What follows belongs to an exercise in optimizing a design on an open flow for small area, a short achievable clock period and few clock cycles; a production flow would make more cautious choices.
Only simulation tests tie the RTL to the original design; equivalence was not proved.
Some runs may be left out. An edit can pass the tests and still lose a function that they never use.

==> design.v <==
module EPU(
  input clk,rst,
  input EPU_start,
  output logic im0_CEB,
  output logic im0_WEB,
  output logic [13:0]im0_A,
  output logic [7:0]im0_D,
  input [7:0]im0_Q,
  output logic im1_CEB,
  output logic im1_WEB,
  output logic [13:0]im1_A,
  output logic [7:0]im1_D,
  input [7:0]im1_Q,
  output logic w_CEB,
  output logic [13:0]w_A,
  input [7:0]w_Q,
  output logic EPU_done
);
  logic layer1_done;
  logic layer2_done;
  logic layer3_done;
  logic layer4_done;
  logic layer5_done;
  logic layer6_done;
  logic control_o_read_done;
  logic image_ctlr_o_gap_saved;
  logic image_ctlr_o_fc_saved;
  logic image_buf_shift;
  logic [13:0]Image_SRAM_A;
  logic Image_SRAM_CEB,Image_SRAM_WEB;
  logic [31:0]Image_SRAM_DI;
  logic     control_o_read_25_image;
  logic     control_o_read_16_image;
  logic     control_o_read_8_image;
  logic     control_o_read_5_image;
  logic     control_o_read_weight;
  logic     control_o_load;
  logic   control_o_cal_done;
  logic   control_o_image_new;
  logic [4:0] control_o_conv1_ifchannel;
  logic [4:0] control_o_conv1_ofchannel;
  logic     control_o_cal_start;
  logic     control_o_row_start;
  logic [2:0] control_o_layer;
  logic 	control_o_gap_cal;
  logic [23:0] PE_result;
  logic     psum_buffer_output_valid;
  logic [7:0] psum_buffer_data_out;
  logic       gap_unit_output_valid;
  logic [7:0] gap_unit_data_out;
  logic       image_ctlr_o_read_25_done;
  logic       image_ctlr_o_read_5_done;
  logic       image_ctlr_o_read_16_done;
  logic       image_ctlr_o_read_8_done;
  logic       image_ctlr_o_conv_2row_done;
  logic       image_ctlr_o_gap_done;
  logic       image_ctlr_o_image_new_25;
  logic       image_ctlr_o_image_new_5;
  logic       image_ctlr_o_image_new_16;
  logic       image_ctlr_o_image_new_8;
  logic [7:0] image_ctlr_o_image;
  logic [7:0] image_RC[0:24];
  logic       weight_ctlr_o_weight_new;
  logic       weight_ctlr_o_weight_new_16;
  logic       weight_ctlr_o_weight_new_8;
  logic [7:0] weight_ctlr_o_weight;
  logic       weight_ctlr_o_bias_new;
  logic [7:0] weight_ctlr_o_bias;
  logic [7:0] weight_RC[0:24];
  logic [7:0] weight_buf_bias;
EPU_Control epu_control(
  .clk                (clk                        ),
  .rst                (rst                        ),
  .i_EPU_start        (EPU_start                  ),
  .i_read_5_done      (image_ctlr_o_read_5_done   ),
  .i_read_8_done	  (image_ctlr_o_read_8_done	  ),
  .i_read_16_done     (image_ctlr_o_read_16_done  ),
  .i_read_25_done     (image_ctlr_o_read_25_done  ),
  .i_weight_done      (control_o_read_done        ),
  .i_2_row_done       (image_ctlr_o_conv_2row_done),
  .i_gap_saved        (image_ctlr_o_gap_saved     ),
  .i_fc_saved         (image_ctlr_o_fc_saved      ),
  .o_cal_start        (control_o_cal_start        ),
  .o_load             (control_o_load             ),
  .o_read_5_image     (control_o_read_5_image     ),
  .o_read_8_image     (control_o_read_8_image     ),
  .o_read_16_image    (control_o_read_16_image    ),
  .o_read_25_image    (control_o_read_25_image    ),
  .o_read_weight      (control_o_read_weight      ),
  .o_image_new        (control_o_image_new        ),
  .o_conv1_ifchannel  (control_o_conv1_ifchannel  ),
  .o_conv1_ofchannel  (control_o_conv1_ofchannel  ),
  .o_cal_done         (control_o_cal_done         ),
  .o_row_start        (control_o_row_start        ),
  .o_gap_cal		  (control_o_gap_cal		  ),
  .o_layer            (control_o_layer            ),
  .o_layer1_done      (layer1_done                ),
  .o_layer2_done      (layer2_done                ),
  .o_layer3_done      (layer3_done                ),
  .o_layer4_done      (layer4_done                ),
  .o_layer5_done      (layer5_done                ),
  .o_layer6_done      (layer6_done                ),
  .o_EPU_done         (EPU_done                   )
);
Image_SRAM_ctlr image_SRAM_ctlr(
  .clk                (clk                        ),
  .rst                (rst                        ),
  .i_read_25          (control_o_read_25_image    ),
  .i_read_5           (control_o_read_5_image     ),
  .i_read_16          (control_o_read_16_image    ),
  .i_read_8           (control_o_read_8_image     ),
  .i_image_new        (control_o_image_new        ),
  .i_layer            (control_o_layer            ),
  .i_if_channel       (control_o_conv1_ifchannel  ),
  .i_layer1_done      (layer1_done                ),
  .i_layer2_done      (layer2_done                ),
  .i_layer3_done      (layer3_done                ),
  .i_layer4_done      (layer4_done                ),
  .i_layer5_done      (layer5_done                ),
  .i_layer6_done      (layer6_done                ),
  .i_psum_new         (psum_buffer_output_valid   ),
  .i_psum             (psum_buffer_data_out       ),
  .i_gap_new          (gap_unit_output_valid      ),
  .i_gap              (gap_unit_data_out          ),
  .o_read_25_done     (image_ctlr_o_read_25_done  ),
  .o_read_5_done      (image_ctlr_o_read_5_done   ),
  .o_read_16_done     (image_ctlr_o_read_16_done  ),
  .o_read_8_done      (image_ctlr_o_read_8_done   ),
  .o_conv_2row_done   (image_ctlr_o_conv_2row_done),
  .o_gap_saved        (image_ctlr_o_gap_saved     ),
  .o_fc_saved         (image_ctlr_o_fc_saved      ),
  .o_image_new_25     (image_ctlr_o_image_new_25  ),
  .o_image_new_5      (image_ctlr_o_image_new_5   ),
  .o_image_new_16     (image_ctlr_o_image_new_16  ),
  .o_image_new_8      (image_ctlr_o_image_new_8   ),
  .o_image            (image_ctlr_o_image         ),
  .o_im0_CEB          (im0_CEB                    ),
  .o_im0_WEB          (im0_WEB                    ),
  .o_im0_A            (im0_A                      ),
  .o_im0_D            (im0_D                      ),
  .i_im0_Q            (im0_Q                      ),
  .o_im1_CEB          (im1_CEB                    ),
  .o_im1_WEB          (im1_WEB                    ),
  .o_im1_A            (im1_A                      ),
  .o_im1_D            (im1_D                      ),
  .i_im1_Q            (im1_Q                      )
);
Weight_SRAM_ctlr weight_SRAM_ctlr(
  .clk                (clk                        ),
  .rst                (rst                        ),
  .i_read             (control_o_read_weight      ),
  .i_layer            (control_o_layer            ),
  .i_if_channel       (control_o_conv1_ifchannel  ),
  .i_of_channel       (control_o_conv1_ofchannel  ),
  .o_read_done        (control_o_read_done        ),
  .o_weight_new       (weight_ctlr_o_weight_new   ),
  .o_weight_new_16    (weight_ctlr_o_weight_new_16),
  .o_weight_new_8     (weight_ctlr_o_weight_new_8 ),
  .o_weight           (weight_ctlr_o_weight       ),
  .o_bias_new         (weight_ctlr_o_bias_new     ),
  .o_bias             (weight_ctlr_o_bias         ),
  .o_w_CEB            (w_CEB                      ),
  .o_w_A              (w_A                        ),
  .i_w_Q              (w_Q                        )
);
assign image_buf_shift = control_o_cal_done && (control_o_layer < 3'd4);
Image_buf image_buf(
  .clk                (clk                        ),
  .rst                (rst                        ),
  .i_image_new_25     (image_ctlr_o_image_new_25  ),
  .i_image_new_5      (image_ctlr_o_image_new_5   ),
  .i_image_new_16     (image_ctlr_o_image_new_16  ),
  .i_image_new_8      (image_ctlr_o_image_new_8   ),
  .i_conv_done        (image_buf_shift            ),
  .i_image            (image_ctlr_o_image         ),
  .o_RC00             (image_RC[0]                ), 
  .o_RC01             (image_RC[1]                ), 
  .o_RC02             (image_RC[2]                ), 
  .o_RC03             (image_RC[3]                ), 
  .o_RC04             (image_RC[4]                ),
  .o_RC10             (image_RC[5]                ), 
  .o_RC11             (image_RC[6]                ), 
  .o_RC12             (image_RC[7]                ), 
  .o_RC13             (image_RC[8]                ), 
  .o_RC14             (image_RC[9]                ),
  .o_RC20             (image_RC[10]               ), 
  .o_RC21             (image_RC[11]               ), 
  .o_RC22             (image_RC[12]               ), 
  .o_RC23             (image_RC[13]               ), 
  .o_RC24             (image_RC[14]               ),
  .o_RC30             (image_RC[15]               ), 
  .o_RC31             (image_RC[16]               ), 
  .o_RC32             (image_RC[17]               ), 
  .o_RC33             (image_RC[18]               ), 
  .o_RC34             (image_RC[19]               ),
  .o_RC40             (image_RC[20]               ), 
  .o_RC41             (image_RC[21]               ),
  .o_RC42             (image_RC[22]               ), 
  .o_RC43             (image_RC[23]               ), 
  .o_RC44             (image_RC[24]               )
);
Weight_buf weight_buf(
  .clk                (clk                        ),
  .rst                (rst                        ),
  .i_weight_new       (weight_ctlr_o_weight_new   ),
  .i_weight_new_16    (weight_ctlr_o_weight_new_16),
  .i_weight_new_8     (weight_ctlr_o_weight_new_8 ),
  .i_weight           (weight_ctlr_o_weight       ),
  .i_bias_new         (weight_ctlr_o_bias_new     ),
  .i_bias             (weight_ctlr_o_bias         ),
  .o_RC00             (weight_RC[0]               ), 
  .o_RC01             (weight_RC[1]               ), 
  .o_RC02             (weight_RC[2]               ), 
  .o_RC03             (weight_RC[3]               ), 
  .o_RC04             (weight_RC[4]               ),
  .o_RC10             (weight_RC[5]               ), 
  .o_RC11             (weight_RC[6]               ), 
  .o_RC12             (weight_RC[7]               ), 
  .o_RC13             (weight_RC[8]               ), 
  .o_RC14             (weight_RC[9]               ),
  .o_RC20             (weight_RC[10]              ), 
  .o_RC21             (weight_RC[11]              ), 
  .o_RC22             (weight_RC[12]              ), 
  .o_RC23             (weight_RC[13]              ), 
  .o_RC24             (weight_RC[14]              ),
  .o_RC30             (weight_RC[15]              ), 
  .o_RC31             (weight_RC[16]              ), 
  .o_RC32             (weight_RC[17]              ), 
  .o_RC33             (weight_RC[18]              ), 
  .o_RC34             (weight_RC[19]              ),
  .o_RC40             (weight_RC[20]              ), 
  .o_RC41             (weight_RC[21]              ), 
  .o_RC42             (weight_RC[22]              ), 
  .o_RC43             (weight_RC[23]              ), 
  .o_RC44             (weight_RC[24]              ),
  .o_BIAS             (weight_buf_bias            )
);
PE_unit pe_unit(
  .clk                (clk                        ),
  .rst                (rst                        ),
  .Conv_en            (control_o_cal_start        ),
  .image1             (image_RC[0]                ),
  .image2             (image_RC[1]                ),
  .image3             (image_RC[2]                ),
  .image4             (image_RC[3]                ),
  .image5             (image_RC[4]                ),
  .image6             (image_RC[5]                ),
  .image7             (image_RC[6]                ),
  .image8             (image_RC[7]                ),
  .image9             (image_RC[8]                ),
  .image10            (image_RC[9]                ),
  .image11            (image_RC[10]               ),
  .image12            (image_RC[11]               ),
  .image13            (image_RC[12]               ),
  .image14            (image_RC[13]               ),
  .image15            (image_RC[14]               ),
  .image16            (image_RC[15]               ),
  .image17            (image_RC[16]               ),
  .image18            (image_RC[17]               ),
  .image19            (image_RC[18]               ),
  .image20            (image_RC[19]               ),
  .image21            (image_RC[20]               ),
  .image22            (image_RC[21]               ),
  .image23            (image_RC[22]               ),
  .image24            (image_RC[23]               ),
  .image25            (image_RC[24]               ),
  .weight1            (weight_RC[0]               ),
  .weight2            (weight_RC[1]               ),
  .weight3            (weight_RC[2]               ),
  .weight4            (weight_RC[3]               ),
  .weight5            (weight_RC[4]               ),
  .weight6            (weight_RC[5]               ),
  .weight7            (weight_RC[6]               ),
  .weight8            (weight_RC[7]               ),
  .weight9            (weight_RC[8]               ),
  .weight10           (weight_RC[9]               ),
  .weight11           (weight_RC[10]         	    ),
  .weight12           (weight_RC[11]         	    ),
  .weight13           (weight_RC[12]         	    ),
  .weight14           (weight_RC[13]         	    ),
  .weight15           (weight_RC[14]         	    ),
  .weight16           (weight_RC[15]         	    ),
  .weight17           (weight_RC[16]         	    ),
  .weight18           (weight_RC[17]         	    ),
  .weight19           (weight_RC[18]         	    ),
  .weight20           (weight_RC[19]         	    ),
  .weight21           (weight_RC[20]         	    ),
  .weight22           (weight_RC[21]         	    ),
  .weight23           (weight_RC[22]         	    ),
  .weight24           (weight_RC[23]         	    ),
  .weight25           (weight_RC[24]         	    ),
  .bias               (weight_buf_bias       	    ),
  .result             (PE_result             	    )
);
psum_buffer psum_buf(
  .clk              (clk                        ),
  .rst              (rst                        ),      
  .start            (control_o_row_start        ),
  .layer            (control_o_layer            ),
  .data_valid       (control_o_cal_done         ),
  .data_in          (PE_result                  ),
  .output_valid     (psum_buffer_output_valid   ),
  .data_out         (psum_buffer_data_out       )
);
GAP_unit gap_unit(
    .clk            (clk                        ),
    .rst            (rst                        ),
    .start          (control_o_read_16_image   	),
    .data_valid     (control_o_gap_cal	        ),
    .data_in_00     (image_RC[ 0]               ),
    .data_in_10     (image_RC[ 5]               ),
    .data_in_20     (image_RC[10]               ),
    .data_in_30     (image_RC[15]               ),
    .data_in_01     (image_RC[ 1]               ),
    .data_in_11     (image_RC[ 6]               ),
    .data_in_21     (image_RC[11]               ),
    .data_in_31     (image_RC[16]               ),
    .data_in_02     (image_RC[ 2]               ),
    .data_in_12     (image_RC[ 7]               ),
    .data_in_22     (image_RC[12]               ),
    .data_in_32     (image_RC[17]               ),
    .data_in_03     (image_RC[ 3]               ),
    .data_in_13     (image_RC[ 8]               ),
    .data_in_23     (image_RC[13]               ),
    .data_in_33     (image_RC[18]               ),
    .output_valid   (gap_unit_output_valid      ),
    .data_out       (gap_unit_data_out          )
);
endmodule
module EPU_Control(
	input clk,rst,
	input i_EPU_start,
	input i_read_5_done,
	input i_read_8_done,
	input i_read_25_done,
	input i_read_16_done,
	input i_weight_done,
	input i_2_row_done,
	input i_gap_saved,
	input i_fc_saved,		 
	output logic o_cal_start,
	output logic o_load,
	output logic o_read_5_image,
	output logic o_read_8_image,
	output logic o_read_16_image,
	output logic o_read_25_image,
	output logic o_read_weight,
	output logic o_image_new,
	output logic [4:0]o_conv1_ifchannel,
	output logic [4:0]o_conv1_ofchannel,
	output logic o_cal_done, 
	output logic o_row_start,
	output logic o_gap_cal,
	output logic [2:0]o_layer,
	output logic o_layer1_done,
	output logic o_layer2_done,
	output logic o_layer3_done,
	output logic o_layer4_done,
	output logic o_layer5_done,
	output logic o_layer6_done,
	output logic o_EPU_done
);
localparam IDLE 							= 6'd0;
localparam conv1_read_input_25 				= 6'd1;
localparam conv1_read_input_5 				= 6'd2;
localparam conv1_read_weight				= 6'd3;
localparam conv1_calculate					= 6'd4;
localparam conv1_1_row_done					= 6'd5;
localparam conv_2_row_done					= 6'd6;
localparam conv1_image_done					= 6'd7;
localparam conv1_save_layer					= 6'd8;
localparam conv1_save_2_row					= 6'd9;
localparam conv1_save_image					= 6'd10;
localparam layer1_done						= 6'd11;
localparam conv2_read_input_25				= 6'd12;
localparam conv2_read_input_5 				= 6'd13;
localparam conv2_read_weight				= 6'd14;
localparam conv2_calculate					= 6'd15;
localparam conv2_1_row_done					= 6'd16;
localparam conv2_2_row_done					= 6'd17;
localparam conv2_all_ifchannel_2_row_done	= 6'd18;
localparam conv2_save_data			   		= 6'd19;
localparam conv2_1_ofchannel_2_row_done		= 6'd20;
localparam conv2_all_ofchannel_2_row_done	= 6'd21;
localparam conv2_save_layer			   		= 6'd22;
localparam conv2_choose						= 6'd23;
localparam layer2_done						= 6'd24;
localparam conv3_read_input_25				= 6'd25;
localparam conv3_read_input_5 				= 6'd26;
localparam conv3_read_weight				= 6'd27;
localparam conv3_calculate					= 6'd28;
localparam conv3_1_row_done					= 6'd29;
localparam conv3_2_row_done					= 6'd30;
localparam conv3_all_ifchannel_2_row_done	= 6'd31;
localparam conv3_save_data			   		= 6'd32;
localparam conv3_1_ofchannel_2_row_done		= 6'd33;
localparam conv3_all_ofchannel_2_row_done	= 6'd34;
localparam conv3_save_layer			   		= 6'd35;
localparam conv3_choose						= 6'd36;
localparam layer3_done						= 6'd37;
localparam conv4_read_input_25				= 6'd38;
localparam conv4_read_input_5 				= 6'd39;
localparam conv4_read_weight				= 6'd40;
localparam conv4_calculate					= 6'd41;
localparam conv4_1_row_done					= 6'd42;
localparam conv4_2_row_done					= 6'd43;
localparam conv4_all_ifchannel_2_row_done	= 6'd44;
localparam conv4_save_data			   		= 6'd45;
localparam conv4_1_ofchannel_2_row_done		= 6'd46;
localparam conv4_all_ofchannel_2_row_done	= 6'd47;
localparam conv4_save_layer			   		= 6'd48;
localparam conv4_choose						= 6'd49;
localparam layer4_done						= 6'd50;
localparam gap1_read_input_16				= 6'd51;
localparam gap1_cal							= 6'd52;
localparam gap2_read_input_16				= 6'd53;
localparam gap2_cal							= 6'd54;
localparam layer5_done						= 6'd55;
localparam fc1_read_input_8					= 6'd56;
localparam fc1_read_weight					= 6'd57;
localparam fc1_calculate					= 6'd58;
localparam layer6_done						= 6'd59;
localparam fc2_read_input_16				= 6'd60;
localparam fc2_read_weight					= 6'd61;
localparam fc2_calculate					= 6'd62;
localparam EPU_done							= 6'd63;
	logic [5:0]state,next_state;
	logic Conv_1_pixel_done;
	logic Conv1_1_row_done;
	logic Conv1_1_image_done;
	logic Conv_2_row_done;
	logic Conv2_1_image_done;
	logic Conv1_all_ofchannel_done;
	logic Conv2_1_row_done;
	logic Conv2_ifchannel_done;
	logic Conv2_all_ofchannel_done;
	logic Conv2_1_ofchannel_done;
	logic Conv3_1_row_done;
	logic Conv3_ifchannel_done;
	logic Conv3_all_ofchannel_done;
	logic Conv3_1_ofchannel_done;
	logic Conv4_1_row_done;
	logic Conv4_ifchannel_done;
	logic Conv4_all_ofchannel_done;
	logic Conv4_1_ofchannel_done;
	logic fc1_all_ofchannel_done;
	logic fc2_all_ofchannel_done;
	logic [1:0]Conv_pixel_counter;
	logic [6:0]Conv_row_counter; 
	logic Conv_2_row_counter;
	logic [6:0]Conv_column_counter; 
	logic [4:0]Conv_ifchannel_counter; 
	logic [4:0]Conv_ofchannel_counter; 
	always_ff @(posedge clk or posedge rst)begin
		if (rst)
			Conv_pixel_counter <= 2'd0;
		else begin
			case(state)
				conv1_calculate:	Conv_pixel_counter <= Conv_pixel_counter + 2'd1;
				conv2_calculate:	Conv_pixel_counter <= Conv_pixel_counter + 2'd1;
				conv3_calculate:	Conv_pixel_counter <= Conv_pixel_counter + 2'd1;
				conv4_calculate:	Conv_pixel_counter <= Conv_pixel_counter + 2'd1;
				fc1_calculate:		Conv_pixel_counter <= Conv_pixel_counter + 2'd1;
				fc2_calculate:		Conv_pixel_counter <= Conv_pixel_counter + 2'd1;
				default:			Conv_pixel_counter <= 2'd0;
			endcase
		end
	end
	always_ff @(posedge clk or posedge rst)begin
		if (rst)
			Conv_row_counter <= 7'd0;
		else if(Conv_1_pixel_done && (Conv1_1_row_done || Conv2_1_row_done || Conv3_1_row_done || Conv4_1_row_done))
			Conv_row_counter <= 7'd0;
		else if(Conv_1_pixel_done) 
			Conv_row_counter <= Conv_row_counter + 7'd1;
		else
			Conv_row_counter <= Conv_row_counter;
	end
	always_ff @(posedge clk or posedge rst)begin
		if (rst)
			Conv_2_row_counter <= 1'd0;
		else if(state == conv1_save_2_row || state == conv2_2_row_done || state == conv3_2_row_done || state == conv4_2_row_done)
			Conv_2_row_counter <= 1'd0;
		else if(Conv_1_pixel_done && (Conv1_1_row_done || Conv2_1_row_done || Conv3_1_row_done || Conv4_1_row_done)) 
			Conv_2_row_counter <= Conv_2_row_counter + 1'd1;
		else
			Conv_2_row_counter <= Conv_2_row_counter;
	end
	always_ff @(posedge clk or posedge rst)begin
		if (rst)
			Conv_column_counter <= 7'd0;
		else if(state == layer1_done || state == layer2_done || state == layer3_done || state == layer4_done)
			Conv_column_counter <= 7'd0;
		else if(Conv_1_pixel_done && Conv1_1_image_done) 
			Conv_column_counter <= 7'd0;
		else if(state == conv2_1_ofchannel_2_row_done) 
			Conv_column_counter <= 7'd0;
		else if(state == conv3_1_ofchannel_2_row_done) 
			Conv_column_counter <= 7'd0;
		else if(state == conv4_1_ofchannel_2_row_done) 
			Conv_column_counter <= 7'd0;
		else if(next_state == conv4_all_ifchannel_2_row_done && state != conv4_all_ifchannel_2_row_done)
			Conv_column_counter <= Conv_column_counter + 7'd1;
		else if(next_state == conv3_all_ifchannel_2_row_done && state != conv3_all_ifchannel_2_row_done)
			Conv_column_counter <= Conv_column_counter + 7'd1;
		else if(next_state == conv2_all_ifchannel_2_row_done && state != conv2_all_ifchannel_2_row_done)
			Conv_column_counter <= Conv_column_counter + 7'd1;
		else if(Conv_1_pixel_done && Conv1_1_row_done)
			Conv_column_counter <= Conv_column_counter + 7'd1;
		else
			Conv_column_counter <= Conv_column_counter;
	end
	always_ff @(posedge clk or posedge rst)begin
		if (rst)
			Conv_ifchannel_counter <= 5'd0;
		else begin
			case(state)
				conv2_1_ofchannel_2_row_done:			Conv_ifchannel_counter <= 5'd0;
				conv2_all_ifchannel_2_row_done:			Conv_ifchannel_counter <= 5'd0;
				conv2_all_ofchannel_2_row_done:			Conv_ifchannel_counter <= 5'd0;
				conv3_1_ofchannel_2_row_done:			Conv_ifchannel_counter <= 5'd0;
				conv3_all_ifchannel_2_row_done:			Conv_ifchannel_counter <= 5'd0;
				conv3_all_ofchannel_2_row_done:			Conv_ifchannel_counter <= 5'd0;
				conv4_all_ifchannel_2_row_done:			Conv_ifchannel_counter <= 5'd0;
				conv4_1_ofchannel_2_row_done:			Conv_ifchannel_counter <= 5'd0;
				conv4_all_ofchannel_2_row_done:			Conv_ifchannel_counter <= 5'd0;
				conv2_choose:begin
					case(next_state)
						conv2_2_row_done:				Conv_ifchannel_counter <= Conv_ifchannel_counter + 5'd1;
						default:						Conv_ifchannel_counter <= Conv_ifchannel_counter;
					endcase
				end
				conv2_save_data:begin
					case(next_state)
						conv2_all_ifchannel_2_row_done:	Conv_ifchannel_counter <= 5'd0;
						conv2_1_ofchannel_2_row_done:	Conv_ifchannel_counter <= 5'd0;
						default:						Conv_ifchannel_counter <= Conv_ifchannel_counter;
					endcase
				end
				conv3_choose:begin
					case(next_state)
						conv3_2_row_done:				Conv_ifchannel_counter <= Conv_ifchannel_counter + 5'd1;
						default:						Conv_ifchannel_counter <= Conv_ifchannel_counter;
					endcase
				end
				conv3_save_data:begin
					case(next_state)
						conv3_all_ifchannel_2_row_done:	Conv_ifchannel_counter <= 5'd0;
						conv3_1_ofchannel_2_row_done:	Conv_ifchannel_counter <= 5'd0;
						default:						Conv_ifchannel_counter <= Conv_ifchannel_counter;
					endcase
				end
				conv4_choose:begin
					case(next_state)
						conv4_2_row_done:				Conv_ifchannel_counter <= Conv_ifchannel_counter + 5'd1;
						default:						Conv_ifchannel_counter <= Conv_ifchannel_counter;
					endcase
				end
				conv4_save_data:begin
					case(next_state)
						conv4_all_ifchannel_2_row_done:	Conv_ifchannel_counter <= 5'd0;
						conv4_1_ofchannel_2_row_done:	Conv_ifchannel_counter <= 5'd0;
						default:						Conv_ifchannel_counter <= Conv_ifchannel_counter;
					endcase
				end
				default:Conv_ifchannel_counter <= Conv_ifchannel_counter;
			endcase
		end
	end
	always_ff @(posedge clk or posedge rst)begin
		if (rst)
			Conv_ofchannel_counter <= 5'd0;
		else if(Conv_1_pixel_done && Conv1_1_image_done && o_layer == 3'd0) 
			Conv_ofchannel_counter <= Conv_ofchannel_counter + 5'd1;
		else begin
			case(state)
				layer1_done:							Conv_ofchannel_counter <= 5'd0;
				layer2_done:							Conv_ofchannel_counter <= 5'd0;
				layer3_done:							Conv_ofchannel_counter <= 5'd0;
				layer4_done:							Conv_ofchannel_counter <= 5'd0;
				layer5_done:							Conv_ofchannel_counter <= 5'd0;
				layer6_done:							Conv_ofchannel_counter <= 5'd0;
				conv2_save_data:begin
					case(next_state)
						conv2_1_ofchannel_2_row_done:	Conv_ofchannel_counter <= Conv_ofchannel_counter + 5'd1;
						default:						Conv_ofchannel_counter <= Conv_ofchannel_counter;
					endcase
				end
				conv3_save_data:begin
					case(next_state)
						conv3_1_ofchannel_2_row_done:	Conv_ofchannel_counter <= Conv_ofchannel_counter + 5'd1;
						default:						Conv_ofchannel_counter <= Conv_ofchannel_counter;
					endcase
				end
				conv4_save_data:begin
					case(next_state)
						conv4_1_ofchannel_2_row_done:	Conv_ofchannel_counter <= Conv_ofchannel_counter + 5'd1;
						default:						Conv_ofchannel_counter <= Conv_ofchannel_counter;
					endcase
				end
				fc1_read_weight:begin
					case(next_state)
						fc1_calculate:					Conv_ofchannel_counter <= Conv_ofchannel_counter + 5'd1;
						default:						Conv_ofchannel_counter <= Conv_ofchannel_counter;
					endcase
				end
				fc2_read_weight:begin
					case(next_state)
						fc2_calculate:					Conv_ofchannel_counter <= Conv_ofchannel_counter + 5'd1;
						default:						Conv_ofchannel_counter <= Conv_ofchannel_counter;
					endcase
				end
				default:Conv_ofchannel_counter <= Conv_ofchannel_counter;
			endcase
		end
	end
	assign Conv_1_pixel_done = (Conv_pixel_counter == 2'd2)? 1'b1: 1'b0;
	assign Conv1_1_row_done = (o_layer == 3'd0 && Conv_row_counter == 7'd95)? 1'b1: 1'b0;
	assign Conv2_1_row_done = (o_layer == 3'd1 && Conv_row_counter == 7'd43)? 1'b1: 1'b0;
	assign Conv3_1_row_done = (o_layer == 3'd2 && Conv_row_counter == 7'd17)? 1'b1: 1'b0;
	assign Conv4_1_row_done = (o_layer == 3'd3 && Conv_row_counter == 7'd3 )? 1'b1: 1'b0;
	assign Conv_2_row_done = (Conv_2_row_counter == 1'd1)? 1'b1: 1'b0;
	assign Conv1_1_image_done = (Conv_row_counter == 7'd95 && Conv_column_counter == 7'd95)? 1'b1: 1'b0;
	assign Conv2_ifchannel_done = (o_layer == 3'd1 && Conv_ifchannel_counter == 5'd3 )? 1'b1: 1'b0;
	assign Conv3_ifchannel_done = (o_layer == 3'd2 && Conv_ifchannel_counter == 5'd7 )? 1'b1: 1'b0;
	assign Conv4_ifchannel_done = (o_layer == 3'd3 && Conv_ifchannel_counter == 5'd7 )? 1'b1: 1'b0;
	assign Conv1_all_ofchannel_done = (o_layer == 3'd0 && Conv_ofchannel_counter == 5'd3)? 1'b1: 1'b0;
	assign Conv2_1_ofchannel_done 	= (o_layer == 3'd1 && Conv2_ifchannel_done && Conv_column_counter == 7'd21)? 1'b1: 1'b0;
	assign Conv2_all_ofchannel_done = (o_layer == 3'd1 && Conv_ofchannel_counter == 5'd7 && Conv2_1_ofchannel_done && Conv2_ifchannel_done)? 1'b1: 1'b0;
	assign Conv3_1_ofchannel_done	= (o_layer == 3'd2 && Conv3_ifchannel_done && Conv_column_counter == 7'd8)? 1'b1: 1'b0;
	assign Conv3_all_ofchannel_done = (o_layer == 3'd2 && Conv_ofchannel_counter == 5'd7 && Conv3_1_ofchannel_done && Conv3_ifchannel_done)? 1'b1: 1'b0;
	assign Conv4_1_ofchannel_done	= (o_layer == 3'd3 && Conv4_ifchannel_done && Conv_column_counter == 7'd1 )? 1'b1: 1'b0;
	assign Conv4_all_ofchannel_done = (o_layer == 3'd3 && Conv_ofchannel_counter == 5'd7 && Conv4_1_ofchannel_done && Conv4_ifchannel_done)? 1'b1: 1'b0;
	assign fc1_all_ofchannel_done   = (o_layer == 3'd5 && Conv_ofchannel_counter == 5'd16)? 1'b1: 1'b0;
	assign fc2_all_ofchannel_done   = (o_layer == 3'd6 && Conv_ofchannel_counter == 5'd5)? 1'b1: 1'b0;
	always_ff @(posedge clk or posedge rst)begin
        if (rst)
            state <= IDLE;	
        else
            state <= next_state;
    end
	always_comb begin
		case(state)
			IDLE:begin
				if(i_EPU_start)
					next_state = conv1_read_input_25;
				else
					next_state = IDLE;			
			end
			conv1_read_input_25:begin
				if(i_read_25_done)
					next_state = conv1_read_weight;
				else
					next_state = conv1_read_input_25;
			end
			conv1_read_input_5:begin
				if(i_read_5_done)
					next_state = conv1_calculate;
				else
					next_state = conv1_read_input_5;
			end
			conv1_read_weight:begin
				if(i_weight_done)
					next_state = conv1_calculate;
				else
					next_state = conv1_read_weight;
			end
			conv1_calculate:begin
				if(Conv_1_pixel_done)
					if(Conv1_all_ofchannel_done && Conv1_1_image_done)
						next_state = conv1_save_layer;
					else if(Conv1_1_image_done)
						next_state = conv1_save_image;
					else if(Conv_2_row_done && Conv1_1_row_done)
						next_state = conv1_save_2_row;
					else if(Conv1_1_row_done)
						next_state = conv1_1_row_done;
					else
						next_state = conv1_read_input_5;
				else
					next_state = conv1_calculate;
			end
			conv1_1_row_done:begin
				if(i_read_25_done)
					next_state = conv1_calculate;
				else
					next_state = conv1_1_row_done;
			end
			conv_2_row_done:begin
				if(i_read_25_done)
					next_state = conv1_calculate;
				else
					next_state = conv_2_row_done;
			end
			conv1_image_done:begin
				if(i_read_25_done)
					next_state = conv1_read_weight;
				else
					next_state = conv1_image_done;
			end
			conv1_save_image:begin
				if(i_2_row_done)
					next_state = conv1_image_done;
				else
					next_state = conv1_save_image;
			end
			conv1_save_2_row:begin
				if(i_2_row_done)
					next_state = conv_2_row_done;
				else
					next_state = conv1_save_2_row;
			end
			conv1_save_layer:begin
				if(i_2_row_done)
					next_state = layer1_done;
				else
					next_state = conv1_save_layer;
			end
			layer1_done:begin
				next_state = conv2_read_input_25;
			end
			conv2_read_input_25:begin
				if(i_read_25_done)
					next_state = conv2_read_weight;
				else
					next_state = conv2_read_input_25;
			end
			conv2_read_input_5:begin
				if(i_read_5_done)
					next_state = conv2_calculate;
				else
					next_state = conv2_read_input_5;
			end
			conv2_read_weight:begin
				if(i_weight_done)
					next_state = conv2_calculate;
				else
					next_state = conv2_read_weight;
			end
			conv2_calculate:begin
				if(Conv_1_pixel_done)
					if(Conv_2_row_done && Conv2_1_row_done)
						next_state = conv2_choose;
					else if(Conv2_1_row_done)
						next_state = conv2_1_row_done;
					else
						next_state = conv2_read_input_5;
				else
					next_state = conv2_calculate;
			end
			conv2_choose:begin
				if(Conv2_all_ofchannel_done)
					next_state = conv2_all_ofchannel_2_row_done;
				else if(Conv2_1_ofchannel_done || Conv2_ifchannel_done)
					next_state = conv2_save_data;
				else
					next_state = conv2_2_row_done;
			end
			conv2_1_row_done:begin
				if(i_read_25_done)
					next_state = conv2_calculate;
				else
					next_state = conv2_1_row_done;
			end
			conv2_2_row_done:begin
				if(i_read_25_done)
					next_state = conv2_read_weight;
				else 
					next_state = conv2_2_row_done;
			end
			conv2_all_ifchannel_2_row_done:begin
				if(i_read_25_done)
					next_state = conv2_read_weight;
				else
					next_state = conv2_all_ifchannel_2_row_done;
			end
			conv2_1_ofchannel_2_row_done:begin
				if(i_read_25_done)
					next_state = conv2_read_weight;
				else
					next_state = conv2_1_ofchannel_2_row_done;
			end
			conv2_all_ofchannel_2_row_done:begin
				next_state = conv2_save_layer;
			end
			conv2_save_data:begin
				if(i_2_row_done)begin
					if(Conv2_1_ofchannel_done && Conv2_ifchannel_done)
						next_state = conv2_1_ofchannel_2_row_done;
					else
						next_state = conv2_all_ifchannel_2_row_done;
				end
				else
					next_state = conv2_save_data;
			end
			conv2_save_layer:begin
				if(i_2_row_done)
					next_state = layer2_done;
				else
					next_state = conv2_save_layer;
			end
			layer2_done:begin
				next_state = conv3_read_input_25;
			end
			conv3_read_input_25:begin
				if(i_read_25_done)
					next_state = conv3_read_weight;
				else
					next_state = conv3_read_input_25;
			end
			conv3_read_input_5:begin
				if(i_read_5_done)
					next_state = conv3_calculate;
				else
					next_state = conv3_read_input_5;
			end
			conv3_read_weight:begin
				if(i_weight_done)
					next_state = conv3_calculate;
				else
					next_state = conv3_read_weight;
			end
			conv3_calculate:begin
				if(Conv_1_pixel_done)
					if(Conv_2_row_done && Conv3_1_row_done)
						next_state = conv3_choose;
					else if(Conv3_1_row_done)
						next_state = conv3_1_row_done;
					else
						next_state = conv3_read_input_5;
				else
					next_state = conv3_calculate;
			end
			conv3_choose:begin
				if(Conv3_all_ofchannel_done)
					next_state = conv3_all_ofchannel_2_row_done;
				else if(Conv3_1_ofchannel_done || Conv3_ifchannel_done)
					next_state = conv3_save_data;
				else
					next_state = conv3_2_row_done;
			end
			conv3_1_row_done:begin
				if(i_read_25_done)
					next_state = conv3_calculate;
				else
					next_state = conv3_1_row_done;
			end
			conv3_2_row_done:begin
				if(i_read_25_done)
					next_state = conv3_read_weight;
				else 
					next_state = conv3_2_row_done;
			end
			conv3_all_ifchannel_2_row_done:begin
				if(i_read_25_done)
					next_state = conv3_read_weight;
				else
					next_state = conv3_all_ifchannel_2_row_done;
			end
			conv3_1_ofchannel_2_row_done:begin
				if(i_read_25_done)
					next_state = conv3_read_weight;
				else
					next_state = conv3_1_ofchannel_2_row_done;
			end
			conv3_all_ofchannel_2_row_done:begin
				next_state = conv3_save_layer;
			end
			conv3_save_data:begin
				if(i_2_row_done)begin
					if(Conv3_1_ofchannel_done && Conv3_ifchannel_done)
						next_state = conv3_1_ofchannel_2_row_done;
					else
						next_state = conv3_all_ifchannel_2_row_done;
				end
				else
					next_state = conv3_save_data;
			end
			conv3_save_layer:begin
				if(i_2_row_done)
					next_state = layer3_done;
				else
					next_state = conv3_save_layer;
			end
			layer3_done:begin
				next_state = conv4_read_input_25;
			end
			conv4_read_input_25:begin
				if(i_read_25_done)
					next_state = conv4_read_weight;
				else
					next_state = conv4_read_input_25;
			end
			conv4_read_input_5:begin
				if(i_read_5_done)
					next_state = conv4_calculate;
				else
					next_state = conv4_read_input_5;
			end
			conv4_read_weight:begin
				if(i_weight_done)
					next_state = conv4_calculate;
				else
					next_state = conv4_read_weight;
			end
			conv4_calculate:begin
				if(Conv_1_pixel_done)
					if(Conv_2_row_done && Conv4_1_row_done)
						next_state = conv4_choose;
					else if(Conv4_1_row_done)
						next_state = conv4_1_row_done;
					else
						next_state = conv4_read_input_5;
				else
					next_state = conv4_calculate;
			end
			conv4_choose:begin
				if(Conv4_all_ofchannel_done)
					next_state = conv4_all_ofchannel_2_row_done;
				else if(Conv4_1_ofchannel_done || Conv4_ifchannel_done)
					next_state = conv4_save_data;
				else
					next_state = conv4_2_row_done;
			end
			conv4_1_row_done:begin
				if(i_read_25_done)
					next_state = conv4_calculate;
				else
					next_state = conv4_1_row_done;
			end
			conv4_2_row_done:begin
				if(i_read_25_done)
					next_state = conv4_read_weight;
				else 
					next_state = conv4_2_row_done;
			end
			conv4_all_ifchannel_2_row_done:begin
				if(i_read_25_done)
					next_state = conv4_read_weight;
				else
					next_state = conv4_all_ifchannel_2_row_done;
			end
			conv4_1_ofchannel_2_row_done:begin
				if(i_read_25_done)
					next_state = conv4_read_weight;
				else
					next_state = conv4_1_ofchannel_2_row_done;
			end
			conv4_all_ofchannel_2_row_done:begin
				next_state = conv4_save_layer;
			end
			conv4_save_data:begin
				if(i_2_row_done)begin
					if(Conv4_1_ofchannel_done && Conv4_ifchannel_done)
						next_state = conv4_1_ofchannel_2_row_done;
					else
						next_state = conv4_all_ifchannel_2_row_done;
				end
				else
					next_state = conv4_save_data;
			end
			conv4_save_layer:begin
				if(i_2_row_done)
					next_state = layer4_done;
				else
					next_state = conv4_save_layer;
			end
			layer4_done:begin
				next_state = gap1_read_input_16;
			end
			gap1_read_input_16:begin
				if(i_read_16_done)
					next_state = gap1_cal;
				else
					next_state = gap1_read_input_16;
			end
			gap1_cal:begin
				if(i_gap_saved)
					next_state = gap2_read_input_16;
				else
					next_state = gap1_cal;
			end
			gap2_read_input_16:begin
				if(i_read_16_done)
					next_state = gap2_cal;
				else
					next_state = gap2_read_input_16;
			end
			gap2_cal:begin
				if(i_gap_saved)
					next_state = layer5_done;
				else
					next_state = gap2_cal;
			end
			layer5_done:begin
				next_state = fc1_read_input_8;
			end
			fc1_read_input_8:begin
				if(i_read_8_done)
					next_state = fc1_read_weight;
				else
					next_state = fc1_read_input_8;
			end
			fc1_read_weight:begin
				if(i_weight_done)
					next_state = fc1_calculate;
				else
					next_state = fc1_read_weight;
			end
			fc1_calculate:begin
				if(Conv_1_pixel_done)begin
					if(fc1_all_ofchannel_done)
						next_state = layer6_done;
					else
						next_state = fc1_read_weight;
				end
				else
					next_state = fc1_calculate;
			end
			layer6_done:begin
				if(i_fc_saved)
					next_state = fc2_read_input_16;
				else
					next_state = layer6_done;
			end
			fc2_read_input_16:begin
				if(i_read_16_done)
					next_state = fc2_read_weight;
				else
					next_state = fc2_read_input_16;
			end
			fc2_read_weight:begin
				if(i_weight_done)
					next_state = fc2_calculate;
				else
					next_state = fc2_read_weight;
			end
			fc2_calculate:begin
				if(Conv_1_pixel_done)begin
					if(fc2_all_ofchannel_done)
						next_state = EPU_done;
					else
						next_state = fc2_read_weight;
				end
				else
					next_state = fc2_calculate;
			end
			EPU_done:begin
				if(i_fc_saved)
					next_state = IDLE;
				else
					next_state = EPU_done;
			end
		endcase
	end
	assign o_layer = ((6'd0  < state) && (state < 6'd11))? 3'd0 : 
					 ((6'd11 < state) && (state < 6'd25))? 3'd1 :
					 ((6'd24 < state) && (state < 6'd38))? 3'd2 :
					 ((6'd37 < state) && (state < 6'd51))? 3'd3 :
					 ((6'd50 < state) && (state < 6'd56))? 3'd4 :
					 ((6'd55 < state) && (state < 6'd60))? 3'd5 :
					 (6'd59 < state)					 ? 3'd6 : 3'd0;
	assign o_layer1_done = (state == layer1_done)? 1'b1 : 1'b0;
	assign o_layer2_done = (state == layer2_done)? 1'b1 : 1'b0;
	assign o_layer3_done = (state == layer3_done)? 1'b1 : 1'b0;
	assign o_layer4_done = (state == layer4_done)? 1'b1 : 1'b0;
	assign o_layer5_done = (state == layer5_done)? 1'b1 : 1'b0;
	assign o_layer6_done = (state == layer6_done)? 1'b1 : 1'b0;
	assign o_EPU_done	 = (state == EPU_done && i_fc_saved)? 1'b1 : 1'b0;	 
	logic [4:0]image_new_counter;
	always_ff @(posedge clk or posedge rst)begin
		if (rst)
			image_new_counter <= 5'd0;
		else begin
			case(state)
				conv1_image_done:				image_new_counter <= image_new_counter + 5'd1;
				conv2_2_row_done:				image_new_counter <= image_new_counter + 5'd1;
				conv3_2_row_done:				image_new_counter <= image_new_counter + 5'd1;
				conv4_2_row_done:				image_new_counter <= image_new_counter + 5'd1;
				conv2_1_ofchannel_2_row_done:	image_new_counter <= image_new_counter + 5'd1;
				conv3_1_ofchannel_2_row_done:	image_new_counter <= image_new_counter + 5'd1;
				conv4_1_ofchannel_2_row_done:	image_new_counter <= image_new_counter + 5'd1;
				default:						image_new_counter <= 5'd0;
			endcase
		end
	end
	always_comb begin
		o_conv1_ifchannel = Conv_ifchannel_counter;
		o_conv1_ofchannel = Conv_ofchannel_counter;
		o_load = !i_EPU_start;
		case(next_state)
			conv1_read_weight:begin
				case(state)
					conv1_read_weight:	o_read_weight = 1'b0;
					default:			o_read_weight = 1'b1;
				endcase
			end
			conv2_read_weight:begin
				case(state)
					conv2_read_weight:	o_read_weight = 1'b0;
					default:			o_read_weight = 1'b1;
				endcase
			end
			conv3_read_weight:begin
				case(state)
					conv3_read_weight:	o_read_weight = 1'b0;
					default:			o_read_weight = 1'b1;
				endcase
			end
			conv4_read_weight:begin
				case(state)
					conv4_read_weight:	o_read_weight = 1'b0;
					default:			o_read_weight = 1'b1;
				endcase
			end
			fc1_read_weight:begin
				case(state)
					fc1_read_weight:	o_read_weight = 1'b0;
					default:			o_read_weight = 1'b1;
				endcase
			end
			fc2_read_weight:begin
				case(state)
					fc2_read_weight:	o_read_weight = 1'b0;
					default:			o_read_weight = 1'b1;
				endcase
			end
			default:					o_read_weight = 1'b0;
		endcase
		case(state)
			conv1_read_input_25:			o_read_25_image = 1'b1;
			conv1_1_row_done:				o_read_25_image = 1'b1;
			conv_2_row_done:				o_read_25_image = 1'b1;
			conv1_image_done:				o_read_25_image = 1'b1;
			conv2_read_input_25:			o_read_25_image = 1'b1;
			conv2_1_row_done:				o_read_25_image = 1'b1;
			conv2_2_row_done:				o_read_25_image = 1'b1;
			conv2_all_ifchannel_2_row_done:	o_read_25_image = 1'b1;
			conv2_1_ofchannel_2_row_done:	o_read_25_image = 1'b1;
			conv3_read_input_25:			o_read_25_image = 1'b1;
			conv3_1_row_done:				o_read_25_image = 1'b1;
			conv3_2_row_done:				o_read_25_image = 1'b1;
			conv3_all_ifchannel_2_row_done:	o_read_25_image = 1'b1;
			conv3_1_ofchannel_2_row_done:	o_read_25_image = 1'b1;
			conv4_read_input_25:			o_read_25_image = 1'b1;
			conv4_1_row_done:				o_read_25_image = 1'b1;
			conv4_2_row_done:				o_read_25_image = 1'b1;
			conv4_all_ifchannel_2_row_done:	o_read_25_image = 1'b1;
			conv4_1_ofchannel_2_row_done:	o_read_25_image = 1'b1;
			default:						o_read_25_image = 1'b0;
		endcase
		case(state)
			conv1_read_input_5:				o_read_5_image = 1'b1;
			conv2_read_input_5:				o_read_5_image = 1'b1;
			conv3_read_input_5:				o_read_5_image = 1'b1;
			conv4_read_input_5:				o_read_5_image = 1'b1;
			default:						o_read_5_image = 1'b0;
		endcase
		case(state)
			gap1_read_input_16:				o_read_16_image = 1'b1;
			gap2_read_input_16:				o_read_16_image = 1'b1;
			fc2_read_input_16:				o_read_16_image = 1'b1;
			default:						o_read_16_image = 1'b0;
		endcase
		case(state)
			fc1_read_input_8:				o_read_8_image = 1'b1;
			default:						o_read_8_image = 1'b0;
		endcase
		case(state)
			conv1_image_done:begin
				case(image_new_counter)
					5'd0:					o_image_new = 1'b1;
					default:				o_image_new = 1'b0;
				endcase
			end
			conv2_2_row_done:begin
				case(image_new_counter)
					5'd0:begin
						case(Conv_column_counter)
							7'd0:			o_image_new = 1'b1;
							default:		o_image_new = 1'b0;
						endcase
					end
					default:				o_image_new = 1'b0;
				endcase
			end
			conv2_1_ofchannel_2_row_done:begin
				case(image_new_counter)
					5'd0:					o_image_new = 1'b1;
					default:				o_image_new = 1'b0;
				endcase
			end
			conv3_2_row_done:begin
				case(image_new_counter)
					5'd0:begin
						case(Conv_column_counter)
							7'd0:			o_image_new = 1'b1;
							default:		o_image_new = 1'b0;
						endcase
					end
					default:				o_image_new = 1'b0;
				endcase
			end
			conv3_1_ofchannel_2_row_done:begin
				case(image_new_counter)
					5'd0:					o_image_new = 1'b1;
					default:				o_image_new = 1'b0;
				endcase
			end
			conv4_2_row_done:begin
				case(image_new_counter)
					5'd0:begin
						case(Conv_column_counter)
							7'd0:			o_image_new = 1'b1;
							default:		o_image_new = 1'b0;
						endcase
					end
					default:				o_image_new = 1'b0;
				endcase
			end
			conv4_1_ofchannel_2_row_done:begin
				case(image_new_counter)
					5'd0:					o_image_new = 1'b1;
					default:				o_image_new = 1'b0;
				endcase
			end
			default:						o_image_new = 1'b0;
		endcase
	end
	always_comb begin
		case(state)
			gap1_cal:						o_gap_cal = 1'b1;
			gap2_cal:						o_gap_cal = 1'b1;
			default:						o_gap_cal = 1'b0;
		endcase
		case(Conv_pixel_counter)
			2'd3:							o_cal_done = 1'b1;
			default:						o_cal_done = 1'b0;
		endcase
		case(state)
			conv1_read_input_25:			o_row_start = 1'b1;
			conv_2_row_done:				o_row_start = 1'b1;
			conv1_image_done:				o_row_start = 1'b1;
			conv2_read_input_25:			o_row_start = 1'b1;
			conv2_all_ifchannel_2_row_done:	o_row_start = 1'b1;
			conv2_1_ofchannel_2_row_done:	o_row_start = 1'b1;
			conv3_read_input_25:			o_row_start = 1'b1;
			conv3_all_ifchannel_2_row_done:	o_row_start = 1'b1;
			conv3_1_ofchannel_2_row_done:	o_row_start = 1'b1;
			conv4_read_input_25:			o_row_start = 1'b1;
			conv4_all_ifchannel_2_row_done:	o_row_start = 1'b1;
			conv4_1_ofchannel_2_row_done:	o_row_start = 1'b1;
			fc1_read_weight:				o_row_start = 1'b1;
			fc2_read_weight:				o_row_start = 1'b1;
			default:						o_row_start = 1'b0;
		endcase
	end
	always_comb	begin
		case(state)
			conv1_calculate:				o_cal_start = 1'b1;
			conv2_calculate:				o_cal_start = 1'b1;
			conv3_calculate:				o_cal_start = 1'b1;
			conv4_calculate:				o_cal_start = 1'b1;
			fc1_calculate:					o_cal_start = 1'b1;
			fc2_calculate:					o_cal_start = 1'b1;
			default:						o_cal_start = 1'b0;
		endcase
	end
endmodule
module Image_SRAM_ctlr (
input                 clk,
input                 rst,
input                 i_read_25,         
input                 i_read_5,          
input                 i_read_16,         
input                 i_read_8,          
input                 i_image_new,
input         [2:0]   i_layer,           
input         [4:0]   i_if_channel,      
input                 i_layer1_done,
input                 i_layer2_done,
input                 i_layer3_done,
input                 i_layer4_done,
input                 i_layer5_done,
input                 i_layer6_done,
input                 i_psum_new,
input         [7:0]   i_psum,
input                 i_gap_new,
input         [7:0]   i_gap,
output  logic         o_read_25_done,
output  logic         o_read_5_done,
output  logic         o_read_16_done,
output  logic         o_read_8_done,
output  logic         o_conv_2row_done,     
output  logic         o_gap_saved,
output  logic         o_fc_saved,
output  logic         o_image_new_25,
output  logic         o_image_new_5,
output  logic         o_image_new_16,
output  logic         o_image_new_8,
output  logic [7:0]   o_image,
output  logic         o_im0_CEB,
output  logic         o_im0_WEB,
output  logic [13:0]  o_im0_A,
output  logic [7:0]   o_im0_D,
input         [7:0]   i_im0_Q,
output  logic         o_im1_CEB,
output  logic         o_im1_WEB,
output  logic [13:0]  o_im1_A,
output  logic [7:0]   o_im1_D,
input         [7:0]   i_im1_Q
);
logic [2:0]   layer_d;
logic [4:0]   if_channel_d;
logic         read_25_d;
logic         image_new_d;
logic         read_5_d;
logic [7:0]   psum_d;
logic         psum_new_d;
logic [7:0]   gap_d;
logic         gap_new_d;
logic         layer_done;
logic         rd_sel1;
logic [4:0]   rd_state;
logic [4:0]   rd_next_state;
logic [3:0]   wr_state;
logic [3:0]   wr_next_state;
logic [6:0]   col_cnt;
logic         row_last_col;
logic [13:0]  tla_inc;
logic         conv1_row_empty;
logic         conv2_row_empty;
logic         conv3_row_empty;
logic         conv4_row_empty;
logic [13:0]  C0_TLA, C1_TLA, C2_TLA, C3_TLA, C4_TLA, C5_TLA, C6_TLA, C7_TLA;
logic [13:0]  PSUM_A;
logic [6:0]   conv_PSUM_saved;
logic [4:0]   cnt_16;
logic [13:0]  rd16_addr;
logic [13:0]  GAP_A;
logic [3:0]   GAP_saved;
logic [4:0]   cnt_8;
logic [13:0]  rd8_addr;
logic         tobuf_state_25;
logic         tobuf_state_5;
logic [13:0]  image_SRAM_A_conv;
logic         addr_state_25;
logic         addr_state_5;
logic         image_SRAM0_CEB;
logic         image_SRAM0_WEB;
logic [13:0]  image_SRAM0_A;
logic [31:0]  image_SRAM0_DI;
logic [31:0]  image_SRAM0_DO;
logic         image_SRAM1_CEB;
logic         image_SRAM1_WEB;
logic [13:0]  image_SRAM1_A;
logic [31:0]  image_SRAM1_DI;
logic [31:0]  image_SRAM1_DO;
localparam  rdst_IDLE             = 5'd0;
localparam  rdst_RD25             = 5'd1;
localparam  rdst_RD25_RC00        = 5'd2;
localparam  rdst_RD25_RC10        = 5'd3;
localparam  rdst_RD25_RC20        = 5'd4;
localparam  rdst_RD25_RC30        = 5'd5;
localparam  rdst_RD25_RC40        = 5'd6;
localparam  rdst_RD25_TOBUF       = 5'd7;
localparam  rdst_RD5              = 5'd8;
localparam  rdst_RD5_RC00         = 5'd9;
localparam  rdst_RD5_RC10         = 5'd10;
localparam  rdst_RD5_RC20         = 5'd11;
localparam  rdst_RD5_RC30         = 5'd12;
localparam  rdst_RD5_RC40         = 5'd13;
localparam  rdst_RD5_TOBUF        = 5'd14;
localparam  rdst_RD16             = 5'd15;
localparam  rdst_RD16_ADDR        = 5'd16;
localparam  rdst_RD16_ADDR_TOBUF  = 5'd17;
localparam  rdst_RD16_TOBUF       = 5'd18;
localparam  rdst_RD8              = 5'd19;
localparam  rdst_RD8_ADDR         = 5'd20;
localparam  rdst_RD8_ADDR_TOBUF   = 5'd21;
localparam  rdst_RD8_TOBUF        = 5'd22;
localparam  wrst_IDLE       = 4'd0;
localparam  wrst_L1_WRPSUM  = 4'd1;
localparam  wrst_L2_WRPSUM  = 4'd2;
localparam  wrst_L3_WRPSUM  = 4'd3;
localparam  wrst_L4_WRPSUM  = 4'd4;
localparam  wrst_WRGAP      = 4'd5;
localparam  wrst_WRFC1      = 4'd6;
localparam  wrst_WRFC2      = 4'd7;
always_ff @(posedge clk or posedge rst) begin
  if (rst) begin
    layer_d       <= 3'd0;
    if_channel_d  <= 5'd0;
    image_new_d   <= 1'b0;
  end
  else if (i_read_25 || i_read_16 || i_read_8) begin
    layer_d       <= i_layer;
    if_channel_d  <= i_if_channel;
    image_new_d   <= i_image_new;
  end
end
always_ff @(posedge clk or posedge rst) begin
  if (rst)  read_25_d <= 1'b0;
  else      read_25_d <= i_read_25;
end
always_ff @(posedge clk or posedge rst) begin
  if (rst)  read_5_d  <= 1'b0;
  else      read_5_d  <= i_read_5;
end
always_ff @(posedge clk or posedge rst) begin
  if (rst) begin
    psum_d      <= 8'd0;
  end
  else if (i_psum_new) begin
    psum_d      <= i_psum;
  end
end
always_ff @(posedge clk or posedge rst) begin
  if (rst)  psum_new_d  <= 1'b0;
  else      psum_new_d  <= i_psum_new;
end
always_ff @(posedge clk or posedge rst) begin
  if (rst)  gap_d       <= 8'd0;
  else      gap_d       <= i_gap;
end
always_ff @(posedge clk or posedge rst) begin
  if (rst)  gap_new_d   <= 1'b0;
  else      gap_new_d   <= i_gap_new;
end
assign  layer_done  = i_layer1_done || i_layer2_done || i_layer3_done || i_layer4_done || i_layer5_done || i_layer6_done;
always_ff @(posedge clk or posedge rst) begin
  if (rst)  rd_state <= rdst_IDLE;
  else      rd_state <= rd_next_state;
end
always_comb begin
  case (rd_state)
    rdst_IDLE:            rd_next_state = i_read_25 ? rdst_RD25 :
                                          i_read_5  ? rdst_RD5  :
                                          i_read_16 ? rdst_RD16 :
                                          i_read_8  ? rdst_RD8  : rdst_IDLE;
    rdst_RD25:            rd_next_state = rdst_RD25_RC00;
    rdst_RD25_RC00:       rd_next_state = rdst_RD25_RC10;
    rdst_RD25_RC10:       rd_next_state = rdst_RD25_RC20;
    rdst_RD25_RC20:       rd_next_state = rdst_RD25_RC30;
    rdst_RD25_RC30:       rd_next_state = rdst_RD25_RC40;
    rdst_RD25_RC40:       rd_next_state = rdst_RD25_TOBUF;
    rdst_RD25_TOBUF:      rd_next_state = (col_cnt < 3'd5)  ? rdst_RD25_RC00 : rdst_IDLE;
    rdst_RD5:             rd_next_state = rdst_RD5_RC00;
    rdst_RD5_RC00:        rd_next_state = rdst_RD5_RC10;
    rdst_RD5_RC10:        rd_next_state = rdst_RD5_RC20;
    rdst_RD5_RC20:        rd_next_state = rdst_RD5_RC30;
    rdst_RD5_RC30:        rd_next_state = rdst_RD5_RC40;
    rdst_RD5_RC40:        rd_next_state = rdst_RD5_TOBUF;
    rdst_RD5_TOBUF:       rd_next_state = rdst_IDLE;
    rdst_RD16:            rd_next_state = rdst_RD16_ADDR;
    rdst_RD16_ADDR:       rd_next_state = rdst_RD16_ADDR_TOBUF;
    rdst_RD16_ADDR_TOBUF: rd_next_state = (cnt_16 == 5'd14) ? rdst_RD16_TOBUF : rdst_RD16_ADDR_TOBUF;
    rdst_RD16_TOBUF:      rd_next_state = rdst_IDLE;
    rdst_RD8:             rd_next_state = rdst_RD8_ADDR;
    rdst_RD8_ADDR:        rd_next_state = rdst_RD8_ADDR_TOBUF;
    rdst_RD8_ADDR_TOBUF:  rd_next_state = (cnt_8 == 5'd6)   ? rdst_RD8_TOBUF  : rdst_RD8_ADDR_TOBUF;
    rdst_RD8_TOBUF:       rd_next_state = rdst_IDLE;
    default:              rd_next_state = rdst_IDLE;
  endcase
end
always_ff @(posedge clk or posedge rst) begin
  if (rst)  wr_state  <= wrst_IDLE;
  else      wr_state  <= wr_next_state;
end
always_comb begin
  case (wr_state)
    wrst_IDLE:        wr_next_state = (i_psum_new && (layer_d == 3'd0)) ? wrst_L1_WRPSUM  :
                                      (i_psum_new && (layer_d == 3'd1)) ? wrst_L2_WRPSUM  :
                                      (i_psum_new && (layer_d == 3'd2)) ? wrst_L3_WRPSUM  :
                                      (i_psum_new && (layer_d == 3'd3)) ? wrst_L4_WRPSUM  :
                                      i_gap_new                         ? wrst_WRGAP      : 
                                      (i_psum_new && (layer_d == 3'd5)) ? wrst_WRFC1      :
                                      (i_psum_new && (layer_d == 3'd6)) ? wrst_WRFC2      : rdst_IDLE;
    wrst_L1_WRPSUM:   wr_next_state = wrst_IDLE;
    wrst_L2_WRPSUM:   wr_next_state = wrst_IDLE;
    wrst_L3_WRPSUM:   wr_next_state = wrst_IDLE;
    wrst_L4_WRPSUM:   wr_next_state = wrst_IDLE;
    wrst_WRGAP:       wr_next_state = (GAP_saved == 4'd4) ? wrst_IDLE : wrst_WRGAP;
    wrst_WRFC1:       wr_next_state = wrst_IDLE;
    wrst_WRFC2:       wr_next_state = wrst_IDLE;
    default:          wr_next_state = wrst_IDLE;
  endcase
end
always_ff @(posedge clk or posedge rst) begin
  if      (rst) col_cnt <= 7'd0;
  else if (row_last_col && (rd_state == rdst_RD5_RC40))  col_cnt <= 7'd0;
  else if ((rd_state == rdst_RD25_RC40) || (rd_state == rdst_RD5_RC40)) col_cnt <= col_cnt + 7'd1;
end
assign  row_last_col  = ((layer_d == 3'd0) && (col_cnt == 7'd99)) ||
                        ((layer_d == 3'd1) && (col_cnt == 7'd47)) ||
                        ((layer_d == 3'd2) && (col_cnt == 7'd21)) ||
                        ((layer_d == 3'd3) && (col_cnt == 7'd7));
assign  tla_inc       = ((layer_d == 3'd3) && (col_cnt == 7'd7)) ? 14'd2 : 14'd1;
always_ff @(posedge clk or posedge rst) begin
  if      (rst) conv1_row_empty <= 1'b0;
  else if ((layer_d == 3'd0) && (col_cnt == 7'd96)) conv1_row_empty <= 1'b1;
  else if (read_25_d) conv1_row_empty <= 1'b0;
end
always_ff @(posedge clk or posedge rst) begin
  if      (rst) conv2_row_empty <= 1'b0;
  else if ((layer_d == 3'd1) && (col_cnt == 7'd44)) conv2_row_empty <= 1'b1;
  else if (read_25_d) conv2_row_empty <= 1'b0;
end
always_ff @(posedge clk or posedge rst) begin
  if      (rst) conv3_row_empty <= 1'b0;
  else if ((layer_d == 3'd2) && (col_cnt == 7'd18)) conv3_row_empty <= 1'b1;
  else if (read_25_d) conv3_row_empty <= 1'b0;
end
always_ff @(posedge clk or posedge rst) begin
  if      (rst) conv4_row_empty <= 1'b0;
  else if ((layer_d == 3'd3) && (col_cnt == 7'd5)) conv4_row_empty <= 1'b1;
  else if (read_25_d) conv4_row_empty <= 1'b0;
end
always_ff @(posedge clk or posedge rst) begin
  if      (rst)                                                                                     C0_TLA  <= 14'd0;
  else if ((read_25_d && image_new_d && (layer_d == 3'd0) && (if_channel_d == 5'd0)) || layer_done) C0_TLA  <= 14'd0;      
  else if ((read_25_d && image_new_d && (layer_d == 3'd1) && (if_channel_d == 5'd0)) || layer_done) C0_TLA  <= 14'd0;      
  else if ((read_25_d && image_new_d && (layer_d == 3'd2) && (if_channel_d == 5'd0)) || layer_done) C0_TLA  <= 14'd0;      
  else if ((read_25_d && image_new_d && (layer_d == 3'd3) && (if_channel_d == 5'd0)) || layer_done) C0_TLA  <= 14'd0;      
  else if ((if_channel_d == 5'd0) && ((rd_state == rdst_RD25_RC40) || (rd_state == rdst_RD5_RC40))) C0_TLA  <= C0_TLA + tla_inc;
end
always_ff @(posedge clk or posedge rst) begin
  if      (rst)                                                                                     C1_TLA  <= 14'd0;
  else if (read_25_d && image_new_d && (layer_d == 3'd1) && (if_channel_d == 5'd1))                 C1_TLA  <= 14'd2304;   
  else if (read_25_d && image_new_d && (layer_d == 3'd2) && (if_channel_d == 5'd1))                 C1_TLA  <= 14'd484;    
  else if (read_25_d && image_new_d && (layer_d == 3'd3) && (if_channel_d == 5'd1))                 C1_TLA  <= 14'd81;     
  else if ((if_channel_d == 5'd1) && ((rd_state == rdst_RD25_RC40) || (rd_state == rdst_RD5_RC40))) C1_TLA  <= C1_TLA + tla_inc;
end
always_ff @(posedge clk or posedge rst) begin
  if      (rst)                                                                                     C2_TLA  <= 14'd0;
  else if (read_25_d && image_new_d && (layer_d == 3'd1) && (if_channel_d == 5'd2))                 C2_TLA  <= 14'd4608;   
  else if (read_25_d && image_new_d && (layer_d == 3'd2) && (if_channel_d == 5'd2))                 C2_TLA  <= 14'd968;    
  else if (read_25_d && image_new_d && (layer_d == 3'd3) && (if_channel_d == 5'd2))                 C2_TLA  <= 14'd162;    
  else if ((if_channel_d == 5'd2) && ((rd_state == rdst_RD25_RC40) || (rd_state == rdst_RD5_RC40))) C2_TLA  <= C2_TLA + tla_inc;
end
always_ff @(posedge clk or posedge rst) begin
  if      (rst)                                                                                     C3_TLA  <= 14'd0;
  else if (read_25_d && image_new_d && (layer_d == 3'd1) && (if_channel_d == 5'd3))                 C3_TLA  <= 14'd6912;   
  else if (read_25_d && image_new_d && (layer_d == 3'd2) && (if_channel_d == 5'd3))                 C3_TLA  <= 14'd1452;   
  else if (read_25_d && image_new_d && (layer_d == 3'd3) && (if_channel_d == 5'd3))                 C3_TLA  <= 14'd243;    
  else if ((if_channel_d == 5'd3) && ((rd_state == rdst_RD25_RC40) || (rd_state == rdst_RD5_RC40))) C3_TLA  <= C3_TLA + tla_inc;
end
always_ff @(posedge clk or posedge rst) begin
  if      (rst)                                                                                     C4_TLA  <= 14'd0;
  else if (read_25_d && image_new_d && (layer_d == 3'd2) && (if_channel_d == 5'd4))                 C4_TLA  <= 14'd1936;   
  else if (read_25_d && image_new_d && (layer_d == 3'd3) && (if_channel_d == 5'd4))                 C4_TLA  <= 14'd324;    
  else if ((if_channel_d == 5'd4) && ((rd_state == rdst_RD25_RC40) || (rd_state == rdst_RD5_RC40))) C4_TLA  <= C4_TLA + tla_inc;
end
always_ff @(posedge clk or posedge rst) begin
  if      (rst)                                                                                     C5_TLA  <= 14'd0;
  else if (read_25_d && image_new_d && (layer_d == 3'd2) && (if_channel_d == 5'd5))                 C5_TLA  <= 14'd2420;   
  else if (read_25_d && image_new_d && (layer_d == 3'd3) && (if_channel_d == 5'd5))                 C5_TLA  <= 14'd405;    
  else if ((if_channel_d == 5'd5) && ((rd_state == rdst_RD25_RC40) || (rd_state == rdst_RD5_RC40))) C5_TLA  <= C5_TLA + tla_inc;
end
always_ff @(posedge clk or posedge rst) begin
  if      (rst)                                                                                     C6_TLA  <= 14'd0;
  else if (read_25_d && image_new_d && (layer_d == 3'd2) && (if_channel_d == 5'd6))                 C6_TLA  <= 14'd2904;   
  else if (read_25_d && image_new_d && (layer_d == 3'd3) && (if_channel_d == 5'd6))                 C6_TLA  <= 14'd486;    
  else if ((if_channel_d == 5'd6) && ((rd_state == rdst_RD25_RC40) || (rd_state == rdst_RD5_RC40))) C6_TLA  <= C6_TLA + tla_inc;
end
always_ff @(posedge clk or posedge rst) begin
  if      (rst)                                                                                     C7_TLA  <= 14'd0;
  else if (read_25_d && image_new_d && (layer_d == 3'd2) && (if_channel_d == 5'd7))                 C7_TLA  <= 14'd3388;   
  else if (read_25_d && image_new_d && (layer_d == 3'd3) && (if_channel_d == 5'd7))                 C7_TLA  <= 14'd567;    
  else if ((if_channel_d == 5'd7) && ((rd_state == rdst_RD25_RC40) || (rd_state == rdst_RD5_RC40))) C7_TLA  <= C7_TLA + tla_inc;
end
always_ff @(posedge clk or posedge rst) begin
  if      (rst)           PSUM_A <= 14'd0;
  else if (layer_d != i_layer)   PSUM_A <= 14'd0;
  else if (psum_new_d)    PSUM_A <= PSUM_A + 14'd1;
end
assign  wrpsum_state  = (wr_state == wrst_L1_WRPSUM) || (wr_state == wrst_L2_WRPSUM) || (wr_state == wrst_L3_WRPSUM) || (wr_state == wrst_L4_WRPSUM);
always_ff @(posedge clk or posedge rst) begin
  if      (rst)                                               conv_PSUM_saved <= 7'd0;
  else if ((conv_PSUM_saved == 7'd48)  && (layer_d == 3'd0))  conv_PSUM_saved <= 7'd0;
  else if ((conv_PSUM_saved == 7'd22)  && (layer_d == 3'd1))  conv_PSUM_saved <= 7'd0;
  else if ((conv_PSUM_saved == 7'd9)   && (layer_d == 3'd2))  conv_PSUM_saved <= 7'd0;
  else if ((conv_PSUM_saved == 7'd2)   && (layer_d == 3'd3))  conv_PSUM_saved <= 7'd0;
  else if (wrpsum_state)                                      conv_PSUM_saved <= conv_PSUM_saved + 7'd1;
end
always_ff @(posedge clk or posedge rst) begin
  if      (rst)                               cnt_16  <= 5'd0;
  else if (rd_state == rdst_RD16_TOBUF)       cnt_16  <= 5'd0;
  else if (rd_state == rdst_RD16_ADDR_TOBUF)  cnt_16  <= cnt_16 + 5'd1;
end
always_ff @(posedge clk or posedge rst) begin
  if      (rst)                                                                 rd16_addr <= 14'd0;
  else if ((rd_state == rdst_RD16_ADDR) || (rd_state == rdst_RD16_ADDR_TOBUF))  rd16_addr <= rd16_addr + 14'd1;
end
always_ff @(posedge clk or posedge rst) begin
  if      (rst)       GAP_A <= 14'd0;
  else if (gap_new_d) GAP_A <= GAP_A + 14'd1;
end
always_ff @(posedge clk or posedge rst) begin
  if      (rst)                     GAP_saved <= 4'd0;
  else if (GAP_saved == 4'd4)       GAP_saved <= 4'd0;
  else if (wr_state == wrst_WRGAP)  GAP_saved <= GAP_saved + 4'd1;
end
always_ff @(posedge clk or posedge rst) begin
  if      (rst)                             cnt_8 <= 5'd0;
  else if (rd_state == rdst_RD8_TOBUF)      cnt_8 <= 5'd0;
  else if (rd_state == rdst_RD8_ADDR_TOBUF) cnt_8 <= cnt_8 + 5'd1;
end
always_ff @(posedge clk or posedge rst) begin
  if      (rst)                                                               rd8_addr  <= 14'd0;
  else if ((rd_state == rdst_RD8_ADDR) || (rd_state == rdst_RD8_ADDR_TOBUF))  rd8_addr  <= rd8_addr + 14'd1;
end
assign  tobuf_state_25    = (rd_state == rdst_RD25_RC10) || (rd_state == rdst_RD25_RC20) || (rd_state == rdst_RD25_RC30) || (rd_state == rdst_RD25_RC40) || (rd_state == rdst_RD25_TOBUF);
assign  tobuf_state_5     = (rd_state == rdst_RD5_RC10)  || (rd_state == rdst_RD5_RC20)  || (rd_state == rdst_RD5_RC30)  || (rd_state == rdst_RD5_RC40)  || (rd_state == rdst_RD5_TOBUF);
assign  tobuf_state_16    = (rd_state == rdst_RD16_ADDR_TOBUF)  || (rd_state == rdst_RD16_TOBUF);
assign  tobuf_state_8     = (rd_state == rdst_RD8_ADDR_TOBUF)   || (rd_state == rdst_RD8_TOBUF);
always_ff @(posedge clk or posedge rst) begin
  if      (rst)                                   rd_sel1 <= 1'b0;
  else if (!image_SRAM1_CEB && image_SRAM1_WEB)   rd_sel1 <= 1'b1;
  else if (!image_SRAM0_CEB && image_SRAM0_WEB)   rd_sel1 <= 1'b0;
end
assign  o_image           = (tobuf_state_25 || tobuf_state_5 || tobuf_state_16 || tobuf_state_8) ? (rd_sel1 ? image_SRAM1_DO[7:0] : image_SRAM0_DO[7:0]) : 8'd0;
assign  o_image_new_25    = tobuf_state_25;
assign  o_image_new_5     = tobuf_state_5;
assign  o_image_new_16    = tobuf_state_16;
assign  o_image_new_8     = tobuf_state_8;
assign  o_read_25_done    = (rd_state == rdst_RD25_TOBUF) && (rd_next_state == rdst_IDLE);
assign  o_read_5_done     = (rd_state == rdst_RD5_TOBUF)  && (rd_next_state == rdst_IDLE);
assign  o_read_16_done    = (rd_state == rdst_RD16_TOBUF) && (rd_next_state == rdst_IDLE);
assign  o_read_8_done     = (rd_state == rdst_RD8_TOBUF)  && (rd_next_state == rdst_IDLE);
assign  o_conv_2row_done  = (layer_d == 3'd0) ? (conv_PSUM_saved == 7'd48)  :
                            (layer_d == 3'd1) ? (conv_PSUM_saved == 7'd22)  :
                            (layer_d == 3'd2) ? (conv_PSUM_saved == 7'd9)   :
                            (layer_d == 3'd3) ? (conv_PSUM_saved == 7'd2)   : 1'b0;
assign  o_gap_saved       = (GAP_saved == 4'd4);
assign  o_fc_saved        = (wr_state == wrst_WRFC1) || (wr_state == wrst_WRFC2);
assign  RC00  = (rd_state == rdst_RD25_RC00) || (rd_state == rdst_RD5_RC00);
assign  RC10  = (rd_state == rdst_RD25_RC10) || (rd_state == rdst_RD5_RC10);
assign  RC20  = (rd_state == rdst_RD25_RC20) || (rd_state == rdst_RD5_RC20);
assign  RC30  = (rd_state == rdst_RD25_RC30) || (rd_state == rdst_RD5_RC30);
assign  RC40  = (rd_state == rdst_RD25_RC40) || (rd_state == rdst_RD5_RC40);
always_comb begin
  case ({RC40, RC30, RC20, RC10, RC00, layer_d, if_channel_d})
    {5'b00001, 3'd0, 5'd0}: image_SRAM_A_conv = C0_TLA;
    {5'b00010, 3'd0, 5'd0}: image_SRAM_A_conv = C0_TLA + 14'd100;
    {5'b00100, 3'd0, 5'd0}: image_SRAM_A_conv = C0_TLA + 14'd200;
    {5'b01000, 3'd0, 5'd0}: image_SRAM_A_conv = C0_TLA + 14'd300;
    {5'b10000, 3'd0, 5'd0}: image_SRAM_A_conv = C0_TLA + 14'd400;
    {5'b00001, 3'd1, 5'd0}: image_SRAM_A_conv = C0_TLA;
    {5'b00010, 3'd1, 5'd0}: image_SRAM_A_conv = C0_TLA + 14'd48;
    {5'b00100, 3'd1, 5'd0}: image_SRAM_A_conv = C0_TLA + 14'd96;
    {5'b01000, 3'd1, 5'd0}: image_SRAM_A_conv = C0_TLA + 14'd144;
    {5'b10000, 3'd1, 5'd0}: image_SRAM_A_conv = C0_TLA + 14'd192;
    {5'b00001, 3'd1, 5'd1}: image_SRAM_A_conv = C1_TLA;
    {5'b00010, 3'd1, 5'd1}: image_SRAM_A_conv = C1_TLA + 14'd48;
    {5'b00100, 3'd1, 5'd1}: image_SRAM_A_conv = C1_TLA + 14'd96;
    {5'b01000, 3'd1, 5'd1}: image_SRAM_A_conv = C1_TLA + 14'd144;
    {5'b10000, 3'd1, 5'd1}: image_SRAM_A_conv = C1_TLA + 14'd192;
    {5'b00001, 3'd1, 5'd2}: image_SRAM_A_conv = C2_TLA;
    {5'b00010, 3'd1, 5'd2}: image_SRAM_A_conv = C2_TLA + 14'd48;
    {5'b00100, 3'd1, 5'd2}: image_SRAM_A_conv = C2_TLA + 14'd96;
    {5'b01000, 3'd1, 5'd2}: image_SRAM_A_conv = C2_TLA + 14'd144;
    {5'b10000, 3'd1, 5'd2}: image_SRAM_A_conv = C2_TLA + 14'd192;
    {5'b00001, 3'd1, 5'd3}: image_SRAM_A_conv = C3_TLA;
    {5'b00010, 3'd1, 5'd3}: image_SRAM_A_conv = C3_TLA + 14'd48;
    {5'b00100, 3'd1, 5'd3}: image_SRAM_A_conv = C3_TLA + 14'd96;
    {5'b01000, 3'd1, 5'd3}: image_SRAM_A_conv = C3_TLA + 14'd144;
    {5'b10000, 3'd1, 5'd3}: image_SRAM_A_conv = C3_TLA + 14'd192;
    {5'b00001, 3'd2, 5'd0}: image_SRAM_A_conv = C0_TLA;
    {5'b00010, 3'd2, 5'd0}: image_SRAM_A_conv = C0_TLA + 14'd22;
    {5'b00100, 3'd2, 5'd0}: image_SRAM_A_conv = C0_TLA + 14'd44;
    {5'b01000, 3'd2, 5'd0}: image_SRAM_A_conv = C0_TLA + 14'd66;
    {5'b10000, 3'd2, 5'd0}: image_SRAM_A_conv = C0_TLA + 14'd88;
    {5'b00001, 3'd2, 5'd1}: image_SRAM_A_conv = C1_TLA;
    {5'b00010, 3'd2, 5'd1}: image_SRAM_A_conv = C1_TLA + 14'd22;
    {5'b00100, 3'd2, 5'd1}: image_SRAM_A_conv = C1_TLA + 14'd44;
    {5'b01000, 3'd2, 5'd1}: image_SRAM_A_conv = C1_TLA + 14'd66;
    {5'b10000, 3'd2, 5'd1}: image_SRAM_A_conv = C1_TLA + 14'd88;
    {5'b00001, 3'd2, 5'd2}: image_SRAM_A_conv = C2_TLA;
    {5'b00010, 3'd2, 5'd2}: image_SRAM_A_conv = C2_TLA + 14'd22;
    {5'b00100, 3'd2, 5'd2}: image_SRAM_A_conv = C2_TLA + 14'd44;
    {5'b01000, 3'd2, 5'd2}: image_SRAM_A_conv = C2_TLA + 14'd66;
    {5'b10000, 3'd2, 5'd2}: image_SRAM_A_conv = C2_TLA + 14'd88;
    {5'b00001, 3'd2, 5'd3}: image_SRAM_A_conv = C3_TLA;
    {5'b00010, 3'd2, 5'd3}: image_SRAM_A_conv = C3_TLA + 14'd22;
    {5'b00100, 3'd2, 5'd3}: image_SRAM_A_conv = C3_TLA + 14'd44;
    {5'b01000, 3'd2, 5'd3}: image_SRAM_A_conv = C3_TLA + 14'd66;
    {5'b10000, 3'd2, 5'd3}: image_SRAM_A_conv = C3_TLA + 14'd88;
    {5'b00001, 3'd2, 5'd4}: image_SRAM_A_conv = C4_TLA;
    {5'b00010, 3'd2, 5'd4}: image_SRAM_A_conv = C4_TLA + 14'd22;
    {5'b00100, 3'd2, 5'd4}: image_SRAM_A_conv = C4_TLA + 14'd44;
    {5'b01000, 3'd2, 5'd4}: image_SRAM_A_conv = C4_TLA + 14'd66;
    {5'b10000, 3'd2, 5'd4}: image_SRAM_A_conv = C4_TLA + 14'd88;
    {5'b00001, 3'd2, 5'd5}: image_SRAM_A_conv = C5_TLA;
    {5'b00010, 3'd2, 5'd5}: image_SRAM_A_conv = C5_TLA + 14'd22;
    {5'b00100, 3'd2, 5'd5}: image_SRAM_A_conv = C5_TLA + 14'd44;
    {5'b01000, 3'd2, 5'd5}: image_SRAM_A_conv = C5_TLA + 14'd66;
    {5'b10000, 3'd2, 5'd5}: image_SRAM_A_conv = C5_TLA + 14'd88;
    {5'b00001, 3'd2, 5'd6}: image_SRAM_A_conv = C6_TLA;
    {5'b00010, 3'd2, 5'd6}: image_SRAM_A_conv = C6_TLA + 14'd22;
    {5'b00100, 3'd2, 5'd6}: image_SRAM_A_conv = C6_TLA + 14'd44;
    {5'b01000, 3'd2, 5'd6}: image_SRAM_A_conv = C6_TLA + 14'd66;
    {5'b10000, 3'd2, 5'd6}: image_SRAM_A_conv = C6_TLA + 14'd88;
    {5'b00001, 3'd2, 5'd7}: image_SRAM_A_conv = C7_TLA;
    {5'b00010, 3'd2, 5'd7}: image_SRAM_A_conv = C7_TLA + 14'd22;
    {5'b00100, 3'd2, 5'd7}: image_SRAM_A_conv = C7_TLA + 14'd44;
    {5'b01000, 3'd2, 5'd7}: image_SRAM_A_conv = C7_TLA + 14'd66;
    {5'b10000, 3'd2, 5'd7}: image_SRAM_A_conv = C7_TLA + 14'd88;
    {5'b00001, 3'd3, 5'd0}: image_SRAM_A_conv = C0_TLA;
    {5'b00010, 3'd3, 5'd0}: image_SRAM_A_conv = C0_TLA + 14'd9;
    {5'b00100, 3'd3, 5'd0}: image_SRAM_A_conv = C0_TLA + 14'd18;
    {5'b01000, 3'd3, 5'd0}: image_SRAM_A_conv = C0_TLA + 14'd27;
    {5'b10000, 3'd3, 5'd0}: image_SRAM_A_conv = C0_TLA + 14'd36;
    {5'b00001, 3'd3, 5'd1}: image_SRAM_A_conv = C1_TLA;
    {5'b00010, 3'd3, 5'd1}: image_SRAM_A_conv = C1_TLA + 14'd9;
    {5'b00100, 3'd3, 5'd1}: image_SRAM_A_conv = C1_TLA + 14'd18;
    {5'b01000, 3'd3, 5'd1}: image_SRAM_A_conv = C1_TLA + 14'd27;
    {5'b10000, 3'd3, 5'd1}: image_SRAM_A_conv = C1_TLA + 14'd36;
    {5'b00001, 3'd3, 5'd2}: image_SRAM_A_conv = C2_TLA;
    {5'b00010, 3'd3, 5'd2}: image_SRAM_A_conv = C2_TLA + 14'd9;
    {5'b00100, 3'd3, 5'd2}: image_SRAM_A_conv = C2_TLA + 14'd18;
    {5'b01000, 3'd3, 5'd2}: image_SRAM_A_conv = C2_TLA + 14'd27;
    {5'b10000, 3'd3, 5'd2}: image_SRAM_A_conv = C2_TLA + 14'd36;
    {5'b00001, 3'd3, 5'd3}: image_SRAM_A_conv = C3_TLA;
    {5'b00010, 3'd3, 5'd3}: image_SRAM_A_conv = C3_TLA + 14'd9;
    {5'b00100, 3'd3, 5'd3}: image_SRAM_A_conv = C3_TLA + 14'd18;
    {5'b01000, 3'd3, 5'd3}: image_SRAM_A_conv = C3_TLA + 14'd27;
    {5'b10000, 3'd3, 5'd3}: image_SRAM_A_conv = C3_TLA + 14'd36;
    {5'b00001, 3'd3, 5'd4}: image_SRAM_A_conv = C4_TLA;
    {5'b00010, 3'd3, 5'd4}: image_SRAM_A_conv = C4_TLA + 14'd9;
    {5'b00100, 3'd3, 5'd4}: image_SRAM_A_conv = C4_TLA + 14'd18;
    {5'b01000, 3'd3, 5'd4}: image_SRAM_A_conv = C4_TLA + 14'd27;
    {5'b10000, 3'd3, 5'd4}: image_SRAM_A_conv = C4_TLA + 14'd36;
    {5'b00001, 3'd3, 5'd5}: image_SRAM_A_conv = C5_TLA;
    {5'b00010, 3'd3, 5'd5}: image_SRAM_A_conv = C5_TLA + 14'd9;
    {5'b00100, 3'd3, 5'd5}: image_SRAM_A_conv = C5_TLA + 14'd18;
    {5'b01000, 3'd3, 5'd5}: image_SRAM_A_conv = C5_TLA + 14'd27;
    {5'b10000, 3'd3, 5'd5}: image_SRAM_A_conv = C5_TLA + 14'd36;
    {5'b00001, 3'd3, 5'd6}: image_SRAM_A_conv = C6_TLA;
    {5'b00010, 3'd3, 5'd6}: image_SRAM_A_conv = C6_TLA + 14'd9;
    {5'b00100, 3'd3, 5'd6}: image_SRAM_A_conv = C6_TLA + 14'd18;
    {5'b01000, 3'd3, 5'd6}: image_SRAM_A_conv = C6_TLA + 14'd27;
    {5'b10000, 3'd3, 5'd6}: image_SRAM_A_conv = C6_TLA + 14'd36;
    {5'b00001, 3'd3, 5'd7}: image_SRAM_A_conv = C7_TLA;
    {5'b00010, 3'd3, 5'd7}: image_SRAM_A_conv = C7_TLA + 14'd9;
    {5'b00100, 3'd3, 5'd7}: image_SRAM_A_conv = C7_TLA + 14'd18;
    {5'b01000, 3'd3, 5'd7}: image_SRAM_A_conv = C7_TLA + 14'd27;
    {5'b10000, 3'd3, 5'd7}: image_SRAM_A_conv = C7_TLA + 14'd36;
    default:                image_SRAM_A_conv = 14'd0;
  endcase
end
assign  addr_state_25   = (rd_state == rdst_RD25_RC00) || (rd_state == rdst_RD25_RC10) || (rd_state == rdst_RD25_RC20) || (rd_state == rdst_RD25_RC30) || (rd_state == rdst_RD25_RC40);
assign  addr_state_5    = (rd_state == rdst_RD5_RC00)  || (rd_state == rdst_RD5_RC10)  || (rd_state == rdst_RD5_RC20)  || (rd_state == rdst_RD5_RC30)  || (rd_state == rdst_RD5_RC40);
assign  addr_state_16   = (rd_state == rdst_RD16_ADDR) || (rd_state == rdst_RD16_ADDR_TOBUF);
assign  addr_state_8    = (rd_state == rdst_RD8_ADDR)  || (rd_state == rdst_RD8_ADDR_TOBUF);
assign  image_SRAM0_CEB = ((addr_state_25 || addr_state_5) && (layer_d == 3'd0))  ? 1'b0              :
                          (wr_state == wrst_L2_WRPSUM)                            ? 1'b0              :
                          ((addr_state_25 || addr_state_5) && (layer_d == 3'd2))  ? 1'b0              :
                          (wr_state == wrst_L4_WRPSUM)                            ? 1'b0              :
                          addr_state_16                                           ? 1'b0              :
                          (wr_state == wrst_WRFC1)                                ? 1'b0              : 1'b1;
assign  image_SRAM0_WEB = (wr_state == wrst_L2_WRPSUM)                            ? 1'b0              :
                          (wr_state == wrst_L4_WRPSUM)                            ? 1'b0              :
                          (wr_state == wrst_WRFC1)                                ? 1'b0              : 1'b1;
assign  image_SRAM0_A   = ((addr_state_25 || addr_state_5) && (layer_d == 3'd0))  ? image_SRAM_A_conv :
                          (wr_state == wrst_L2_WRPSUM)                            ? PSUM_A            :
                          ((addr_state_25 || addr_state_5) && (layer_d == 3'd2))  ? image_SRAM_A_conv :
                          (wr_state == wrst_L4_WRPSUM)                            ? PSUM_A            :
                          addr_state_16                                           ? rd16_addr         :      
                          (wr_state == wrst_WRFC1)                                ? PSUM_A + 14'd32   : 14'd0;
assign  image_SRAM0_DI  = (wr_state == wrst_L2_WRPSUM)                            ? {24'd0, psum_d}   : 
                          (wr_state == wrst_L4_WRPSUM)                            ? {24'd0, psum_d}   :
                          (wr_state == wrst_WRFC1)                                ? {24'd0, psum_d}   : 32'd0;
assign  image_SRAM1_CEB = (wr_state == wrst_L1_WRPSUM)                            ? 1'b0              :
                          ((addr_state_25 || addr_state_5) && (layer_d == 3'd1))  ? 1'b0              :
                          (wr_state == wrst_L3_WRPSUM)                            ? 1'b0              :
                          ((addr_state_25 || addr_state_5) && (layer_d == 3'd3))  ? 1'b0              :
                          gap_new_d                                               ? 1'b0              :
                          addr_state_8                                            ? 1'b0              :      
                          (wr_state == wrst_WRFC2)                                ? 1'b0              : 1'b1;
assign  image_SRAM1_WEB = (wr_state == wrst_L1_WRPSUM)                            ? 1'b0              :
                          (wr_state == wrst_L3_WRPSUM)                            ? 1'b0              :
                          gap_new_d                                               ? 1'b0              :
                          (wr_state == wrst_WRFC2)                                ? 1'b0              : 1'b1;
assign  image_SRAM1_A   = (wr_state == wrst_L1_WRPSUM)                            ? PSUM_A            :
                          ((addr_state_25 || addr_state_5) && (layer_d == 3'd1))  ? image_SRAM_A_conv :
                          (wr_state == wrst_L3_WRPSUM)                            ? PSUM_A            :
                          ((addr_state_25 || addr_state_5) && (layer_d == 3'd3))  ? image_SRAM_A_conv :
                          gap_new_d                                               ? GAP_A             :
                          addr_state_8                                            ? rd8_addr          :      
                          (wr_state == wrst_WRFC2)                                ? PSUM_A            : 14'd0;
assign  image_SRAM1_DI  = (wr_state == wrst_L1_WRPSUM)                            ? {24'd0, psum_d}   :
                          (wr_state == wrst_L3_WRPSUM)                            ? {24'd0, psum_d}   :
                          gap_new_d                                               ? {24'd0, i_gap}    :
                          (wr_state == wrst_WRFC2)                                ? {24'd0, psum_d}   : 32'd0;
assign  o_im0_CEB       = image_SRAM0_CEB;
assign  o_im0_WEB       = image_SRAM0_WEB;
assign  o_im0_A         = image_SRAM0_A;
assign  o_im0_D         = image_SRAM0_DI[7:0];
assign  image_SRAM0_DO  = {24'd0, i_im0_Q};
assign  o_im1_CEB       = image_SRAM1_CEB;
assign  o_im1_WEB       = image_SRAM1_WEB;
assign  o_im1_A         = image_SRAM1_A;
assign  o_im1_D         = image_SRAM1_DI[7:0];
assign  image_SRAM1_DO  = {24'd0, i_im1_Q};
endmodule
module Weight_SRAM_ctlr (
input                 clk,
input                 rst,
input                 i_read,
input         [2:0]   i_layer,
input         [4:0]   i_if_channel,
input         [4:0]   i_of_channel,
output  logic         o_read_done,
output  logic         o_weight_new,
output  logic         o_weight_new_16,
output  logic         o_weight_new_8,
output  logic [7:0]   o_weight,
output  logic         o_bias_new,
output  logic [7:0]   o_bias,
output  logic         o_w_CEB,
output  logic [13:0]  o_w_A,
input         [7:0]   i_w_Q
);
logic         read_d;
logic [2:0]   layer_d;
logic [4:0]   if_channel_d;
logic [4:0]   of_channel_d;
logic [4:0]   of_channel_1t;
logic [2:0]   state;
logic [2:0]   next_state;
logic [4:0]   w_cnt;
logic [13:0]  w_addr;
logic [13:0]  b_addr;
logic         wtobuf_state;
logic         btobuf_state;
logic         waddr_state;
logic         baddr_state;
logic         weight_SRAM_CEB;
logic         weight_SRAM_WEB;
logic [13:0]  weight_SRAM_A;
logic [31:0]  weight_SRAM_DI;
logic [31:0]  weight_SRAM_DO;
localparam  st_IDLE         = 3'd0;
localparam  st_WADDR        = 3'd1;
localparam  st_WADDR_WTOBUF = 3'd2;
localparam  st_BADDR_WTOBUF = 3'd3;
localparam  st_WTOBUF       = 3'd4;
localparam  st_BTOBUF       = 3'd5;
always_ff @(posedge clk or posedge rst) begin
  if (rst) begin
    layer_d       <= 3'd0;
    if_channel_d  <= 5'd0;
    of_channel_d  <= 5'd0;
  end
  else if (i_read) begin
    layer_d       <= i_layer;
    if_channel_d  <= i_if_channel;
    of_channel_d  <= i_of_channel;
  end
end
always_ff @(posedge clk or posedge rst) begin
  if (rst)  read_d  <= 1'b0;
  else      read_d  <= i_read;
end
always_ff @(posedge clk or posedge rst) begin
  if (rst)  of_channel_1t <= 5'd0;
  else      of_channel_1t <= i_of_channel;
end
always_ff @(posedge clk or posedge rst) begin
  if (rst)  state <= st_IDLE;
  else      state <= next_state;
end
always_comb begin
  case (state)
    st_IDLE:          next_state  = read_d  ? st_WADDR : st_IDLE;
    st_WADDR:         next_state  = st_WADDR_WTOBUF;
    st_WADDR_WTOBUF:  next_state  = ((layer_d < 5'd4)  && (w_cnt == 5'd23)) ? st_BADDR_WTOBUF :
                                    ((layer_d == 5'd4) && (w_cnt == 5'd15)) ? st_WTOBUF      :
                                    ((layer_d == 5'd5) && (w_cnt == 5'd6))  ? st_BADDR_WTOBUF :
                                    ((layer_d == 5'd6) && (w_cnt == 5'd14)) ? st_BADDR_WTOBUF : st_WADDR_WTOBUF;
    st_BADDR_WTOBUF:  next_state  = st_BTOBUF;
    st_BTOBUF:        next_state  = st_IDLE;
    st_WTOBUF:        next_state  = st_IDLE;
    default:          next_state  = st_IDLE;
  endcase
end
always_ff @(posedge clk or posedge rst) begin
  if      (rst)                       w_cnt <= 5'd0;
  else if (state == st_BADDR_WTOBUF)  w_cnt <= 5'd0;
  else if (state == st_WTOBUF)        w_cnt <= 5'd0;
  else if (state == st_WADDR_WTOBUF)  w_cnt <= w_cnt + 5'd1;
end
always_ff @(posedge clk or posedge rst) begin
  if      (rst)                                                                             w_addr  <= 14'd0;
  else if (read_d && (layer_d == 3'd0) && (if_channel_d == 5'd0) && (of_channel_d == 5'd0)) w_addr  <= 14'd0;
  else if (read_d && (layer_d == 3'd1) && (if_channel_d == 5'd0) && (of_channel_d == 5'd0)) w_addr  <= 14'd100;
  else if (read_d && (layer_d == 3'd1) && (if_channel_d == 5'd0) && (of_channel_d == 5'd1)) w_addr  <= 14'd200;
  else if (read_d && (layer_d == 3'd1) && (if_channel_d == 5'd0) && (of_channel_d == 5'd2)) w_addr  <= 14'd300;
  else if (read_d && (layer_d == 3'd1) && (if_channel_d == 5'd0) && (of_channel_d == 5'd3)) w_addr  <= 14'd400;
  else if (read_d && (layer_d == 3'd1) && (if_channel_d == 5'd0) && (of_channel_d == 5'd4)) w_addr  <= 14'd500;
  else if (read_d && (layer_d == 3'd1) && (if_channel_d == 5'd0) && (of_channel_d == 5'd5)) w_addr  <= 14'd600;
  else if (read_d && (layer_d == 3'd1) && (if_channel_d == 5'd0) && (of_channel_d == 5'd6)) w_addr  <= 14'd700;
  else if (read_d && (layer_d == 3'd1) && (if_channel_d == 5'd0) && (of_channel_d == 5'd7)) w_addr  <= 14'd800;
  else if (read_d && (layer_d == 3'd2) && (if_channel_d == 5'd0) && (of_channel_d == 5'd0)) w_addr  <= 14'd900;
  else if (read_d && (layer_d == 3'd2) && (if_channel_d == 5'd0) && (of_channel_d == 5'd1)) w_addr  <= 14'd1100;
  else if (read_d && (layer_d == 3'd2) && (if_channel_d == 5'd0) && (of_channel_d == 5'd2)) w_addr  <= 14'd1300;
  else if (read_d && (layer_d == 3'd2) && (if_channel_d == 5'd0) && (of_channel_d == 5'd3)) w_addr  <= 14'd1500;
  else if (read_d && (layer_d == 3'd2) && (if_channel_d == 5'd0) && (of_channel_d == 5'd4)) w_addr  <= 14'd1700;
  else if (read_d && (layer_d == 3'd2) && (if_channel_d == 5'd0) && (of_channel_d == 5'd5)) w_addr  <= 14'd1900;
  else if (read_d && (layer_d == 3'd2) && (if_channel_d == 5'd0) && (of_channel_d == 5'd6)) w_addr  <= 14'd2100;
  else if (read_d && (layer_d == 3'd2) && (if_channel_d == 5'd0) && (of_channel_d == 5'd7)) w_addr  <= 14'd2300;
  else if (read_d && (layer_d == 3'd3) && (if_channel_d == 5'd0) && (of_channel_d == 5'd0)) w_addr  <= 14'd2500;
  else if (read_d && (layer_d == 3'd3) && (if_channel_d == 5'd0) && (of_channel_d == 5'd1)) w_addr  <= 14'd2700;
  else if (read_d && (layer_d == 3'd3) && (if_channel_d == 5'd0) && (of_channel_d == 5'd2)) w_addr  <= 14'd2900;
  else if (read_d && (layer_d == 3'd3) && (if_channel_d == 5'd0) && (of_channel_d == 5'd3)) w_addr  <= 14'd3100;
  else if (read_d && (layer_d == 3'd3) && (if_channel_d == 5'd0) && (of_channel_d == 5'd4)) w_addr  <= 14'd3300;
  else if (read_d && (layer_d == 3'd3) && (if_channel_d == 5'd0) && (of_channel_d == 5'd5)) w_addr  <= 14'd3500;
  else if (read_d && (layer_d == 3'd3) && (if_channel_d == 5'd0) && (of_channel_d == 5'd6)) w_addr  <= 14'd3700;
  else if (read_d && (layer_d == 3'd3) && (if_channel_d == 5'd0) && (of_channel_d == 5'd7)) w_addr  <= 14'd3900;
  else if (read_d && (layer_d == 3'd5) && (if_channel_d == 5'd0) && (of_channel_d == 5'd0)) w_addr  <= 14'd4100;
  else if (read_d && (layer_d == 3'd6) && (if_channel_d == 5'd0) && (of_channel_d == 5'd0)) w_addr  <= 14'd4228;
  else if ((state == st_WADDR) || (state == st_WADDR_WTOBUF))                               w_addr  <= w_addr + 14'd1;
end
always_ff @(posedge clk or posedge rst) begin
  if (rst)  b_addr  <= 13'd0;
  else if (read_d && (layer_d == 3'd0) && (of_channel_d == 3'd0)) b_addr  <= 14'd5120;     
  else if (read_d && (layer_d == 3'd1) && (if_channel_d == 3'd0) && (of_channel_d == 3'd0)) b_addr  <= 14'd5124;
  else if (read_d && (layer_d == 3'd2) && (if_channel_d == 3'd0) && (of_channel_d == 3'd0)) b_addr  <= 14'd5132;
  else if (read_d && (layer_d == 3'd3) && (if_channel_d == 3'd0) && (of_channel_d == 3'd0)) b_addr  <= 14'd5140;
  else if (read_d && (layer_d == 3'd5) && (if_channel_d == 3'd0) && (of_channel_d == 3'd0)) b_addr  <= 14'd5148;
  else if (read_d && (layer_d == 3'd6) && (if_channel_d == 3'd0) && (of_channel_d == 3'd0)) b_addr  <= 14'd5164;
  else if (of_channel_1t != i_of_channel)                                                   b_addr  <= b_addr + 14'd1;
end
assign  wtobuf_state    = (state == st_WADDR_WTOBUF) || (state == st_BADDR_WTOBUF) || (state == st_WTOBUF);
assign  btobuf_state    = (state == st_BTOBUF);
assign  o_weight        = wtobuf_state ? weight_SRAM_DO[7:0]  : 8'd0;
assign  o_weight_new    = wtobuf_state && (layer_d < 3'd4);    
assign  o_weight_new_16 = wtobuf_state && (layer_d == 3'd5);   
assign  o_weight_new_8  = wtobuf_state && (layer_d == 3'd6);   
assign  o_bias          = (btobuf_state && (if_channel_d == 5'd0)) ? weight_SRAM_DO[7:0] : 8'd0;  
assign  o_bias_new      = btobuf_state;
assign  o_read_done     = (state == st_BTOBUF) && (next_state == st_IDLE);
assign  waddr_state     = (state == st_WADDR) || (state == st_WADDR_WTOBUF);
assign  baddr_state     = (state == st_BADDR_WTOBUF);
assign  weight_SRAM_CEB = waddr_state   ? 1'b0          :
                          baddr_state   ? 1'b0          : 1'b1;
assign  weight_SRAM_WEB = 1'b1;
assign  weight_SRAM_A   = waddr_state   ? w_addr        :
                          baddr_state   ? b_addr        : 14'd0;
assign  weight_SRAM_DI  = 32'd0;
assign  o_w_CEB         = weight_SRAM_CEB;
assign  o_w_A           = weight_SRAM_A;
assign  weight_SRAM_DO  = {24'd0, i_w_Q};
endmodule
module Image_buf (
input               clk,
input               rst,
input               i_image_new_25,
input               i_image_new_5,
input               i_image_new_16,
input               i_image_new_8,
input               i_conv_done,
input         [7:0] i_image,
output  logic [7:0] o_RC00, o_RC01, o_RC02, o_RC03, o_RC04,
output  logic [7:0] o_RC10, o_RC11, o_RC12, o_RC13, o_RC14,
output  logic [7:0] o_RC20, o_RC21, o_RC22, o_RC23, o_RC24,
output  logic [7:0] o_RC30, o_RC31, o_RC32, o_RC33, o_RC34,
output  logic [7:0] o_RC40, o_RC41, o_RC42, o_RC43, o_RC44
);
logic [7:0] buf0    [4:0];
logic [7:0] buf1    [4:0];
logic [7:0] buf2    [4:0];
logic [7:0] buf3    [4:0];
logic [7:0] buf4    [4:0];
logic [3:0] row_cnt;
logic [3:0] col_cnt;
always_ff @(posedge clk or posedge rst) begin
  if (rst) begin
    for (int i = 0; i < 5; i++) buf0[i] <= 8'd0;
    for (int i = 0; i < 5; i++) buf1[i] <= 8'd0;
    for (int i = 0; i < 5; i++) buf2[i] <= 8'd0;
    for (int i = 0; i < 5; i++) buf3[i] <= 8'd0;
    for (int i = 0; i < 5; i++) buf4[i] <= 8'd0;
  end
  else begin
    if (i_image_new_25) begin
      case (row_cnt)
        3'd0: buf0[col_cnt] <= i_image;
        3'd1: buf1[col_cnt] <= i_image;
        3'd2: buf2[col_cnt] <= i_image;
        3'd3: buf3[col_cnt] <= i_image;
        3'd4: buf4[col_cnt] <= i_image;
        default:  begin
          buf0[col_cnt] <= 8'd0;
          buf1[col_cnt] <= 8'd0;
          buf2[col_cnt] <= 8'd0;
          buf3[col_cnt] <= 8'd0;
          buf4[col_cnt] <= 8'd0;
        end
      endcase
    end
    else if (i_image_new_5) begin
      case (row_cnt)
        3'd0: buf0[4] <= i_image;
        3'd1: buf1[4] <= i_image;
        3'd2: buf2[4] <= i_image;
        3'd3: buf3[4] <= i_image;
        3'd4: buf4[4] <= i_image;
        default:  begin
          buf0[4] <= 8'd0;
          buf1[4] <= 8'd0;
          buf2[4] <= 8'd0;
          buf3[4] <= 8'd0;
          buf4[4] <= 8'd0;
        end
      endcase
    end
    else if (i_image_new_16 || i_image_new_8) begin
      case (row_cnt)
        3'd0: buf0[col_cnt] <= i_image;
        3'd1: buf1[col_cnt] <= i_image;
        3'd2: buf2[col_cnt] <= i_image;
        3'd3: buf3[col_cnt] <= i_image;
        3'd4: buf4[col_cnt] <= 8'd0;
        default: begin
          buf0[4] <= 8'd0;
          buf1[4] <= 8'd0;
          buf2[4] <= 8'd0;
          buf3[4] <= 8'd0;
          buf4[4] <= 8'd0;
        end
      endcase
    end
    else if (i_conv_done) begin    
      buf0[0] <= buf0[1];
      buf0[1] <= buf0[2];
      buf0[2] <= buf0[3];
      buf0[3] <= buf0[4];
      buf1[0] <= buf1[1];
      buf1[1] <= buf1[2];
      buf1[2] <= buf1[3];
      buf1[3] <= buf1[4];
      buf2[0] <= buf2[1];
      buf2[1] <= buf2[2];
      buf2[2] <= buf2[3];
      buf2[3] <= buf2[4];
      buf3[0] <= buf3[1];
      buf3[1] <= buf3[2];
      buf3[2] <= buf3[3];
      buf3[3] <= buf3[4];
      buf4[0] <= buf4[1];
      buf4[1] <= buf4[2];
      buf4[2] <= buf4[3];
      buf4[3] <= buf4[4];
    end
  end
end
always_ff @(posedge clk or posedge rst) begin
  if      (rst) row_cnt <= 3'd0;
  else if ((i_image_new_5 || i_image_new_25) && (row_cnt == 3'd4))  row_cnt <= 3'd0;
  else if ((i_image_new_16 || i_image_new_8) && (row_cnt == 3'd3))  row_cnt <= 3'd0;
  else if (i_image_new_5 || i_image_new_25 || i_image_new_16 || i_image_new_8)  row_cnt <= row_cnt + 3'd1;
end
always_ff @(posedge clk or posedge rst) begin
  if      (rst) col_cnt <= 3'd0;
  else if (i_image_new_25 && (col_cnt == 3'd4) && (row_cnt == 3'd4))  col_cnt <= 3'd0;
  else if ((i_image_new_16 || i_image_new_8) && (col_cnt == 3'd3) && (row_cnt == 3'd3)) col_cnt <= 3'd0;
  else if (i_image_new_8 && (col_cnt == 3'd1) && (row_cnt == 3'd3)) col_cnt <= 3'd0;    
  else if (i_image_new_25 && (row_cnt == 3'd4)) col_cnt <= col_cnt + 3'd1;
  else if ((i_image_new_16 || i_image_new_8) && (row_cnt == 3'd3))  col_cnt <= col_cnt + 3'd1;
end
assign  o_RC00  = buf0[0];
assign  o_RC01  = buf0[1];
assign  o_RC02  = buf0[2];
assign  o_RC03  = buf0[3];
assign  o_RC04  = buf0[4];
assign  o_RC10  = buf1[0];
assign  o_RC11  = buf1[1];
assign  o_RC12  = buf1[2];
assign  o_RC13  = buf1[3];
assign  o_RC14  = buf1[4];
assign  o_RC20  = buf2[0];
assign  o_RC21  = buf2[1];
assign  o_RC22  = buf2[2];
assign  o_RC23  = buf2[3];
assign  o_RC24  = buf2[4];
assign  o_RC30  = buf3[0];
assign  o_RC31  = buf3[1];
assign  o_RC32  = buf3[2];
assign  o_RC33  = buf3[3];
assign  o_RC34  = buf3[4];
assign  o_RC40  = buf4[0];
assign  o_RC41  = buf4[1];
assign  o_RC42  = buf4[2];
assign  o_RC43  = buf4[3];
assign  o_RC44  = buf4[4];
endmodule
module Weight_buf (
input               clk,
input               rst,
input               i_weight_new,
input               i_weight_new_16,
input               i_weight_new_8,
input         [7:0] i_weight,
input               i_bias_new,
input         [7:0] i_bias,
output  logic [7:0] o_RC00, o_RC01, o_RC02, o_RC03, o_RC04,
output  logic [7:0] o_RC10, o_RC11, o_RC12, o_RC13, o_RC14,
output  logic [7:0] o_RC20, o_RC21, o_RC22, o_RC23, o_RC24,
output  logic [7:0] o_RC30, o_RC31, o_RC32, o_RC33, o_RC34,
output  logic [7:0] o_RC40, o_RC41, o_RC42, o_RC43, o_RC44,
output  logic [7:0] o_BIAS
);
logic   [7:0] buf0 [4:0];
logic   [7:0] buf1 [4:0];
logic   [7:0] buf2 [4:0];
logic   [7:0] buf3 [4:0];
logic   [7:0] buf4 [4:0];
logic   [7:0] bias_buf;
logic   [2:0] row_cnt;
logic   [2:0] col_cnt;
logic   [4:0] fc_cnt;
always_ff @(posedge clk or posedge rst) begin
  if (rst) begin
    for (int i = 0; i < 5; i++) buf0[i] <= 8'd0;
    for (int i = 0; i < 5; i++) buf1[i] <= 8'd0;
    for (int i = 0; i < 5; i++) buf2[i] <= 8'd0;
    for (int i = 0; i < 5; i++) buf3[i] <= 8'd0;
    for (int i = 0; i < 5; i++) buf4[i] <= 8'd0;
  end
  else begin
    if (i_weight_new) begin
      case (row_cnt)
        3'd0: buf0[col_cnt] <= i_weight;
        3'd1: buf1[col_cnt] <= i_weight;
        3'd2: buf2[col_cnt] <= i_weight;
        3'd3: buf3[col_cnt] <= i_weight;
        3'd4: buf4[col_cnt] <= i_weight;
        default:  begin
          buf0[col_cnt] <= 8'd0;
          buf1[col_cnt] <= 8'd0;
          buf2[col_cnt] <= 8'd0;
          buf3[col_cnt] <= 8'd0;
          buf4[col_cnt] <= 8'd0;
        end
      endcase
    end
    else if (i_weight_new_16 || i_weight_new_8) begin
      if (fc_cnt == 5'd0) begin
        for (int i = 0; i < 5; i++) buf0[i] <= 8'd0;
        for (int i = 0; i < 5; i++) buf1[i] <= 8'd0;
        for (int i = 0; i < 5; i++) buf2[i] <= 8'd0;
        for (int i = 0; i < 5; i++) buf3[i] <= 8'd0;
        for (int i = 0; i < 5; i++) buf4[i] <= 8'd0;
      end
      case (fc_cnt[3:2])
        2'd0: buf0[fc_cnt[1:0]] <= i_weight;
        2'd1: buf1[fc_cnt[1:0]] <= i_weight;
        2'd2: buf2[fc_cnt[1:0]] <= i_weight;
        2'd3: buf3[fc_cnt[1:0]] <= i_weight;
      endcase
    end
  end
end
always_ff @(posedge clk or posedge rst) begin
  if      (rst)                                 fc_cnt  <= 5'd0;
  else if (i_bias_new)                          fc_cnt  <= 5'd0;
  else if (i_weight_new_16 || i_weight_new_8)   fc_cnt  <= fc_cnt + 5'd1;
end
always_ff @(posedge clk or posedge rst) begin
  if      (rst) bias_buf  <= 8'd0;
  else if (i_bias_new)  bias_buf  <= i_bias;
end
always_ff @(posedge clk or posedge rst) begin
  if      (rst) row_cnt <= 3'd0;
  else if (i_weight_new && (row_cnt == 3'd4)) row_cnt <= 3'd0;
  else if (i_weight_new_16 && (row_cnt == 3'd3))  row_cnt <= 3'd0;
  else if (i_weight_new_8  && (row_cnt == 3'd3))  row_cnt <= 3'd0;
  else if (i_weight_new || i_weight_new_16 || i_weight_new_8) row_cnt <= row_cnt + 3'd1;
end
always_ff @(posedge clk or posedge rst) begin
  if      (rst) col_cnt <= 3'd0;
  else if (i_weight_new && (col_cnt == 3'd4) && (row_cnt == 3'd4))  col_cnt <= 3'd0;
  else if (i_weight_new_16 && (col_cnt == 3'd3) && (row_cnt == 3'd3)) col_cnt <= 3'd0;
  else if (i_weight_new_8  && (col_cnt == 3'd1) && (row_cnt == 3'd3)) col_cnt <= 3'd0;
  else if (i_weight_new && (row_cnt == 3'd4)) col_cnt <= col_cnt + 3'd1;
  else if (i_weight_new_16 && (row_cnt == 3'd3))  col_cnt <= col_cnt + 3'd1;
  else if (i_weight_new_8  && (row_cnt == 3'd3))  col_cnt <= col_cnt + 3'd1;
end
assign  o_RC00  = buf0[0];
assign  o_RC01  = buf1[0];
assign  o_RC02  = buf2[0];
assign  o_RC03  = buf3[0];
assign  o_RC04  = buf4[0];
assign  o_RC10  = buf0[1];
assign  o_RC11  = buf1[1];
assign  o_RC12  = buf2[1];
assign  o_RC13  = buf3[1];
assign  o_RC14  = buf4[1];
assign  o_RC20  = buf0[2];
assign  o_RC21  = buf1[2];
assign  o_RC22  = buf2[2];
assign  o_RC23  = buf3[2];
assign  o_RC24  = buf4[2];
assign  o_RC30  = buf0[3];
assign  o_RC31  = buf1[3];
assign  o_RC32  = buf2[3];
assign  o_RC33  = buf3[3];
assign  o_RC34  = buf4[3];
assign  o_RC40  = buf0[4];
assign  o_RC41  = buf1[4];
assign  o_RC42  = buf2[4];
assign  o_RC43  = buf3[4];
assign  o_RC44  = buf4[4];
assign  o_BIAS  = bias_buf;
endmodule
module PE_unit(
	input clk,rst,
	input Conv_en,
	input [7:0]image1,
	input [7:0]image2,
	input [7:0]image3,
	input [7:0]image4,
	input [7:0]image5,
	input [7:0]image6,
	input [7:0]image7,
	input [7:0]image8,
	input [7:0]image9,
	input [7:0]image10,
	input [7:0]image11,
	input [7:0]image12,
	input [7:0]image13,
	input [7:0]image14,
	input [7:0]image15,
	input [7:0]image16,
	input [7:0]image17,
	input [7:0]image18,
	input [7:0]image19,
	input [7:0]image20,
	input [7:0]image21,
	input [7:0]image22,
	input [7:0]image23,
	input [7:0]image24,
	input [7:0]image25,
	input [7:0]weight1,
	input [7:0]weight2,
	input [7:0]weight3,
	input [7:0]weight4,
	input [7:0]weight5,
	input [7:0]weight6,
	input [7:0]weight7,
	input [7:0]weight8,
	input [7:0]weight9,
	input [7:0]weight10,
	input [7:0]weight11,
	input [7:0]weight12,
	input [7:0]weight13,
	input [7:0]weight14,
	input [7:0]weight15,
	input [7:0]weight16,
	input [7:0]weight17,
	input [7:0]weight18,
	input [7:0]weight19,
	input [7:0]weight20,
	input [7:0]weight21,
	input [7:0]weight22,
	input [7:0]weight23,
	input [7:0]weight24,
	input [7:0]weight25,
	input [7:0]bias,
	output logic [23:0]result
);
	logic [23:0]conv[0:24];
	logic [23:0]sum1,sum2,sum3,sum4,sum5;
	logic [23:0]sum11,sum12,sum13;
	logic [23:0]sum;
	logic [23:0]bias_extend;
	assign bias_extend = {{16{bias[7]}},bias};
	always_ff @(posedge clk or posedge rst) begin
		if(rst)begin
			for(int i=0;i<25;i++)begin
				conv[i] <= 24'd0;
			end
		end
		else if(Conv_en)begin
			conv[0]  <= $signed(image1)  * $signed(weight1);
			conv[1]  <= $signed(image2)  * $signed(weight2);
			conv[2]  <= $signed(image3)  * $signed(weight3);
			conv[3]  <= $signed(image4)  * $signed(weight4);
			conv[4]  <= $signed(image5)  * $signed(weight5);
			conv[5]  <= $signed(image6)  * $signed(weight6);
			conv[6]  <= $signed(image7)  * $signed(weight7);
			conv[7]  <= $signed(image8)  * $signed(weight8);
			conv[8]  <= $signed(image9)  * $signed(weight9);
			conv[9]  <= $signed(image10) * $signed(weight10);
			conv[10] <= $signed(image11) * $signed(weight11);
			conv[11] <= $signed(image12) * $signed(weight12);
			conv[12] <= $signed(image13) * $signed(weight13);
			conv[13] <= $signed(image14) * $signed(weight14);
			conv[14] <= $signed(image15) * $signed(weight15);
			conv[15] <= $signed(image16) * $signed(weight16);
			conv[16] <= $signed(image17) * $signed(weight17);
			conv[17] <= $signed(image18) * $signed(weight18);
			conv[18] <= $signed(image19) * $signed(weight19);
			conv[19] <= $signed(image20) * $signed(weight20);
			conv[20] <= $signed(image21) * $signed(weight21);
			conv[21] <= $signed(image22) * $signed(weight22);
			conv[22] <= $signed(image23) * $signed(weight23);
			conv[23] <= $signed(image24) * $signed(weight24);
			conv[24] <= $signed(image25) * $signed(weight25);
		end
		else begin
			for(int i=0;i<25;i++)begin
				conv[i] <= 24'd0;
			end
		end
	end
	always_ff @(posedge clk or posedge rst) begin
		if(rst)begin
			sum1 <= 24'd0;
			sum2 <= 24'd0;
			sum3 <= 24'd0;
			sum4 <= 24'd0;
			sum5 <= 24'd0;
		end
		else if(Conv_en) begin
			sum1 <= conv[0]  + conv[1]  + conv[2]  + conv[3]  + conv[4];
			sum2 <=	conv[5]  + conv[6]  + conv[7]  + conv[8]  + conv[9];
			sum3 <= conv[10] + conv[11] + conv[12] + conv[13] + conv[14];	
			sum4 <= conv[15] + conv[16] + conv[17] + conv[18] + conv[19];
			sum5 <= conv[20] + conv[21] + conv[22] + conv[23] + conv[24];
		end
		else begin
			sum1 <= 24'd0;
			sum2 <= 24'd0;
			sum3 <= 24'd0;
			sum4 <= 24'd0;
			sum5 <= 24'd0;
		end
	end
	always_ff @(posedge clk or posedge rst) begin
		if(rst)
			sum <= 24'd0;
		else if(Conv_en)
			sum <= sum1 + sum2 + sum3 + sum4 + sum5 + bias_extend;
		else
			sum <= 24'd0;
	end
	always_comb begin
		result = sum;
	end
endmodule
module psum_buffer(
input                   clk,
input                   rst,
input                   start,
input           [ 2:0]  layer,
input                   data_valid,
input           [23:0]  data_in,
output logic            output_valid,
output logic    [ 7:0]  data_out
);
localparam IDLE           = 3'd0;
localparam FIRST          = 3'd1;
localparam SECOND         = 3'd2;
localparam MAX_POOL       = 3'd3;
localparam FC             = 3'd4;
localparam RE_QUAN        = 3'd5;
localparam POP            = 3'd6;
localparam INPUT_SIZE_0   = 7'd95;   
localparam INPUT_SIZE_1   = 7'd43;   
localparam INPUT_SIZE_2   = 7'd17;   
localparam INPUT_SIZE_3   = 7'd3;    
localparam OUTPUT_SIZE_0  = 7'd47;   
localparam OUTPUT_SIZE_1  = 7'd21;   
localparam OUTPUT_SIZE_2  = 7'd8;    
localparam OUTPUT_SIZE_3  = 7'd1;    
localparam CHANNEL_SIZE_1 = 4'd0;    
localparam CHANNEL_SIZE_4 = 4'd3;    
localparam CHANNEL_SIZE_8 = 4'd7;    
logic [ 2:0] cur_state;
logic [ 2:0] next_state;
logic [ 2:0] layer_latch;    
logic [ 6:0] input_size;             
logic [ 6:0] output_size;            
logic [ 3:0] channel_size;           
logic [ 3:0] count_c;                
logic [ 6:0] count_1;                
logic [ 6:0] count_2;                
logic [ 6:0] count_mp;               
logic [ 6:0] count_mp1;              
logic [ 6:0] count_o;                
logic [23:0] psum_1[0:95];           
logic [23:0] psum_2[0:95];           
logic [23:0] psum_fc;                
logic [23:0] psum_mp;                
logic [23:0] psum_relu;              
logic        round_0;
logic        round_1;
logic        round_2;
logic        round_3;
logic        round_5;
logic        round_6;
assign count_mp1    = count_mp + 7'd1;
assign output_valid = (cur_state == POP)       ? 1'b1   : 1'b0;
assign round_0      = (layer_latch == 3'd0) && ((psum_relu[9:0] > 10'b10_0000_0000) || (psum_relu[9:0] == 10'b10_0000_0000 && psum_relu[10]));
assign round_1      = (layer_latch == 3'd1) && ((psum_relu[8:0] >   9'b1_0000_0000) || (psum_relu[8:0] ==   9'b1_0000_0000 && psum_relu[9]));
assign round_2      = (layer_latch == 3'd2) && ((psum_relu[8:0] >   9'b1_0000_0000) || (psum_relu[8:0] ==   9'b1_0000_0000 && psum_relu[9]));
assign round_3      = (layer_latch == 3'd3) && ((psum_relu[8:0] >   9'b1_0000_0000) || (psum_relu[8:0] ==   9'b1_0000_0000 && psum_relu[9]));
assign round_5      = (layer_latch == 3'd5) && ((psum_relu[6:0] >      7'b100_0000) || (psum_relu[6:0] ==      7'b100_0000 && psum_relu[7]));
assign round_6      = (layer_latch == 3'd6) && ((psum_relu[6:0] >      7'b100_0000) || (psum_relu[6:0] ==      7'b100_0000 && psum_relu[7]));
assign psum_relu    = ((layer_latch == 3'd0 || layer_latch == 3'd1 || layer_latch == 3'd2 || layer_latch == 3'd3) && (~psum_mp[23])) ? psum_mp : 
                      ((layer_latch == 3'd5 || layer_latch == 3'd6) && (~psum_fc[23]))                                               ? psum_fc : 24'd0;
always_ff@(posedge clk or posedge rst)begin
    if(rst) cur_state <= IDLE;
    else    cur_state <= next_state;
end
always_comb 
begin
    case(cur_state)
    IDLE:       next_state = (start) ? (layer == 3'd5 || layer == 3'd6) ? FC : FIRST : IDLE;
    FIRST:      next_state = (data_valid && count_1 == input_size) ? SECOND : FIRST;
    SECOND:     next_state = (data_valid && count_2 == input_size) ? ((count_c == channel_size) ? MAX_POOL : FIRST) : SECOND;
    MAX_POOL:   next_state = RE_QUAN;
    FC:         next_state = (data_valid) ? RE_QUAN : FC;
    RE_QUAN:    next_state = POP;
    POP:        next_state = (count_o == output_size) ? IDLE : MAX_POOL;
    default:    next_state = IDLE;
    endcase
end
always_ff@(posedge clk or posedge rst)begin
    if(rst)
        layer_latch <= 3'd0;
    else if(start)
        layer_latch <= layer;
    else
        layer_latch <= layer_latch;
end
assign input_size   =   (layer_latch == 3'd0) ? INPUT_SIZE_0    :
                        (layer_latch == 3'd1) ? INPUT_SIZE_1    :
                        (layer_latch == 3'd2) ? INPUT_SIZE_2    :
                        (layer_latch == 3'd3) ? INPUT_SIZE_3    : 7'd0;
assign output_size  =   (layer_latch == 3'd0) ? OUTPUT_SIZE_0   :
                        (layer_latch == 3'd1) ? OUTPUT_SIZE_1   :
                        (layer_latch == 3'd2) ? OUTPUT_SIZE_2   :
                        (layer_latch == 3'd3) ? OUTPUT_SIZE_3   : 7'd0;
assign channel_size =   (layer_latch == 3'd0) ? CHANNEL_SIZE_1  :
                        (layer_latch == 3'd1) ? CHANNEL_SIZE_4  :
                        (layer_latch == 3'd2) ? CHANNEL_SIZE_8  :
                        (layer_latch == 3'd3) ? CHANNEL_SIZE_8  : 4'd0;
always_ff@(posedge clk or posedge rst)begin
    if(rst)
        count_1 <= 7'd0;
    else if(cur_state == SECOND)
        count_1 <= 7'd0;
    else if(cur_state == FIRST && data_valid)
        count_1 <= count_1 + 7'd1;
    else
        count_1 <= count_1;
end
always_ff@(posedge clk or posedge rst)begin
    if(rst)begin
        for(integer i=0; i<96; i=i+1)
            psum_1[i] <= 24'd0;
    end
    else if(cur_state == IDLE)begin
        for(integer j=0; j<96; j=j+1)
            psum_1[j] <= 24'd0;
    end
    else if(cur_state == FIRST && data_valid)begin
        for(integer j=0; j<95; j=j+1)
            psum_1[j] <= psum_1[j+1];
        case(layer_latch)
        3'd0:    psum_1[95] <= psum_1[0] + data_in;
        3'd1:    psum_1[43] <= psum_1[0] + data_in;
        3'd2:    psum_1[17] <= psum_1[0] + data_in;
        3'd3:    psum_1[3]  <= psum_1[0] + data_in;
        default: psum_1[0]  <= psum_1[0] + data_in;
        endcase
    end
    else if(cur_state == MAX_POOL)begin
        for(integer j=0; j<94; j=j+1)
            psum_1[j] <= psum_1[j+2];
    end
end
always_ff@(posedge clk or posedge rst)begin
    if(rst)
        count_2 <= 7'd0;
    else if(cur_state == FIRST)
        count_2 <= 7'd0;
    else if(cur_state == SECOND && data_valid)
        count_2 <= count_2 + 7'd1;
    else
        count_2 <= count_2;
end
always_ff@(posedge clk or posedge rst)begin
    if(rst)begin
        for(integer i=0; i<96; i=i+1)
            psum_2[i] <= 24'd0;
    end
    else if(cur_state == IDLE)begin
        for(integer j=0; j<96; j=j+1)
            psum_2[j] <= 24'd0;
    end
    else if(cur_state == SECOND && data_valid)begin
        for(integer j=0; j<95; j=j+1)
            psum_2[j] <= psum_2[j+1];
        case(layer_latch)
        3'd0:    psum_2[95] <= psum_2[0] + data_in;
        3'd1:    psum_2[43] <= psum_2[0] + data_in;
        3'd2:    psum_2[17] <= psum_2[0] + data_in;
        3'd3:    psum_2[3]  <= psum_2[0] + data_in;
        default: psum_2[0]  <= psum_2[0] + data_in;
        endcase
    end
    else if(cur_state == MAX_POOL)begin
        for(integer j=0; j<94; j=j+1)
            psum_2[j] <= psum_2[j+2];
    end
end
always_ff@(posedge clk or posedge rst)begin
    if(rst)
        count_c <= 4'd0;
    else if(cur_state == IDLE)
        count_c <= 4'd0;
    else if(data_valid && count_2 == input_size)
        count_c <= count_c + 4'd1;
    else
        count_c <= count_c;
end
always_ff@(posedge clk or posedge rst)begin
    if(rst)
        count_mp <= 7'd0;
    else if(cur_state == IDLE)
        count_mp <= 7'd0;
    else if(cur_state == MAX_POOL)
        count_mp <= count_mp + 7'd2;
    else
        count_mp <= count_mp;
end
always_ff@(posedge clk or posedge rst)begin
    if(rst)
        psum_mp <= 24'd0;
    else if(cur_state == MAX_POOL)begin
        if(($signed(psum_1[0])>=$signed(psum_1[1])) && ($signed(psum_1[0])>=$signed(psum_2[0])) && ($signed(psum_1[0])>=$signed(psum_2[1])))
            psum_mp <= psum_1[0];
        else if(($signed(psum_1[1])>=$signed(psum_1[0])) && ($signed(psum_1[1])>=$signed(psum_2[0])) && ($signed(psum_1[1])>=$signed(psum_2[1])))
            psum_mp <= psum_1[1];
        else if(($signed(psum_2[0])>=$signed(psum_1[0])) && ($signed(psum_2[0])>=$signed(psum_1[1])) && ($signed(psum_2[0])>=$signed(psum_2[1])))
            psum_mp <= psum_2[0];
        else
            psum_mp <= psum_2[1];
    end
end
always_ff@(posedge clk or posedge rst)begin
    if(rst)
        psum_fc <= 24'd0;
    else if(cur_state == IDLE)
        psum_fc <= 24'd0;
    else if(cur_state == FC && data_valid)
        psum_fc <= data_in;
    else 
        psum_fc <= psum_fc;
end
always_ff@(posedge clk or posedge rst)begin
    if(rst)
        data_out <= 8'd0;
    else if(cur_state == RE_QUAN)begin
        case(layer_latch)
        3'd0:    data_out <= (round_0) ? psum_relu[17:10] + 8'd1 : psum_relu[17:10];
        3'd1:    data_out <= (round_1) ? psum_relu[16:9]  + 8'd1 : psum_relu[16:9];
        3'd2:    data_out <= (round_2) ? psum_relu[16:9]  + 8'd1 : psum_relu[16:9];
        3'd3:    data_out <= (round_3) ? psum_relu[16:9]  + 8'd1 : psum_relu[16:9];
        3'd5:    data_out <= (round_5) ? psum_relu[14:7]  + 8'd1 : psum_relu[14:7];
        3'd6:    data_out <= (round_6) ? psum_relu[14:7]  + 8'd1 : psum_relu[14:7];
        default: data_out <= 8'd0;
        endcase
    end
end
always_ff@(posedge clk or posedge rst)begin
    if(rst)
        count_o <= 7'd0;
    else if(cur_state == IDLE)
        count_o <= 7'd0;
    else if(cur_state == POP)
        count_o <= count_o + 7'd1;
    else
        count_o <= count_o;
end
endmodule
module GAP_unit(
    input                   clk,
    input                   rst,
    input                   start,
    input                   data_valid,
    input           [7:0]   data_in_00,
    input           [7:0]   data_in_10,
    input           [7:0]   data_in_20,
    input           [7:0]   data_in_30,
    input           [7:0]   data_in_01,
    input           [7:0]   data_in_11,
    input           [7:0]   data_in_21,
    input           [7:0]   data_in_31,
    input           [7:0]   data_in_02,
    input           [7:0]   data_in_12,
    input           [7:0]   data_in_22,
    input           [7:0]   data_in_32,
    input           [7:0]   data_in_03,
    input           [7:0]   data_in_13,
    input           [7:0]   data_in_23,
    input           [7:0]   data_in_33,
    output logic            output_valid,
    output logic    [7:0]   data_out
);
localparam IDLE = 2'd0;
localparam SUM  = 2'd1;
localparam POP  = 2'd2;
logic [1:0] cur_state;
logic [1:0] next_state;
logic [1:0] count_o;
logic [9:0] sum_0;
logic [9:0] sum_1;
logic [9:0] sum_2;
logic [9:0] sum_3;
logic [7:0] data_out_0;
logic [7:0] data_out_1;
logic [7:0] data_out_2;
logic [7:0] data_out_3;
assign output_valid = (cur_state == POP) ? 1'b1 : 1'b0;
assign data_out_0 = ((sum_0[1] && sum_0[0]) || (sum_0[2] && sum_0[1] && ~sum_0[0]))? sum_0[9:2] + 8'd1 : sum_0[9:2];
assign data_out_1 = ((sum_1[1] && sum_1[0]) || (sum_1[2] && sum_1[1] && ~sum_1[0]))? sum_1[9:2] + 8'd1 : sum_1[9:2];
assign data_out_2 = ((sum_2[1] && sum_2[0]) || (sum_2[2] && sum_2[1] && ~sum_2[0]))? sum_2[9:2] + 8'd1 : sum_2[9:2];
assign data_out_3 = ((sum_3[1] && sum_3[0]) || (sum_3[2] && sum_3[1] && ~sum_3[0]))? sum_3[9:2] + 8'd1 : sum_3[9:2];
always_ff@(posedge clk or posedge rst)begin
    if(rst) cur_state <= IDLE;
    else    cur_state <= next_state;
end
always_comb
begin
    case(cur_state)
    IDLE: next_state = (start)           ? SUM  : IDLE;
    SUM:  next_state = (data_valid)      ? POP  : SUM;
    POP:  next_state = (count_o == 2'd3) ? IDLE : POP;
    default: next_state = IDLE;
    endcase
end
always_ff@(posedge clk or posedge rst)begin
    if(rst)begin
        sum_0 <= 10'd0;
        sum_1 <= 10'd0;
        sum_2 <= 10'd0;
        sum_3 <= 10'd0;
    end
    else if(data_valid)begin
        sum_0 <= data_in_00 + data_in_10 + data_in_20 + data_in_30; 
        sum_1 <= data_in_01 + data_in_11 + data_in_21 + data_in_31; 
        sum_2 <= data_in_02 + data_in_12 + data_in_22 + data_in_32; 
        sum_3 <= data_in_03 + data_in_13 + data_in_23 + data_in_33;
    end 
end
always_ff@(posedge clk or posedge rst)begin
    if(rst)
        count_o <= 2'd0;
    else if(cur_state == IDLE)
        count_o <= 2'd0;
    else if(cur_state == POP)
        count_o <= count_o + 2'd1;
    else
        count_o <= count_o;
end
always_ff@(posedge clk or posedge rst)begin
    if(rst)
        data_out <= 8'd0;
    else if(cur_state == POP)begin
        case(count_o)
        2'd0: data_out <= data_out_0;
        2'd1: data_out <= data_out_1;
        2'd2: data_out <= data_out_2;
        2'd3: data_out <= data_out_3;
        endcase
    end
end
endmodule
==> run.sh <==
#!/bin/bash
# synth_recipe.tcl (not shown) runs the flow's synth.tcl, then flattens the netlist and writes it again
# the make line also repeats each setting of config.mk as NAME=value (left out here)
make -C /OpenROAD-flow-scripts/flow DESIGN_CONFIG=/design/flow/config.mk WORK_HOME=/design/flow/orfs CLKGATE_MAP_FILE= SYNTH_SCRIPT=/design/flow/synth_recipe.tcl finish
==> config.mk <==
export PLATFORM = sky130hd
export DESIGN_NAME = EPU
export DESIGN_NICKNAME = EPU
export VERILOG_FILES = /design/flow/design.v
export SDC_FILE = /design/flow/constraint.sdc
export NUM_CORES = 8
export LEC_CHECK = 0
export CAP_MARGIN = 20
export CORE_MARGIN = 2
export CORE_UTILIZATION = 35
export SLEW_MARGIN = 20
==> constraint.sdc <==
create_clock -name core_clock -period 11.0 [get_ports {clk}]
set_input_delay 2.2000 -clock core_clock [delete_from_list [all_inputs] [get_ports {clk}]]
set_output_delay 2.2000 -clock core_clock [all_outputs]
set_load 0.01 [all_outputs]
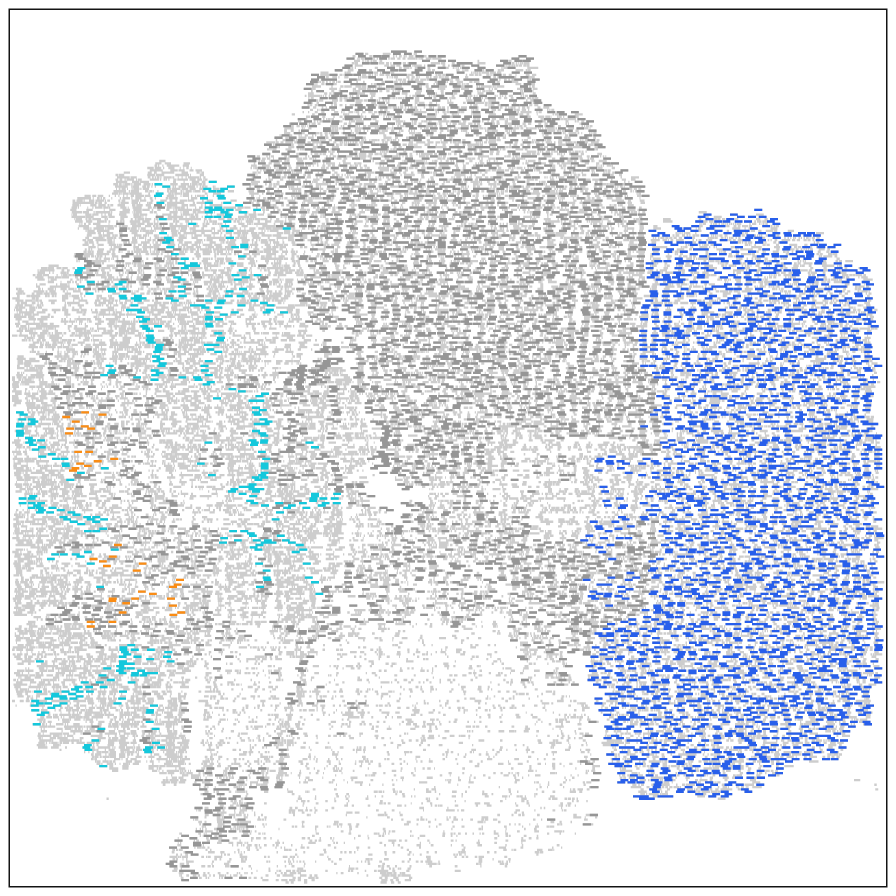
Figure 1: run 1, sequential cells colored by netlist name.
Other sequential cells in the stronger gray, the rest of the logic in the fainter gray.
Key: image_buf.buf0 = orange [sequential cells 40]; psum_buf.psum_1 = blue [sequential cells 2304]; pe_unit.conv = cyan [sequential cells 400]
Another 3282 sequential cells are not colored.

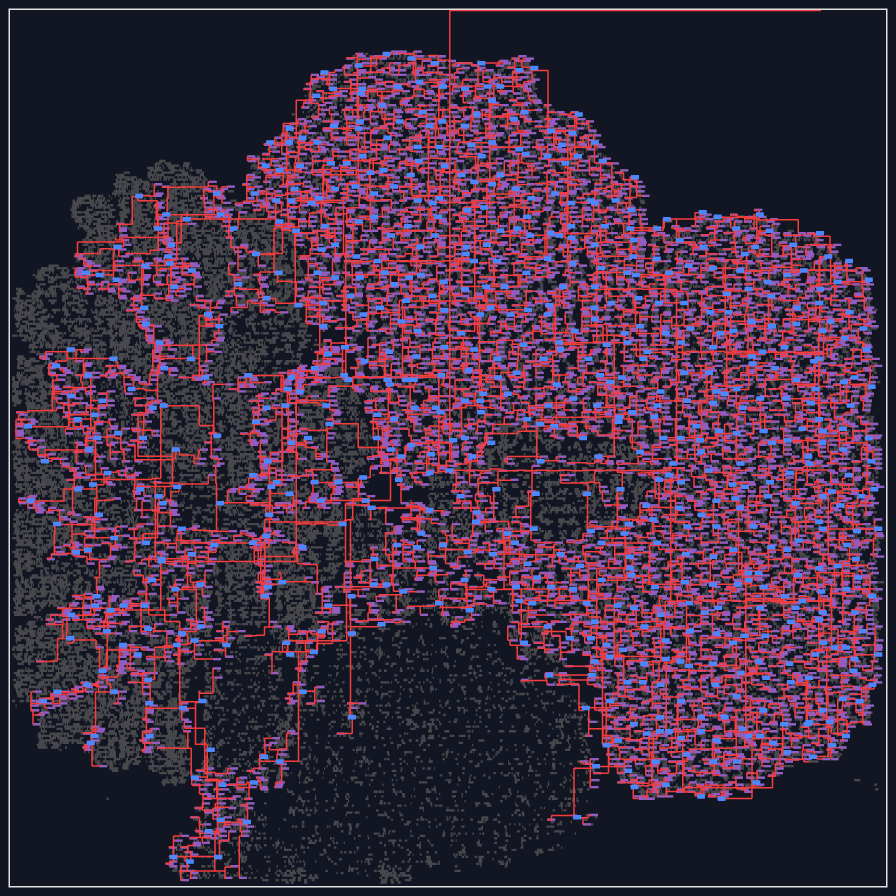
Figure 2: run 1, clock distribution.
Key: flip-flops = purple [count 6026]; clock drivers = blue [count 683]; clock wires = red [length 86.5 mm]
There are 684 routed clock nets.

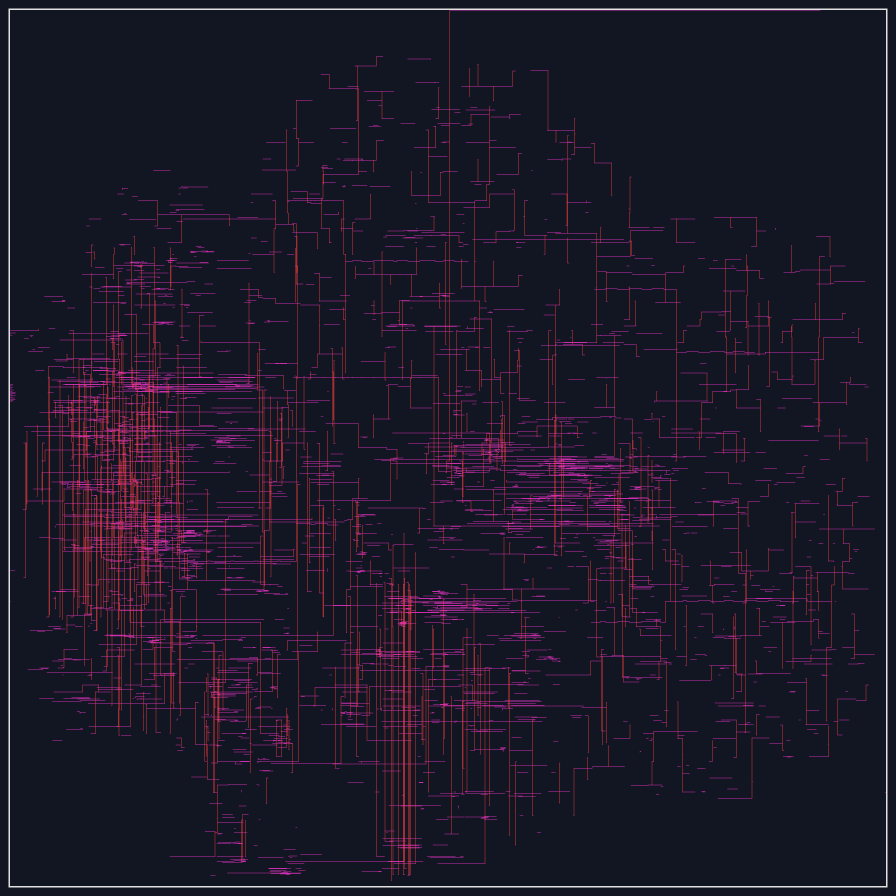
Figure 3: run 1, routed metal, one color a layer.
Two of the layers only.
Key: metal 4 = red [wire length 45.0 mm]; metal 3 = magenta [wire length 51.3 mm]
routed length per instance: 22.4 um
GRT Resource Usage Total: 21.3%
via count: 270000

==> results by group, run 1 <==
Clock tree
  • H-tree levels: 6
  • CTS buffer count: roughly 680
  • Clock slew at reported path FFs: ~60 ps
  • Worst-Skew Late Latency: around 1200 ps
  • Clock tree buffer depth: 5
  • Post-CTS Hold Fix Bufs: 0
  • CTS resizes: 0
  • CTS tree: yes
  • Root Buffer: clkbuf_16
  • CTS Sinks: ~6000
  • Setup Fix Bufs, Post-CTS: 0

Global routing
  • Vias in the first global route: ~270k
  • Global-route wire length before repair: approximately 1700000 um
  • GRT overflow: 0
  • Antenna violations before repair: 63
  • Pin count of the biggest net entering global routing: between 200 and 300

Critical path
  • Critical path class: register to output port
  • CP Launch Type: register
  • Worst R2R Start: image_SRAM_ctlr.rd_state[1]
  • R2r endpoint: image_SRAM_ctlr.C0_TLA[11]
  • CP Max Fanout: 17
  • CP required: 8800 ps
  • R2r setup slk: 5040 ps
  • Crit path capture type: output port
  • Critical Path AT: between 8000 and 9000 ps
  • Worst Reg-to-Reg Cells: 10

Timing
  • Min Tclk post-route: roughly 11000 ps
  • Slew @ Worst Pin: ~1300 ps
  • Setup slack after layout: around 160 ps
  • Worst Skew: around 120 ps
  • Final Hold Fails: 0
  • Setup_tns: 0 ps
  • Unrepaired setup endpoints after global routing: no
  • Max_slew headroom: between 10% and 20%
  • Final Cycle Share: between 90 and 100%
  • Max frequency: ~92 MHz
  • Max-slew violation count: 0
  • Final setup violation count: 0

Yosys
  • YS warnings: 34
  • Yosys top cell area share: around 41%
  • Synth area leaders: dfrtp_1, mux2i_1, fa_1
  • Area leader, netlist: dfrtp_1
  • EDFF count, synth: 0
  • Yosys reg bits: 6026
  • Syn Inst Count: around 38000
  • Most common cell in the netlist: nand2_1
  • Post-synth ARST share: 100%
  • Post-synthesis cell area: between 300000 and 400000 um2
  • Post-synthesis net count: around 41000
  • Synth cell types: ~120
  • Post-synthesis sequential area ratio: 41.4%
  • Synth top cells by count: nand2_1, dfrtp_1, o21ai_0
  • Syn avg cell area: between 9 and 10 um2
  • Post-synth top flop: dfrtp_1

Die
  • IO Count: just over 90
  • Initial Utilization: 35.1%
  • Core Area: between 1000000 and 1500000 um2
  • Area of the die: between 1000000 and 1500000 um2
  • Core Rows: 374
  • Die Width: ~1000 um
  • Die height: around 1000 um

Cells and area
  • Syn-to-layout area delta: 10.6%
  • Multi-input logic area: slightly below 200000 um2
  • Fill count: 102000
  • Final #Nets: 39600
  • Register area: roughly 150000 um2
  • Fraction of layout cells with a size suffix above 1: under 10%

Hold path
  • Hold endpoint: gap_unit.cur_state[0]
  • Hold Path Stages: 1
  • Min-delay src: gap_unit.cur_state[1]
  • Hold WC Path Type: register to register

Drt
  • Initial DRC Count: approximately 22000
  • Post-Route WL: between 1000000 and 1500000 um
  • # DRC: 0
  • Pre-antenna DRT Iters: 6
  • Via density: 5.32
  • Final ANT Viol Nets: 0

Run status
  • Status: timing/DRC/antenna clean

Placement
  • DP HPWL: roughly 820000 um
  • Setup slack at placement: 1720 ps
  • IO Port Bufs: 90
  • Placer Congestion: around 0.94

Flow run
  • Number of max-cap violations: 0
Testbench counts for the RTL of run 1, summed over its fixed seeds: cycles 5,947,672.
run 1: registers in the layout (all words and copies together) (netlist names), 40 cells and up:
name             cells
image_buf.buf4      40
image_buf.buf2      40
image_buf.buf3      40
psum_buf.psum_1   2304
image_buf.buf1      40
image_buf.buf0      40
pe_unit.conv       400
weight_buf.buf4     40
weight_buf.buf2     40
weight_buf.buf3     40
psum_buf.psum_2   2304
weight_buf.buf1     40
weight_buf.buf0     40
run 1: area by class of cell:
class / count / share of cell area [%]
Sequential cell: 6026 / 37.5
Clock inverter: 248 / 0.859
Clock buffer: 968 / 4.91
Multi-Input combinational cell: 26900 / 48.8
Timing Repair Buffer: 693 / 1.65
Tap cell: 13700 / 4.26
Inverter: 2230 / 2.08
Antenna cell: 34 / 0.0211
run 1: routing by layer:
layer	wire, um	vias up	part of all wire (%)	track usage [%]
li1	-	125000	-	-
met1	510000	138000	45	29.2
met2	535000	5710	47	35.0
met3	51300	1593	4.5	2.76
met4	45000	16	3.9	7.51
met5	130	-	0.011	0
run 1: worst max-delay path, cell delays in order (launching register included):
cell and delay [ps]:
dfrtp_1 640, nor4_1 700, buf_4 260, and2_1 500
nand2_1 200, inv_1 190, ha_1 250, a21o_1 200
a21oi_1 220, o21ai_0 220, nand2b_1 140, xnor2_1 80
a211o_1 520, a31oi_1 650, o221ai_1 450, nor4_1 800
nand4b_1 550, a221o_1 460, clkdlybuf4s50_1 490
run 1: placed cells by master (no fill, tap or decap), drive strengths merged, types with 187 or more instances in the layout:
| cell | Yosys | routed |
|---|---|---|
| xor2 | 292 | 292 |
| nor2 | 1429 | 1429 |
| mux2i | 4351 | 4351 |
| buf | 334 | 602 |
| nand3 | 318 | 318 |
| dfrtp | 6026 | 6026 |
| and2 | 1088 | 1088 |
| clkbuf | 2068 | 969 |
| nand2b | 280 | 280 |
| xnor2 | 645 | 645 |
| nand2 | 6217 | 6217 |
| o31ai | 187 | 187 |
| nor3 | 349 | 349 |
| inv | 2226 | 2254 |
| o21ai | 5350 | 5350 |
| ha | 1179 | 1179 |
| a21oi | 1015 | 1015 |
| fa | 1791 | 1791 |
run 1: worst max path at each step:
stage,end,slack [ps],from
CTS,im0_A[4],480,image_SRAM_ctlr.rd_state[1]
global route,im1_A[13],140,image_SRAM_ctlr.layer_d[2]
global placement,im1_A[6],1060,image_SRAM_ctlr.if_channel_d[0]
finish,im1_A[13],160,image_SRAM_ctlr.layer_d[2]
detailed placement,im1_A[13],1720,image_SRAM_ctlr.layer_d[2]
floorplan,epu_control.Conv_2_row_counter,-75280,rst
run 1: per-stage QoR:
stage / area (um2) / hold WS, ps / util [%] / instances
after global placement: 379000 / 430 / 36.6 / 49600
after detailed placement: 379000 / 445 / 36.6 / 49600
final: 403000 / 456 / 38.8 / 50900
after CTS: 402000 / 455 / 38.8 / 50800
after global routing: 403000 / 482 / 38.8 / 50800
after floorplan: 364000 / 352 / - / 37600
run 1: kinds of logic (layout without fill, tap and decap cells):
group / Yosys count / after routing / synth area share, %
compound gates: 8249 / 8249 / 12.9
xor+xnor: 938 / 938 / 2.26
fa+ha+maj: 2971 / 2971 / 13.9
buf+inv: 4632 / 4139 / 4.85
flops: 6026 / 6026 / 41.4
mux: 4419 / 4419 / 12.2
other cells: 0 / 34 / 0
simple gates: 10400 / 10400 / 12.5
Figure 4. Port wiring (run 1).
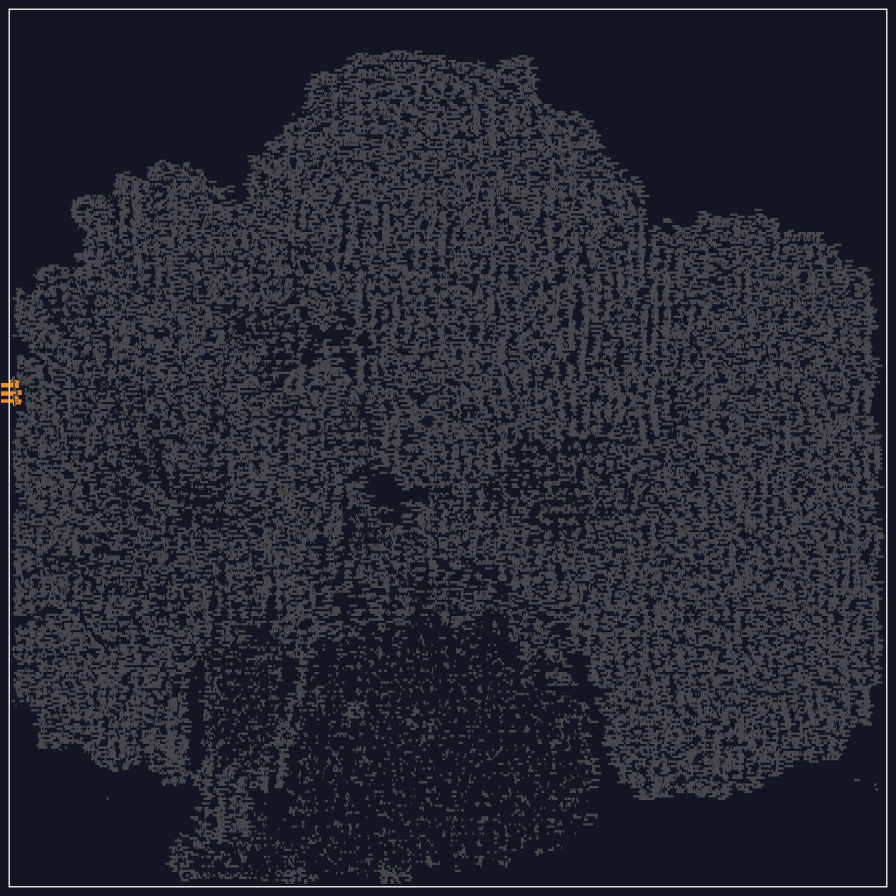

==> run 2: a larger rewrite; changed files in full <==
==> design.v <==
module EPU(
  input clk,rst,
  input EPU_start,
  output logic im0_CEB,
  output logic im0_WEB,
  output logic [13:0]im0_A,
  output logic [7:0]im0_D,
  input [7:0]im0_Q,
  output logic im1_CEB,
  output logic im1_WEB,
  output logic [13:0]im1_A,
  output logic [7:0]im1_D,
  input [7:0]im1_Q,
  output logic w_CEB,
  output logic [13:0]w_A,
  input [7:0]w_Q,
  output logic EPU_done
);
  localparam S_IDLE  = 3'd0;
  localparam S_BIAS  = 3'd1;
  localparam S_MAC   = 3'd2;
  localparam S_DRAIN = 3'd3;
  localparam S_FIN   = 3'd4;
  logic [2:0]  st;
  logic [2:0]  layer;
  logic [3:0]  oc;
  logic [5:0]  yy, xx;
  logic [1:0]  q;
  logic [2:0]  ic, ki, kj;
  logic [2:0]  dcnt;
  logic        lend;
  logic [5:0]  bp;
  logic [13:0] wb;
  logic        conv, gap;
  logic [2:0]  c_m1;        
  logic [5:0]  p_m1;        
  logic [3:0]  oc_m1;       
  logic [13:0] in_base;
  logic [13:0] s_i, s_ic, s_q0, s_q1, s_q3, s_q3x;
  function automatic [13:0] k14(input integer v);
    k14 = v[13:0];
  endfunction
  always_comb begin
    conv = (layer < 3'd4);
    gap  = (layer == 3'd4);
    in_base = (layer == 3'd6) ? 14'd32 : 14'd0;
    c_m1 = 3'd7; p_m1 = 6'd0; oc_m1 = 4'd7;
    s_i = 14'd0; s_ic = 14'd0; s_q0 = 14'd0; s_q1 = 14'd0; s_q3 = 14'd0; s_q3x = 14'd0;
    case (layer)
      3'd0: begin c_m1 = 3'd0; p_m1 = 6'd47; oc_m1 = 4'd3;
        s_i = k14(96); s_ic = k14(0); s_q0 = k14(-403); s_q1 = k14(-305); s_q3 = k14(-503); s_q3x = k14(-399); end
      3'd1: begin c_m1 = 3'd3; p_m1 = 6'd21; oc_m1 = 4'd7;
        s_i = k14(44); s_ic = k14(2108); s_q0 = k14(-7107); s_q1 = k14(-7061); s_q3 = k14(-7155); s_q3x = k14(-7103); end
      3'd2: begin c_m1 = 3'd7; p_m1 = 6'd8; oc_m1 = 4'd7;
        s_i = k14(18); s_ic = k14(392); s_q0 = k14(-3479); s_q1 = k14(-3459); s_q3 = k14(-3501); s_q3x = k14(-3475); end
      3'd3: begin c_m1 = 3'd7; p_m1 = 6'd1; oc_m1 = 4'd7;
        s_i = k14(5); s_ic = k14(41); s_q0 = k14(-606); s_q1 = k14(-599); s_q3 = k14(-615); s_q3x = k14(-601); end
      3'd4: begin p_m1 = 6'd3;  oc_m1 = 4'd7; end
      3'd5: begin p_m1 = 6'd7;  oc_m1 = 4'd15; end
      default: begin p_m1 = 6'd15; oc_m1 = 4'd4; end
    endcase
  end
  logic e_j, e_i, e_c, e_q, e_x, e_y;
  logic win_end, grp_end, lay_end;
  logic t_first, t_pf, t_pl;
  assign e_j = (kj == 3'd4);
  assign e_i = (ki == 3'd4);
  assign e_c = (ic == c_m1);
  assign e_q = (q == 2'd3);
  assign e_x = (xx == p_m1);
  assign e_y = (yy == p_m1);
  assign win_end = conv ? (e_j & e_i & e_c) : e_x;
  assign grp_end = conv ? (win_end & e_q & e_x & e_y) : e_x;
  assign lay_end = grp_end & (oc == oc_m1);
  assign t_first = conv ? (kj == 3'd0 && ki == 3'd0 && ic == 3'd0) : (xx == 6'd0);
  assign t_pf    = conv ? (q == 2'd0) : 1'b1;
  assign t_pl    = conv ? e_q : 1'b1;
  logic [13:0] a_in;
  logic [13:0] step;
  logic [13:0] a_in_nx;
  assign a_in = layer[0] ? im1_A : im0_A;
  always_comb begin
    if (!conv)            step = 14'd1;
    else if (!e_j)        step = 14'd1;
    else if (!e_i)        step = s_i;
    else if (!e_c)        step = s_ic;
    else if (q == 2'd1)   step = s_q1;
    else if (!e_q)        step = s_q0;
    else if (!e_x)        step = s_q3;
    else                  step = s_q3x;
  end
  assign a_in_nx = (grp_end && !gap) ? in_base : a_in + step;
  logic [2:0]  st_n;
  logic [2:0]  layer_n;
  logic        new_layer;    
  logic [13:0] bias_addr;
  assign bias_addr = {8'b01010000, bp};
  always_comb begin
    st_n = st;
    layer_n = layer;
    new_layer = 1'b0;
    case (st)
      S_IDLE:  if (EPU_start) begin st_n = S_BIAS; layer_n = 3'd0; new_layer = 1'b1; end
      S_BIAS:  st_n = S_MAC;
      S_MAC:   if (grp_end) st_n = (lay_end && layer == 3'd6) ? S_FIN : S_DRAIN;
      S_DRAIN: if (dcnt == 3'd7) begin
                 st_n = S_BIAS;
                 if (lend) begin layer_n = layer + 3'd1; new_layer = 1'b1; end
               end
      S_FIN:   st_n = S_FIN;
      default: st_n = S_IDLE;
    endcase
  end
  logic d_wr;
  always_ff @(posedge clk or posedge rst) begin
    if (rst) begin
      st <= S_IDLE;
      layer <= 3'd0;
      EPU_done <= 1'b0;
    end else begin
      st <= st_n;
      layer <= layer_n;
      EPU_done <= 1'b0;
      if (st == S_FIN && d_wr) begin
        EPU_done <= 1'b1;
        st <= S_IDLE;
      end
    end
  end
  always_ff @(posedge clk) begin
    if (st == S_IDLE) begin
      oc <= 4'd0; yy <= 6'd0; xx <= 6'd0; q <= 2'd0; ic <= 3'd0; ki <= 3'd0; kj <= 3'd0;
      bp <= 6'd0; wb <= 14'd0; dcnt <= 3'd0; lend <= 1'b0;
    end else begin
      if (st == S_BIAS && !gap) bp <= bp + 6'd1;
      if (st == S_DRAIN) begin
        dcnt <= dcnt + 3'd1;
        if (dcnt == 3'd7 && lend) oc <= 4'd0;
      end else dcnt <= 3'd0;
      if (st == S_MAC) begin
        if (!win_end) begin
          if (conv) begin
            kj <= e_j ? 3'd0 : kj + 3'd1;
            if (e_j) begin
              ki <= e_i ? 3'd0 : ki + 3'd1;
              if (e_i) ic <= ic + 3'd1;
            end
          end else xx <= xx + 6'd1;
        end else begin
          kj <= 3'd0; ki <= 3'd0; ic <= 3'd0;
          if (grp_end) begin
            q <= 2'd0; xx <= 6'd0; yy <= 6'd0;
            lend <= lay_end;
            if (!lay_end) oc <= oc + 4'd1;
            if (!gap) wb <= w_A + 14'd1;
          end else begin
            q <= q + 2'd1;
            if (e_q) begin
              xx <= e_x ? 6'd0 : xx + 6'd1;
              if (e_x) yy <= yy + 6'd1;
            end
          end
        end
      end
    end
  end
  logic gap_n;
  assign gap_n = (layer_n == 3'd4);
  always_ff @(posedge clk or posedge rst) begin
    if (rst) begin
      w_CEB <= 1'b1;
      w_A <= 14'd0;
    end else begin
      w_CEB <= !((st_n == S_BIAS || st_n == S_MAC) && !gap_n);
      if (st_n == S_BIAS) w_A <= bias_addr;
      else if (st == S_BIAS) w_A <= wb;
      else if (st == S_MAC) w_A <= win_end ? wb : w_A + 14'd1;
    end
  end
  logic [7:0]  pix_r, w_r, bias_r;
  logic        r_bias, r_first, r_last, r_pf, r_pl;
  logic        m_first, m_last, m_pf, m_pl;
  logic        a_first, a_last, a_pf, a_pl;
  logic        x_last, x_pf, x_pl;
  logic        v_wr;
  logic signed [15:0] prod;
  logic signed [22:0] acc, mx, vb;
  always_ff @(posedge clk or posedge rst) begin
    if (rst) begin
      r_bias <= 1'b0; r_first <= 1'b0; r_last <= 1'b0; r_pf <= 1'b0; r_pl <= 1'b0;
      m_first <= 1'b0; m_last <= 1'b0; m_pf <= 1'b0; m_pl <= 1'b0;
      a_first <= 1'b0; a_last <= 1'b0; a_pf <= 1'b0; a_pl <= 1'b0;
      x_last <= 1'b0; x_pf <= 1'b0; x_pl <= 1'b0;
      v_wr <= 1'b0; d_wr <= 1'b0;
    end else begin
      r_bias  <= (st == S_BIAS);
      r_first <= (st == S_MAC) & t_first;
      r_last  <= (st == S_MAC) & win_end;
      r_pf    <= t_pf;
      r_pl    <= t_pl;
      m_first <= r_first; m_last <= r_last; m_pf <= r_pf; m_pl <= r_pl;
      a_first <= m_first; a_last <= m_last; a_pf <= m_pf; a_pl <= m_pl;
      x_last  <= a_last;  x_pf <= a_pf;     x_pl <= a_pl;
      v_wr    <= x_last & x_pl;
      d_wr    <= v_wr;
    end
  end
  always_ff @(posedge clk) begin
    pix_r <= layer[0] ? im1_Q : im0_Q;
    w_r   <= w_Q;
    if (r_bias) bias_r <= gap ? 8'd0 : w_Q;
    prod  <= gap ? $signed({8'd0, pix_r}) : $signed(pix_r) * $signed(w_r);
    acc   <= (a_first ? 23'sd0 : acc) + prod;
    if (x_last && (x_pf || acc > mx)) mx <= acc;
    vb    <= mx + $signed(bias_r);
  end
  logic [22:0] rl;
  logic [7:0]  qv;
  logic        rnd;
  assign rl = vb[22] ? 23'd0 : vb;
  always_comb begin
    case (layer)
      3'd0:    begin qv = rl[17:10]; rnd = rl[9] & ((|rl[8:0]) | rl[10]); end
      3'd4:    begin qv = rl[9:2];   rnd = rl[1] & (rl[0] | rl[2]); end
      3'd5, 3'd6: begin qv = rl[14:7]; rnd = rl[6] & ((|rl[5:0]) | rl[7]); end
      default: begin qv = rl[16:9];  rnd = rl[8] & ((|rl[7:0]) | rl[9]); end
    endcase
  end
  logic [7:0] d_r;
  assign im0_D = d_r;
  assign im1_D = d_r;
  always_ff @(posedge clk) if (d_wr) d_r <= qv + {7'd0, rnd};
  logic rd_n;
  assign rd_n = (st_n == S_MAC);
  always_ff @(posedge clk or posedge rst) begin
    if (rst) begin
      im0_CEB <= 1'b1; im0_WEB <= 1'b1;
      im1_CEB <= 1'b1; im1_WEB <= 1'b1;
    end else begin
      im0_CEB <= !((rd_n && !layer_n[0]) || (d_wr && layer[0]));
      im0_WEB <= !(d_wr && layer[0]);
      im1_CEB <= !((rd_n &&  layer_n[0]) || (d_wr && !layer[0]));
      im1_WEB <= !(d_wr && !layer[0]);
    end
  end
  logic [13:0] out_base_n, in_base_n;
  assign out_base_n = (layer_n == 3'd5) ? 14'd32 : 14'd0;
  assign in_base_n  = (layer_n == 3'd6) ? 14'd32 : 14'd0;
  always_ff @(posedge clk) begin
    if (new_layer) begin
      im0_A <= layer_n[0] ? out_base_n : in_base_n;
      im1_A <= layer_n[0] ? in_base_n : out_base_n;
    end else begin
      if (!layer[0]) begin
        if (st == S_MAC) im0_A <= a_in_nx;
        if (!im1_WEB) im1_A <= im1_A + 14'd1;
      end else begin
        if (st == S_MAC) im1_A <= a_in_nx;
        if (!im0_WEB) im0_A <= im0_A + 14'd1;
      end
    end
  end
endmodule
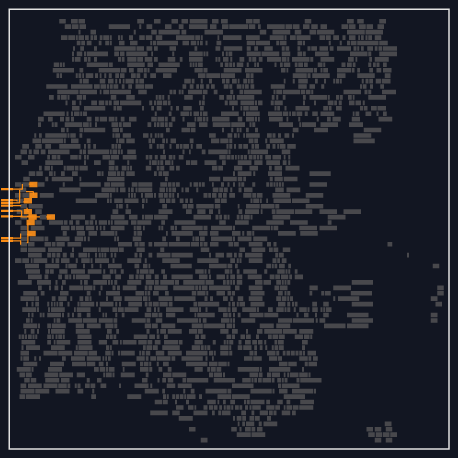
Figure 5: run 2, port wiring.
Drawn at 2 px/um.
Key: im0_Q = orange [direction input, edge west, end cells 8, buffers 8, wire 94.9 um]
IO Count: 91
IO Port Bufs: 90

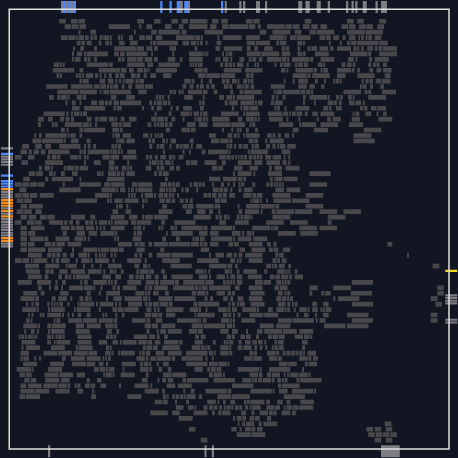
Figure 6: run 2, ports around the boundary.
Drawn at 2 px/um. Pins as bars across the die edge, other pins in gray.
Key: rst = yellow [pins 1, direction input, edge east]; im0_Q = orange [pins 8, direction input, edge west]; im1_A = blue [pins 14, direction output, edge 9 north, 5 west]

==> results by group, run 2 <==
Global routing
  • Global-route wire length before repair: 64100 um
  • GRT Resource Usage Total: between 10% and 20%
  • GRT overflow: 0
  • Vias in the first global route: between 10000 and 15000
  • Pin count of the biggest net entering global routing: 78
  • Antenna violations before repair: 0

Flow run
  • Number of max-cap violations: 0

Clock tree
  • H-tree levels: 1
  • CTS tree: yes
  • Root Buffer: clkbuf_16
  • CTS Sinks: 236
  • Clock tree buffer depth: 3
  • CTS buffer count: 28
  • Setup Fix Bufs, Post-CTS: 0
  • CTS resizes: 0
  • Clock slew at reported path FFs: 60 ps
  • Worst-Skew Late Latency: between 500 and 600 ps
  • Post-CTS Hold Fix Bufs: 0

Timing
  • Final Hold Fails: 0
  • Final setup violation count: 0
  • Min Tclk post-route: about 6500 ps
  • Max-slew violation count: 0
  • Worst Skew: about 34 ps
  • Final Cycle Share: between 50% and 60%
  • Max_slew headroom: between 30% and 40%
  • Max frequency: 153 MHz
  • Setup_tns: 0 ps
  • Slew @ Worst Pin: roughly 960 ps
  • Unrepaired setup endpoints after global routing: no

Critical path
  • CP Max Fanout: a little under 80
  • Worst Reg-to-Reg Cells: 21
  • Critical Path AT: approximately 6800 ps
  • R2r endpoint: im1_A[12]
  • CP Launch Type: register
  • Critical path class: register to register
  • Worst R2R Start: layer[0]
  • Crit path capture type: register
  • R2r setup slk: roughly 4500 ps
  • CP required: 11290 ps

Drt
  • Post-Route WL: roughly 40000 um
  • Final ANT Viol Nets: 0
  • Initial DRC Count: roughly 870
  • Routed length per instance: 16.0 um
  • Via count: between 10000 and 15000
  • Pre-antenna DRT Iters: 6
  • Via density: slightly above 5
  • # DRC: 0

Yosys
  • YS warnings: 1
  • Yosys reg bits: ~240
  • Post-synth top flop: dfxtp_1
  • Yosys top cell area share: between 15 and 20%
  • Synth area leaders: dfxtp_1, edfxtp_1, ha_1
  • Syn Inst Count: approximately 1800
  • Synth cell types: between 80 and 90
  • Area leader, netlist: dfxtp_1
  • Post-synthesis sequential area ratio: 34.7%
  • Most common cell in the netlist: nor2_1
  • EDFF count, synth: 67
  • Post-synthesis cell area: about 16000 um2
  • Syn avg cell area: just over 9 um2
  • Post-synthesis net count: 1977
  • Synth top cells by count: nor2_1, nand2_1, ha_1
  • Post-synth ARST share: 18.6%

Cells and area
  • Syn-to-layout area delta: 14.6%
  • Fill count: 4502
  • Largest regs: acc x23, mx x23, vb x19
  • Final #Nets: ~2000
  • Ant. Diodes: 0
  • Most frequent cells in the layout: nor2_1, nand2_1, ha_1, dfxtp_1, inv_1
  • Commonest non-fill, non-tap cell in the layout: nor2_1
  • Fraction of layout cells with a size suffix above 1: approximately 7.5%

Hold path
  • Hold WC Path Type: register to register
  • Hold Path Stages: 0
  • Min-delay src: r_first
  • Hold endpoint: m_first

Die
  • Die height: 219 um
  • Area of the die: roughly 48000 um2
  • Core Area: about 46000 um2
  • Core Rows: between 70 and 80
  • Die Width: approximately 220 um
  • Initial Utilization: a little over a third

Placement
  • DP HPWL: slightly below 30000 um
  • Placer Congestion: between 0.8 and 0.9

Run status
  • Status: timing/DRC/antenna clean
Testbench counts for the RTL of run 2, summed over its fixed seeds: cycles 12,060,612.
==> run 2: changes by cell type after synthesis, moves of 1043 or more <==
| cell | previous run | this run |
|---|---|---|
| o21ai_0 | 5304 | 72 |
| nor2_1 | 1422 | 150 |
| mux2i_1 | 4351 | 10 |
| inv_1 | 2225 | 119 |
| dfrtp_1 | 6026 | 39 |
| nand2_1 | 6217 | 148 |
| clkbuf_1 | 2058 | 43 |
| fa_1 | 1791 | 58 |
| ha_1 | 1179 | 136 |
==> run 2: cells by family (layout without fill, tap and decap cells) <==
kind of cell	count (synthesis)	after routing	share of synthesized area, %
simple gates	595	595	18.3
flops	236	236	34.7
fa+ha+maj	194	194	17.7
mux	40	40	2.70
xor+xnor	121	121	6.54
buf+inv	192	273	4.86
compound gates	378	378	15.3
==> run 2: final cells by class <==
cell class              count  area, um2  area share [%]
flip-flops and latches    236       5620            30.3
repair buffers            100        976            5.26
clock inverters            14        168           0.903
inverters                 121        454            2.45
clock buffers              38        790            4.25
multi-input cells        1328       9800            52.8
well taps                 600        751            4.04
==> run 2: metal layers <==
layer | wire, um | vias to the layer above | GRT usage [%]
met5 | 0 | - | 0
li1 | - | 6232 | -
met1 | 19100 | 6024 | 23.0
met3 | 1660 | 57 | 2.02
met2 | 17500 | 263 | 26.3
met4 | 798 | 0 | 4.64
==> run 2: worst max-delay path: stages (launching register included) <==
cell,delay (ps)
dfrtp_2,330
buf_4,630
clkinv_1,620
ha_1,390
buf_4,240
nor4bb_1,180
a31oi_1,160
o21ai_0,120
and3_1,400
and3_1,290
o41ai_1,310
nor2_1,70
a211oi_1,290
ha_1,320
nor2b_1,140
o21ai_0,200
a21boi_0,190
o211a_1,280
o31a_1,270
and3b_1,170
o41ai_1,470
a21oi_1,140
==> run 2: worst max-delay path by stage <==
stage | from | to | slack (ps) | cells past startpoint
6_report | layer[0] | im1_A[12] | 4460 | 21
5_1_grt | layer[0] | im1_A[12] | 3850 | 21
4_1_cts | layer[0] | im1_A[12] | 4490 | 21
3_5_place_dp | layer[0] | im1_A[12] | 4520 | 21
3_3_place_gp | layer[0] | im1_A[12] | 4710 | 21
2_1_floorplan | layer[0] | im1_A[12] | 6040 | 22
==> run 2: stage by stage <==
stage | hold slack (ps) | instance area [um2] | cells | util [%] | setup slack, ps
after floorplan | 331 | 16200 | 1756 | - | 6040
after global placement | 332 | 17600 | 2385 | 38.6 | 4710
after detailed placement | 335 | 17600 | 2385 | 38.6 | 4520
after CTS | 347 | 18600 | 2437 | 40.7 | 4490
after global routing | 355 | 18600 | 2437 | 40.7 | 3850
final | 344 | 18600 | 2437 | 40.7 | 4460
Figure 7. Cell placement (run 2).
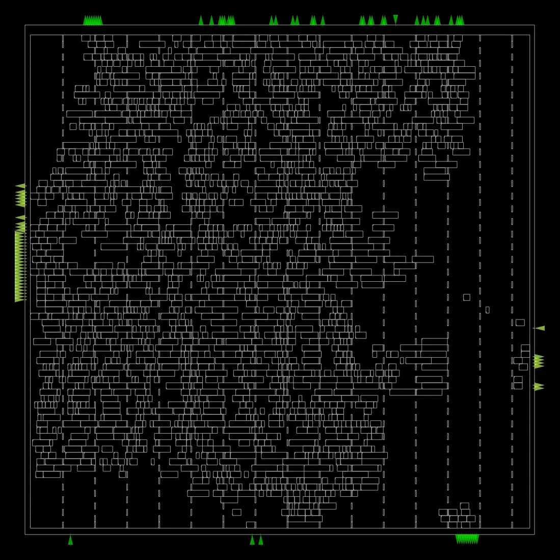

## Run 3: files that changed since run 2, shown whole
==> design.v <==
module EPU(
  input clk,rst,
  input EPU_start,
  output logic im0_CEB,
  output logic im0_WEB,
  output logic [13:0]im0_A,
  output logic [7:0]im0_D,
  input [7:0]im0_Q,
  output logic im1_CEB,
  output logic im1_WEB,
  output logic [13:0]im1_A,
  output logic [7:0]im1_D,
  input [7:0]im1_Q,
  output logic w_CEB,
  output logic [13:0]w_A,
  input [7:0]w_Q,
  output logic EPU_done
);
  localparam S_IDLE  = 3'd0;
  localparam S_BIAS  = 3'd1;
  localparam S_MAC   = 3'd2;
  localparam S_DRAIN = 3'd3;
  localparam S_FIN   = 3'd4;
  logic [2:0]  st;
  logic [2:0]  layer;
  logic [3:0]  oc;           
  logic [5:0]  yy, xx;       
  logic [2:0]  ic;           
  logic [2:0]  pr, pc;       
  logic [3:0]  dcnt;         
  logic [13:0] wb;           
  function automatic [13:0] k14(input integer v);
    k14 = v[13:0];
  endfunction
  logic        conv, gap;
  logic [2:0]  c_m1;        
  logic [5:0]  p_m1;        
  logic [3:0]  oc_m1;       
  logic [5:0]  b_base;      
  logic [13:0] s_r, s_ic, s_x, s_y;
  always_comb begin
    conv = !layer[2];
    gap  = (layer == 3'd4);
    c_m1 = 3'd7; p_m1 = 6'd0; oc_m1 = 4'd7; b_base = 6'd0;
    s_r = 14'd0; s_ic = 14'd0; s_x = 14'd0; s_y = 14'd0;
    case (layer)
      3'd0: begin c_m1 = 3'd0; p_m1 = 6'd47; oc_m1 = 4'd3; b_base = 6'd0;
        s_r = k14(95); s_ic = k14(0); s_x = k14(-503); s_y = k14(-399); end
      3'd1: begin c_m1 = 3'd3; p_m1 = 6'd21; oc_m1 = 4'd7; b_base = 6'd4;
        s_r = k14(43); s_ic = k14(2059); s_x = k14(-7155); s_y = k14(-7103); end
      3'd2: begin c_m1 = 3'd7; p_m1 = 6'd8; oc_m1 = 4'd7; b_base = 6'd12;
        s_r = k14(17); s_ic = k14(369); s_x = k14(-3501); s_y = k14(-3475); end
      3'd3: begin c_m1 = 3'd7; p_m1 = 6'd1; oc_m1 = 4'd7; b_base = 6'd20;
        s_r = k14(4); s_ic = k14(31); s_x = k14(-615); s_y = k14(-601); end
      3'd4: begin p_m1 = 6'd3;  oc_m1 = 4'd7; end
      3'd5: begin p_m1 = 6'd7;  oc_m1 = 4'd15; b_base = 6'd28; end
      default: begin p_m1 = 6'd15; oc_m1 = 4'd4; b_base = 6'd44; end
    endcase
  end
  logic [2:0] layer_nx;
  logic [2:0] c_m1_nx;
  logic [5:0] p_m1_nx;
  assign layer_nx = layer + 3'd1;
  always_comb begin
    case (layer_nx)
      3'd1: begin c_m1_nx = 3'd3; p_m1_nx = 6'd21; end
      3'd2: begin c_m1_nx = 3'd7; p_m1_nx = 6'd8; end
      3'd3: begin c_m1_nx = 3'd7; p_m1_nx = 6'd1; end
      3'd4: begin c_m1_nx = 3'd7; p_m1_nx = 6'd3; end
      3'd5: begin c_m1_nx = 3'd7; p_m1_nx = 6'd7; end
      3'd6: begin c_m1_nx = 3'd7; p_m1_nx = 6'd15; end
      default: begin c_m1_nx = 3'd0; p_m1_nx = 6'd47; end
    endcase
  end
  logic e_c, e_r, e_ic, e_x, e_y;
  logic win_end, grp_end, lay_end;
  logic t_valid, t_first;
  assign e_c  = (pc == 3'd5);
  assign e_r  = (pr == 3'd5);
  assign e_ic = (ic == 3'd0);
  assign e_x  = (xx == 6'd0);
  assign e_y  = (yy == 6'd0);
  assign win_end = conv ? (e_c & e_r & e_ic) : e_x;
  assign grp_end = win_end & (!conv | (e_x & e_y));
  assign lay_end = grp_end & (oc == oc_m1);
  assign t_valid = !conv | ((pr != 3'd0) & (pc != 3'd0));
  assign t_first = conv ? (ic == c_m1 && pr == 3'd1 && pc == 3'd1) : (xx == p_m1);
  logic [13:0] step;
  always_comb begin
    if (!conv || !e_c) step = 14'd1;
    else if (!e_r)     step = s_r;
    else if (!e_ic)    step = s_ic;
    else if (!e_x)     step = s_x;
    else               step = s_y;
  end
  logic [2:0]  st_n;
  logic        new_layer;    
  logic        start;
  logic        lend;         
  assign start = (st == S_IDLE) && EPU_start;
  always_comb begin
    st_n = st;
    new_layer = 1'b0;
    case (st)
      S_IDLE:  if (EPU_start) st_n = S_BIAS;
      S_BIAS:  st_n = S_MAC;
      S_MAC:   if (grp_end) st_n = (lay_end && layer == 3'd6) ? S_FIN : S_DRAIN;
      S_DRAIN: if (dcnt == 4'd10) begin st_n = S_BIAS; new_layer = lend; end
      S_FIN:   st_n = S_FIN;
      default: st_n = S_IDLE;
    endcase
  end
  logic [2:0] ph;
  always_ff @(posedge clk or posedge rst) begin
    if (rst) begin
      st <= S_IDLE;
      layer <= 3'd0;
      EPU_done <= 1'b0;
    end else begin
      st <= st_n;
      if (start) layer <= 3'd0;
      else if (new_layer) layer <= layer_nx;
      EPU_done <= 1'b0;
      if (st == S_FIN && ph == 3'd6) begin
        EPU_done <= 1'b1;
        st <= S_IDLE;
      end
    end
  end
  always_ff @(posedge clk) begin
    if (start) begin
      oc <= 4'd0; yy <= 6'd47; xx <= 6'd47; ic <= 3'd0; pr <= 3'd0; pc <= 3'd0; lend <= 1'b0;
    end else if (new_layer) begin
      oc <= 4'd0; yy <= p_m1_nx; xx <= p_m1_nx; ic <= c_m1_nx; pr <= 3'd0; pc <= 3'd0;
    end else if (st == S_MAC) begin
      if (conv) begin
        pc <= e_c ? 3'd0 : pc + 3'd1;
        if (e_c) begin
          pr <= e_r ? 3'd0 : pr + 3'd1;
          if (e_r) begin
            ic <= e_ic ? c_m1 : ic - 3'd1;
            if (e_ic) begin
              xx <= e_x ? p_m1 : xx - 6'd1;
              if (e_x) yy <= e_y ? p_m1 : yy - 6'd1;
            end
          end
        end
      end else begin
        xx <= e_x ? p_m1 : xx - 6'd1;
      end
      if (grp_end) begin
        lend <= lay_end;
        if (!lay_end) oc <= oc + 4'd1;
      end
    end
  end
  always_ff @(posedge clk) begin
    if (st == S_DRAIN) dcnt <= dcnt + 4'd1;
    else               dcnt <= 4'd0;
  end
  logic [13:0] step_r;
  logic        ld_r, upd_wb;
  always_ff @(posedge clk) begin
    step_r   <= (st == S_MAC) ? step : 14'd0;
    ld_r     <= (st == S_MAC) && grp_end && !gap;
    upd_wb   <= (st == S_MAC) && grp_end && !gap;
  end
  logic [13:0] w_inc;
  assign w_inc = w_A + 14'd1;
  always_ff @(posedge clk) begin
    if (start)       wb <= 14'd0;
    else if (upd_wb) wb <= w_inc;
  end
  always_ff @(posedge clk or posedge rst) begin
    if (rst) w_CEB <= 1'b1;
    else     w_CEB <= !((st == S_BIAS || (st == S_MAC && t_valid)) && !gap);
  end
  always_ff @(posedge clk) begin
    if (st == S_BIAS) w_A <= {8'b01010000, b_base + {2'b00, oc}};
    else if (st == S_MAC && t_valid) w_A <= t_first ? wb : w_inc;
  end
  logic        p_bias, p_valid, p_first, p_last;
  logic        r_bias, r_valid, r_first, r_last;
  logic        m_first, m_last;
  logic        a_first, a_last;
  always_ff @(posedge clk) begin
    p_bias  <= (st == S_BIAS);
    p_valid <= (st == S_MAC) & t_valid;
    p_first <= (st == S_MAC) & t_first;
    r_bias  <= p_bias;
    r_valid <= p_valid;
    r_first <= p_first;
    m_first <= r_first;
    a_first <= m_first;
  end
  always_ff @(posedge clk or posedge rst) begin
    if (rst) begin
      p_last <= 1'b0; r_last <= 1'b0; m_last <= 1'b0; a_last <= 1'b0;
    end else begin
      p_last  <= (st == S_MAC) & win_end;
      r_last  <= p_last;
      m_last  <= r_last;
      a_last  <= m_last;
    end
  end
  logic [7:0] d0, d1, d2, d3, d4, d5, d6, d7;
  logic [7:0] w_r, bias_r;
  always_ff @(posedge clk) begin
    d0 <= layer[0] ? im1_Q : im0_Q;
    d1 <= d0; d2 <= d1; d3 <= d2; d4 <= d3; d5 <= d4; d6 <= d5; d7 <= d6;
    w_r <= !r_valid ? 8'd0 : gap ? 8'd1 : w_Q;
    if (r_bias) bias_r <= gap ? 8'd0 : w_Q;
  end
  logic [15:0] s00, c00, s01, c01, s10, c10, s11, c11;
  PE_unit mul00 (.a(d7), .b(w_r), .g(1'b0), .s(s00), .c(c00));
  PE_unit mul01 (.a(d6), .b(w_r), .g(1'b0), .s(s01), .c(c01));
  PE_unit mul10 (.a(d1), .b(w_r), .g(1'b0), .s(s10), .c(c10));
  PE_unit mul11 (.a(d0), .b(w_r), .g(gap),  .s(s11), .c(c11));
  logic [14:0] s00_r, s01_r, s10_r, s11_r;
  logic [15:0] c00_r, c01_r, c10_r, c11_r;
  logic [22:0] acc00, acc01, acc10, acc11;
  localparam logic [22:0] PK = 23'h7F8000;    
  always_ff @(posedge clk) begin
    s00_r <= s00[14:0]; c00_r <= c00;
    s01_r <= s01[14:0]; c01_r <= c01;
    s10_r <= s10[14:0]; c10_r <= c10;
    s11_r <= s11[14:0]; c11_r <= c11;
    acc00 <= (a_first ? 23'd0 : acc00) + {8'd0, s00_r} + {7'd0, c00_r} + PK;
    acc01 <= (a_first ? 23'd0 : acc01) + {8'd0, s01_r} + {7'd0, c01_r} + PK;
    acc10 <= (a_first ? 23'd0 : acc10) + {8'd0, s10_r} + {7'd0, c10_r} + PK;
    acc11 <= (a_first ? 23'd0 : acc11) + {8'd0, s11_r} + {7'd0, c11_r} + PK;
  end
  logic [22:0] mx, acc_sel;
  always_comb begin
    case (ph)
      3'd1:    acc_sel = conv ? acc00 : acc11;
      3'd2:    acc_sel = acc01;
      3'd3:    acc_sel = acc10;
      default: acc_sel = acc11;
    endcase
  end
  always_ff @(posedge clk or posedge rst) begin
    if (rst) ph <= 3'd0;
    else if (a_last) ph <= 3'd1;
    else if (ph == 3'd1 && !conv) ph <= 3'd5;
    else if (ph == 3'd6) ph <= 3'd0;
    else if (ph != 3'd0) ph <= ph + 3'd1;
  end
  always_ff @(posedge clk) begin
    if (ph == 3'd1 || ((ph == 3'd2 || ph == 3'd3 || ph == 3'd4) && $signed(acc_sel) > $signed(mx)))
      mx <= acc_sel;
    else if (ph == 3'd5)
      mx <= mx + {{15{bias_r[7]}}, bias_r};
  end
  logic [22:0] rl;
  logic [7:0]  qv;
  logic        rnd;
  assign rl = mx[22] ? 23'd0 : mx;
  always_comb begin
    case (layer)
      3'd0:    begin qv = rl[17:10]; rnd = rl[9] & ((|rl[8:0]) | rl[10]); end
      3'd4:    begin qv = rl[9:2];   rnd = rl[1] & (rl[0] | rl[2]); end
      3'd5, 3'd6: begin qv = rl[14:7]; rnd = rl[6] & ((|rl[5:0]) | rl[7]); end
      default: begin qv = rl[16:9];  rnd = rl[8] & ((|rl[7:0]) | rl[9]); end
    endcase
  end
  logic [7:0] d_r;
  assign im0_D = d_r;
  assign im1_D = d_r;
  always_ff @(posedge clk) d_r <= qv + {7'd0, rnd};
  logic rd, wr;
  assign rd = (st == S_MAC);
  assign wr = (ph == 3'd6);
  always_ff @(posedge clk or posedge rst) begin
    if (rst) begin
      im0_CEB <= 1'b1; im0_WEB <= 1'b1;
      im1_CEB <= 1'b1; im1_WEB <= 1'b1;
    end else begin
      im0_CEB <= !((rd && !layer[0]) || (wr && layer[0]));
      im0_WEB <= !(wr && layer[0]);
      im1_CEB <= !((rd &&  layer[0]) || (wr && !layer[0]));
      im1_WEB <= !(wr && !layer[0]);
    end
  end
  logic [13:0] a_in, a_in_nx, in_base;
  assign a_in = layer[0] ? im1_A : im0_A;
  assign in_base = (layer == 3'd6) ? 14'd32 : 14'd0;
  assign a_in_nx = ld_r ? in_base : a_in + step_r;
  always_ff @(posedge clk) begin
    if (start) begin
      im0_A <= 14'd0;
      im1_A <= 14'd0;
    end else if (new_layer) begin
      im0_A <= (layer_nx == 3'd5 || layer_nx == 3'd6) ? 14'd32 : 14'd0;
      im1_A <= 14'd0;
    end else begin
      if (!layer[0]) begin
        im0_A <= a_in_nx;
        if (!im1_WEB) im1_A <= im1_A + 14'd1;
      end else begin
        im1_A <= a_in_nx;
        if (!im0_WEB) im0_A <= im0_A + 14'd1;
      end
    end
  end
endmodule
module PE_unit(
  input  [7:0]  a,
  input  [7:0]  b,
  input         g,
  output [15:0] s,
  output [15:0] c
);
  wire pp_0_0;
  wire pp_0_1;
  wire pp_0_2;
  wire pp_0_3;
  wire pp_0_4;
  wire pp_0_5;
  wire pp_0_6;
  wire pp_0_7;
  wire pp_1_0;
  wire pp_1_1;
  wire pp_1_2;
  wire pp_1_3;
  wire pp_1_4;
  wire pp_1_5;
  wire pp_1_6;
  wire pp_1_7;
  wire pp_2_0;
  wire pp_2_1;
  wire pp_2_2;
  wire pp_2_3;
  wire pp_2_4;
  wire pp_2_5;
  wire pp_2_6;
  wire pp_2_7;
  wire pp_3_0;
  wire pp_3_1;
  wire pp_3_2;
  wire pp_3_3;
  wire pp_3_4;
  wire pp_3_5;
  wire pp_3_6;
  wire pp_3_7;
  wire pp_4_0;
  wire pp_4_1;
  wire pp_4_2;
  wire pp_4_3;
  wire pp_4_4;
  wire pp_4_5;
  wire pp_4_6;
  wire pp_4_7;
  wire pp_5_0;
  wire pp_5_1;
  wire pp_5_2;
  wire pp_5_3;
  wire pp_5_4;
  wire pp_5_5;
  wire pp_5_6;
  wire pp_5_7;
  wire pp_6_0;
  wire pp_6_1;
  wire pp_6_2;
  wire pp_6_3;
  wire pp_6_4;
  wire pp_6_5;
  wire pp_6_6;
  wire pp_6_7;
  wire pp_7_0;
  wire pp_7_1;
  wire pp_7_2;
  wire pp_7_3;
  wire pp_7_4;
  wire pp_7_5;
  wire pp_7_6;
  wire pp_7_7;
  wire pp_g;
  wire t1;
  wire t2;
  wire t3;
  wire t4;
  wire t5;
  wire t6;
  wire t7;
  wire t8;
  wire t9;
  wire t10;
  wire t11;
  wire t12;
  wire t13;
  wire t14;
  wire t15;
  wire t16;
  wire t17;
  wire t18;
  wire t19;
  wire t20;
  wire t21;
  wire t22;
  wire t23;
  wire t24;
  wire t25;
  wire t26;
  wire t27;
  wire t28;
  wire t29;
  wire t30;
  wire t31;
  wire t32;
  wire t33;
  wire t34;
  wire t35;
  wire t36;
  wire t37;
  wire t38;
  wire t39;
  wire t40;
  wire t41;
  wire t42;
  wire t43;
  wire t44;
  wire t45;
  wire t46;
  wire t47;
  wire t48;
  wire t49;
  wire t50;
  wire t51;
  wire t52;
  wire t53;
  wire t54;
  wire t55;
  wire t56;
  wire t57;
  wire t58;
  wire t59;
  wire t60;
  wire t61;
  wire t62;
  wire t63;
  wire t64;
  wire t65;
  wire t66;
  wire t67;
  wire t68;
  wire t69;
  wire t70;
  wire t71;
  wire t72;
  wire t73;
  wire t74;
  wire t75;
  wire t76;
  wire t77;
  wire t78;
  wire t79;
  wire t80;
  wire t81;
  wire t82;
  wire t83;
  wire t84;
  wire t85;
  wire t86;
  wire t87;
  wire t88;
  wire t89;
  wire t90;
  wire t91;
  wire t92;
  wire t93;
  wire t94;
  wire t95;
  wire t96;
  wire t97;
  wire t98;
  assign pp_0_0 = a[0] & b[0];
  assign pp_0_1 = a[0] & b[1];
  assign pp_0_2 = a[0] & b[2];
  assign pp_0_3 = a[0] & b[3];
  assign pp_0_4 = a[0] & b[4];
  assign pp_0_5 = a[0] & b[5];
  assign pp_0_6 = a[0] & b[6];
  assign pp_0_7 = ~(a[0] & b[7]);
  assign pp_1_0 = a[1] & b[0];
  assign pp_1_1 = a[1] & b[1];
  assign pp_1_2 = a[1] & b[2];
  assign pp_1_3 = a[1] & b[3];
  assign pp_1_4 = a[1] & b[4];
  assign pp_1_5 = a[1] & b[5];
  assign pp_1_6 = a[1] & b[6];
  assign pp_1_7 = ~(a[1] & b[7]);
  assign pp_2_0 = a[2] & b[0];
  assign pp_2_1 = a[2] & b[1];
  assign pp_2_2 = a[2] & b[2];
  assign pp_2_3 = a[2] & b[3];
  assign pp_2_4 = a[2] & b[4];
  assign pp_2_5 = a[2] & b[5];
  assign pp_2_6 = a[2] & b[6];
  assign pp_2_7 = ~(a[2] & b[7]);
  assign pp_3_0 = a[3] & b[0];
  assign pp_3_1 = a[3] & b[1];
  assign pp_3_2 = a[3] & b[2];
  assign pp_3_3 = a[3] & b[3];
  assign pp_3_4 = a[3] & b[4];
  assign pp_3_5 = a[3] & b[5];
  assign pp_3_6 = a[3] & b[6];
  assign pp_3_7 = ~(a[3] & b[7]);
  assign pp_4_0 = a[4] & b[0];
  assign pp_4_1 = a[4] & b[1];
  assign pp_4_2 = a[4] & b[2];
  assign pp_4_3 = a[4] & b[3];
  assign pp_4_4 = a[4] & b[4];
  assign pp_4_5 = a[4] & b[5];
  assign pp_4_6 = a[4] & b[6];
  assign pp_4_7 = ~(a[4] & b[7]);
  assign pp_5_0 = a[5] & b[0];
  assign pp_5_1 = a[5] & b[1];
  assign pp_5_2 = a[5] & b[2];
  assign pp_5_3 = a[5] & b[3];
  assign pp_5_4 = a[5] & b[4];
  assign pp_5_5 = a[5] & b[5];
  assign pp_5_6 = a[5] & b[6];
  assign pp_5_7 = ~(a[5] & b[7]);
  assign pp_6_0 = a[6] & b[0];
  assign pp_6_1 = a[6] & b[1];
  assign pp_6_2 = a[6] & b[2];
  assign pp_6_3 = a[6] & b[3];
  assign pp_6_4 = a[6] & b[4];
  assign pp_6_5 = a[6] & b[5];
  assign pp_6_6 = a[6] & b[6];
  assign pp_6_7 = ~(a[6] & b[7]);
  assign pp_7_0 = ~(a[7] & b[0]);
  assign pp_7_1 = ~(a[7] & b[1]);
  assign pp_7_2 = ~(a[7] & b[2]);
  assign pp_7_3 = ~(a[7] & b[3]);
  assign pp_7_4 = ~(a[7] & b[4]);
  assign pp_7_5 = ~(a[7] & b[5]);
  assign pp_7_6 = ~(a[7] & b[6]);
  assign pp_7_7 = a[7] & b[7];
  assign pp_g = g & a[7];
  assign t1 = pp_0_6 ^ pp_1_5;
  assign t2 = pp_0_6 & pp_1_5;
  assign t3 = pp_0_7 ^ pp_1_6 ^ pp_2_5;
  assign t4 = (pp_0_7 & pp_1_6) | (pp_0_7 & pp_2_5) | (pp_1_6 & pp_2_5);
  assign t5 = pp_3_4 ^ pp_4_3;
  assign t6 = pp_3_4 & pp_4_3;
  assign t7 = pp_1_7 ^ pp_2_6 ^ pp_3_5;
  assign t8 = (pp_1_7 & pp_2_6) | (pp_1_7 & pp_3_5) | (pp_2_6 & pp_3_5);
  assign t9 = pp_4_4 ^ pp_5_3 ^ pp_6_2;
  assign t10 = (pp_4_4 & pp_5_3) | (pp_4_4 & pp_6_2) | (pp_5_3 & pp_6_2);
  assign t11 = pp_7_1 ^ pp_g;
  assign t12 = pp_7_1 & pp_g;
  assign t13 = pp_2_7 ^ pp_3_6 ^ pp_4_5;
  assign t14 = (pp_2_7 & pp_3_6) | (pp_2_7 & pp_4_5) | (pp_3_6 & pp_4_5);
  assign t15 = pp_5_4 ^ pp_6_3;
  assign t16 = pp_5_4 & pp_6_3;
  assign t17 = pp_3_7 ^ pp_4_6;
  assign t18 = pp_3_7 & pp_4_6;
  assign t19 = pp_0_4 ^ pp_1_3;
  assign t20 = pp_0_4 & pp_1_3;
  assign t21 = pp_0_5 ^ pp_1_4 ^ pp_2_3;
  assign t22 = (pp_0_5 & pp_1_4) | (pp_0_5 & pp_2_3) | (pp_1_4 & pp_2_3);
  assign t23 = pp_3_2 ^ pp_4_1;
  assign t24 = pp_3_2 & pp_4_1;
  assign t25 = t1 ^ pp_2_4 ^ pp_3_3;
  assign t26 = (t1 & pp_2_4) | (t1 & pp_3_3) | (pp_2_4 & pp_3_3);
  assign t27 = pp_4_2 ^ pp_5_1 ^ pp_6_0;
  assign t28 = (pp_4_2 & pp_5_1) | (pp_4_2 & pp_6_0) | (pp_5_1 & pp_6_0);
  assign t29 = t3 ^ t5 ^ pp_5_2;
  assign t30 = (t3 & t5) | (t3 & pp_5_2) | (t5 & pp_5_2);
  assign t31 = pp_6_1 ^ pp_7_0 ^ t2;
  assign t32 = (pp_6_1 & pp_7_0) | (pp_6_1 & t2) | (pp_7_0 & t2);
  assign t33 = t7 ^ t9 ^ t11;
  assign t34 = (t7 & t9) | (t7 & t11) | (t9 & t11);
  assign t35 = 1'b1 ^ t4 ^ t6;
  assign t36 = (1'b1 & t4) | (1'b1 & t6) | (t4 & t6);
  assign t37 = t13 ^ t15 ^ pp_7_2;
  assign t38 = (t13 & t15) | (t13 & pp_7_2) | (t15 & pp_7_2);
  assign t39 = t8 ^ t10 ^ t12;
  assign t40 = (t8 & t10) | (t8 & t12) | (t10 & t12);
  assign t41 = t17 ^ pp_5_5 ^ pp_6_4;
  assign t42 = (t17 & pp_5_5) | (t17 & pp_6_4) | (pp_5_5 & pp_6_4);
  assign t43 = pp_7_3 ^ t14 ^ t16;
  assign t44 = (pp_7_3 & t14) | (pp_7_3 & t16) | (t14 & t16);
  assign t45 = pp_4_7 ^ pp_5_6 ^ pp_6_5;
  assign t46 = (pp_4_7 & pp_5_6) | (pp_4_7 & pp_6_5) | (pp_5_6 & pp_6_5);
  assign t47 = pp_7_4 ^ t18;
  assign t48 = pp_7_4 & t18;
  assign t49 = pp_5_7 ^ pp_6_6;
  assign t50 = pp_5_7 & pp_6_6;
  assign t51 = pp_0_3 ^ pp_1_2;
  assign t52 = pp_0_3 & pp_1_2;
  assign t53 = t19 ^ pp_2_2 ^ pp_3_1;
  assign t54 = (t19 & pp_2_2) | (t19 & pp_3_1) | (pp_2_2 & pp_3_1);
  assign t55 = t21 ^ t23 ^ pp_5_0;
  assign t56 = (t21 & t23) | (t21 & pp_5_0) | (t23 & pp_5_0);
  assign t57 = t25 ^ t27 ^ t22;
  assign t58 = (t25 & t27) | (t25 & t22) | (t27 & t22);
  assign t59 = t29 ^ t31 ^ t26;
  assign t60 = (t29 & t31) | (t29 & t26) | (t31 & t26);
  assign t61 = t33 ^ t35 ^ t30;
  assign t62 = (t33 & t35) | (t33 & t30) | (t35 & t30);
  assign t63 = t37 ^ t39 ^ t34;
  assign t64 = (t37 & t39) | (t37 & t34) | (t39 & t34);
  assign t65 = t41 ^ t43 ^ t38;
  assign t66 = (t41 & t43) | (t41 & t38) | (t43 & t38);
  assign t67 = t45 ^ t47 ^ t42;
  assign t68 = (t45 & t47) | (t45 & t42) | (t47 & t42);
  assign t69 = t49 ^ pp_7_5 ^ t46;
  assign t70 = (t49 & pp_7_5) | (t49 & t46) | (pp_7_5 & t46);
  assign t71 = pp_6_7 ^ pp_7_6;
  assign t72 = pp_6_7 & pp_7_6;
  assign t73 = pp_0_2 ^ pp_1_1;
  assign t74 = pp_0_2 & pp_1_1;
  assign t75 = t51 ^ pp_2_1 ^ pp_3_0;
  assign t76 = (t51 & pp_2_1) | (t51 & pp_3_0) | (pp_2_1 & pp_3_0);
  assign t77 = t53 ^ pp_4_0 ^ t52;
  assign t78 = (t53 & pp_4_0) | (t53 & t52) | (pp_4_0 & t52);
  assign t79 = t55 ^ t20 ^ t54;
  assign t80 = (t55 & t20) | (t55 & t54) | (t20 & t54);
  assign t81 = t57 ^ t24 ^ t56;
  assign t82 = (t57 & t24) | (t57 & t56) | (t24 & t56);
  assign t83 = t59 ^ t28 ^ t58;
  assign t84 = (t59 & t28) | (t59 & t58) | (t28 & t58);
  assign t85 = t61 ^ t32 ^ t60;
  assign t86 = (t61 & t32) | (t61 & t60) | (t32 & t60);
  assign t87 = t63 ^ t36 ^ t62;
  assign t88 = (t63 & t36) | (t63 & t62) | (t36 & t62);
  assign t89 = t65 ^ t40 ^ t64;
  assign t90 = (t65 & t40) | (t65 & t64) | (t40 & t64);
  assign t91 = t67 ^ t44 ^ t66;
  assign t92 = (t67 & t44) | (t67 & t66) | (t44 & t66);
  assign t93 = t69 ^ t48 ^ t68;
  assign t94 = (t69 & t48) | (t69 & t68) | (t48 & t68);
  assign t95 = t71 ^ t50 ^ t70;
  assign t96 = (t71 & t50) | (t71 & t70) | (t50 & t70);
  assign t97 = pp_7_7 ^ t72;
  assign t98 = pp_7_7 & t72;
  assign s[0] = pp_0_0;
  assign c[0] = 1'b0;
  assign s[1] = pp_0_1;
  assign c[1] = pp_1_0;
  assign s[2] = t73;
  assign c[2] = pp_2_0;
  assign s[3] = t75;
  assign c[3] = t74;
  assign s[4] = t77;
  assign c[4] = t76;
  assign s[5] = t79;
  assign c[5] = t78;
  assign s[6] = t81;
  assign c[6] = t80;
  assign s[7] = t83;
  assign c[7] = t82;
  assign s[8] = t85;
  assign c[8] = t84;
  assign s[9] = t87;
  assign c[9] = t86;
  assign s[10] = t89;
  assign c[10] = t88;
  assign s[11] = t91;
  assign c[11] = t90;
  assign s[12] = t93;
  assign c[12] = t92;
  assign s[13] = t95;
  assign c[13] = t94;
  assign s[14] = t97;
  assign c[14] = t96;
  assign s[15] = 1'b1;
  assign c[15] = t98;
endmodule
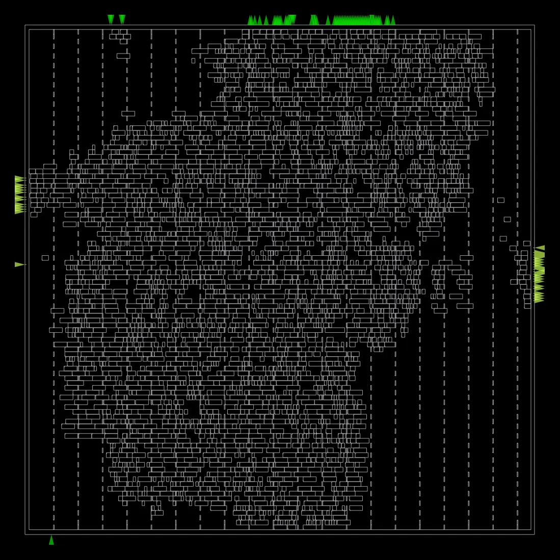
Figure 8: run 3, cell placement.
Core Area: 80300 um2
Core Rows: 104
sequential share of cell area: 29.8%

==> results by group, run 3 <==
Clock tree
  • Setup Fix Bufs, Post-CTS: 0
  • Clock slew at reported path FFs: around 60 ps
  • Clock tree buffer depth: 3
  • Root Buffer: clkbuf_16
  • CTS tree: yes
  • CTS buffer count: 52
  • Post-CTS Hold Fix Bufs: 0
  • H-tree levels: 2
  • CTS resizes: 0

Critical path
  • CP required: 11340 ps
  • CP Launch Type: register
  • Critical Path AT: between 5000 and 6000 ps
  • CP Max Fanout: 26
  • Crit path capture type: register
  • Critical path class: register to register
  • R2r setup slk: between 5000 and 6000 ps

Global routing
  • Global-route wire length before repair: ~110000 um
  • Pin count of the biggest net entering global routing: 65
  • Vias in the first global route: slightly above 20000
  • Antenna violations before repair: 0
  • GRT overflow: 0
  • GRT Resource Usage Total: 17.2%

Drt
  • Routed length per instance: ~17 um
  • Post-Route WL: about 70000 um
  • Final ANT Viol Nets: 0
  • Initial DRC Count: between 1000 and 1500
  • Via density: between 5 and 6
  • # DRC: 0
  • Via count: approximately 21000
  • Pre-antenna DRT Iters: 7

Placement
  • Cells after DPL: 4026
  • Cell area after placement: 30200 um2
  • DP HPWL: between 50000 and 60000 um
  • IO Port Bufs: 90
  • Placer Congestion: approximately 0.88

Hold path
  • Hold WC Path Type: register to register

Flow run
  • Number of max-cap violations: 0

Yosys
  • Post-synthesis compound-gate area fraction: between 10% and 20%
  • EDFF count, synth: 37
  • Synth cell types: 81
  • XOR/XNOR Fraction of Synth Area: under 10%
  • Synth area leaders: dfxtp_1, fa_1, ha_1
  • Largest family of logic cells by synthesized area: adder cells
  • Post-synth top flop: dfxtp_1
  • Syn Inst Count: a little under 3000
  • Synth top cells by count: dfxtp_1, inv_1, nand2_1
  • Yosys top cell area share: between 20 and 30%
  • Most common cell in the netlist: dfxtp_1
  • Post-synth ARST share: between 4 and 5%
  • Post-synthesis sequential area ratio: around a third
  • Post-Synth Simple-Gate Area: about 17%
  • Area share of fa/ha/maj cells after synthesis: about a quarter
  • Yosys reg bits: roughly 450
  • Post-synthesis cell area: around 28000 um2
  • Area leader, netlist: dfxtp_1
  • Post-synthesis net count: ~3400
  • Syn avg cell area: ~9.5 um2
  • Multiplexer area fraction after synthesis: about 2.6%
  • YS warnings: 1

Cells and area
  • Fin area: around 32000 um2
  • Final #Nets: around 3500
  • Commonest non-fill, non-tap cell in the layout: dfxtp_1
  • Fraction of layout cells with a size suffix above 1: under 10%
  • Syn-to-layout area delta: 12.9%
  • Most frequent cells in the layout: dfxtp_1, inv_1, nand2_1, ha_1, nor2_1
  • Ant. Diodes: 0
  • Non-filler cells, final: a little over 4000

Die
  • Die height: around 290 um
  • IO Count: between 90 and 100
  • Area of the die: 83000 um2
  • Initial Utilization: approximately a third
  • Die Width: 288 um

Timing
  • Final setup violation count: 0
  • Unrepaired setup endpoints after global routing: no
  • Max-slew violation count: 0
  • Max_slew headroom: ~33%
  • Setup_tns: 0 ps
  • Final Cycle Share: 45.7%
  • Min Tclk post-route: 5020 ps
  • Max frequency: 199 MHz
  • Slew @ Worst Pin: 1010 ps
  • Final Hold Fails: 0

Run status
  • Status: timing/DRC/antenna clean
Testbench counts for the RTL of run 3, summed over its fixed seeds: cycles 4,344,424.
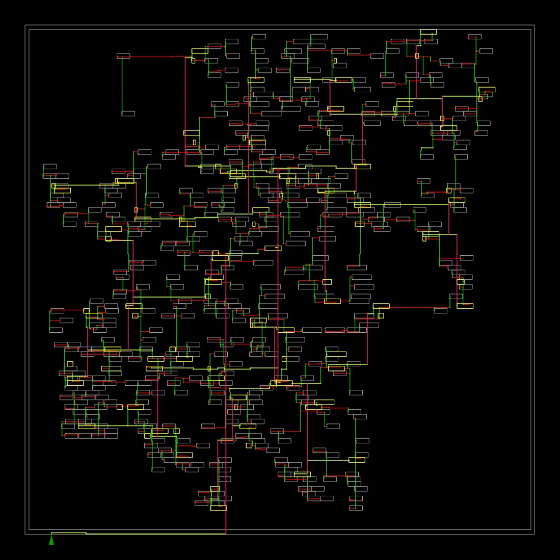
Figure 9: run 3, the clock network.
CTS Sinks: 451
Worst Skew: 31.4 ps
Clock buffer cells: 67
Worst-Skew Late Latency: 610 ps

==> run 3: changes by cell type after synthesis, sizes merged, moves of 47 or more <==
cell	previous run	this run
nor2b	34	81
ha	136	232
dfxtp	125	395
inv	119	260
nand2	148	244
fa	58	200
and2	55	193
==> run 3: per-layer routing <==
| layer | share of wire [%] | up-vias | track usage [%] |
|---|---|---|---|
| met5 | 0 | - | 0 |
| met4 | 1.7 | 0 | 4.05 |
| met3 | 4.7 | 81 | 1.84 |
| met2 | 45 | 490 | 27.3 |
| met1 | 49 | 10000 | 24.9 |
| li1 | - | 10100 | - |
==> run 3: worst paths after layout <==
kind | cells past startpoint | start | to
setup / recovery | 18 | ph[0] | mx[5]
hold / removal | 0 | d3[0] | d4[0]
setup reg to reg | 18 | ph[0] | mx[5]
hold reg to reg | 0 | d3[0] | d4[0]
max in group asynchronous | 2 | rst | layer[0]
min in group asynchronous | 2 | rst | st[2]
==> run 3: cell families (layout without fill, tap and decap cells) <==
| group | Yosys count | in the layout |
|---|---|---|
| buf+inv | 365 | 466 |
| compound gates | 515 | 515 |
| simple gates | 969 | 969 |
| fa+ha+maj | 432 | 432 |
| xor+xnor | 162 | 162 |
| flops | 451 | 451 |
| mux | 69 | 69 |
==> run 3: layout make-up <==
cell class,instances,area [um2]
Fill cell,7904,48400
Clock buffer,67,1410
Timing Repair Buffer,109,1050
Sequential cell,451,9510
Inverter,260,976
Tap cell,1060,1330
Clock inverter,30,282
Multi-Input combinational cell,2147,17400
==> run 3: metrics by stage <==
step	util (%)	hold slack, ps	worst slack [ps]
global route	39.8	327	5610
detailed placement	37.6	312	6080
CTS	39.7	325	6040
finish	39.8	324	5980
global placement	37.6	310	6120
floorplan	-	310	6950
==> run 3: worst max-delay path, cell delays in order, from the launching register on <==
cell and delay (ps):
dfrtp_1 480, and2_1 170, ha_1 810, mux2i_1 160, nand2_1 110, o21ai_1 60, buf_4 250, a221o_1 330
ha_1 290, nor2b_1 130, o21a_1 170, o21bai_1 120, a21oi_1 80, nor3_1 240, xor2_1 180, o211ai_1 140
o21ai_2 270, buf_4 350, mux2_2 370
Figure 10. Routed metal, one color a layer (run 3).
Drawn at 1.5 px/um. Two of the layers only.
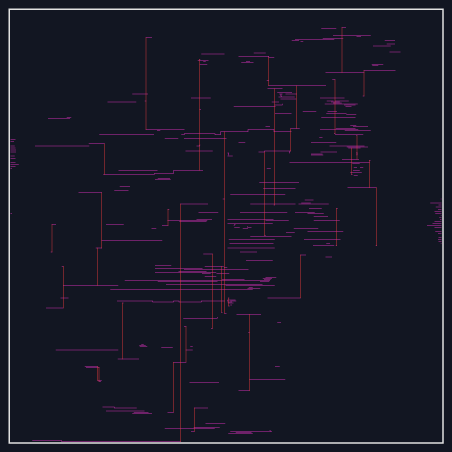

==> run 4: a larger rewrite; changed files in full <==
removed: run.sh
==> design.v <==
module EPU(
  input clk,rst,
  input EPU_start,
  output logic im0_CEB,
  output logic im0_WEB,
  output logic [13:0]im0_A,
  output logic [7:0]im0_D,
  input [7:0]im0_Q,
  output logic im1_CEB,
  output logic im1_WEB,
  output logic [13:0]im1_A,
  output logic [7:0]im1_D,
  input [7:0]im1_Q,
  output logic w_CEB,
  output logic [13:0]w_A,
  input [7:0]w_Q,
  output logic EPU_done
);
  localparam S_IDLE  = 3'd0;
  localparam S_BIAS  = 3'd1;
  localparam S_MAC   = 3'd2;
  localparam S_DRAIN = 3'd3;
  localparam S_FIN   = 3'd4;
  localparam S_INIT  = 3'd5;
  logic [2:0]  st;
  logic [2:0]  layer;
  logic [3:0]  oc;           
  logic [5:0]  yy, xx;       
  logic [2:0]  ic;           
  logic [2:0]  pr, pc;       
  logic [3:0]  dcnt;         
  logic [13:0] wb;           
  logic [5:0]  bp;           
  function automatic [13:0] k14(input integer v);
    k14 = v[13:0];
  endfunction
  logic        conv, gap;
  logic [2:0]  c_m1;        
  logic [5:0]  p_m1;        
  logic [3:0]  oc_m1;       
  logic [13:0] s_r, s_ic, s_x, s_y;
  always_comb begin
    conv = !layer[2];
    gap  = (layer == 3'd4);
    c_m1 = 3'd7; p_m1 = 6'd0; oc_m1 = 4'd7;
    s_r = 14'd0; s_ic = 14'd0; s_x = 14'd0; s_y = 14'd0;
    case (layer)
      3'd0: begin c_m1 = 3'd0; p_m1 = 6'd47; oc_m1 = 4'd3;
        s_r = k14(95); s_ic = k14(0); s_x = k14(-503); s_y = k14(-399); end
      3'd1: begin c_m1 = 3'd3; p_m1 = 6'd21; oc_m1 = 4'd7;
        s_r = k14(43); s_ic = k14(2059); s_x = k14(-7155); s_y = k14(-7103); end
      3'd2: begin c_m1 = 3'd7; p_m1 = 6'd8; oc_m1 = 4'd7;
        s_r = k14(17); s_ic = k14(369); s_x = k14(-3501); s_y = k14(-3475); end
      3'd3: begin c_m1 = 3'd7; p_m1 = 6'd1; oc_m1 = 4'd7;
        s_r = k14(4); s_ic = k14(31); s_x = k14(-615); s_y = k14(-601); end
      3'd4: begin p_m1 = 6'd3;  oc_m1 = 4'd7; end
      3'd5: begin p_m1 = 6'd7;  oc_m1 = 4'd15; end
      default: begin p_m1 = 6'd15; oc_m1 = 4'd4; end
    endcase
  end
  logic [2:0] layer_nx;
  logic [2:0] c_m1_nx;
  logic [5:0] p_m1_nx;
  assign layer_nx = layer + 3'd1;
  always_comb begin
    case (layer_nx)
      3'd1: begin c_m1_nx = 3'd3; p_m1_nx = 6'd21; end
      3'd2: begin c_m1_nx = 3'd7; p_m1_nx = 6'd8; end
      3'd3: begin c_m1_nx = 3'd7; p_m1_nx = 6'd1; end
      3'd4: begin c_m1_nx = 3'd7; p_m1_nx = 6'd3; end
      3'd5: begin c_m1_nx = 3'd7; p_m1_nx = 6'd7; end
      3'd6: begin c_m1_nx = 3'd7; p_m1_nx = 6'd15; end
      default: begin c_m1_nx = 3'd0; p_m1_nx = 6'd47; end
    endcase
  end
  logic e_c, e_r, e_ic, e_x, e_y;
  logic win_end, grp_end, lay_end;
  logic t_valid, t_first;
  assign e_c  = (pc == 3'd5);
  assign e_r  = (pr == 3'd5);
  assign e_ic = (ic == 3'd0);
  assign e_x  = (xx == 6'd0);
  assign e_y  = (yy == 6'd0);
  assign win_end = conv ? (e_c & e_r & e_ic) : e_x;
  assign grp_end = win_end & (!conv | (e_x & e_y));
  assign lay_end = grp_end & (oc == oc_m1);
  assign t_valid = !conv | ((pr != 3'd0) & (pc != 3'd0));
  assign t_first = conv ? (ic == c_m1 && pr == 3'd1 && pc == 3'd1) : (xx == p_m1);
  logic [13:0] step;
  always_comb begin
    if (!conv || !e_c) step = 14'd1;
    else if (!e_r)     step = s_r;
    else if (!e_ic)    step = s_ic;
    else if (!e_x)     step = s_x;
    else               step = s_y;
  end
  logic [2:0]  st_n;
  logic        new_layer;    
  logic        start;
  assign start = (st == S_INIT);
  always_comb begin
    st_n = st;
    new_layer = 1'b0;
    case (st)
      S_IDLE:  if (EPU_start) st_n = S_INIT;
      S_INIT:  st_n = S_BIAS;
      S_BIAS:  st_n = S_MAC;
      S_MAC:   if (grp_end) st_n = !lay_end ? S_BIAS : (layer == 3'd6) ? S_FIN : S_DRAIN;
      S_DRAIN: if (dcnt == 4'd10) begin st_n = S_BIAS; new_layer = 1'b1; end
      S_FIN:   st_n = S_FIN;
      default: st_n = S_IDLE;
    endcase
  end
  logic ph5;    
  always_ff @(posedge clk or posedge rst) begin
    if (rst) begin
      st <= S_IDLE;
      layer <= 3'd0;
      EPU_done <= 1'b0;
    end else begin
      st <= st_n;
      if (start) layer <= 3'd0;
      else if (new_layer) layer <= layer_nx;
      EPU_done <= 1'b0;
      if (st == S_FIN && ph5) begin
        EPU_done <= 1'b1;
        st <= S_IDLE;
      end
    end
  end
  always_ff @(posedge clk) begin
    if (start) begin
      oc <= 4'd0; yy <= 6'd47; xx <= 6'd47; ic <= 3'd0; pr <= 3'd0; pc <= 3'd0;
    end else if (new_layer) begin
      oc <= 4'd0; yy <= p_m1_nx; xx <= p_m1_nx; ic <= c_m1_nx; pr <= 3'd0; pc <= 3'd0;
    end else if (st == S_MAC) begin
      if (conv) begin
        pc <= e_c ? 3'd0 : pc + 3'd1;
        if (e_c) begin
          pr <= e_r ? 3'd0 : pr + 3'd1;
          if (e_r) begin
            ic <= e_ic ? c_m1 : ic - 3'd1;
            if (e_ic) begin
              xx <= e_x ? p_m1 : xx - 6'd1;
              if (e_x) yy <= e_y ? p_m1 : yy - 6'd1;
            end
          end
        end
      end else begin
        xx <= e_x ? p_m1 : xx - 6'd1;
      end
      if (grp_end && !lay_end) oc <= oc + 4'd1;
    end
  end
  always_ff @(posedge clk) begin
    if (st == S_DRAIN) dcnt <= dcnt + 4'd1;
    else               dcnt <= 4'd0;
  end
  logic [13:0] step_r;
  logic        ld_r, upd_wb;
  always_ff @(posedge clk) begin
    step_r   <= (st == S_MAC) ? step : 14'd0;
    ld_r     <= (st == S_MAC) && grp_end && !gap;
    upd_wb   <= (st == S_MAC) && grp_end && !gap;
  end
  logic [13:0] w_inc;
  assign w_inc = w_A + 14'd1;
  always_ff @(posedge clk) begin
    if (start)       wb <= 14'd0;
    else if (upd_wb) wb <= w_inc;
    if (start)       bp <= 6'd0;
    else if (st == S_BIAS && !gap) bp <= bp + 6'd1;
  end
  logic wce;
  always_ff @(posedge clk or posedge rst) begin
    if (rst) wce <= 1'b0;
    else     wce <= (st == S_BIAS || (st == S_MAC && t_valid)) && !gap;
  end
  assign w_CEB = !wce;
  logic w_step;
  assign w_step = (st == S_MAC) && t_valid;
  always_ff @(posedge clk) begin
    if (st == S_BIAS)          w_A <= {8'b01010000, bp};
    else if (w_step && t_first) w_A <= wb;
    else                       w_A <= w_A + {13'd0, w_step};
  end
  logic        p_bias, p_valid, p_first, p_last;
  logic        r_bias, r_valid, r_first, r_last;
  logic        m_first, m_last;
  logic        a_first, a_last;
  always_ff @(posedge clk) begin
    p_bias  <= (st == S_BIAS);
    p_valid <= (st == S_MAC) & t_valid;
    p_first <= (st == S_MAC) & t_first;
    r_bias  <= p_bias;
    r_valid <= p_valid;
    r_first <= p_first;
    m_first <= r_first;
    a_first <= m_first;
  end
  always_ff @(posedge clk or posedge rst) begin
    if (rst) begin
      p_last <= 1'b0; r_last <= 1'b0; m_last <= 1'b0; a_last <= 1'b0;
    end else begin
      p_last  <= (st == S_MAC) & win_end;
      r_last  <= p_last;
      m_last  <= r_last;
      a_last  <= m_last;
    end
  end
  logic [7:0] d0, d1, d2, d3, d4, d5, d6, d7;
  logic [7:0] wsel, bias_r;
  logic [3:0] bone, btwo, bneg, one_r, two_r, neg_r;
  assign wsel = !r_valid ? 8'd0 : gap ? 8'd1 : w_Q;
  always_comb begin
    for (int k = 0; k < 4; k++) begin
      logic hi, mid, lo;
      hi  = wsel[2*k+1];
      mid = wsel[2*k];
      lo  = (k == 0) ? 1'b0 : wsel[2*k-1];
      bone[k] = mid ^ lo;
      btwo[k] = (hi & ~mid & ~lo) | (~hi & mid & lo);
      bneg[k] = hi;
    end
  end
  always_ff @(posedge clk) begin
    d0 <= layer[0] ? im1_Q : im0_Q;
    d1 <= d0; d2 <= d1; d3 <= d2; d4 <= d3; d5 <= d4; d6 <= d5; d7 <= d6;
    one_r <= bone; two_r <= btwo; neg_r <= bneg;
    if (r_bias) bias_r <= gap ? 8'd0 : w_Q;
  end
  logic [16:0] s00, c00, s01, c01, s10, c10, s11, c11;
  PE_unit mul00 (.a(d7), .one(one_r), .two(two_r), .neg(neg_r), .g(1'b0), .s(s00), .c(c00));
  PE_unit mul01 (.a(d6), .one(one_r), .two(two_r), .neg(neg_r), .g(1'b0), .s(s01), .c(c01));
  PE_unit mul10 (.a(d1), .one(one_r), .two(two_r), .neg(neg_r), .g(1'b0), .s(s10), .c(c10));
  PE_unit mul11 (.a(d0), .one(one_r), .two(two_r), .neg(neg_r), .g(gap),  .s(s11), .c(c11));
  logic [14:0] s00_r, c00_r, s01_r, c01_r, s10_r, c10_r, s11_r, c11_r;
  logic [22:0] acc00, acc01, acc10, acc11;
  logic [22:0] bias_x;
  localparam logic [22:0] PK = 23'h7F8000;    
  assign bias_x = {{15{bias_r[7]}}, bias_r};
  always_ff @(posedge clk) begin
    s00_r <= s00[14:0]; c00_r <= c00[14:0];
    s01_r <= s01[14:0]; c01_r <= c01[14:0];
    s10_r <= s10[14:0]; c10_r <= c10[14:0];
    s11_r <= s11[14:0]; c11_r <= c11[14:0];
    acc00 <= (a_first ? bias_x : acc00) + {8'd0, s00_r} + {8'd0, c00_r} + PK;
    acc01 <= (a_first ? bias_x : acc01) + {8'd0, s01_r} + {8'd0, c01_r} + PK;
    acc10 <= (a_first ? bias_x : acc10) + {8'd0, s10_r} + {8'd0, c10_r} + PK;
    acc11 <= (a_first ? bias_x : acc11) + {8'd0, s11_r} + {8'd0, c11_r} + PK;
  end
  logic ph1, ph2, ph3, ph4;
  logic sel00, sel01, sel10, sel11;
  logic [22:0] mx, acc_sel;
  logic        gt;
  always_ff @(posedge clk or posedge rst) begin
    if (rst) begin
      ph1 <= 1'b0; ph2 <= 1'b0; ph3 <= 1'b0; ph4 <= 1'b0; ph5 <= 1'b0;
    end else begin
      ph1 <= a_last;
      ph2 <= ph1 & conv;
      ph3 <= ph2;
      ph4 <= ph3;
      ph5 <= ph4 | (ph1 & !conv);
    end
  end
  always_ff @(posedge clk) begin
    sel00 <= a_last & conv;
    sel01 <= ph1 & conv;
    sel10 <= ph2;
    sel11 <= (a_last & !conv) | ph3;
  end
  assign acc_sel = ({23{sel00}} & acc00) | ({23{sel01}} & acc01) |
                   ({23{sel10}} & acc10) | ({23{sel11}} & acc11);
  assign gt = $signed(acc_sel) > $signed(mx);
  always_ff @(posedge clk)
    if (ph1 || ((ph2 || ph3 || ph4) && gt)) mx <= acc_sel;
  logic [22:0] rl;
  logic [7:0]  qv;
  logic        rnd;
  assign rl = mx[22] ? 23'd0 : mx;
  always_comb begin
    case (layer)
      3'd0:    begin qv = rl[17:10]; rnd = rl[9] & ((|rl[8:0]) | rl[10]); end
      3'd4:    begin qv = rl[9:2];   rnd = rl[1] & (rl[0] | rl[2]); end
      3'd5, 3'd6: begin qv = rl[14:7]; rnd = rl[6] & ((|rl[5:0]) | rl[7]); end
      default: begin qv = rl[16:9];  rnd = rl[8] & ((|rl[7:0]) | rl[9]); end
    endcase
  end
  logic [7:0] d_r;
  assign im0_D = d_r;
  assign im1_D = d_r;
  always_ff @(posedge clk) d_r <= qv + {7'd0, rnd};
  logic rd, wr;
  logic ce0, we0, ce1, we1;
  assign rd = (st == S_MAC);
  assign wr = ph5;
  always_ff @(posedge clk or posedge rst) begin
    if (rst) begin
      ce0 <= 1'b0; we0 <= 1'b0;
      ce1 <= 1'b0; we1 <= 1'b0;
    end else begin
      ce0 <= (rd && !layer[0]) || (wr && layer[0]);
      we0 <= wr && layer[0];
      ce1 <= (rd &&  layer[0]) || (wr && !layer[0]);
      we1 <= wr && !layer[0];
    end
  end
  assign im0_CEB = !ce0;
  assign im0_WEB = !we0;
  assign im1_CEB = !ce1;
  assign im1_WEB = !we1;
  logic [13:0] in_base;
  assign in_base = (layer == 3'd6) ? 14'd32 : 14'd0;
  logic [13:0] inc0, inc1;
  assign inc0 = layer[0] ? {13'd0, we0} : step_r;
  assign inc1 = layer[0] ? step_r : {13'd0, we1};
  always_ff @(posedge clk) begin
    if (start) begin
      im0_A <= 14'd0;
      im1_A <= 14'd0;
    end else if (new_layer) begin
      im0_A <= (layer_nx == 3'd5 || layer_nx == 3'd6) ? 14'd32 : 14'd0;
      im1_A <= 14'd0;
    end else begin
      im0_A <= (ld_r && !layer[0]) ? in_base : im0_A + inc0;
      im1_A <= (ld_r &&  layer[0]) ? in_base : im1_A + inc1;
    end
  end
endmodule
module PE_unit(
  input  [7:0]  a,
  input  [3:0]  one,
  input  [3:0]  two,
  input  [3:0]  neg,
  input         g,
  output [16:0] s,
  output [16:0] c
);
  wire sel_0_0;
  wire x_0_0;
  wire sel_0_1;
  wire x_0_1;
  wire sel_0_2;
  wire x_0_2;
  wire sel_0_3;
  wire x_0_3;
  wire sel_0_4;
  wire x_0_4;
  wire sel_0_5;
  wire x_0_5;
  wire sel_0_6;
  wire x_0_6;
  wire sel_0_7;
  wire x_0_7;
  wire sel_0_8;
  wire x_0_8;
  wire sel_1_0;
  wire x_1_0;
  wire sel_1_1;
  wire x_1_1;
  wire sel_1_2;
  wire x_1_2;
  wire sel_1_3;
  wire x_1_3;
  wire sel_1_4;
  wire x_1_4;
  wire sel_1_5;
  wire x_1_5;
  wire sel_1_6;
  wire x_1_6;
  wire sel_1_7;
  wire x_1_7;
  wire sel_1_8;
  wire x_1_8;
  wire sel_2_0;
  wire x_2_0;
  wire sel_2_1;
  wire x_2_1;
  wire sel_2_2;
  wire x_2_2;
  wire sel_2_3;
  wire x_2_3;
  wire sel_2_4;
  wire x_2_4;
  wire sel_2_5;
  wire x_2_5;
  wire sel_2_6;
  wire x_2_6;
  wire sel_2_7;
  wire x_2_7;
  wire sel_2_8;
  wire x_2_8;
  wire sel_3_0;
  wire x_3_0;
  wire sel_3_1;
  wire x_3_1;
  wire sel_3_2;
  wire x_3_2;
  wire sel_3_3;
  wire x_3_3;
  wire sel_3_4;
  wire x_3_4;
  wire sel_3_5;
  wire x_3_5;
  wire sel_3_6;
  wire x_3_6;
  wire sel_3_7;
  wire x_3_7;
  wire sel_3_8;
  wire x_3_8;
  wire pp_g;
  wire t1;
  wire t2;
  wire t3;
  wire t4;
  wire t5;
  wire t6;
  wire t7;
  wire t8;
  wire t9;
  wire t10;
  wire t11;
  wire t12;
  wire t13;
  wire t14;
  wire t15;
  wire t16;
  wire t17;
  wire t18;
  wire t19;
  wire t20;
  wire t21;
  wire t22;
  wire t23;
  wire t24;
  wire t25;
  wire t26;
  wire t27;
  wire t28;
  wire t29;
  wire t30;
  wire t31;
  wire t32;
  wire t33;
  wire t34;
  wire t35;
  wire t36;
  wire t37;
  wire t38;
  wire t39;
  wire t40;
  wire t41;
  wire t42;
  wire t43;
  wire t44;
  wire t45;
  wire t46;
  wire t47;
  wire t48;
  wire t49;
  wire t50;
  assign sel_0_0 = one[0] & a[0];
  assign x_0_0 = sel_0_0 ^ neg[0];
  assign sel_0_1 = (one[0] & a[1]) | (two[0] & a[0]);
  assign x_0_1 = sel_0_1 ^ neg[0];
  assign sel_0_2 = (one[0] & a[2]) | (two[0] & a[1]);
  assign x_0_2 = sel_0_2 ^ neg[0];
  assign sel_0_3 = (one[0] & a[3]) | (two[0] & a[2]);
  assign x_0_3 = sel_0_3 ^ neg[0];
  assign sel_0_4 = (one[0] & a[4]) | (two[0] & a[3]);
  assign x_0_4 = sel_0_4 ^ neg[0];
  assign sel_0_5 = (one[0] & a[5]) | (two[0] & a[4]);
  assign x_0_5 = sel_0_5 ^ neg[0];
  assign sel_0_6 = (one[0] & a[6]) | (two[0] & a[5]);
  assign x_0_6 = sel_0_6 ^ neg[0];
  assign sel_0_7 = (one[0] & a[7]) | (two[0] & a[6]);
  assign x_0_7 = sel_0_7 ^ neg[0];
  assign sel_0_8 = (one[0] & a[7]) | (two[0] & a[7]);
  assign x_0_8 = ~(sel_0_8 ^ neg[0]);
  assign sel_1_0 = one[1] & a[0];
  assign x_1_0 = sel_1_0 ^ neg[1];
  assign sel_1_1 = (one[1] & a[1]) | (two[1] & a[0]);
  assign x_1_1 = sel_1_1 ^ neg[1];
  assign sel_1_2 = (one[1] & a[2]) | (two[1] & a[1]);
  assign x_1_2 = sel_1_2 ^ neg[1];
  assign sel_1_3 = (one[1] & a[3]) | (two[1] & a[2]);
  assign x_1_3 = sel_1_3 ^ neg[1];
  assign sel_1_4 = (one[1] & a[4]) | (two[1] & a[3]);
  assign x_1_4 = sel_1_4 ^ neg[1];
  assign sel_1_5 = (one[1] & a[5]) | (two[1] & a[4]);
  assign x_1_5 = sel_1_5 ^ neg[1];
  assign sel_1_6 = (one[1] & a[6]) | (two[1] & a[5]);
  assign x_1_6 = sel_1_6 ^ neg[1];
  assign sel_1_7 = (one[1] & a[7]) | (two[1] & a[6]);
  assign x_1_7 = sel_1_7 ^ neg[1];
  assign sel_1_8 = (one[1] & a[7]) | (two[1] & a[7]);
  assign x_1_8 = ~(sel_1_8 ^ neg[1]);
  assign sel_2_0 = one[2] & a[0];
  assign x_2_0 = sel_2_0 ^ neg[2];
  assign sel_2_1 = (one[2] & a[1]) | (two[2] & a[0]);
  assign x_2_1 = sel_2_1 ^ neg[2];
  assign sel_2_2 = (one[2] & a[2]) | (two[2] & a[1]);
  assign x_2_2 = sel_2_2 ^ neg[2];
  assign sel_2_3 = (one[2] & a[3]) | (two[2] & a[2]);
  assign x_2_3 = sel_2_3 ^ neg[2];
  assign sel_2_4 = (one[2] & a[4]) | (two[2] & a[3]);
  assign x_2_4 = sel_2_4 ^ neg[2];
  assign sel_2_5 = (one[2] & a[5]) | (two[2] & a[4]);
  assign x_2_5 = sel_2_5 ^ neg[2];
  assign sel_2_6 = (one[2] & a[6]) | (two[2] & a[5]);
  assign x_2_6 = sel_2_6 ^ neg[2];
  assign sel_2_7 = (one[2] & a[7]) | (two[2] & a[6]);
  assign x_2_7 = sel_2_7 ^ neg[2];
  assign sel_2_8 = (one[2] & a[7]) | (two[2] & a[7]);
  assign x_2_8 = ~(sel_2_8 ^ neg[2]);
  assign sel_3_0 = one[3] & a[0];
  assign x_3_0 = sel_3_0 ^ neg[3];
  assign sel_3_1 = (one[3] & a[1]) | (two[3] & a[0]);
  assign x_3_1 = sel_3_1 ^ neg[3];
  assign sel_3_2 = (one[3] & a[2]) | (two[3] & a[1]);
  assign x_3_2 = sel_3_2 ^ neg[3];
  assign sel_3_3 = (one[3] & a[3]) | (two[3] & a[2]);
  assign x_3_3 = sel_3_3 ^ neg[3];
  assign sel_3_4 = (one[3] & a[4]) | (two[3] & a[3]);
  assign x_3_4 = sel_3_4 ^ neg[3];
  assign sel_3_5 = (one[3] & a[5]) | (two[3] & a[4]);
  assign x_3_5 = sel_3_5 ^ neg[3];
  assign sel_3_6 = (one[3] & a[6]) | (two[3] & a[5]);
  assign x_3_6 = sel_3_6 ^ neg[3];
  assign sel_3_7 = (one[3] & a[7]) | (two[3] & a[6]);
  assign x_3_7 = sel_3_7 ^ neg[3];
  assign sel_3_8 = (one[3] & a[7]) | (two[3] & a[7]);
  assign x_3_8 = ~(sel_3_8 ^ neg[3]);
  assign pp_g = g & a[7];
  assign t1 = x_0_6 ^ x_1_4;
  assign t2 = x_0_6 & x_1_4;
  assign t3 = x_0_7 ^ x_1_5;
  assign t4 = x_0_7 & x_1_5;
  assign t5 = x_0_8 ^ x_1_6 ^ x_2_4;
  assign t6 = (x_0_8 & x_1_6) | (x_0_8 & x_2_4) | (x_1_6 & x_2_4);
  assign t7 = x_3_2 ^ pp_g;
  assign t8 = x_3_2 & pp_g;
  assign t9 = x_1_7 ^ x_2_5 ^ x_3_3;
  assign t10 = (x_1_7 & x_2_5) | (x_1_7 & x_3_3) | (x_2_5 & x_3_3);
  assign t11 = x_0_4 ^ x_1_2;
  assign t12 = x_0_4 & x_1_2;
  assign t13 = x_0_5 ^ x_1_3;
  assign t14 = x_0_5 & x_1_3;
  assign t15 = t1 ^ x_2_2 ^ x_3_0;
  assign t16 = (t1 & x_2_2) | (t1 & x_3_0) | (x_2_2 & x_3_0);
  assign t17 = t3 ^ x_2_3 ^ x_3_1;
  assign t18 = (t3 & x_2_3) | (t3 & x_3_1) | (x_2_3 & x_3_1);
  assign t19 = t5 ^ t7 ^ t4;
  assign t20 = (t5 & t7) | (t5 & t4) | (t7 & t4);
  assign t21 = t9 ^ t6 ^ t8;
  assign t22 = (t9 & t6) | (t9 & t8) | (t6 & t8);
  assign t23 = x_1_8 ^ x_2_6 ^ x_3_4;
  assign t24 = (x_1_8 & x_2_6) | (x_1_8 & x_3_4) | (x_2_6 & x_3_4);
  assign t25 = x_2_7 ^ x_3_5;
  assign t26 = x_2_7 & x_3_5;
  assign t27 = x_0_2 ^ x_1_0;
  assign t28 = x_0_2 & x_1_0;
  assign t29 = x_0_3 ^ x_1_1;
  assign t30 = x_0_3 & x_1_1;
  assign t31 = t11 ^ x_2_0 ^ neg[2];
  assign t32 = (t11 & x_2_0) | (t11 & neg[2]) | (x_2_0 & neg[2]);
  assign t33 = t13 ^ x_2_1 ^ t12;
  assign t34 = (t13 & x_2_1) | (t13 & t12) | (x_2_1 & t12);
  assign t35 = t15 ^ neg[3] ^ t14;
  assign t36 = (t15 & neg[3]) | (t15 & t14) | (neg[3] & t14);
  assign t37 = t17 ^ t2 ^ t16;
  assign t38 = (t17 & t2) | (t17 & t16) | (t2 & t16);
  assign t39 = t19 ^ t18 ^ 1'b1;
  assign t40 = (t19 & t18) | (t19 & 1'b1) | (t18 & 1'b1);
  assign t41 = t21 ^ t20 ^ 1'b1;
  assign t42 = (t21 & t20) | (t21 & 1'b1) | (t20 & 1'b1);
  assign t43 = t23 ^ t10 ^ t22;
  assign t44 = (t23 & t10) | (t23 & t22) | (t10 & t22);
  assign t45 = t25 ^ t24 ^ 1'b1;
  assign t46 = (t25 & t24) | (t25 & 1'b1) | (t24 & 1'b1);
  assign t47 = x_2_8 ^ x_3_6 ^ t26;
  assign t48 = (x_2_8 & x_3_6) | (x_2_8 & t26) | (x_3_6 & t26);
  assign t49 = x_3_7 ^ 1'b1;
  assign t50 = x_3_7 & 1'b1;
  assign s[0] = x_0_0;
  assign c[0] = neg[0];
  assign s[1] = x_0_1;
  assign c[1] = 1'b0;
  assign s[2] = t27;
  assign c[2] = neg[1];
  assign s[3] = t29;
  assign c[3] = t28;
  assign s[4] = t31;
  assign c[4] = t30;
  assign s[5] = t33;
  assign c[5] = t32;
  assign s[6] = t35;
  assign c[6] = t34;
  assign s[7] = t37;
  assign c[7] = t36;
  assign s[8] = t39;
  assign c[8] = t38;
  assign s[9] = t41;
  assign c[9] = t40;
  assign s[10] = t43;
  assign c[10] = t42;
  assign s[11] = t45;
  assign c[11] = t44;
  assign s[12] = t47;
  assign c[12] = t46;
  assign s[13] = t49;
  assign c[13] = t48;
  assign s[14] = x_3_8;
  assign c[14] = t50;
  assign s[15] = 1'b1;
  assign c[15] = 1'b0;
  assign s[16] = 1'b1;
  assign c[16] = 1'b0;
endmodule
==> flow/run.sh <==
#!/bin/bash
# Layout flow: the standard flow (standard.sh, which runs ORFS from
# synthesis to the final layout with the standard flow's config.mk and constraints),
# with these changes to how the layout is optimised:
#  - repair_timing aims for 7.5 ns of setup slack instead of 0, so the
#    resizer upsizes and buffers paths for a shorter achieved period;
#  - clock tree clusters of up to 25 sinks within 80 um (fewer, larger
#    leaf buffers);
#  - the port buffers that buffer_ports inserts are buf_4 cells.
# The clock period, constraints, synthesis and every other step are the
# standard flow's. ORFS writes each step's full log under orfs/logs/.
export SETUP_SLACK_MARGIN=7.5
export CTS_CLUSTER_SIZE=25
export CTS_CLUSTER_DIAMETER=80
export BUFFER_PORTS_ARGS="-buffer_cell sky130_fd_sc_hd__buf_4"
bash standard.sh > standard.log 2>&1
==> standard.sh <==
#!/bin/bash
# synth_recipe.tcl (not shown) runs the flow's synth.tcl, then flattens the netlist and writes it again
# the make line also repeats each setting of config.mk as NAME=value (left out here)
make -C /OpenROAD-flow-scripts/flow DESIGN_CONFIG=/design/flow/config.mk WORK_HOME=/design/flow/orfs CLKGATE_MAP_FILE= SYNTH_SCRIPT=/design/flow/synth_recipe.tcl "${@:-finish}"
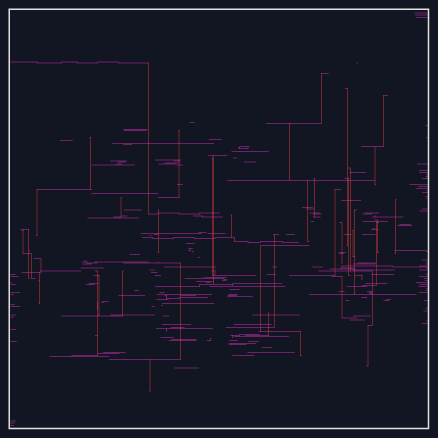
Figure 11: run 4, routed metal, one color a layer.
Drawn at 1.5 px/um. Two of the layers only.
Key: metal 4 = red [wire length 1660 um]; metal 3 = magenta [wire length 3080 um]
routed length per instance: 17.9 um
Post-Route WL: 68000 um

==> results by group, run 4 <==
Yosys
  • Post-synthesis net count: between 3000 and 4000
  • Synth area leaders: dfxtp_1, ha_1, fa_1
  • Post-synth ARST share: under 10%
  • Synth cell types: 84
  • EDFF count, synth: 31
  • Synth top cells by count: dfxtp_1, inv_1, ha_1
  • Yosys top cell area share: a little under a third
  • Most common cell in the netlist: dfxtp_1
  • Post-synthesis cell area: ~26000 um2
  • Area leader, netlist: dfxtp_1
  • Yosys reg bits: around 460
  • YS warnings: 1
  • Syn avg cell area: around 9.4 um2
  • Post-synth top flop: dfxtp_1
  • Syn Inst Count: 2795
  • Post-synthesis sequential area ratio: 36.2%

Clock tree
  • Root Buffer: clkbuf_16
  • Worst-Skew Late Latency: roughly 630 ps
  • Clock tree buffer depth: 3
  • Clock slew at reported path FFs: about 100 ps
  • CTS tree: yes
  • CTS buffer count: 30
  • H-tree levels: 1
  • Post-CTS Hold Fix Bufs: 0
  • CTS Sinks: 456

Global routing
  • Pin count of the biggest net entering global routing: 46
  • GRT overflow: 0
  • Antenna violations before repair: 4
  • GRT Resource Usage Total: between 10% and 20%
  • Global-route wire length before repair: about 110000 um
  • Vias in the first global route: 19600

Timing
  • Final setup violation count: 0
  • Max-slew violation count: 0
  • Slew @ Worst Pin: around 840 ps
  • Max frequency: 282 MHz
  • Worst Skew: around 26 ps
  • Max_slew headroom: 43.7%
  • Min Tclk post-route: between 3000 and 4000 ps
  • Setup_tns: 0 ps
  • Hold slack: roughly 330 ps
  • Final Cycle Share: around 32%
  • Setup slack after layout: around 7500 ps
  • Final Hold Fails: 0
  • Unrepaired setup endpoints after global routing: yes

Die
  • Die Width: 278 um
  • Die height: 278 um
  • Core Rows: 100
  • IO Count: between 90 and 100
  • Area of the die: a little under 80000 um2
  • Initial Utilization: 35.4%

Critical path
  • Worst Setup SP: a_first
  • Critical Path AT: 4050 ps
  • Crit path cell chain: clkbuf_16 > and2_4 > clkbuf_16 > a21o_1 > fa_1 > ha_1 > a21oi_1 > o21ai_1 > a2111oi_2 > buf_4 > a211oi_2 > o31ai_2 > mux2i_1 > o211ai_1
  • Crit path capture type: register
  • Slowest stage delay, CP: 440 ps
  • Worst R2R Start: a_first
  • CP top delay family: compound AO/OA/AOI/OAI gates
  • Critical path class: register to register
  • CP Launch Type: register
  • CP max stage cell: dfxtp_4
  • CP Buf/Inv Count: 3
  • CP required: 11510 ps
  • CP Max Fanout: 7
  • Most frequent cell on the critical path: clkbuf_16

Placement
  • Placer Congestion: approximately 0.86
  • Setup slack at placement: roughly 6500 ps
  • IO Port Bufs: 90
  • DP HPWL: roughly 47000 um

Hold path
  • Min-delay src: d3[0]
  • Hold WC Path Type: register to register

Drt
  • Initial DRC Count: 1328
  • # DRC: 0
  • Pre-antenna DRT Iters: 5
  • Via density: roughly 5.2
  • Final ANT Viol Nets: 0
  • Via count: around 20000

Cells and area
  • Commonest non-fill, non-tap cell in the layout: dfxtp_1
  • Fraction of layout cells with a size suffix above 1: around an eighth
  • Most frequent cells in the layout: dfxtp_1, inv_1, nor2_1, xnor2_1, ha_1
  • Final Util: about two fifths
  • Syn-to-layout area delta: 13.7%
  • Final #Nets: between 3000 and 4000

Flow run
  • Number of max-cap violations: 0

Run status
  • Status: timing/DRC/antenna clean
Testbench counts for the RTL of run 4, summed over its fixed seeds: cycles 4,342,224.
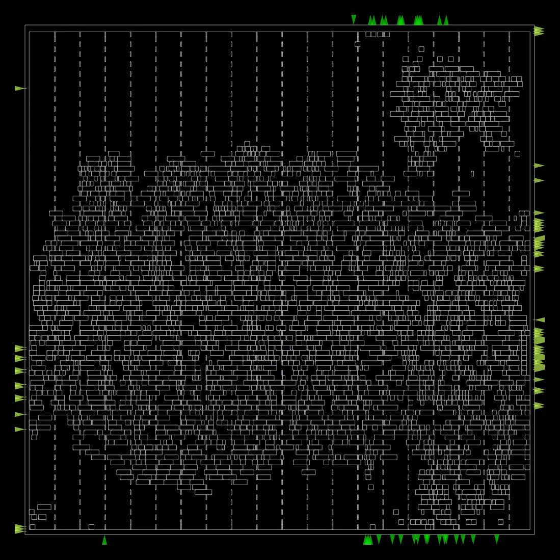
Figure 12: run 4, cell placement.
fill count: 7237
non-filler cells, final: 3805
Core Area: 74400 um2
Well Taps: 969

==> run 4: path summary, 6_finish.rpt <==
path / to / slack, ps / cells past startpoint
worst min-delay path: d4[0] / 330 / 0
worst min register to register: d4[0] / 330 / 0
worst max-delay path: acc10[20] / 7460 / 14
worst max register to register: acc10[20] / 7460 / 14
min in group asynchronous: ph2 / 1760 / 2
max in group asynchronous: layer[0] / 8620 / 2
==> run 4: per-layer routing <==
layer	wire, um	vias to the layer above	global-route usage (%)
li1	-	9717	-
met1	31400	9533	22.9
met2	31900	464	29.0
met3	3080	94	2.35
met4	1660	2	4.60
met5	12	-	0
==> run 4: cell families after synthesis <==
family                   share of synthesized area, %
adder cells (fa/ha/maj)                          17.8
buffers and inverters                            5.71
flip-flops                                       36.2
multiplexers                                     1.94
AO/OA/AOI/OAI                                    17.4
AND/OR/NAND/NOR                                  11.5
XOR/XNOR                                         9.50
==> run 4: cell type report <==
class / instances / area (um2) / share of cell area, %
tap: 969 / 1210 / 4.04
multi-input combinational: 1961 / 16000 / 53.3
clock inverter: 23 / 265 / 0.885
sequential: 456 / 9570 / 31.9
antenna: 2 / 5.00 / 0.0167
clock buffer: 32 / 801 / 2.67
inverter: 219 / 835 / 2.78
timing repair buffer: 143 / 1300 / 4.34
==> run 4: timing repair <==
action,4_1_cts,5_1_grt
resized for setup,77,105
gates cloned,5,2
buffers inserted,3,19
pin swaps,5,41
endpoints found under the setup margin,116,81
==> run 4: through the flow <==
step / area [um2] / cells
6_report: 30000 / 3805
5_1_grt: 30000 / 3803
4_1_cts: 29300 / 3782
3_5_place_dp: 27800 / 3719
3_3_place_gp: 27800 / 3719
2_1_floorplan: 26400 / 2795
Figure 13. Clock distribution (run 4).
Drawn at 1.5 px/um.
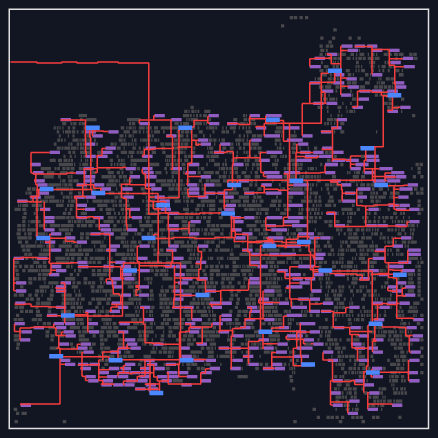

--- run 5 (diff from run 4) ---
--- a/design.v
+++ b/design.v
@@ -213,2 +213,3 @@
   logic [3:0] bone, btwo, bneg, one_r, two_r, neg_r;
+  logic       g_r;
   assign wsel = !r_valid ? 8'd0 : gap ? 8'd1 : w_Q;
@@ -229,2 +230,3 @@
     one_r <= bone; two_r <= btwo; neg_r <= bneg;
+    g_r <= gap & r_valid;    
     if (r_bias) bias_r <= gap ? 8'd0 : w_Q;
@@ -232,2 +234,3 @@
   logic [16:0] s00, c00, s01, c01, s10, c10, s11, c11;
+  logic [14:0] s00_r, c00_r, s01_r, c01_r, s10_r, c10_r, s11_r, c11_r;
   PE_unit mul00 (.a(d7), .one(one_r), .two(two_r), .neg(neg_r), .g(1'b0), .s(s00), .c(c00));
@@ -235,8 +238,15 @@
   PE_unit mul10 (.a(d1), .one(one_r), .two(two_r), .neg(neg_r), .g(1'b0), .s(s10), .c(c10));
-  PE_unit mul11 (.a(d0), .one(one_r), .two(two_r), .neg(neg_r), .g(gap),  .s(s11), .c(c11));
-  logic [14:0] s00_r, c00_r, s01_r, c01_r, s10_r, c10_r, s11_r, c11_r;
-  logic [22:0] acc00, acc01, acc10, acc11;
+  PE_unit mul11 (.a(d0), .one(one_r), .two(two_r), .neg(neg_r), .g(g_r),  .s(s11), .c(c11));
+  logic        h_first;
+  always_ff @(posedge clk) h_first <= a_first;
+  logic [15:0] lo00, lo01, lo10, lo11;
+  logic [6:0]  hi00, hi01, hi10, hi11;
+  logic        up00, up01, up10, up11, dn00, dn01, dn10, dn11;
+  logic [16:0] t00, t01, t10, t11;
   logic [22:0] bias_x;
-  localparam logic [22:0] PK = 23'h7F8000;    
   assign bias_x = {{15{bias_r[7]}}, bias_r};
+  assign t00 = (a_first ? bias_x[15:0] : lo00) + {2'b0, s00_r} + {2'b0, c00_r};
+  assign t01 = (a_first ? bias_x[15:0] : lo01) + {2'b0, s01_r} + {2'b0, c01_r};
+  assign t10 = (a_first ? bias_x[15:0] : lo10) + {2'b0, s10_r} + {2'b0, c10_r};
+  assign t11 = (a_first ? bias_x[15:0] : lo11) + {2'b0, s11_r} + {2'b0, c11_r};
   always_ff @(posedge clk) begin
@@ -246,8 +256,17 @@
     s11_r <= s11[14:0]; c11_r <= c11[14:0];
-    acc00 <= (a_first ? bias_x : acc00) + {8'd0, s00_r} + {8'd0, c00_r} + PK;
-    acc01 <= (a_first ? bias_x : acc01) + {8'd0, s01_r} + {8'd0, c01_r} + PK;
-    acc10 <= (a_first ? bias_x : acc10) + {8'd0, s10_r} + {8'd0, c10_r} + PK;
-    acc11 <= (a_first ? bias_x : acc11) + {8'd0, s11_r} + {8'd0, c11_r} + PK;
+    lo00 <= {~t00[15], t00[14:0]}; up00 <= t00[16] & t00[15]; dn00 <= !t00[16] & !t00[15];
+    lo01 <= {~t01[15], t01[14:0]}; up01 <= t01[16] & t01[15]; dn01 <= !t01[16] & !t01[15];
+    lo10 <= {~t10[15], t10[14:0]}; up10 <= t10[16] & t10[15]; dn10 <= !t10[16] & !t10[15];
+    lo11 <= {~t11[15], t11[14:0]}; up11 <= t11[16] & t11[15]; dn11 <= !t11[16] & !t11[15];
+    hi00 <= (h_first ? bias_x[22:16] : hi00) + {{6{dn00}}, up00 | dn00};
+    hi01 <= (h_first ? bias_x[22:16] : hi01) + {{6{dn01}}, up01 | dn01};
+    hi10 <= (h_first ? bias_x[22:16] : hi10) + {{6{dn10}}, up10 | dn10};
+    hi11 <= (h_first ? bias_x[22:16] : hi11) + {{6{dn11}}, up11 | dn11};
   end
-  logic ph1, ph2, ph3, ph4;
+  logic [22:0] acc00, acc01, acc10, acc11;
+  assign acc00 = {hi00, lo00};
+  assign acc01 = {hi01, lo01};
+  assign acc10 = {hi10, lo10};
+  assign acc11 = {hi11, lo11};
+  logic x_last, ph1, ph2, ph3, ph4;
   logic sel00, sel01, sel10, sel11;
@@ -257,5 +276,6 @@
     if (rst) begin
-      ph1 <= 1'b0; ph2 <= 1'b0; ph3 <= 1'b0; ph4 <= 1'b0; ph5 <= 1'b0;
+      x_last <= 1'b0; ph1 <= 1'b0; ph2 <= 1'b0; ph3 <= 1'b0; ph4 <= 1'b0; ph5 <= 1'b0;
     end else begin
-      ph1 <= a_last;
+      x_last <= a_last;
+      ph1 <= x_last;
       ph2 <= ph1 & conv;
@@ -267,6 +287,6 @@
   always_ff @(posedge clk) begin
-    sel00 <= a_last & conv;
+    sel00 <= x_last & conv;
     sel01 <= ph1 & conv;
     sel10 <= ph2;
-    sel11 <= (a_last & !conv) | ph3;
+    sel11 <= (x_last & !conv) | ph3;
   end
@@ -281,9 +301,13 @@
   assign rl = mx[22] ? 23'd0 : mx;
+  logic sh10, sh2, sh7;    
+  always_ff @(posedge clk) begin
+    sh10 <= (layer == 3'd0);
+    sh2  <= (layer == 3'd4);
+    sh7  <= (layer == 3'd5) || (layer == 3'd6);
+  end
   always_comb begin
-    case (layer)
-      3'd0:    begin qv = rl[17:10]; rnd = rl[9] & ((|rl[8:0]) | rl[10]); end
-      3'd4:    begin qv = rl[9:2];   rnd = rl[1] & (rl[0] | rl[2]); end
-      3'd5, 3'd6: begin qv = rl[14:7]; rnd = rl[6] & ((|rl[5:0]) | rl[7]); end
-      default: begin qv = rl[16:9];  rnd = rl[8] & ((|rl[7:0]) | rl[9]); end
-    endcase
+    if (sh10)     begin qv = rl[17:10]; rnd = rl[9] & ((|rl[8:0]) | rl[10]); end
+    else if (sh2) begin qv = rl[9:2];   rnd = rl[1] & (rl[0] | rl[2]); end
+    else if (sh7) begin qv = rl[14:7];  rnd = rl[6] & ((|rl[5:0]) | rl[7]); end
+    else          begin qv = rl[16:9];  rnd = rl[8] & ((|rl[7:0]) | rl[9]); end
   end
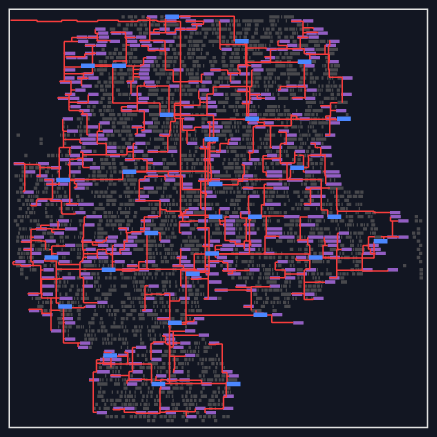
Figure 14: run 5, clock distribution.
Drawn at 1.5 px/um.
Key: clock drivers = blue [count 29]; flip-flops = purple [count 470]; clock wires = red [length 6060 um]
There are 30 routed clock nets.

==> results by group, run 5 <==
Timing
  • Slew @ Worst Pin: between 900 and 1000 ps
  • Unrepaired setup endpoints after global routing: yes
  • Final setup violation count: 0
  • Final Cycle Share: ~31%
  • Min Tclk post-route: approximately 3400 ps
  • Final Hold Fails: 0
  • Max frequency: 294 MHz
  • Max-slew violation count: 0
  • Setup_tns: 0 ps
  • Hold slack: around 330 ps
  • Max_slew headroom: between 30 and 40%
  • Worst Skew: ~30 ps

Placement
  • Cell area after placement: about 28000 um2
  • Placer Congestion: approximately 0.90
  • DP HPWL: roughly 47000 um
  • IO Port Bufs: 90

Critical path
  • Slowest stage delay, CP: ~430 ps
  • CP Buf/Inv Count: 1
  • CP required: 8800 ps
  • CP max stage cell: dfxtp_1
  • CP Launch Type: register
  • Critical path class: register to output port
  • R2r setup slk: 7640 ps
  • CP top delay family: flip-flops
  • Crit path cell chain: buf_4
  • Crit path capture type: output port
  • CP Max Fanout: 5
  • Critical Path AT: around 1200 ps

Drt
  • Initial DRC Count: about 1200
  • Post-Route WL: roughly 65000 um
  • # DRC: 0
  • Final ANT Viol Nets: 0
  • Pre-antenna DRT Iters: 5
  • Via density: roughly 5

Yosys
  • Area leader, netlist: dfxtp_1
  • Synth area leaders: dfxtp_1, ha_1, fa_1
  • Post-synth ARST share: 4.68%
  • Yosys top cell area share: approximately a third
  • YS warnings: 1
  • Post-synthesis sequential area ratio: a little under two fifths
  • Syn Inst Count: between 2000 and 3000
  • Post-synth top flop: dfxtp_1
  • Most common cell in the netlist: dfxtp_1
  • Post-synthesis cell area: between 20000 and 30000 um2
  • Synth cell types: between 80 and 90
  • Synth top cells by count: dfxtp_1, inv_1, ha_1
  • Yosys reg bits: 470
  • EDFF count, synth: 31
  • Post-synthesis net count: 3100
  • Syn avg cell area: ~9.5 um2

Run status
  • Status: timing/DRC/antenna clean

Clock tree
  • CTS Sinks: between 400 and 500
  • Clock tree buffer depth: 3
  • Clock slew at reported path FFs: approximately 100 ps
  • CTS buffer count: 29
  • Worst-Skew Late Latency: 620 ps
  • H-tree levels: 1
  • Root Buffer: clkbuf_16
  • CTS tree: yes
  • Post-CTS Hold Fix Bufs: 0

Hold path
  • Hold WC Path Type: register to register

Cells and area
  • Ant. Diodes: 0
  • Most frequent cells in the layout: dfxtp_1, inv_1, ha_1, xnor2_1, nor2_1
  • Commonest non-fill, non-tap cell in the layout: dfxtp_1
  • Fraction of layout cells with a size suffix above 1: 8.94%
  • Fin area: between 20000 and 30000 um2
  • Number of flip-flops in the largest register: 23
  • Final #Nets: 3095
  • Syn-to-layout area delta: 10.1%
  • Reg with most FFs: mx

Flow run
  • Number of max-cap violations: 0

Die
  • Core Rows: 100
  • Die height: around 280 um
  • IO Count: 91
  • Area of the die: 77200 um2
  • Core Area: 74300 um2
  • Die Width: roughly 280 um
  • Initial Utilization: 35.3%

Global routing
  • Vias in the first global route: 18300
  • GRT overflow: 0
  • Antenna violations before repair: 0
  • Pin count of the biggest net entering global routing: 48
  • Global-route wire length before repair: about 100000 um
Testbench counts for the RTL of run 5, summed over its fixed seeds: cycles 4,342,228.
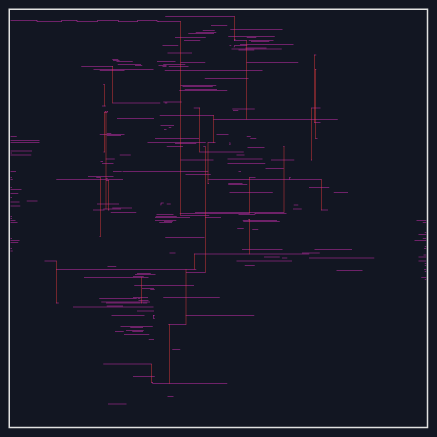
Figure 15: run 5, routed metal, one color a layer.
Drawn at 1.5 px/um. Two of the layers only.
Key: metal 4 = red [wire length 926 um]; metal 3 = magenta [wire length 3290 um]
GRT Resource Usage Total: 16.5%
via count: 18800
routed length per instance: 17.5 um

run 5: cell types whose count changed after synthesis, sizes merged, moves of 18 or more:
cell | before | now
a21o | 77 | 40
a21oi | 159 | 115
inv | 217 | 275
nor2 | 202 | 177
nor3 | 56 | 38
o21ai | 118 | 177
run 5: cells by family after synthesis:
group / after synthesis / synth area share [%]
AO/OA/AOI/OAI: 637 / 15.7
AND/OR/NAND/NOR: 578 / 10.8
flip-flops: 470 / 37.4
buffers and inverters: 430 / 6.64
adder cells (fa/ha/maj): 315 / 18.2
XOR/XNOR: 279 / 9.31
multiplexers: 49 / 1.94
run 5: layer usage:
metal	track usage [%]	vias up	wire length, um
li1	-	9349	-
met1	24.3	9023	31800
met2	26.1	411	29300
met3	2.09	61	3290
met4	2.99	0	925
met5	0	-	0
run 5: layout make-up:
cell class / instances / area (um2)
clock buffer: 35 / 748
tap: 969 / 1210
fill: 7487 / 45400
inverter: 275 / 1030
timing repair buffer: 118 / 978
clock inverter: 17 / 244
sequential: 470 / 9860
multi-input combinational: 1859 / 14800
run 5: timing repair:
action / CTS / global route
cloned: 2 / 2
setup buffers: 0 / 3
pin swaps: 0 / 6
resized for setup: 27 / 26
setup endpoints to repair: 76 / 59
run 5: worst paths after layout:
path	start	end	cells after the start
worst max-delay path	w_A[12]	w_A[12]	1
worst min-delay path	d4[1]	d5[1]	0
worst max register to register	bias_r[7]	dn11	12
worst min register to register	d4[1]	d5[1]	0
max in group asynchronous	rst	we0	2
min in group asynchronous	rst	ph2	2
run 5: metrics by stage:
step	cells	setup slack [ps]	util, %
global route	3743	7450	38.9
CTS	3738	7520	38.7
floorplan	2758	7590	-
finish	3743	7600	38.9
global placement	3684	7020	37.2
detailed placement	3684	6940	37.2

## port drivers added, routing unchanged
The results above use ideal ports. As a check the final layouts listed here were re-extracted and re-timed, cells and wires unchanged.
Step 1, drivers: a clkbuf_16 drives clk and a buf_2 each remaining input, both assumed.
Step 2 adds t to the input delays and takes it off the output delays; t is the mean of the earliest and latest rising clock arrival at the registers after step 1. Input paths then give back, and output paths get back, about the clock's delay inside the block.
Slacks: no drivers / after step 1 / after step 2; pairs: no drivers / after step 1.
run | t, ns | slack for setup (ns) | worst setup path after step 2 | worst register clock-pin slew, ns
run 1 | 1.279 | 0.160 / 0.015 / 1.294 | register to output | 0.08 / 0.08
run 2 | 0.607 | 4.465 / 4.465 / 4.465 | register to register | 0.06 / 0.06
run 3 | 0.663 | 5.976 / 5.976 / 5.976 | register to register | 0.07 / 0.07
run 4 | 0.674 | 7.456 / 7.456 / 7.456 | register to register | 0.10 / 0.10
run 5 | 0.669 | 7.600 / 7.535 / 7.637 | register to register | 0.10 / 0.10
After both steps every run listed still meets setup and hold.
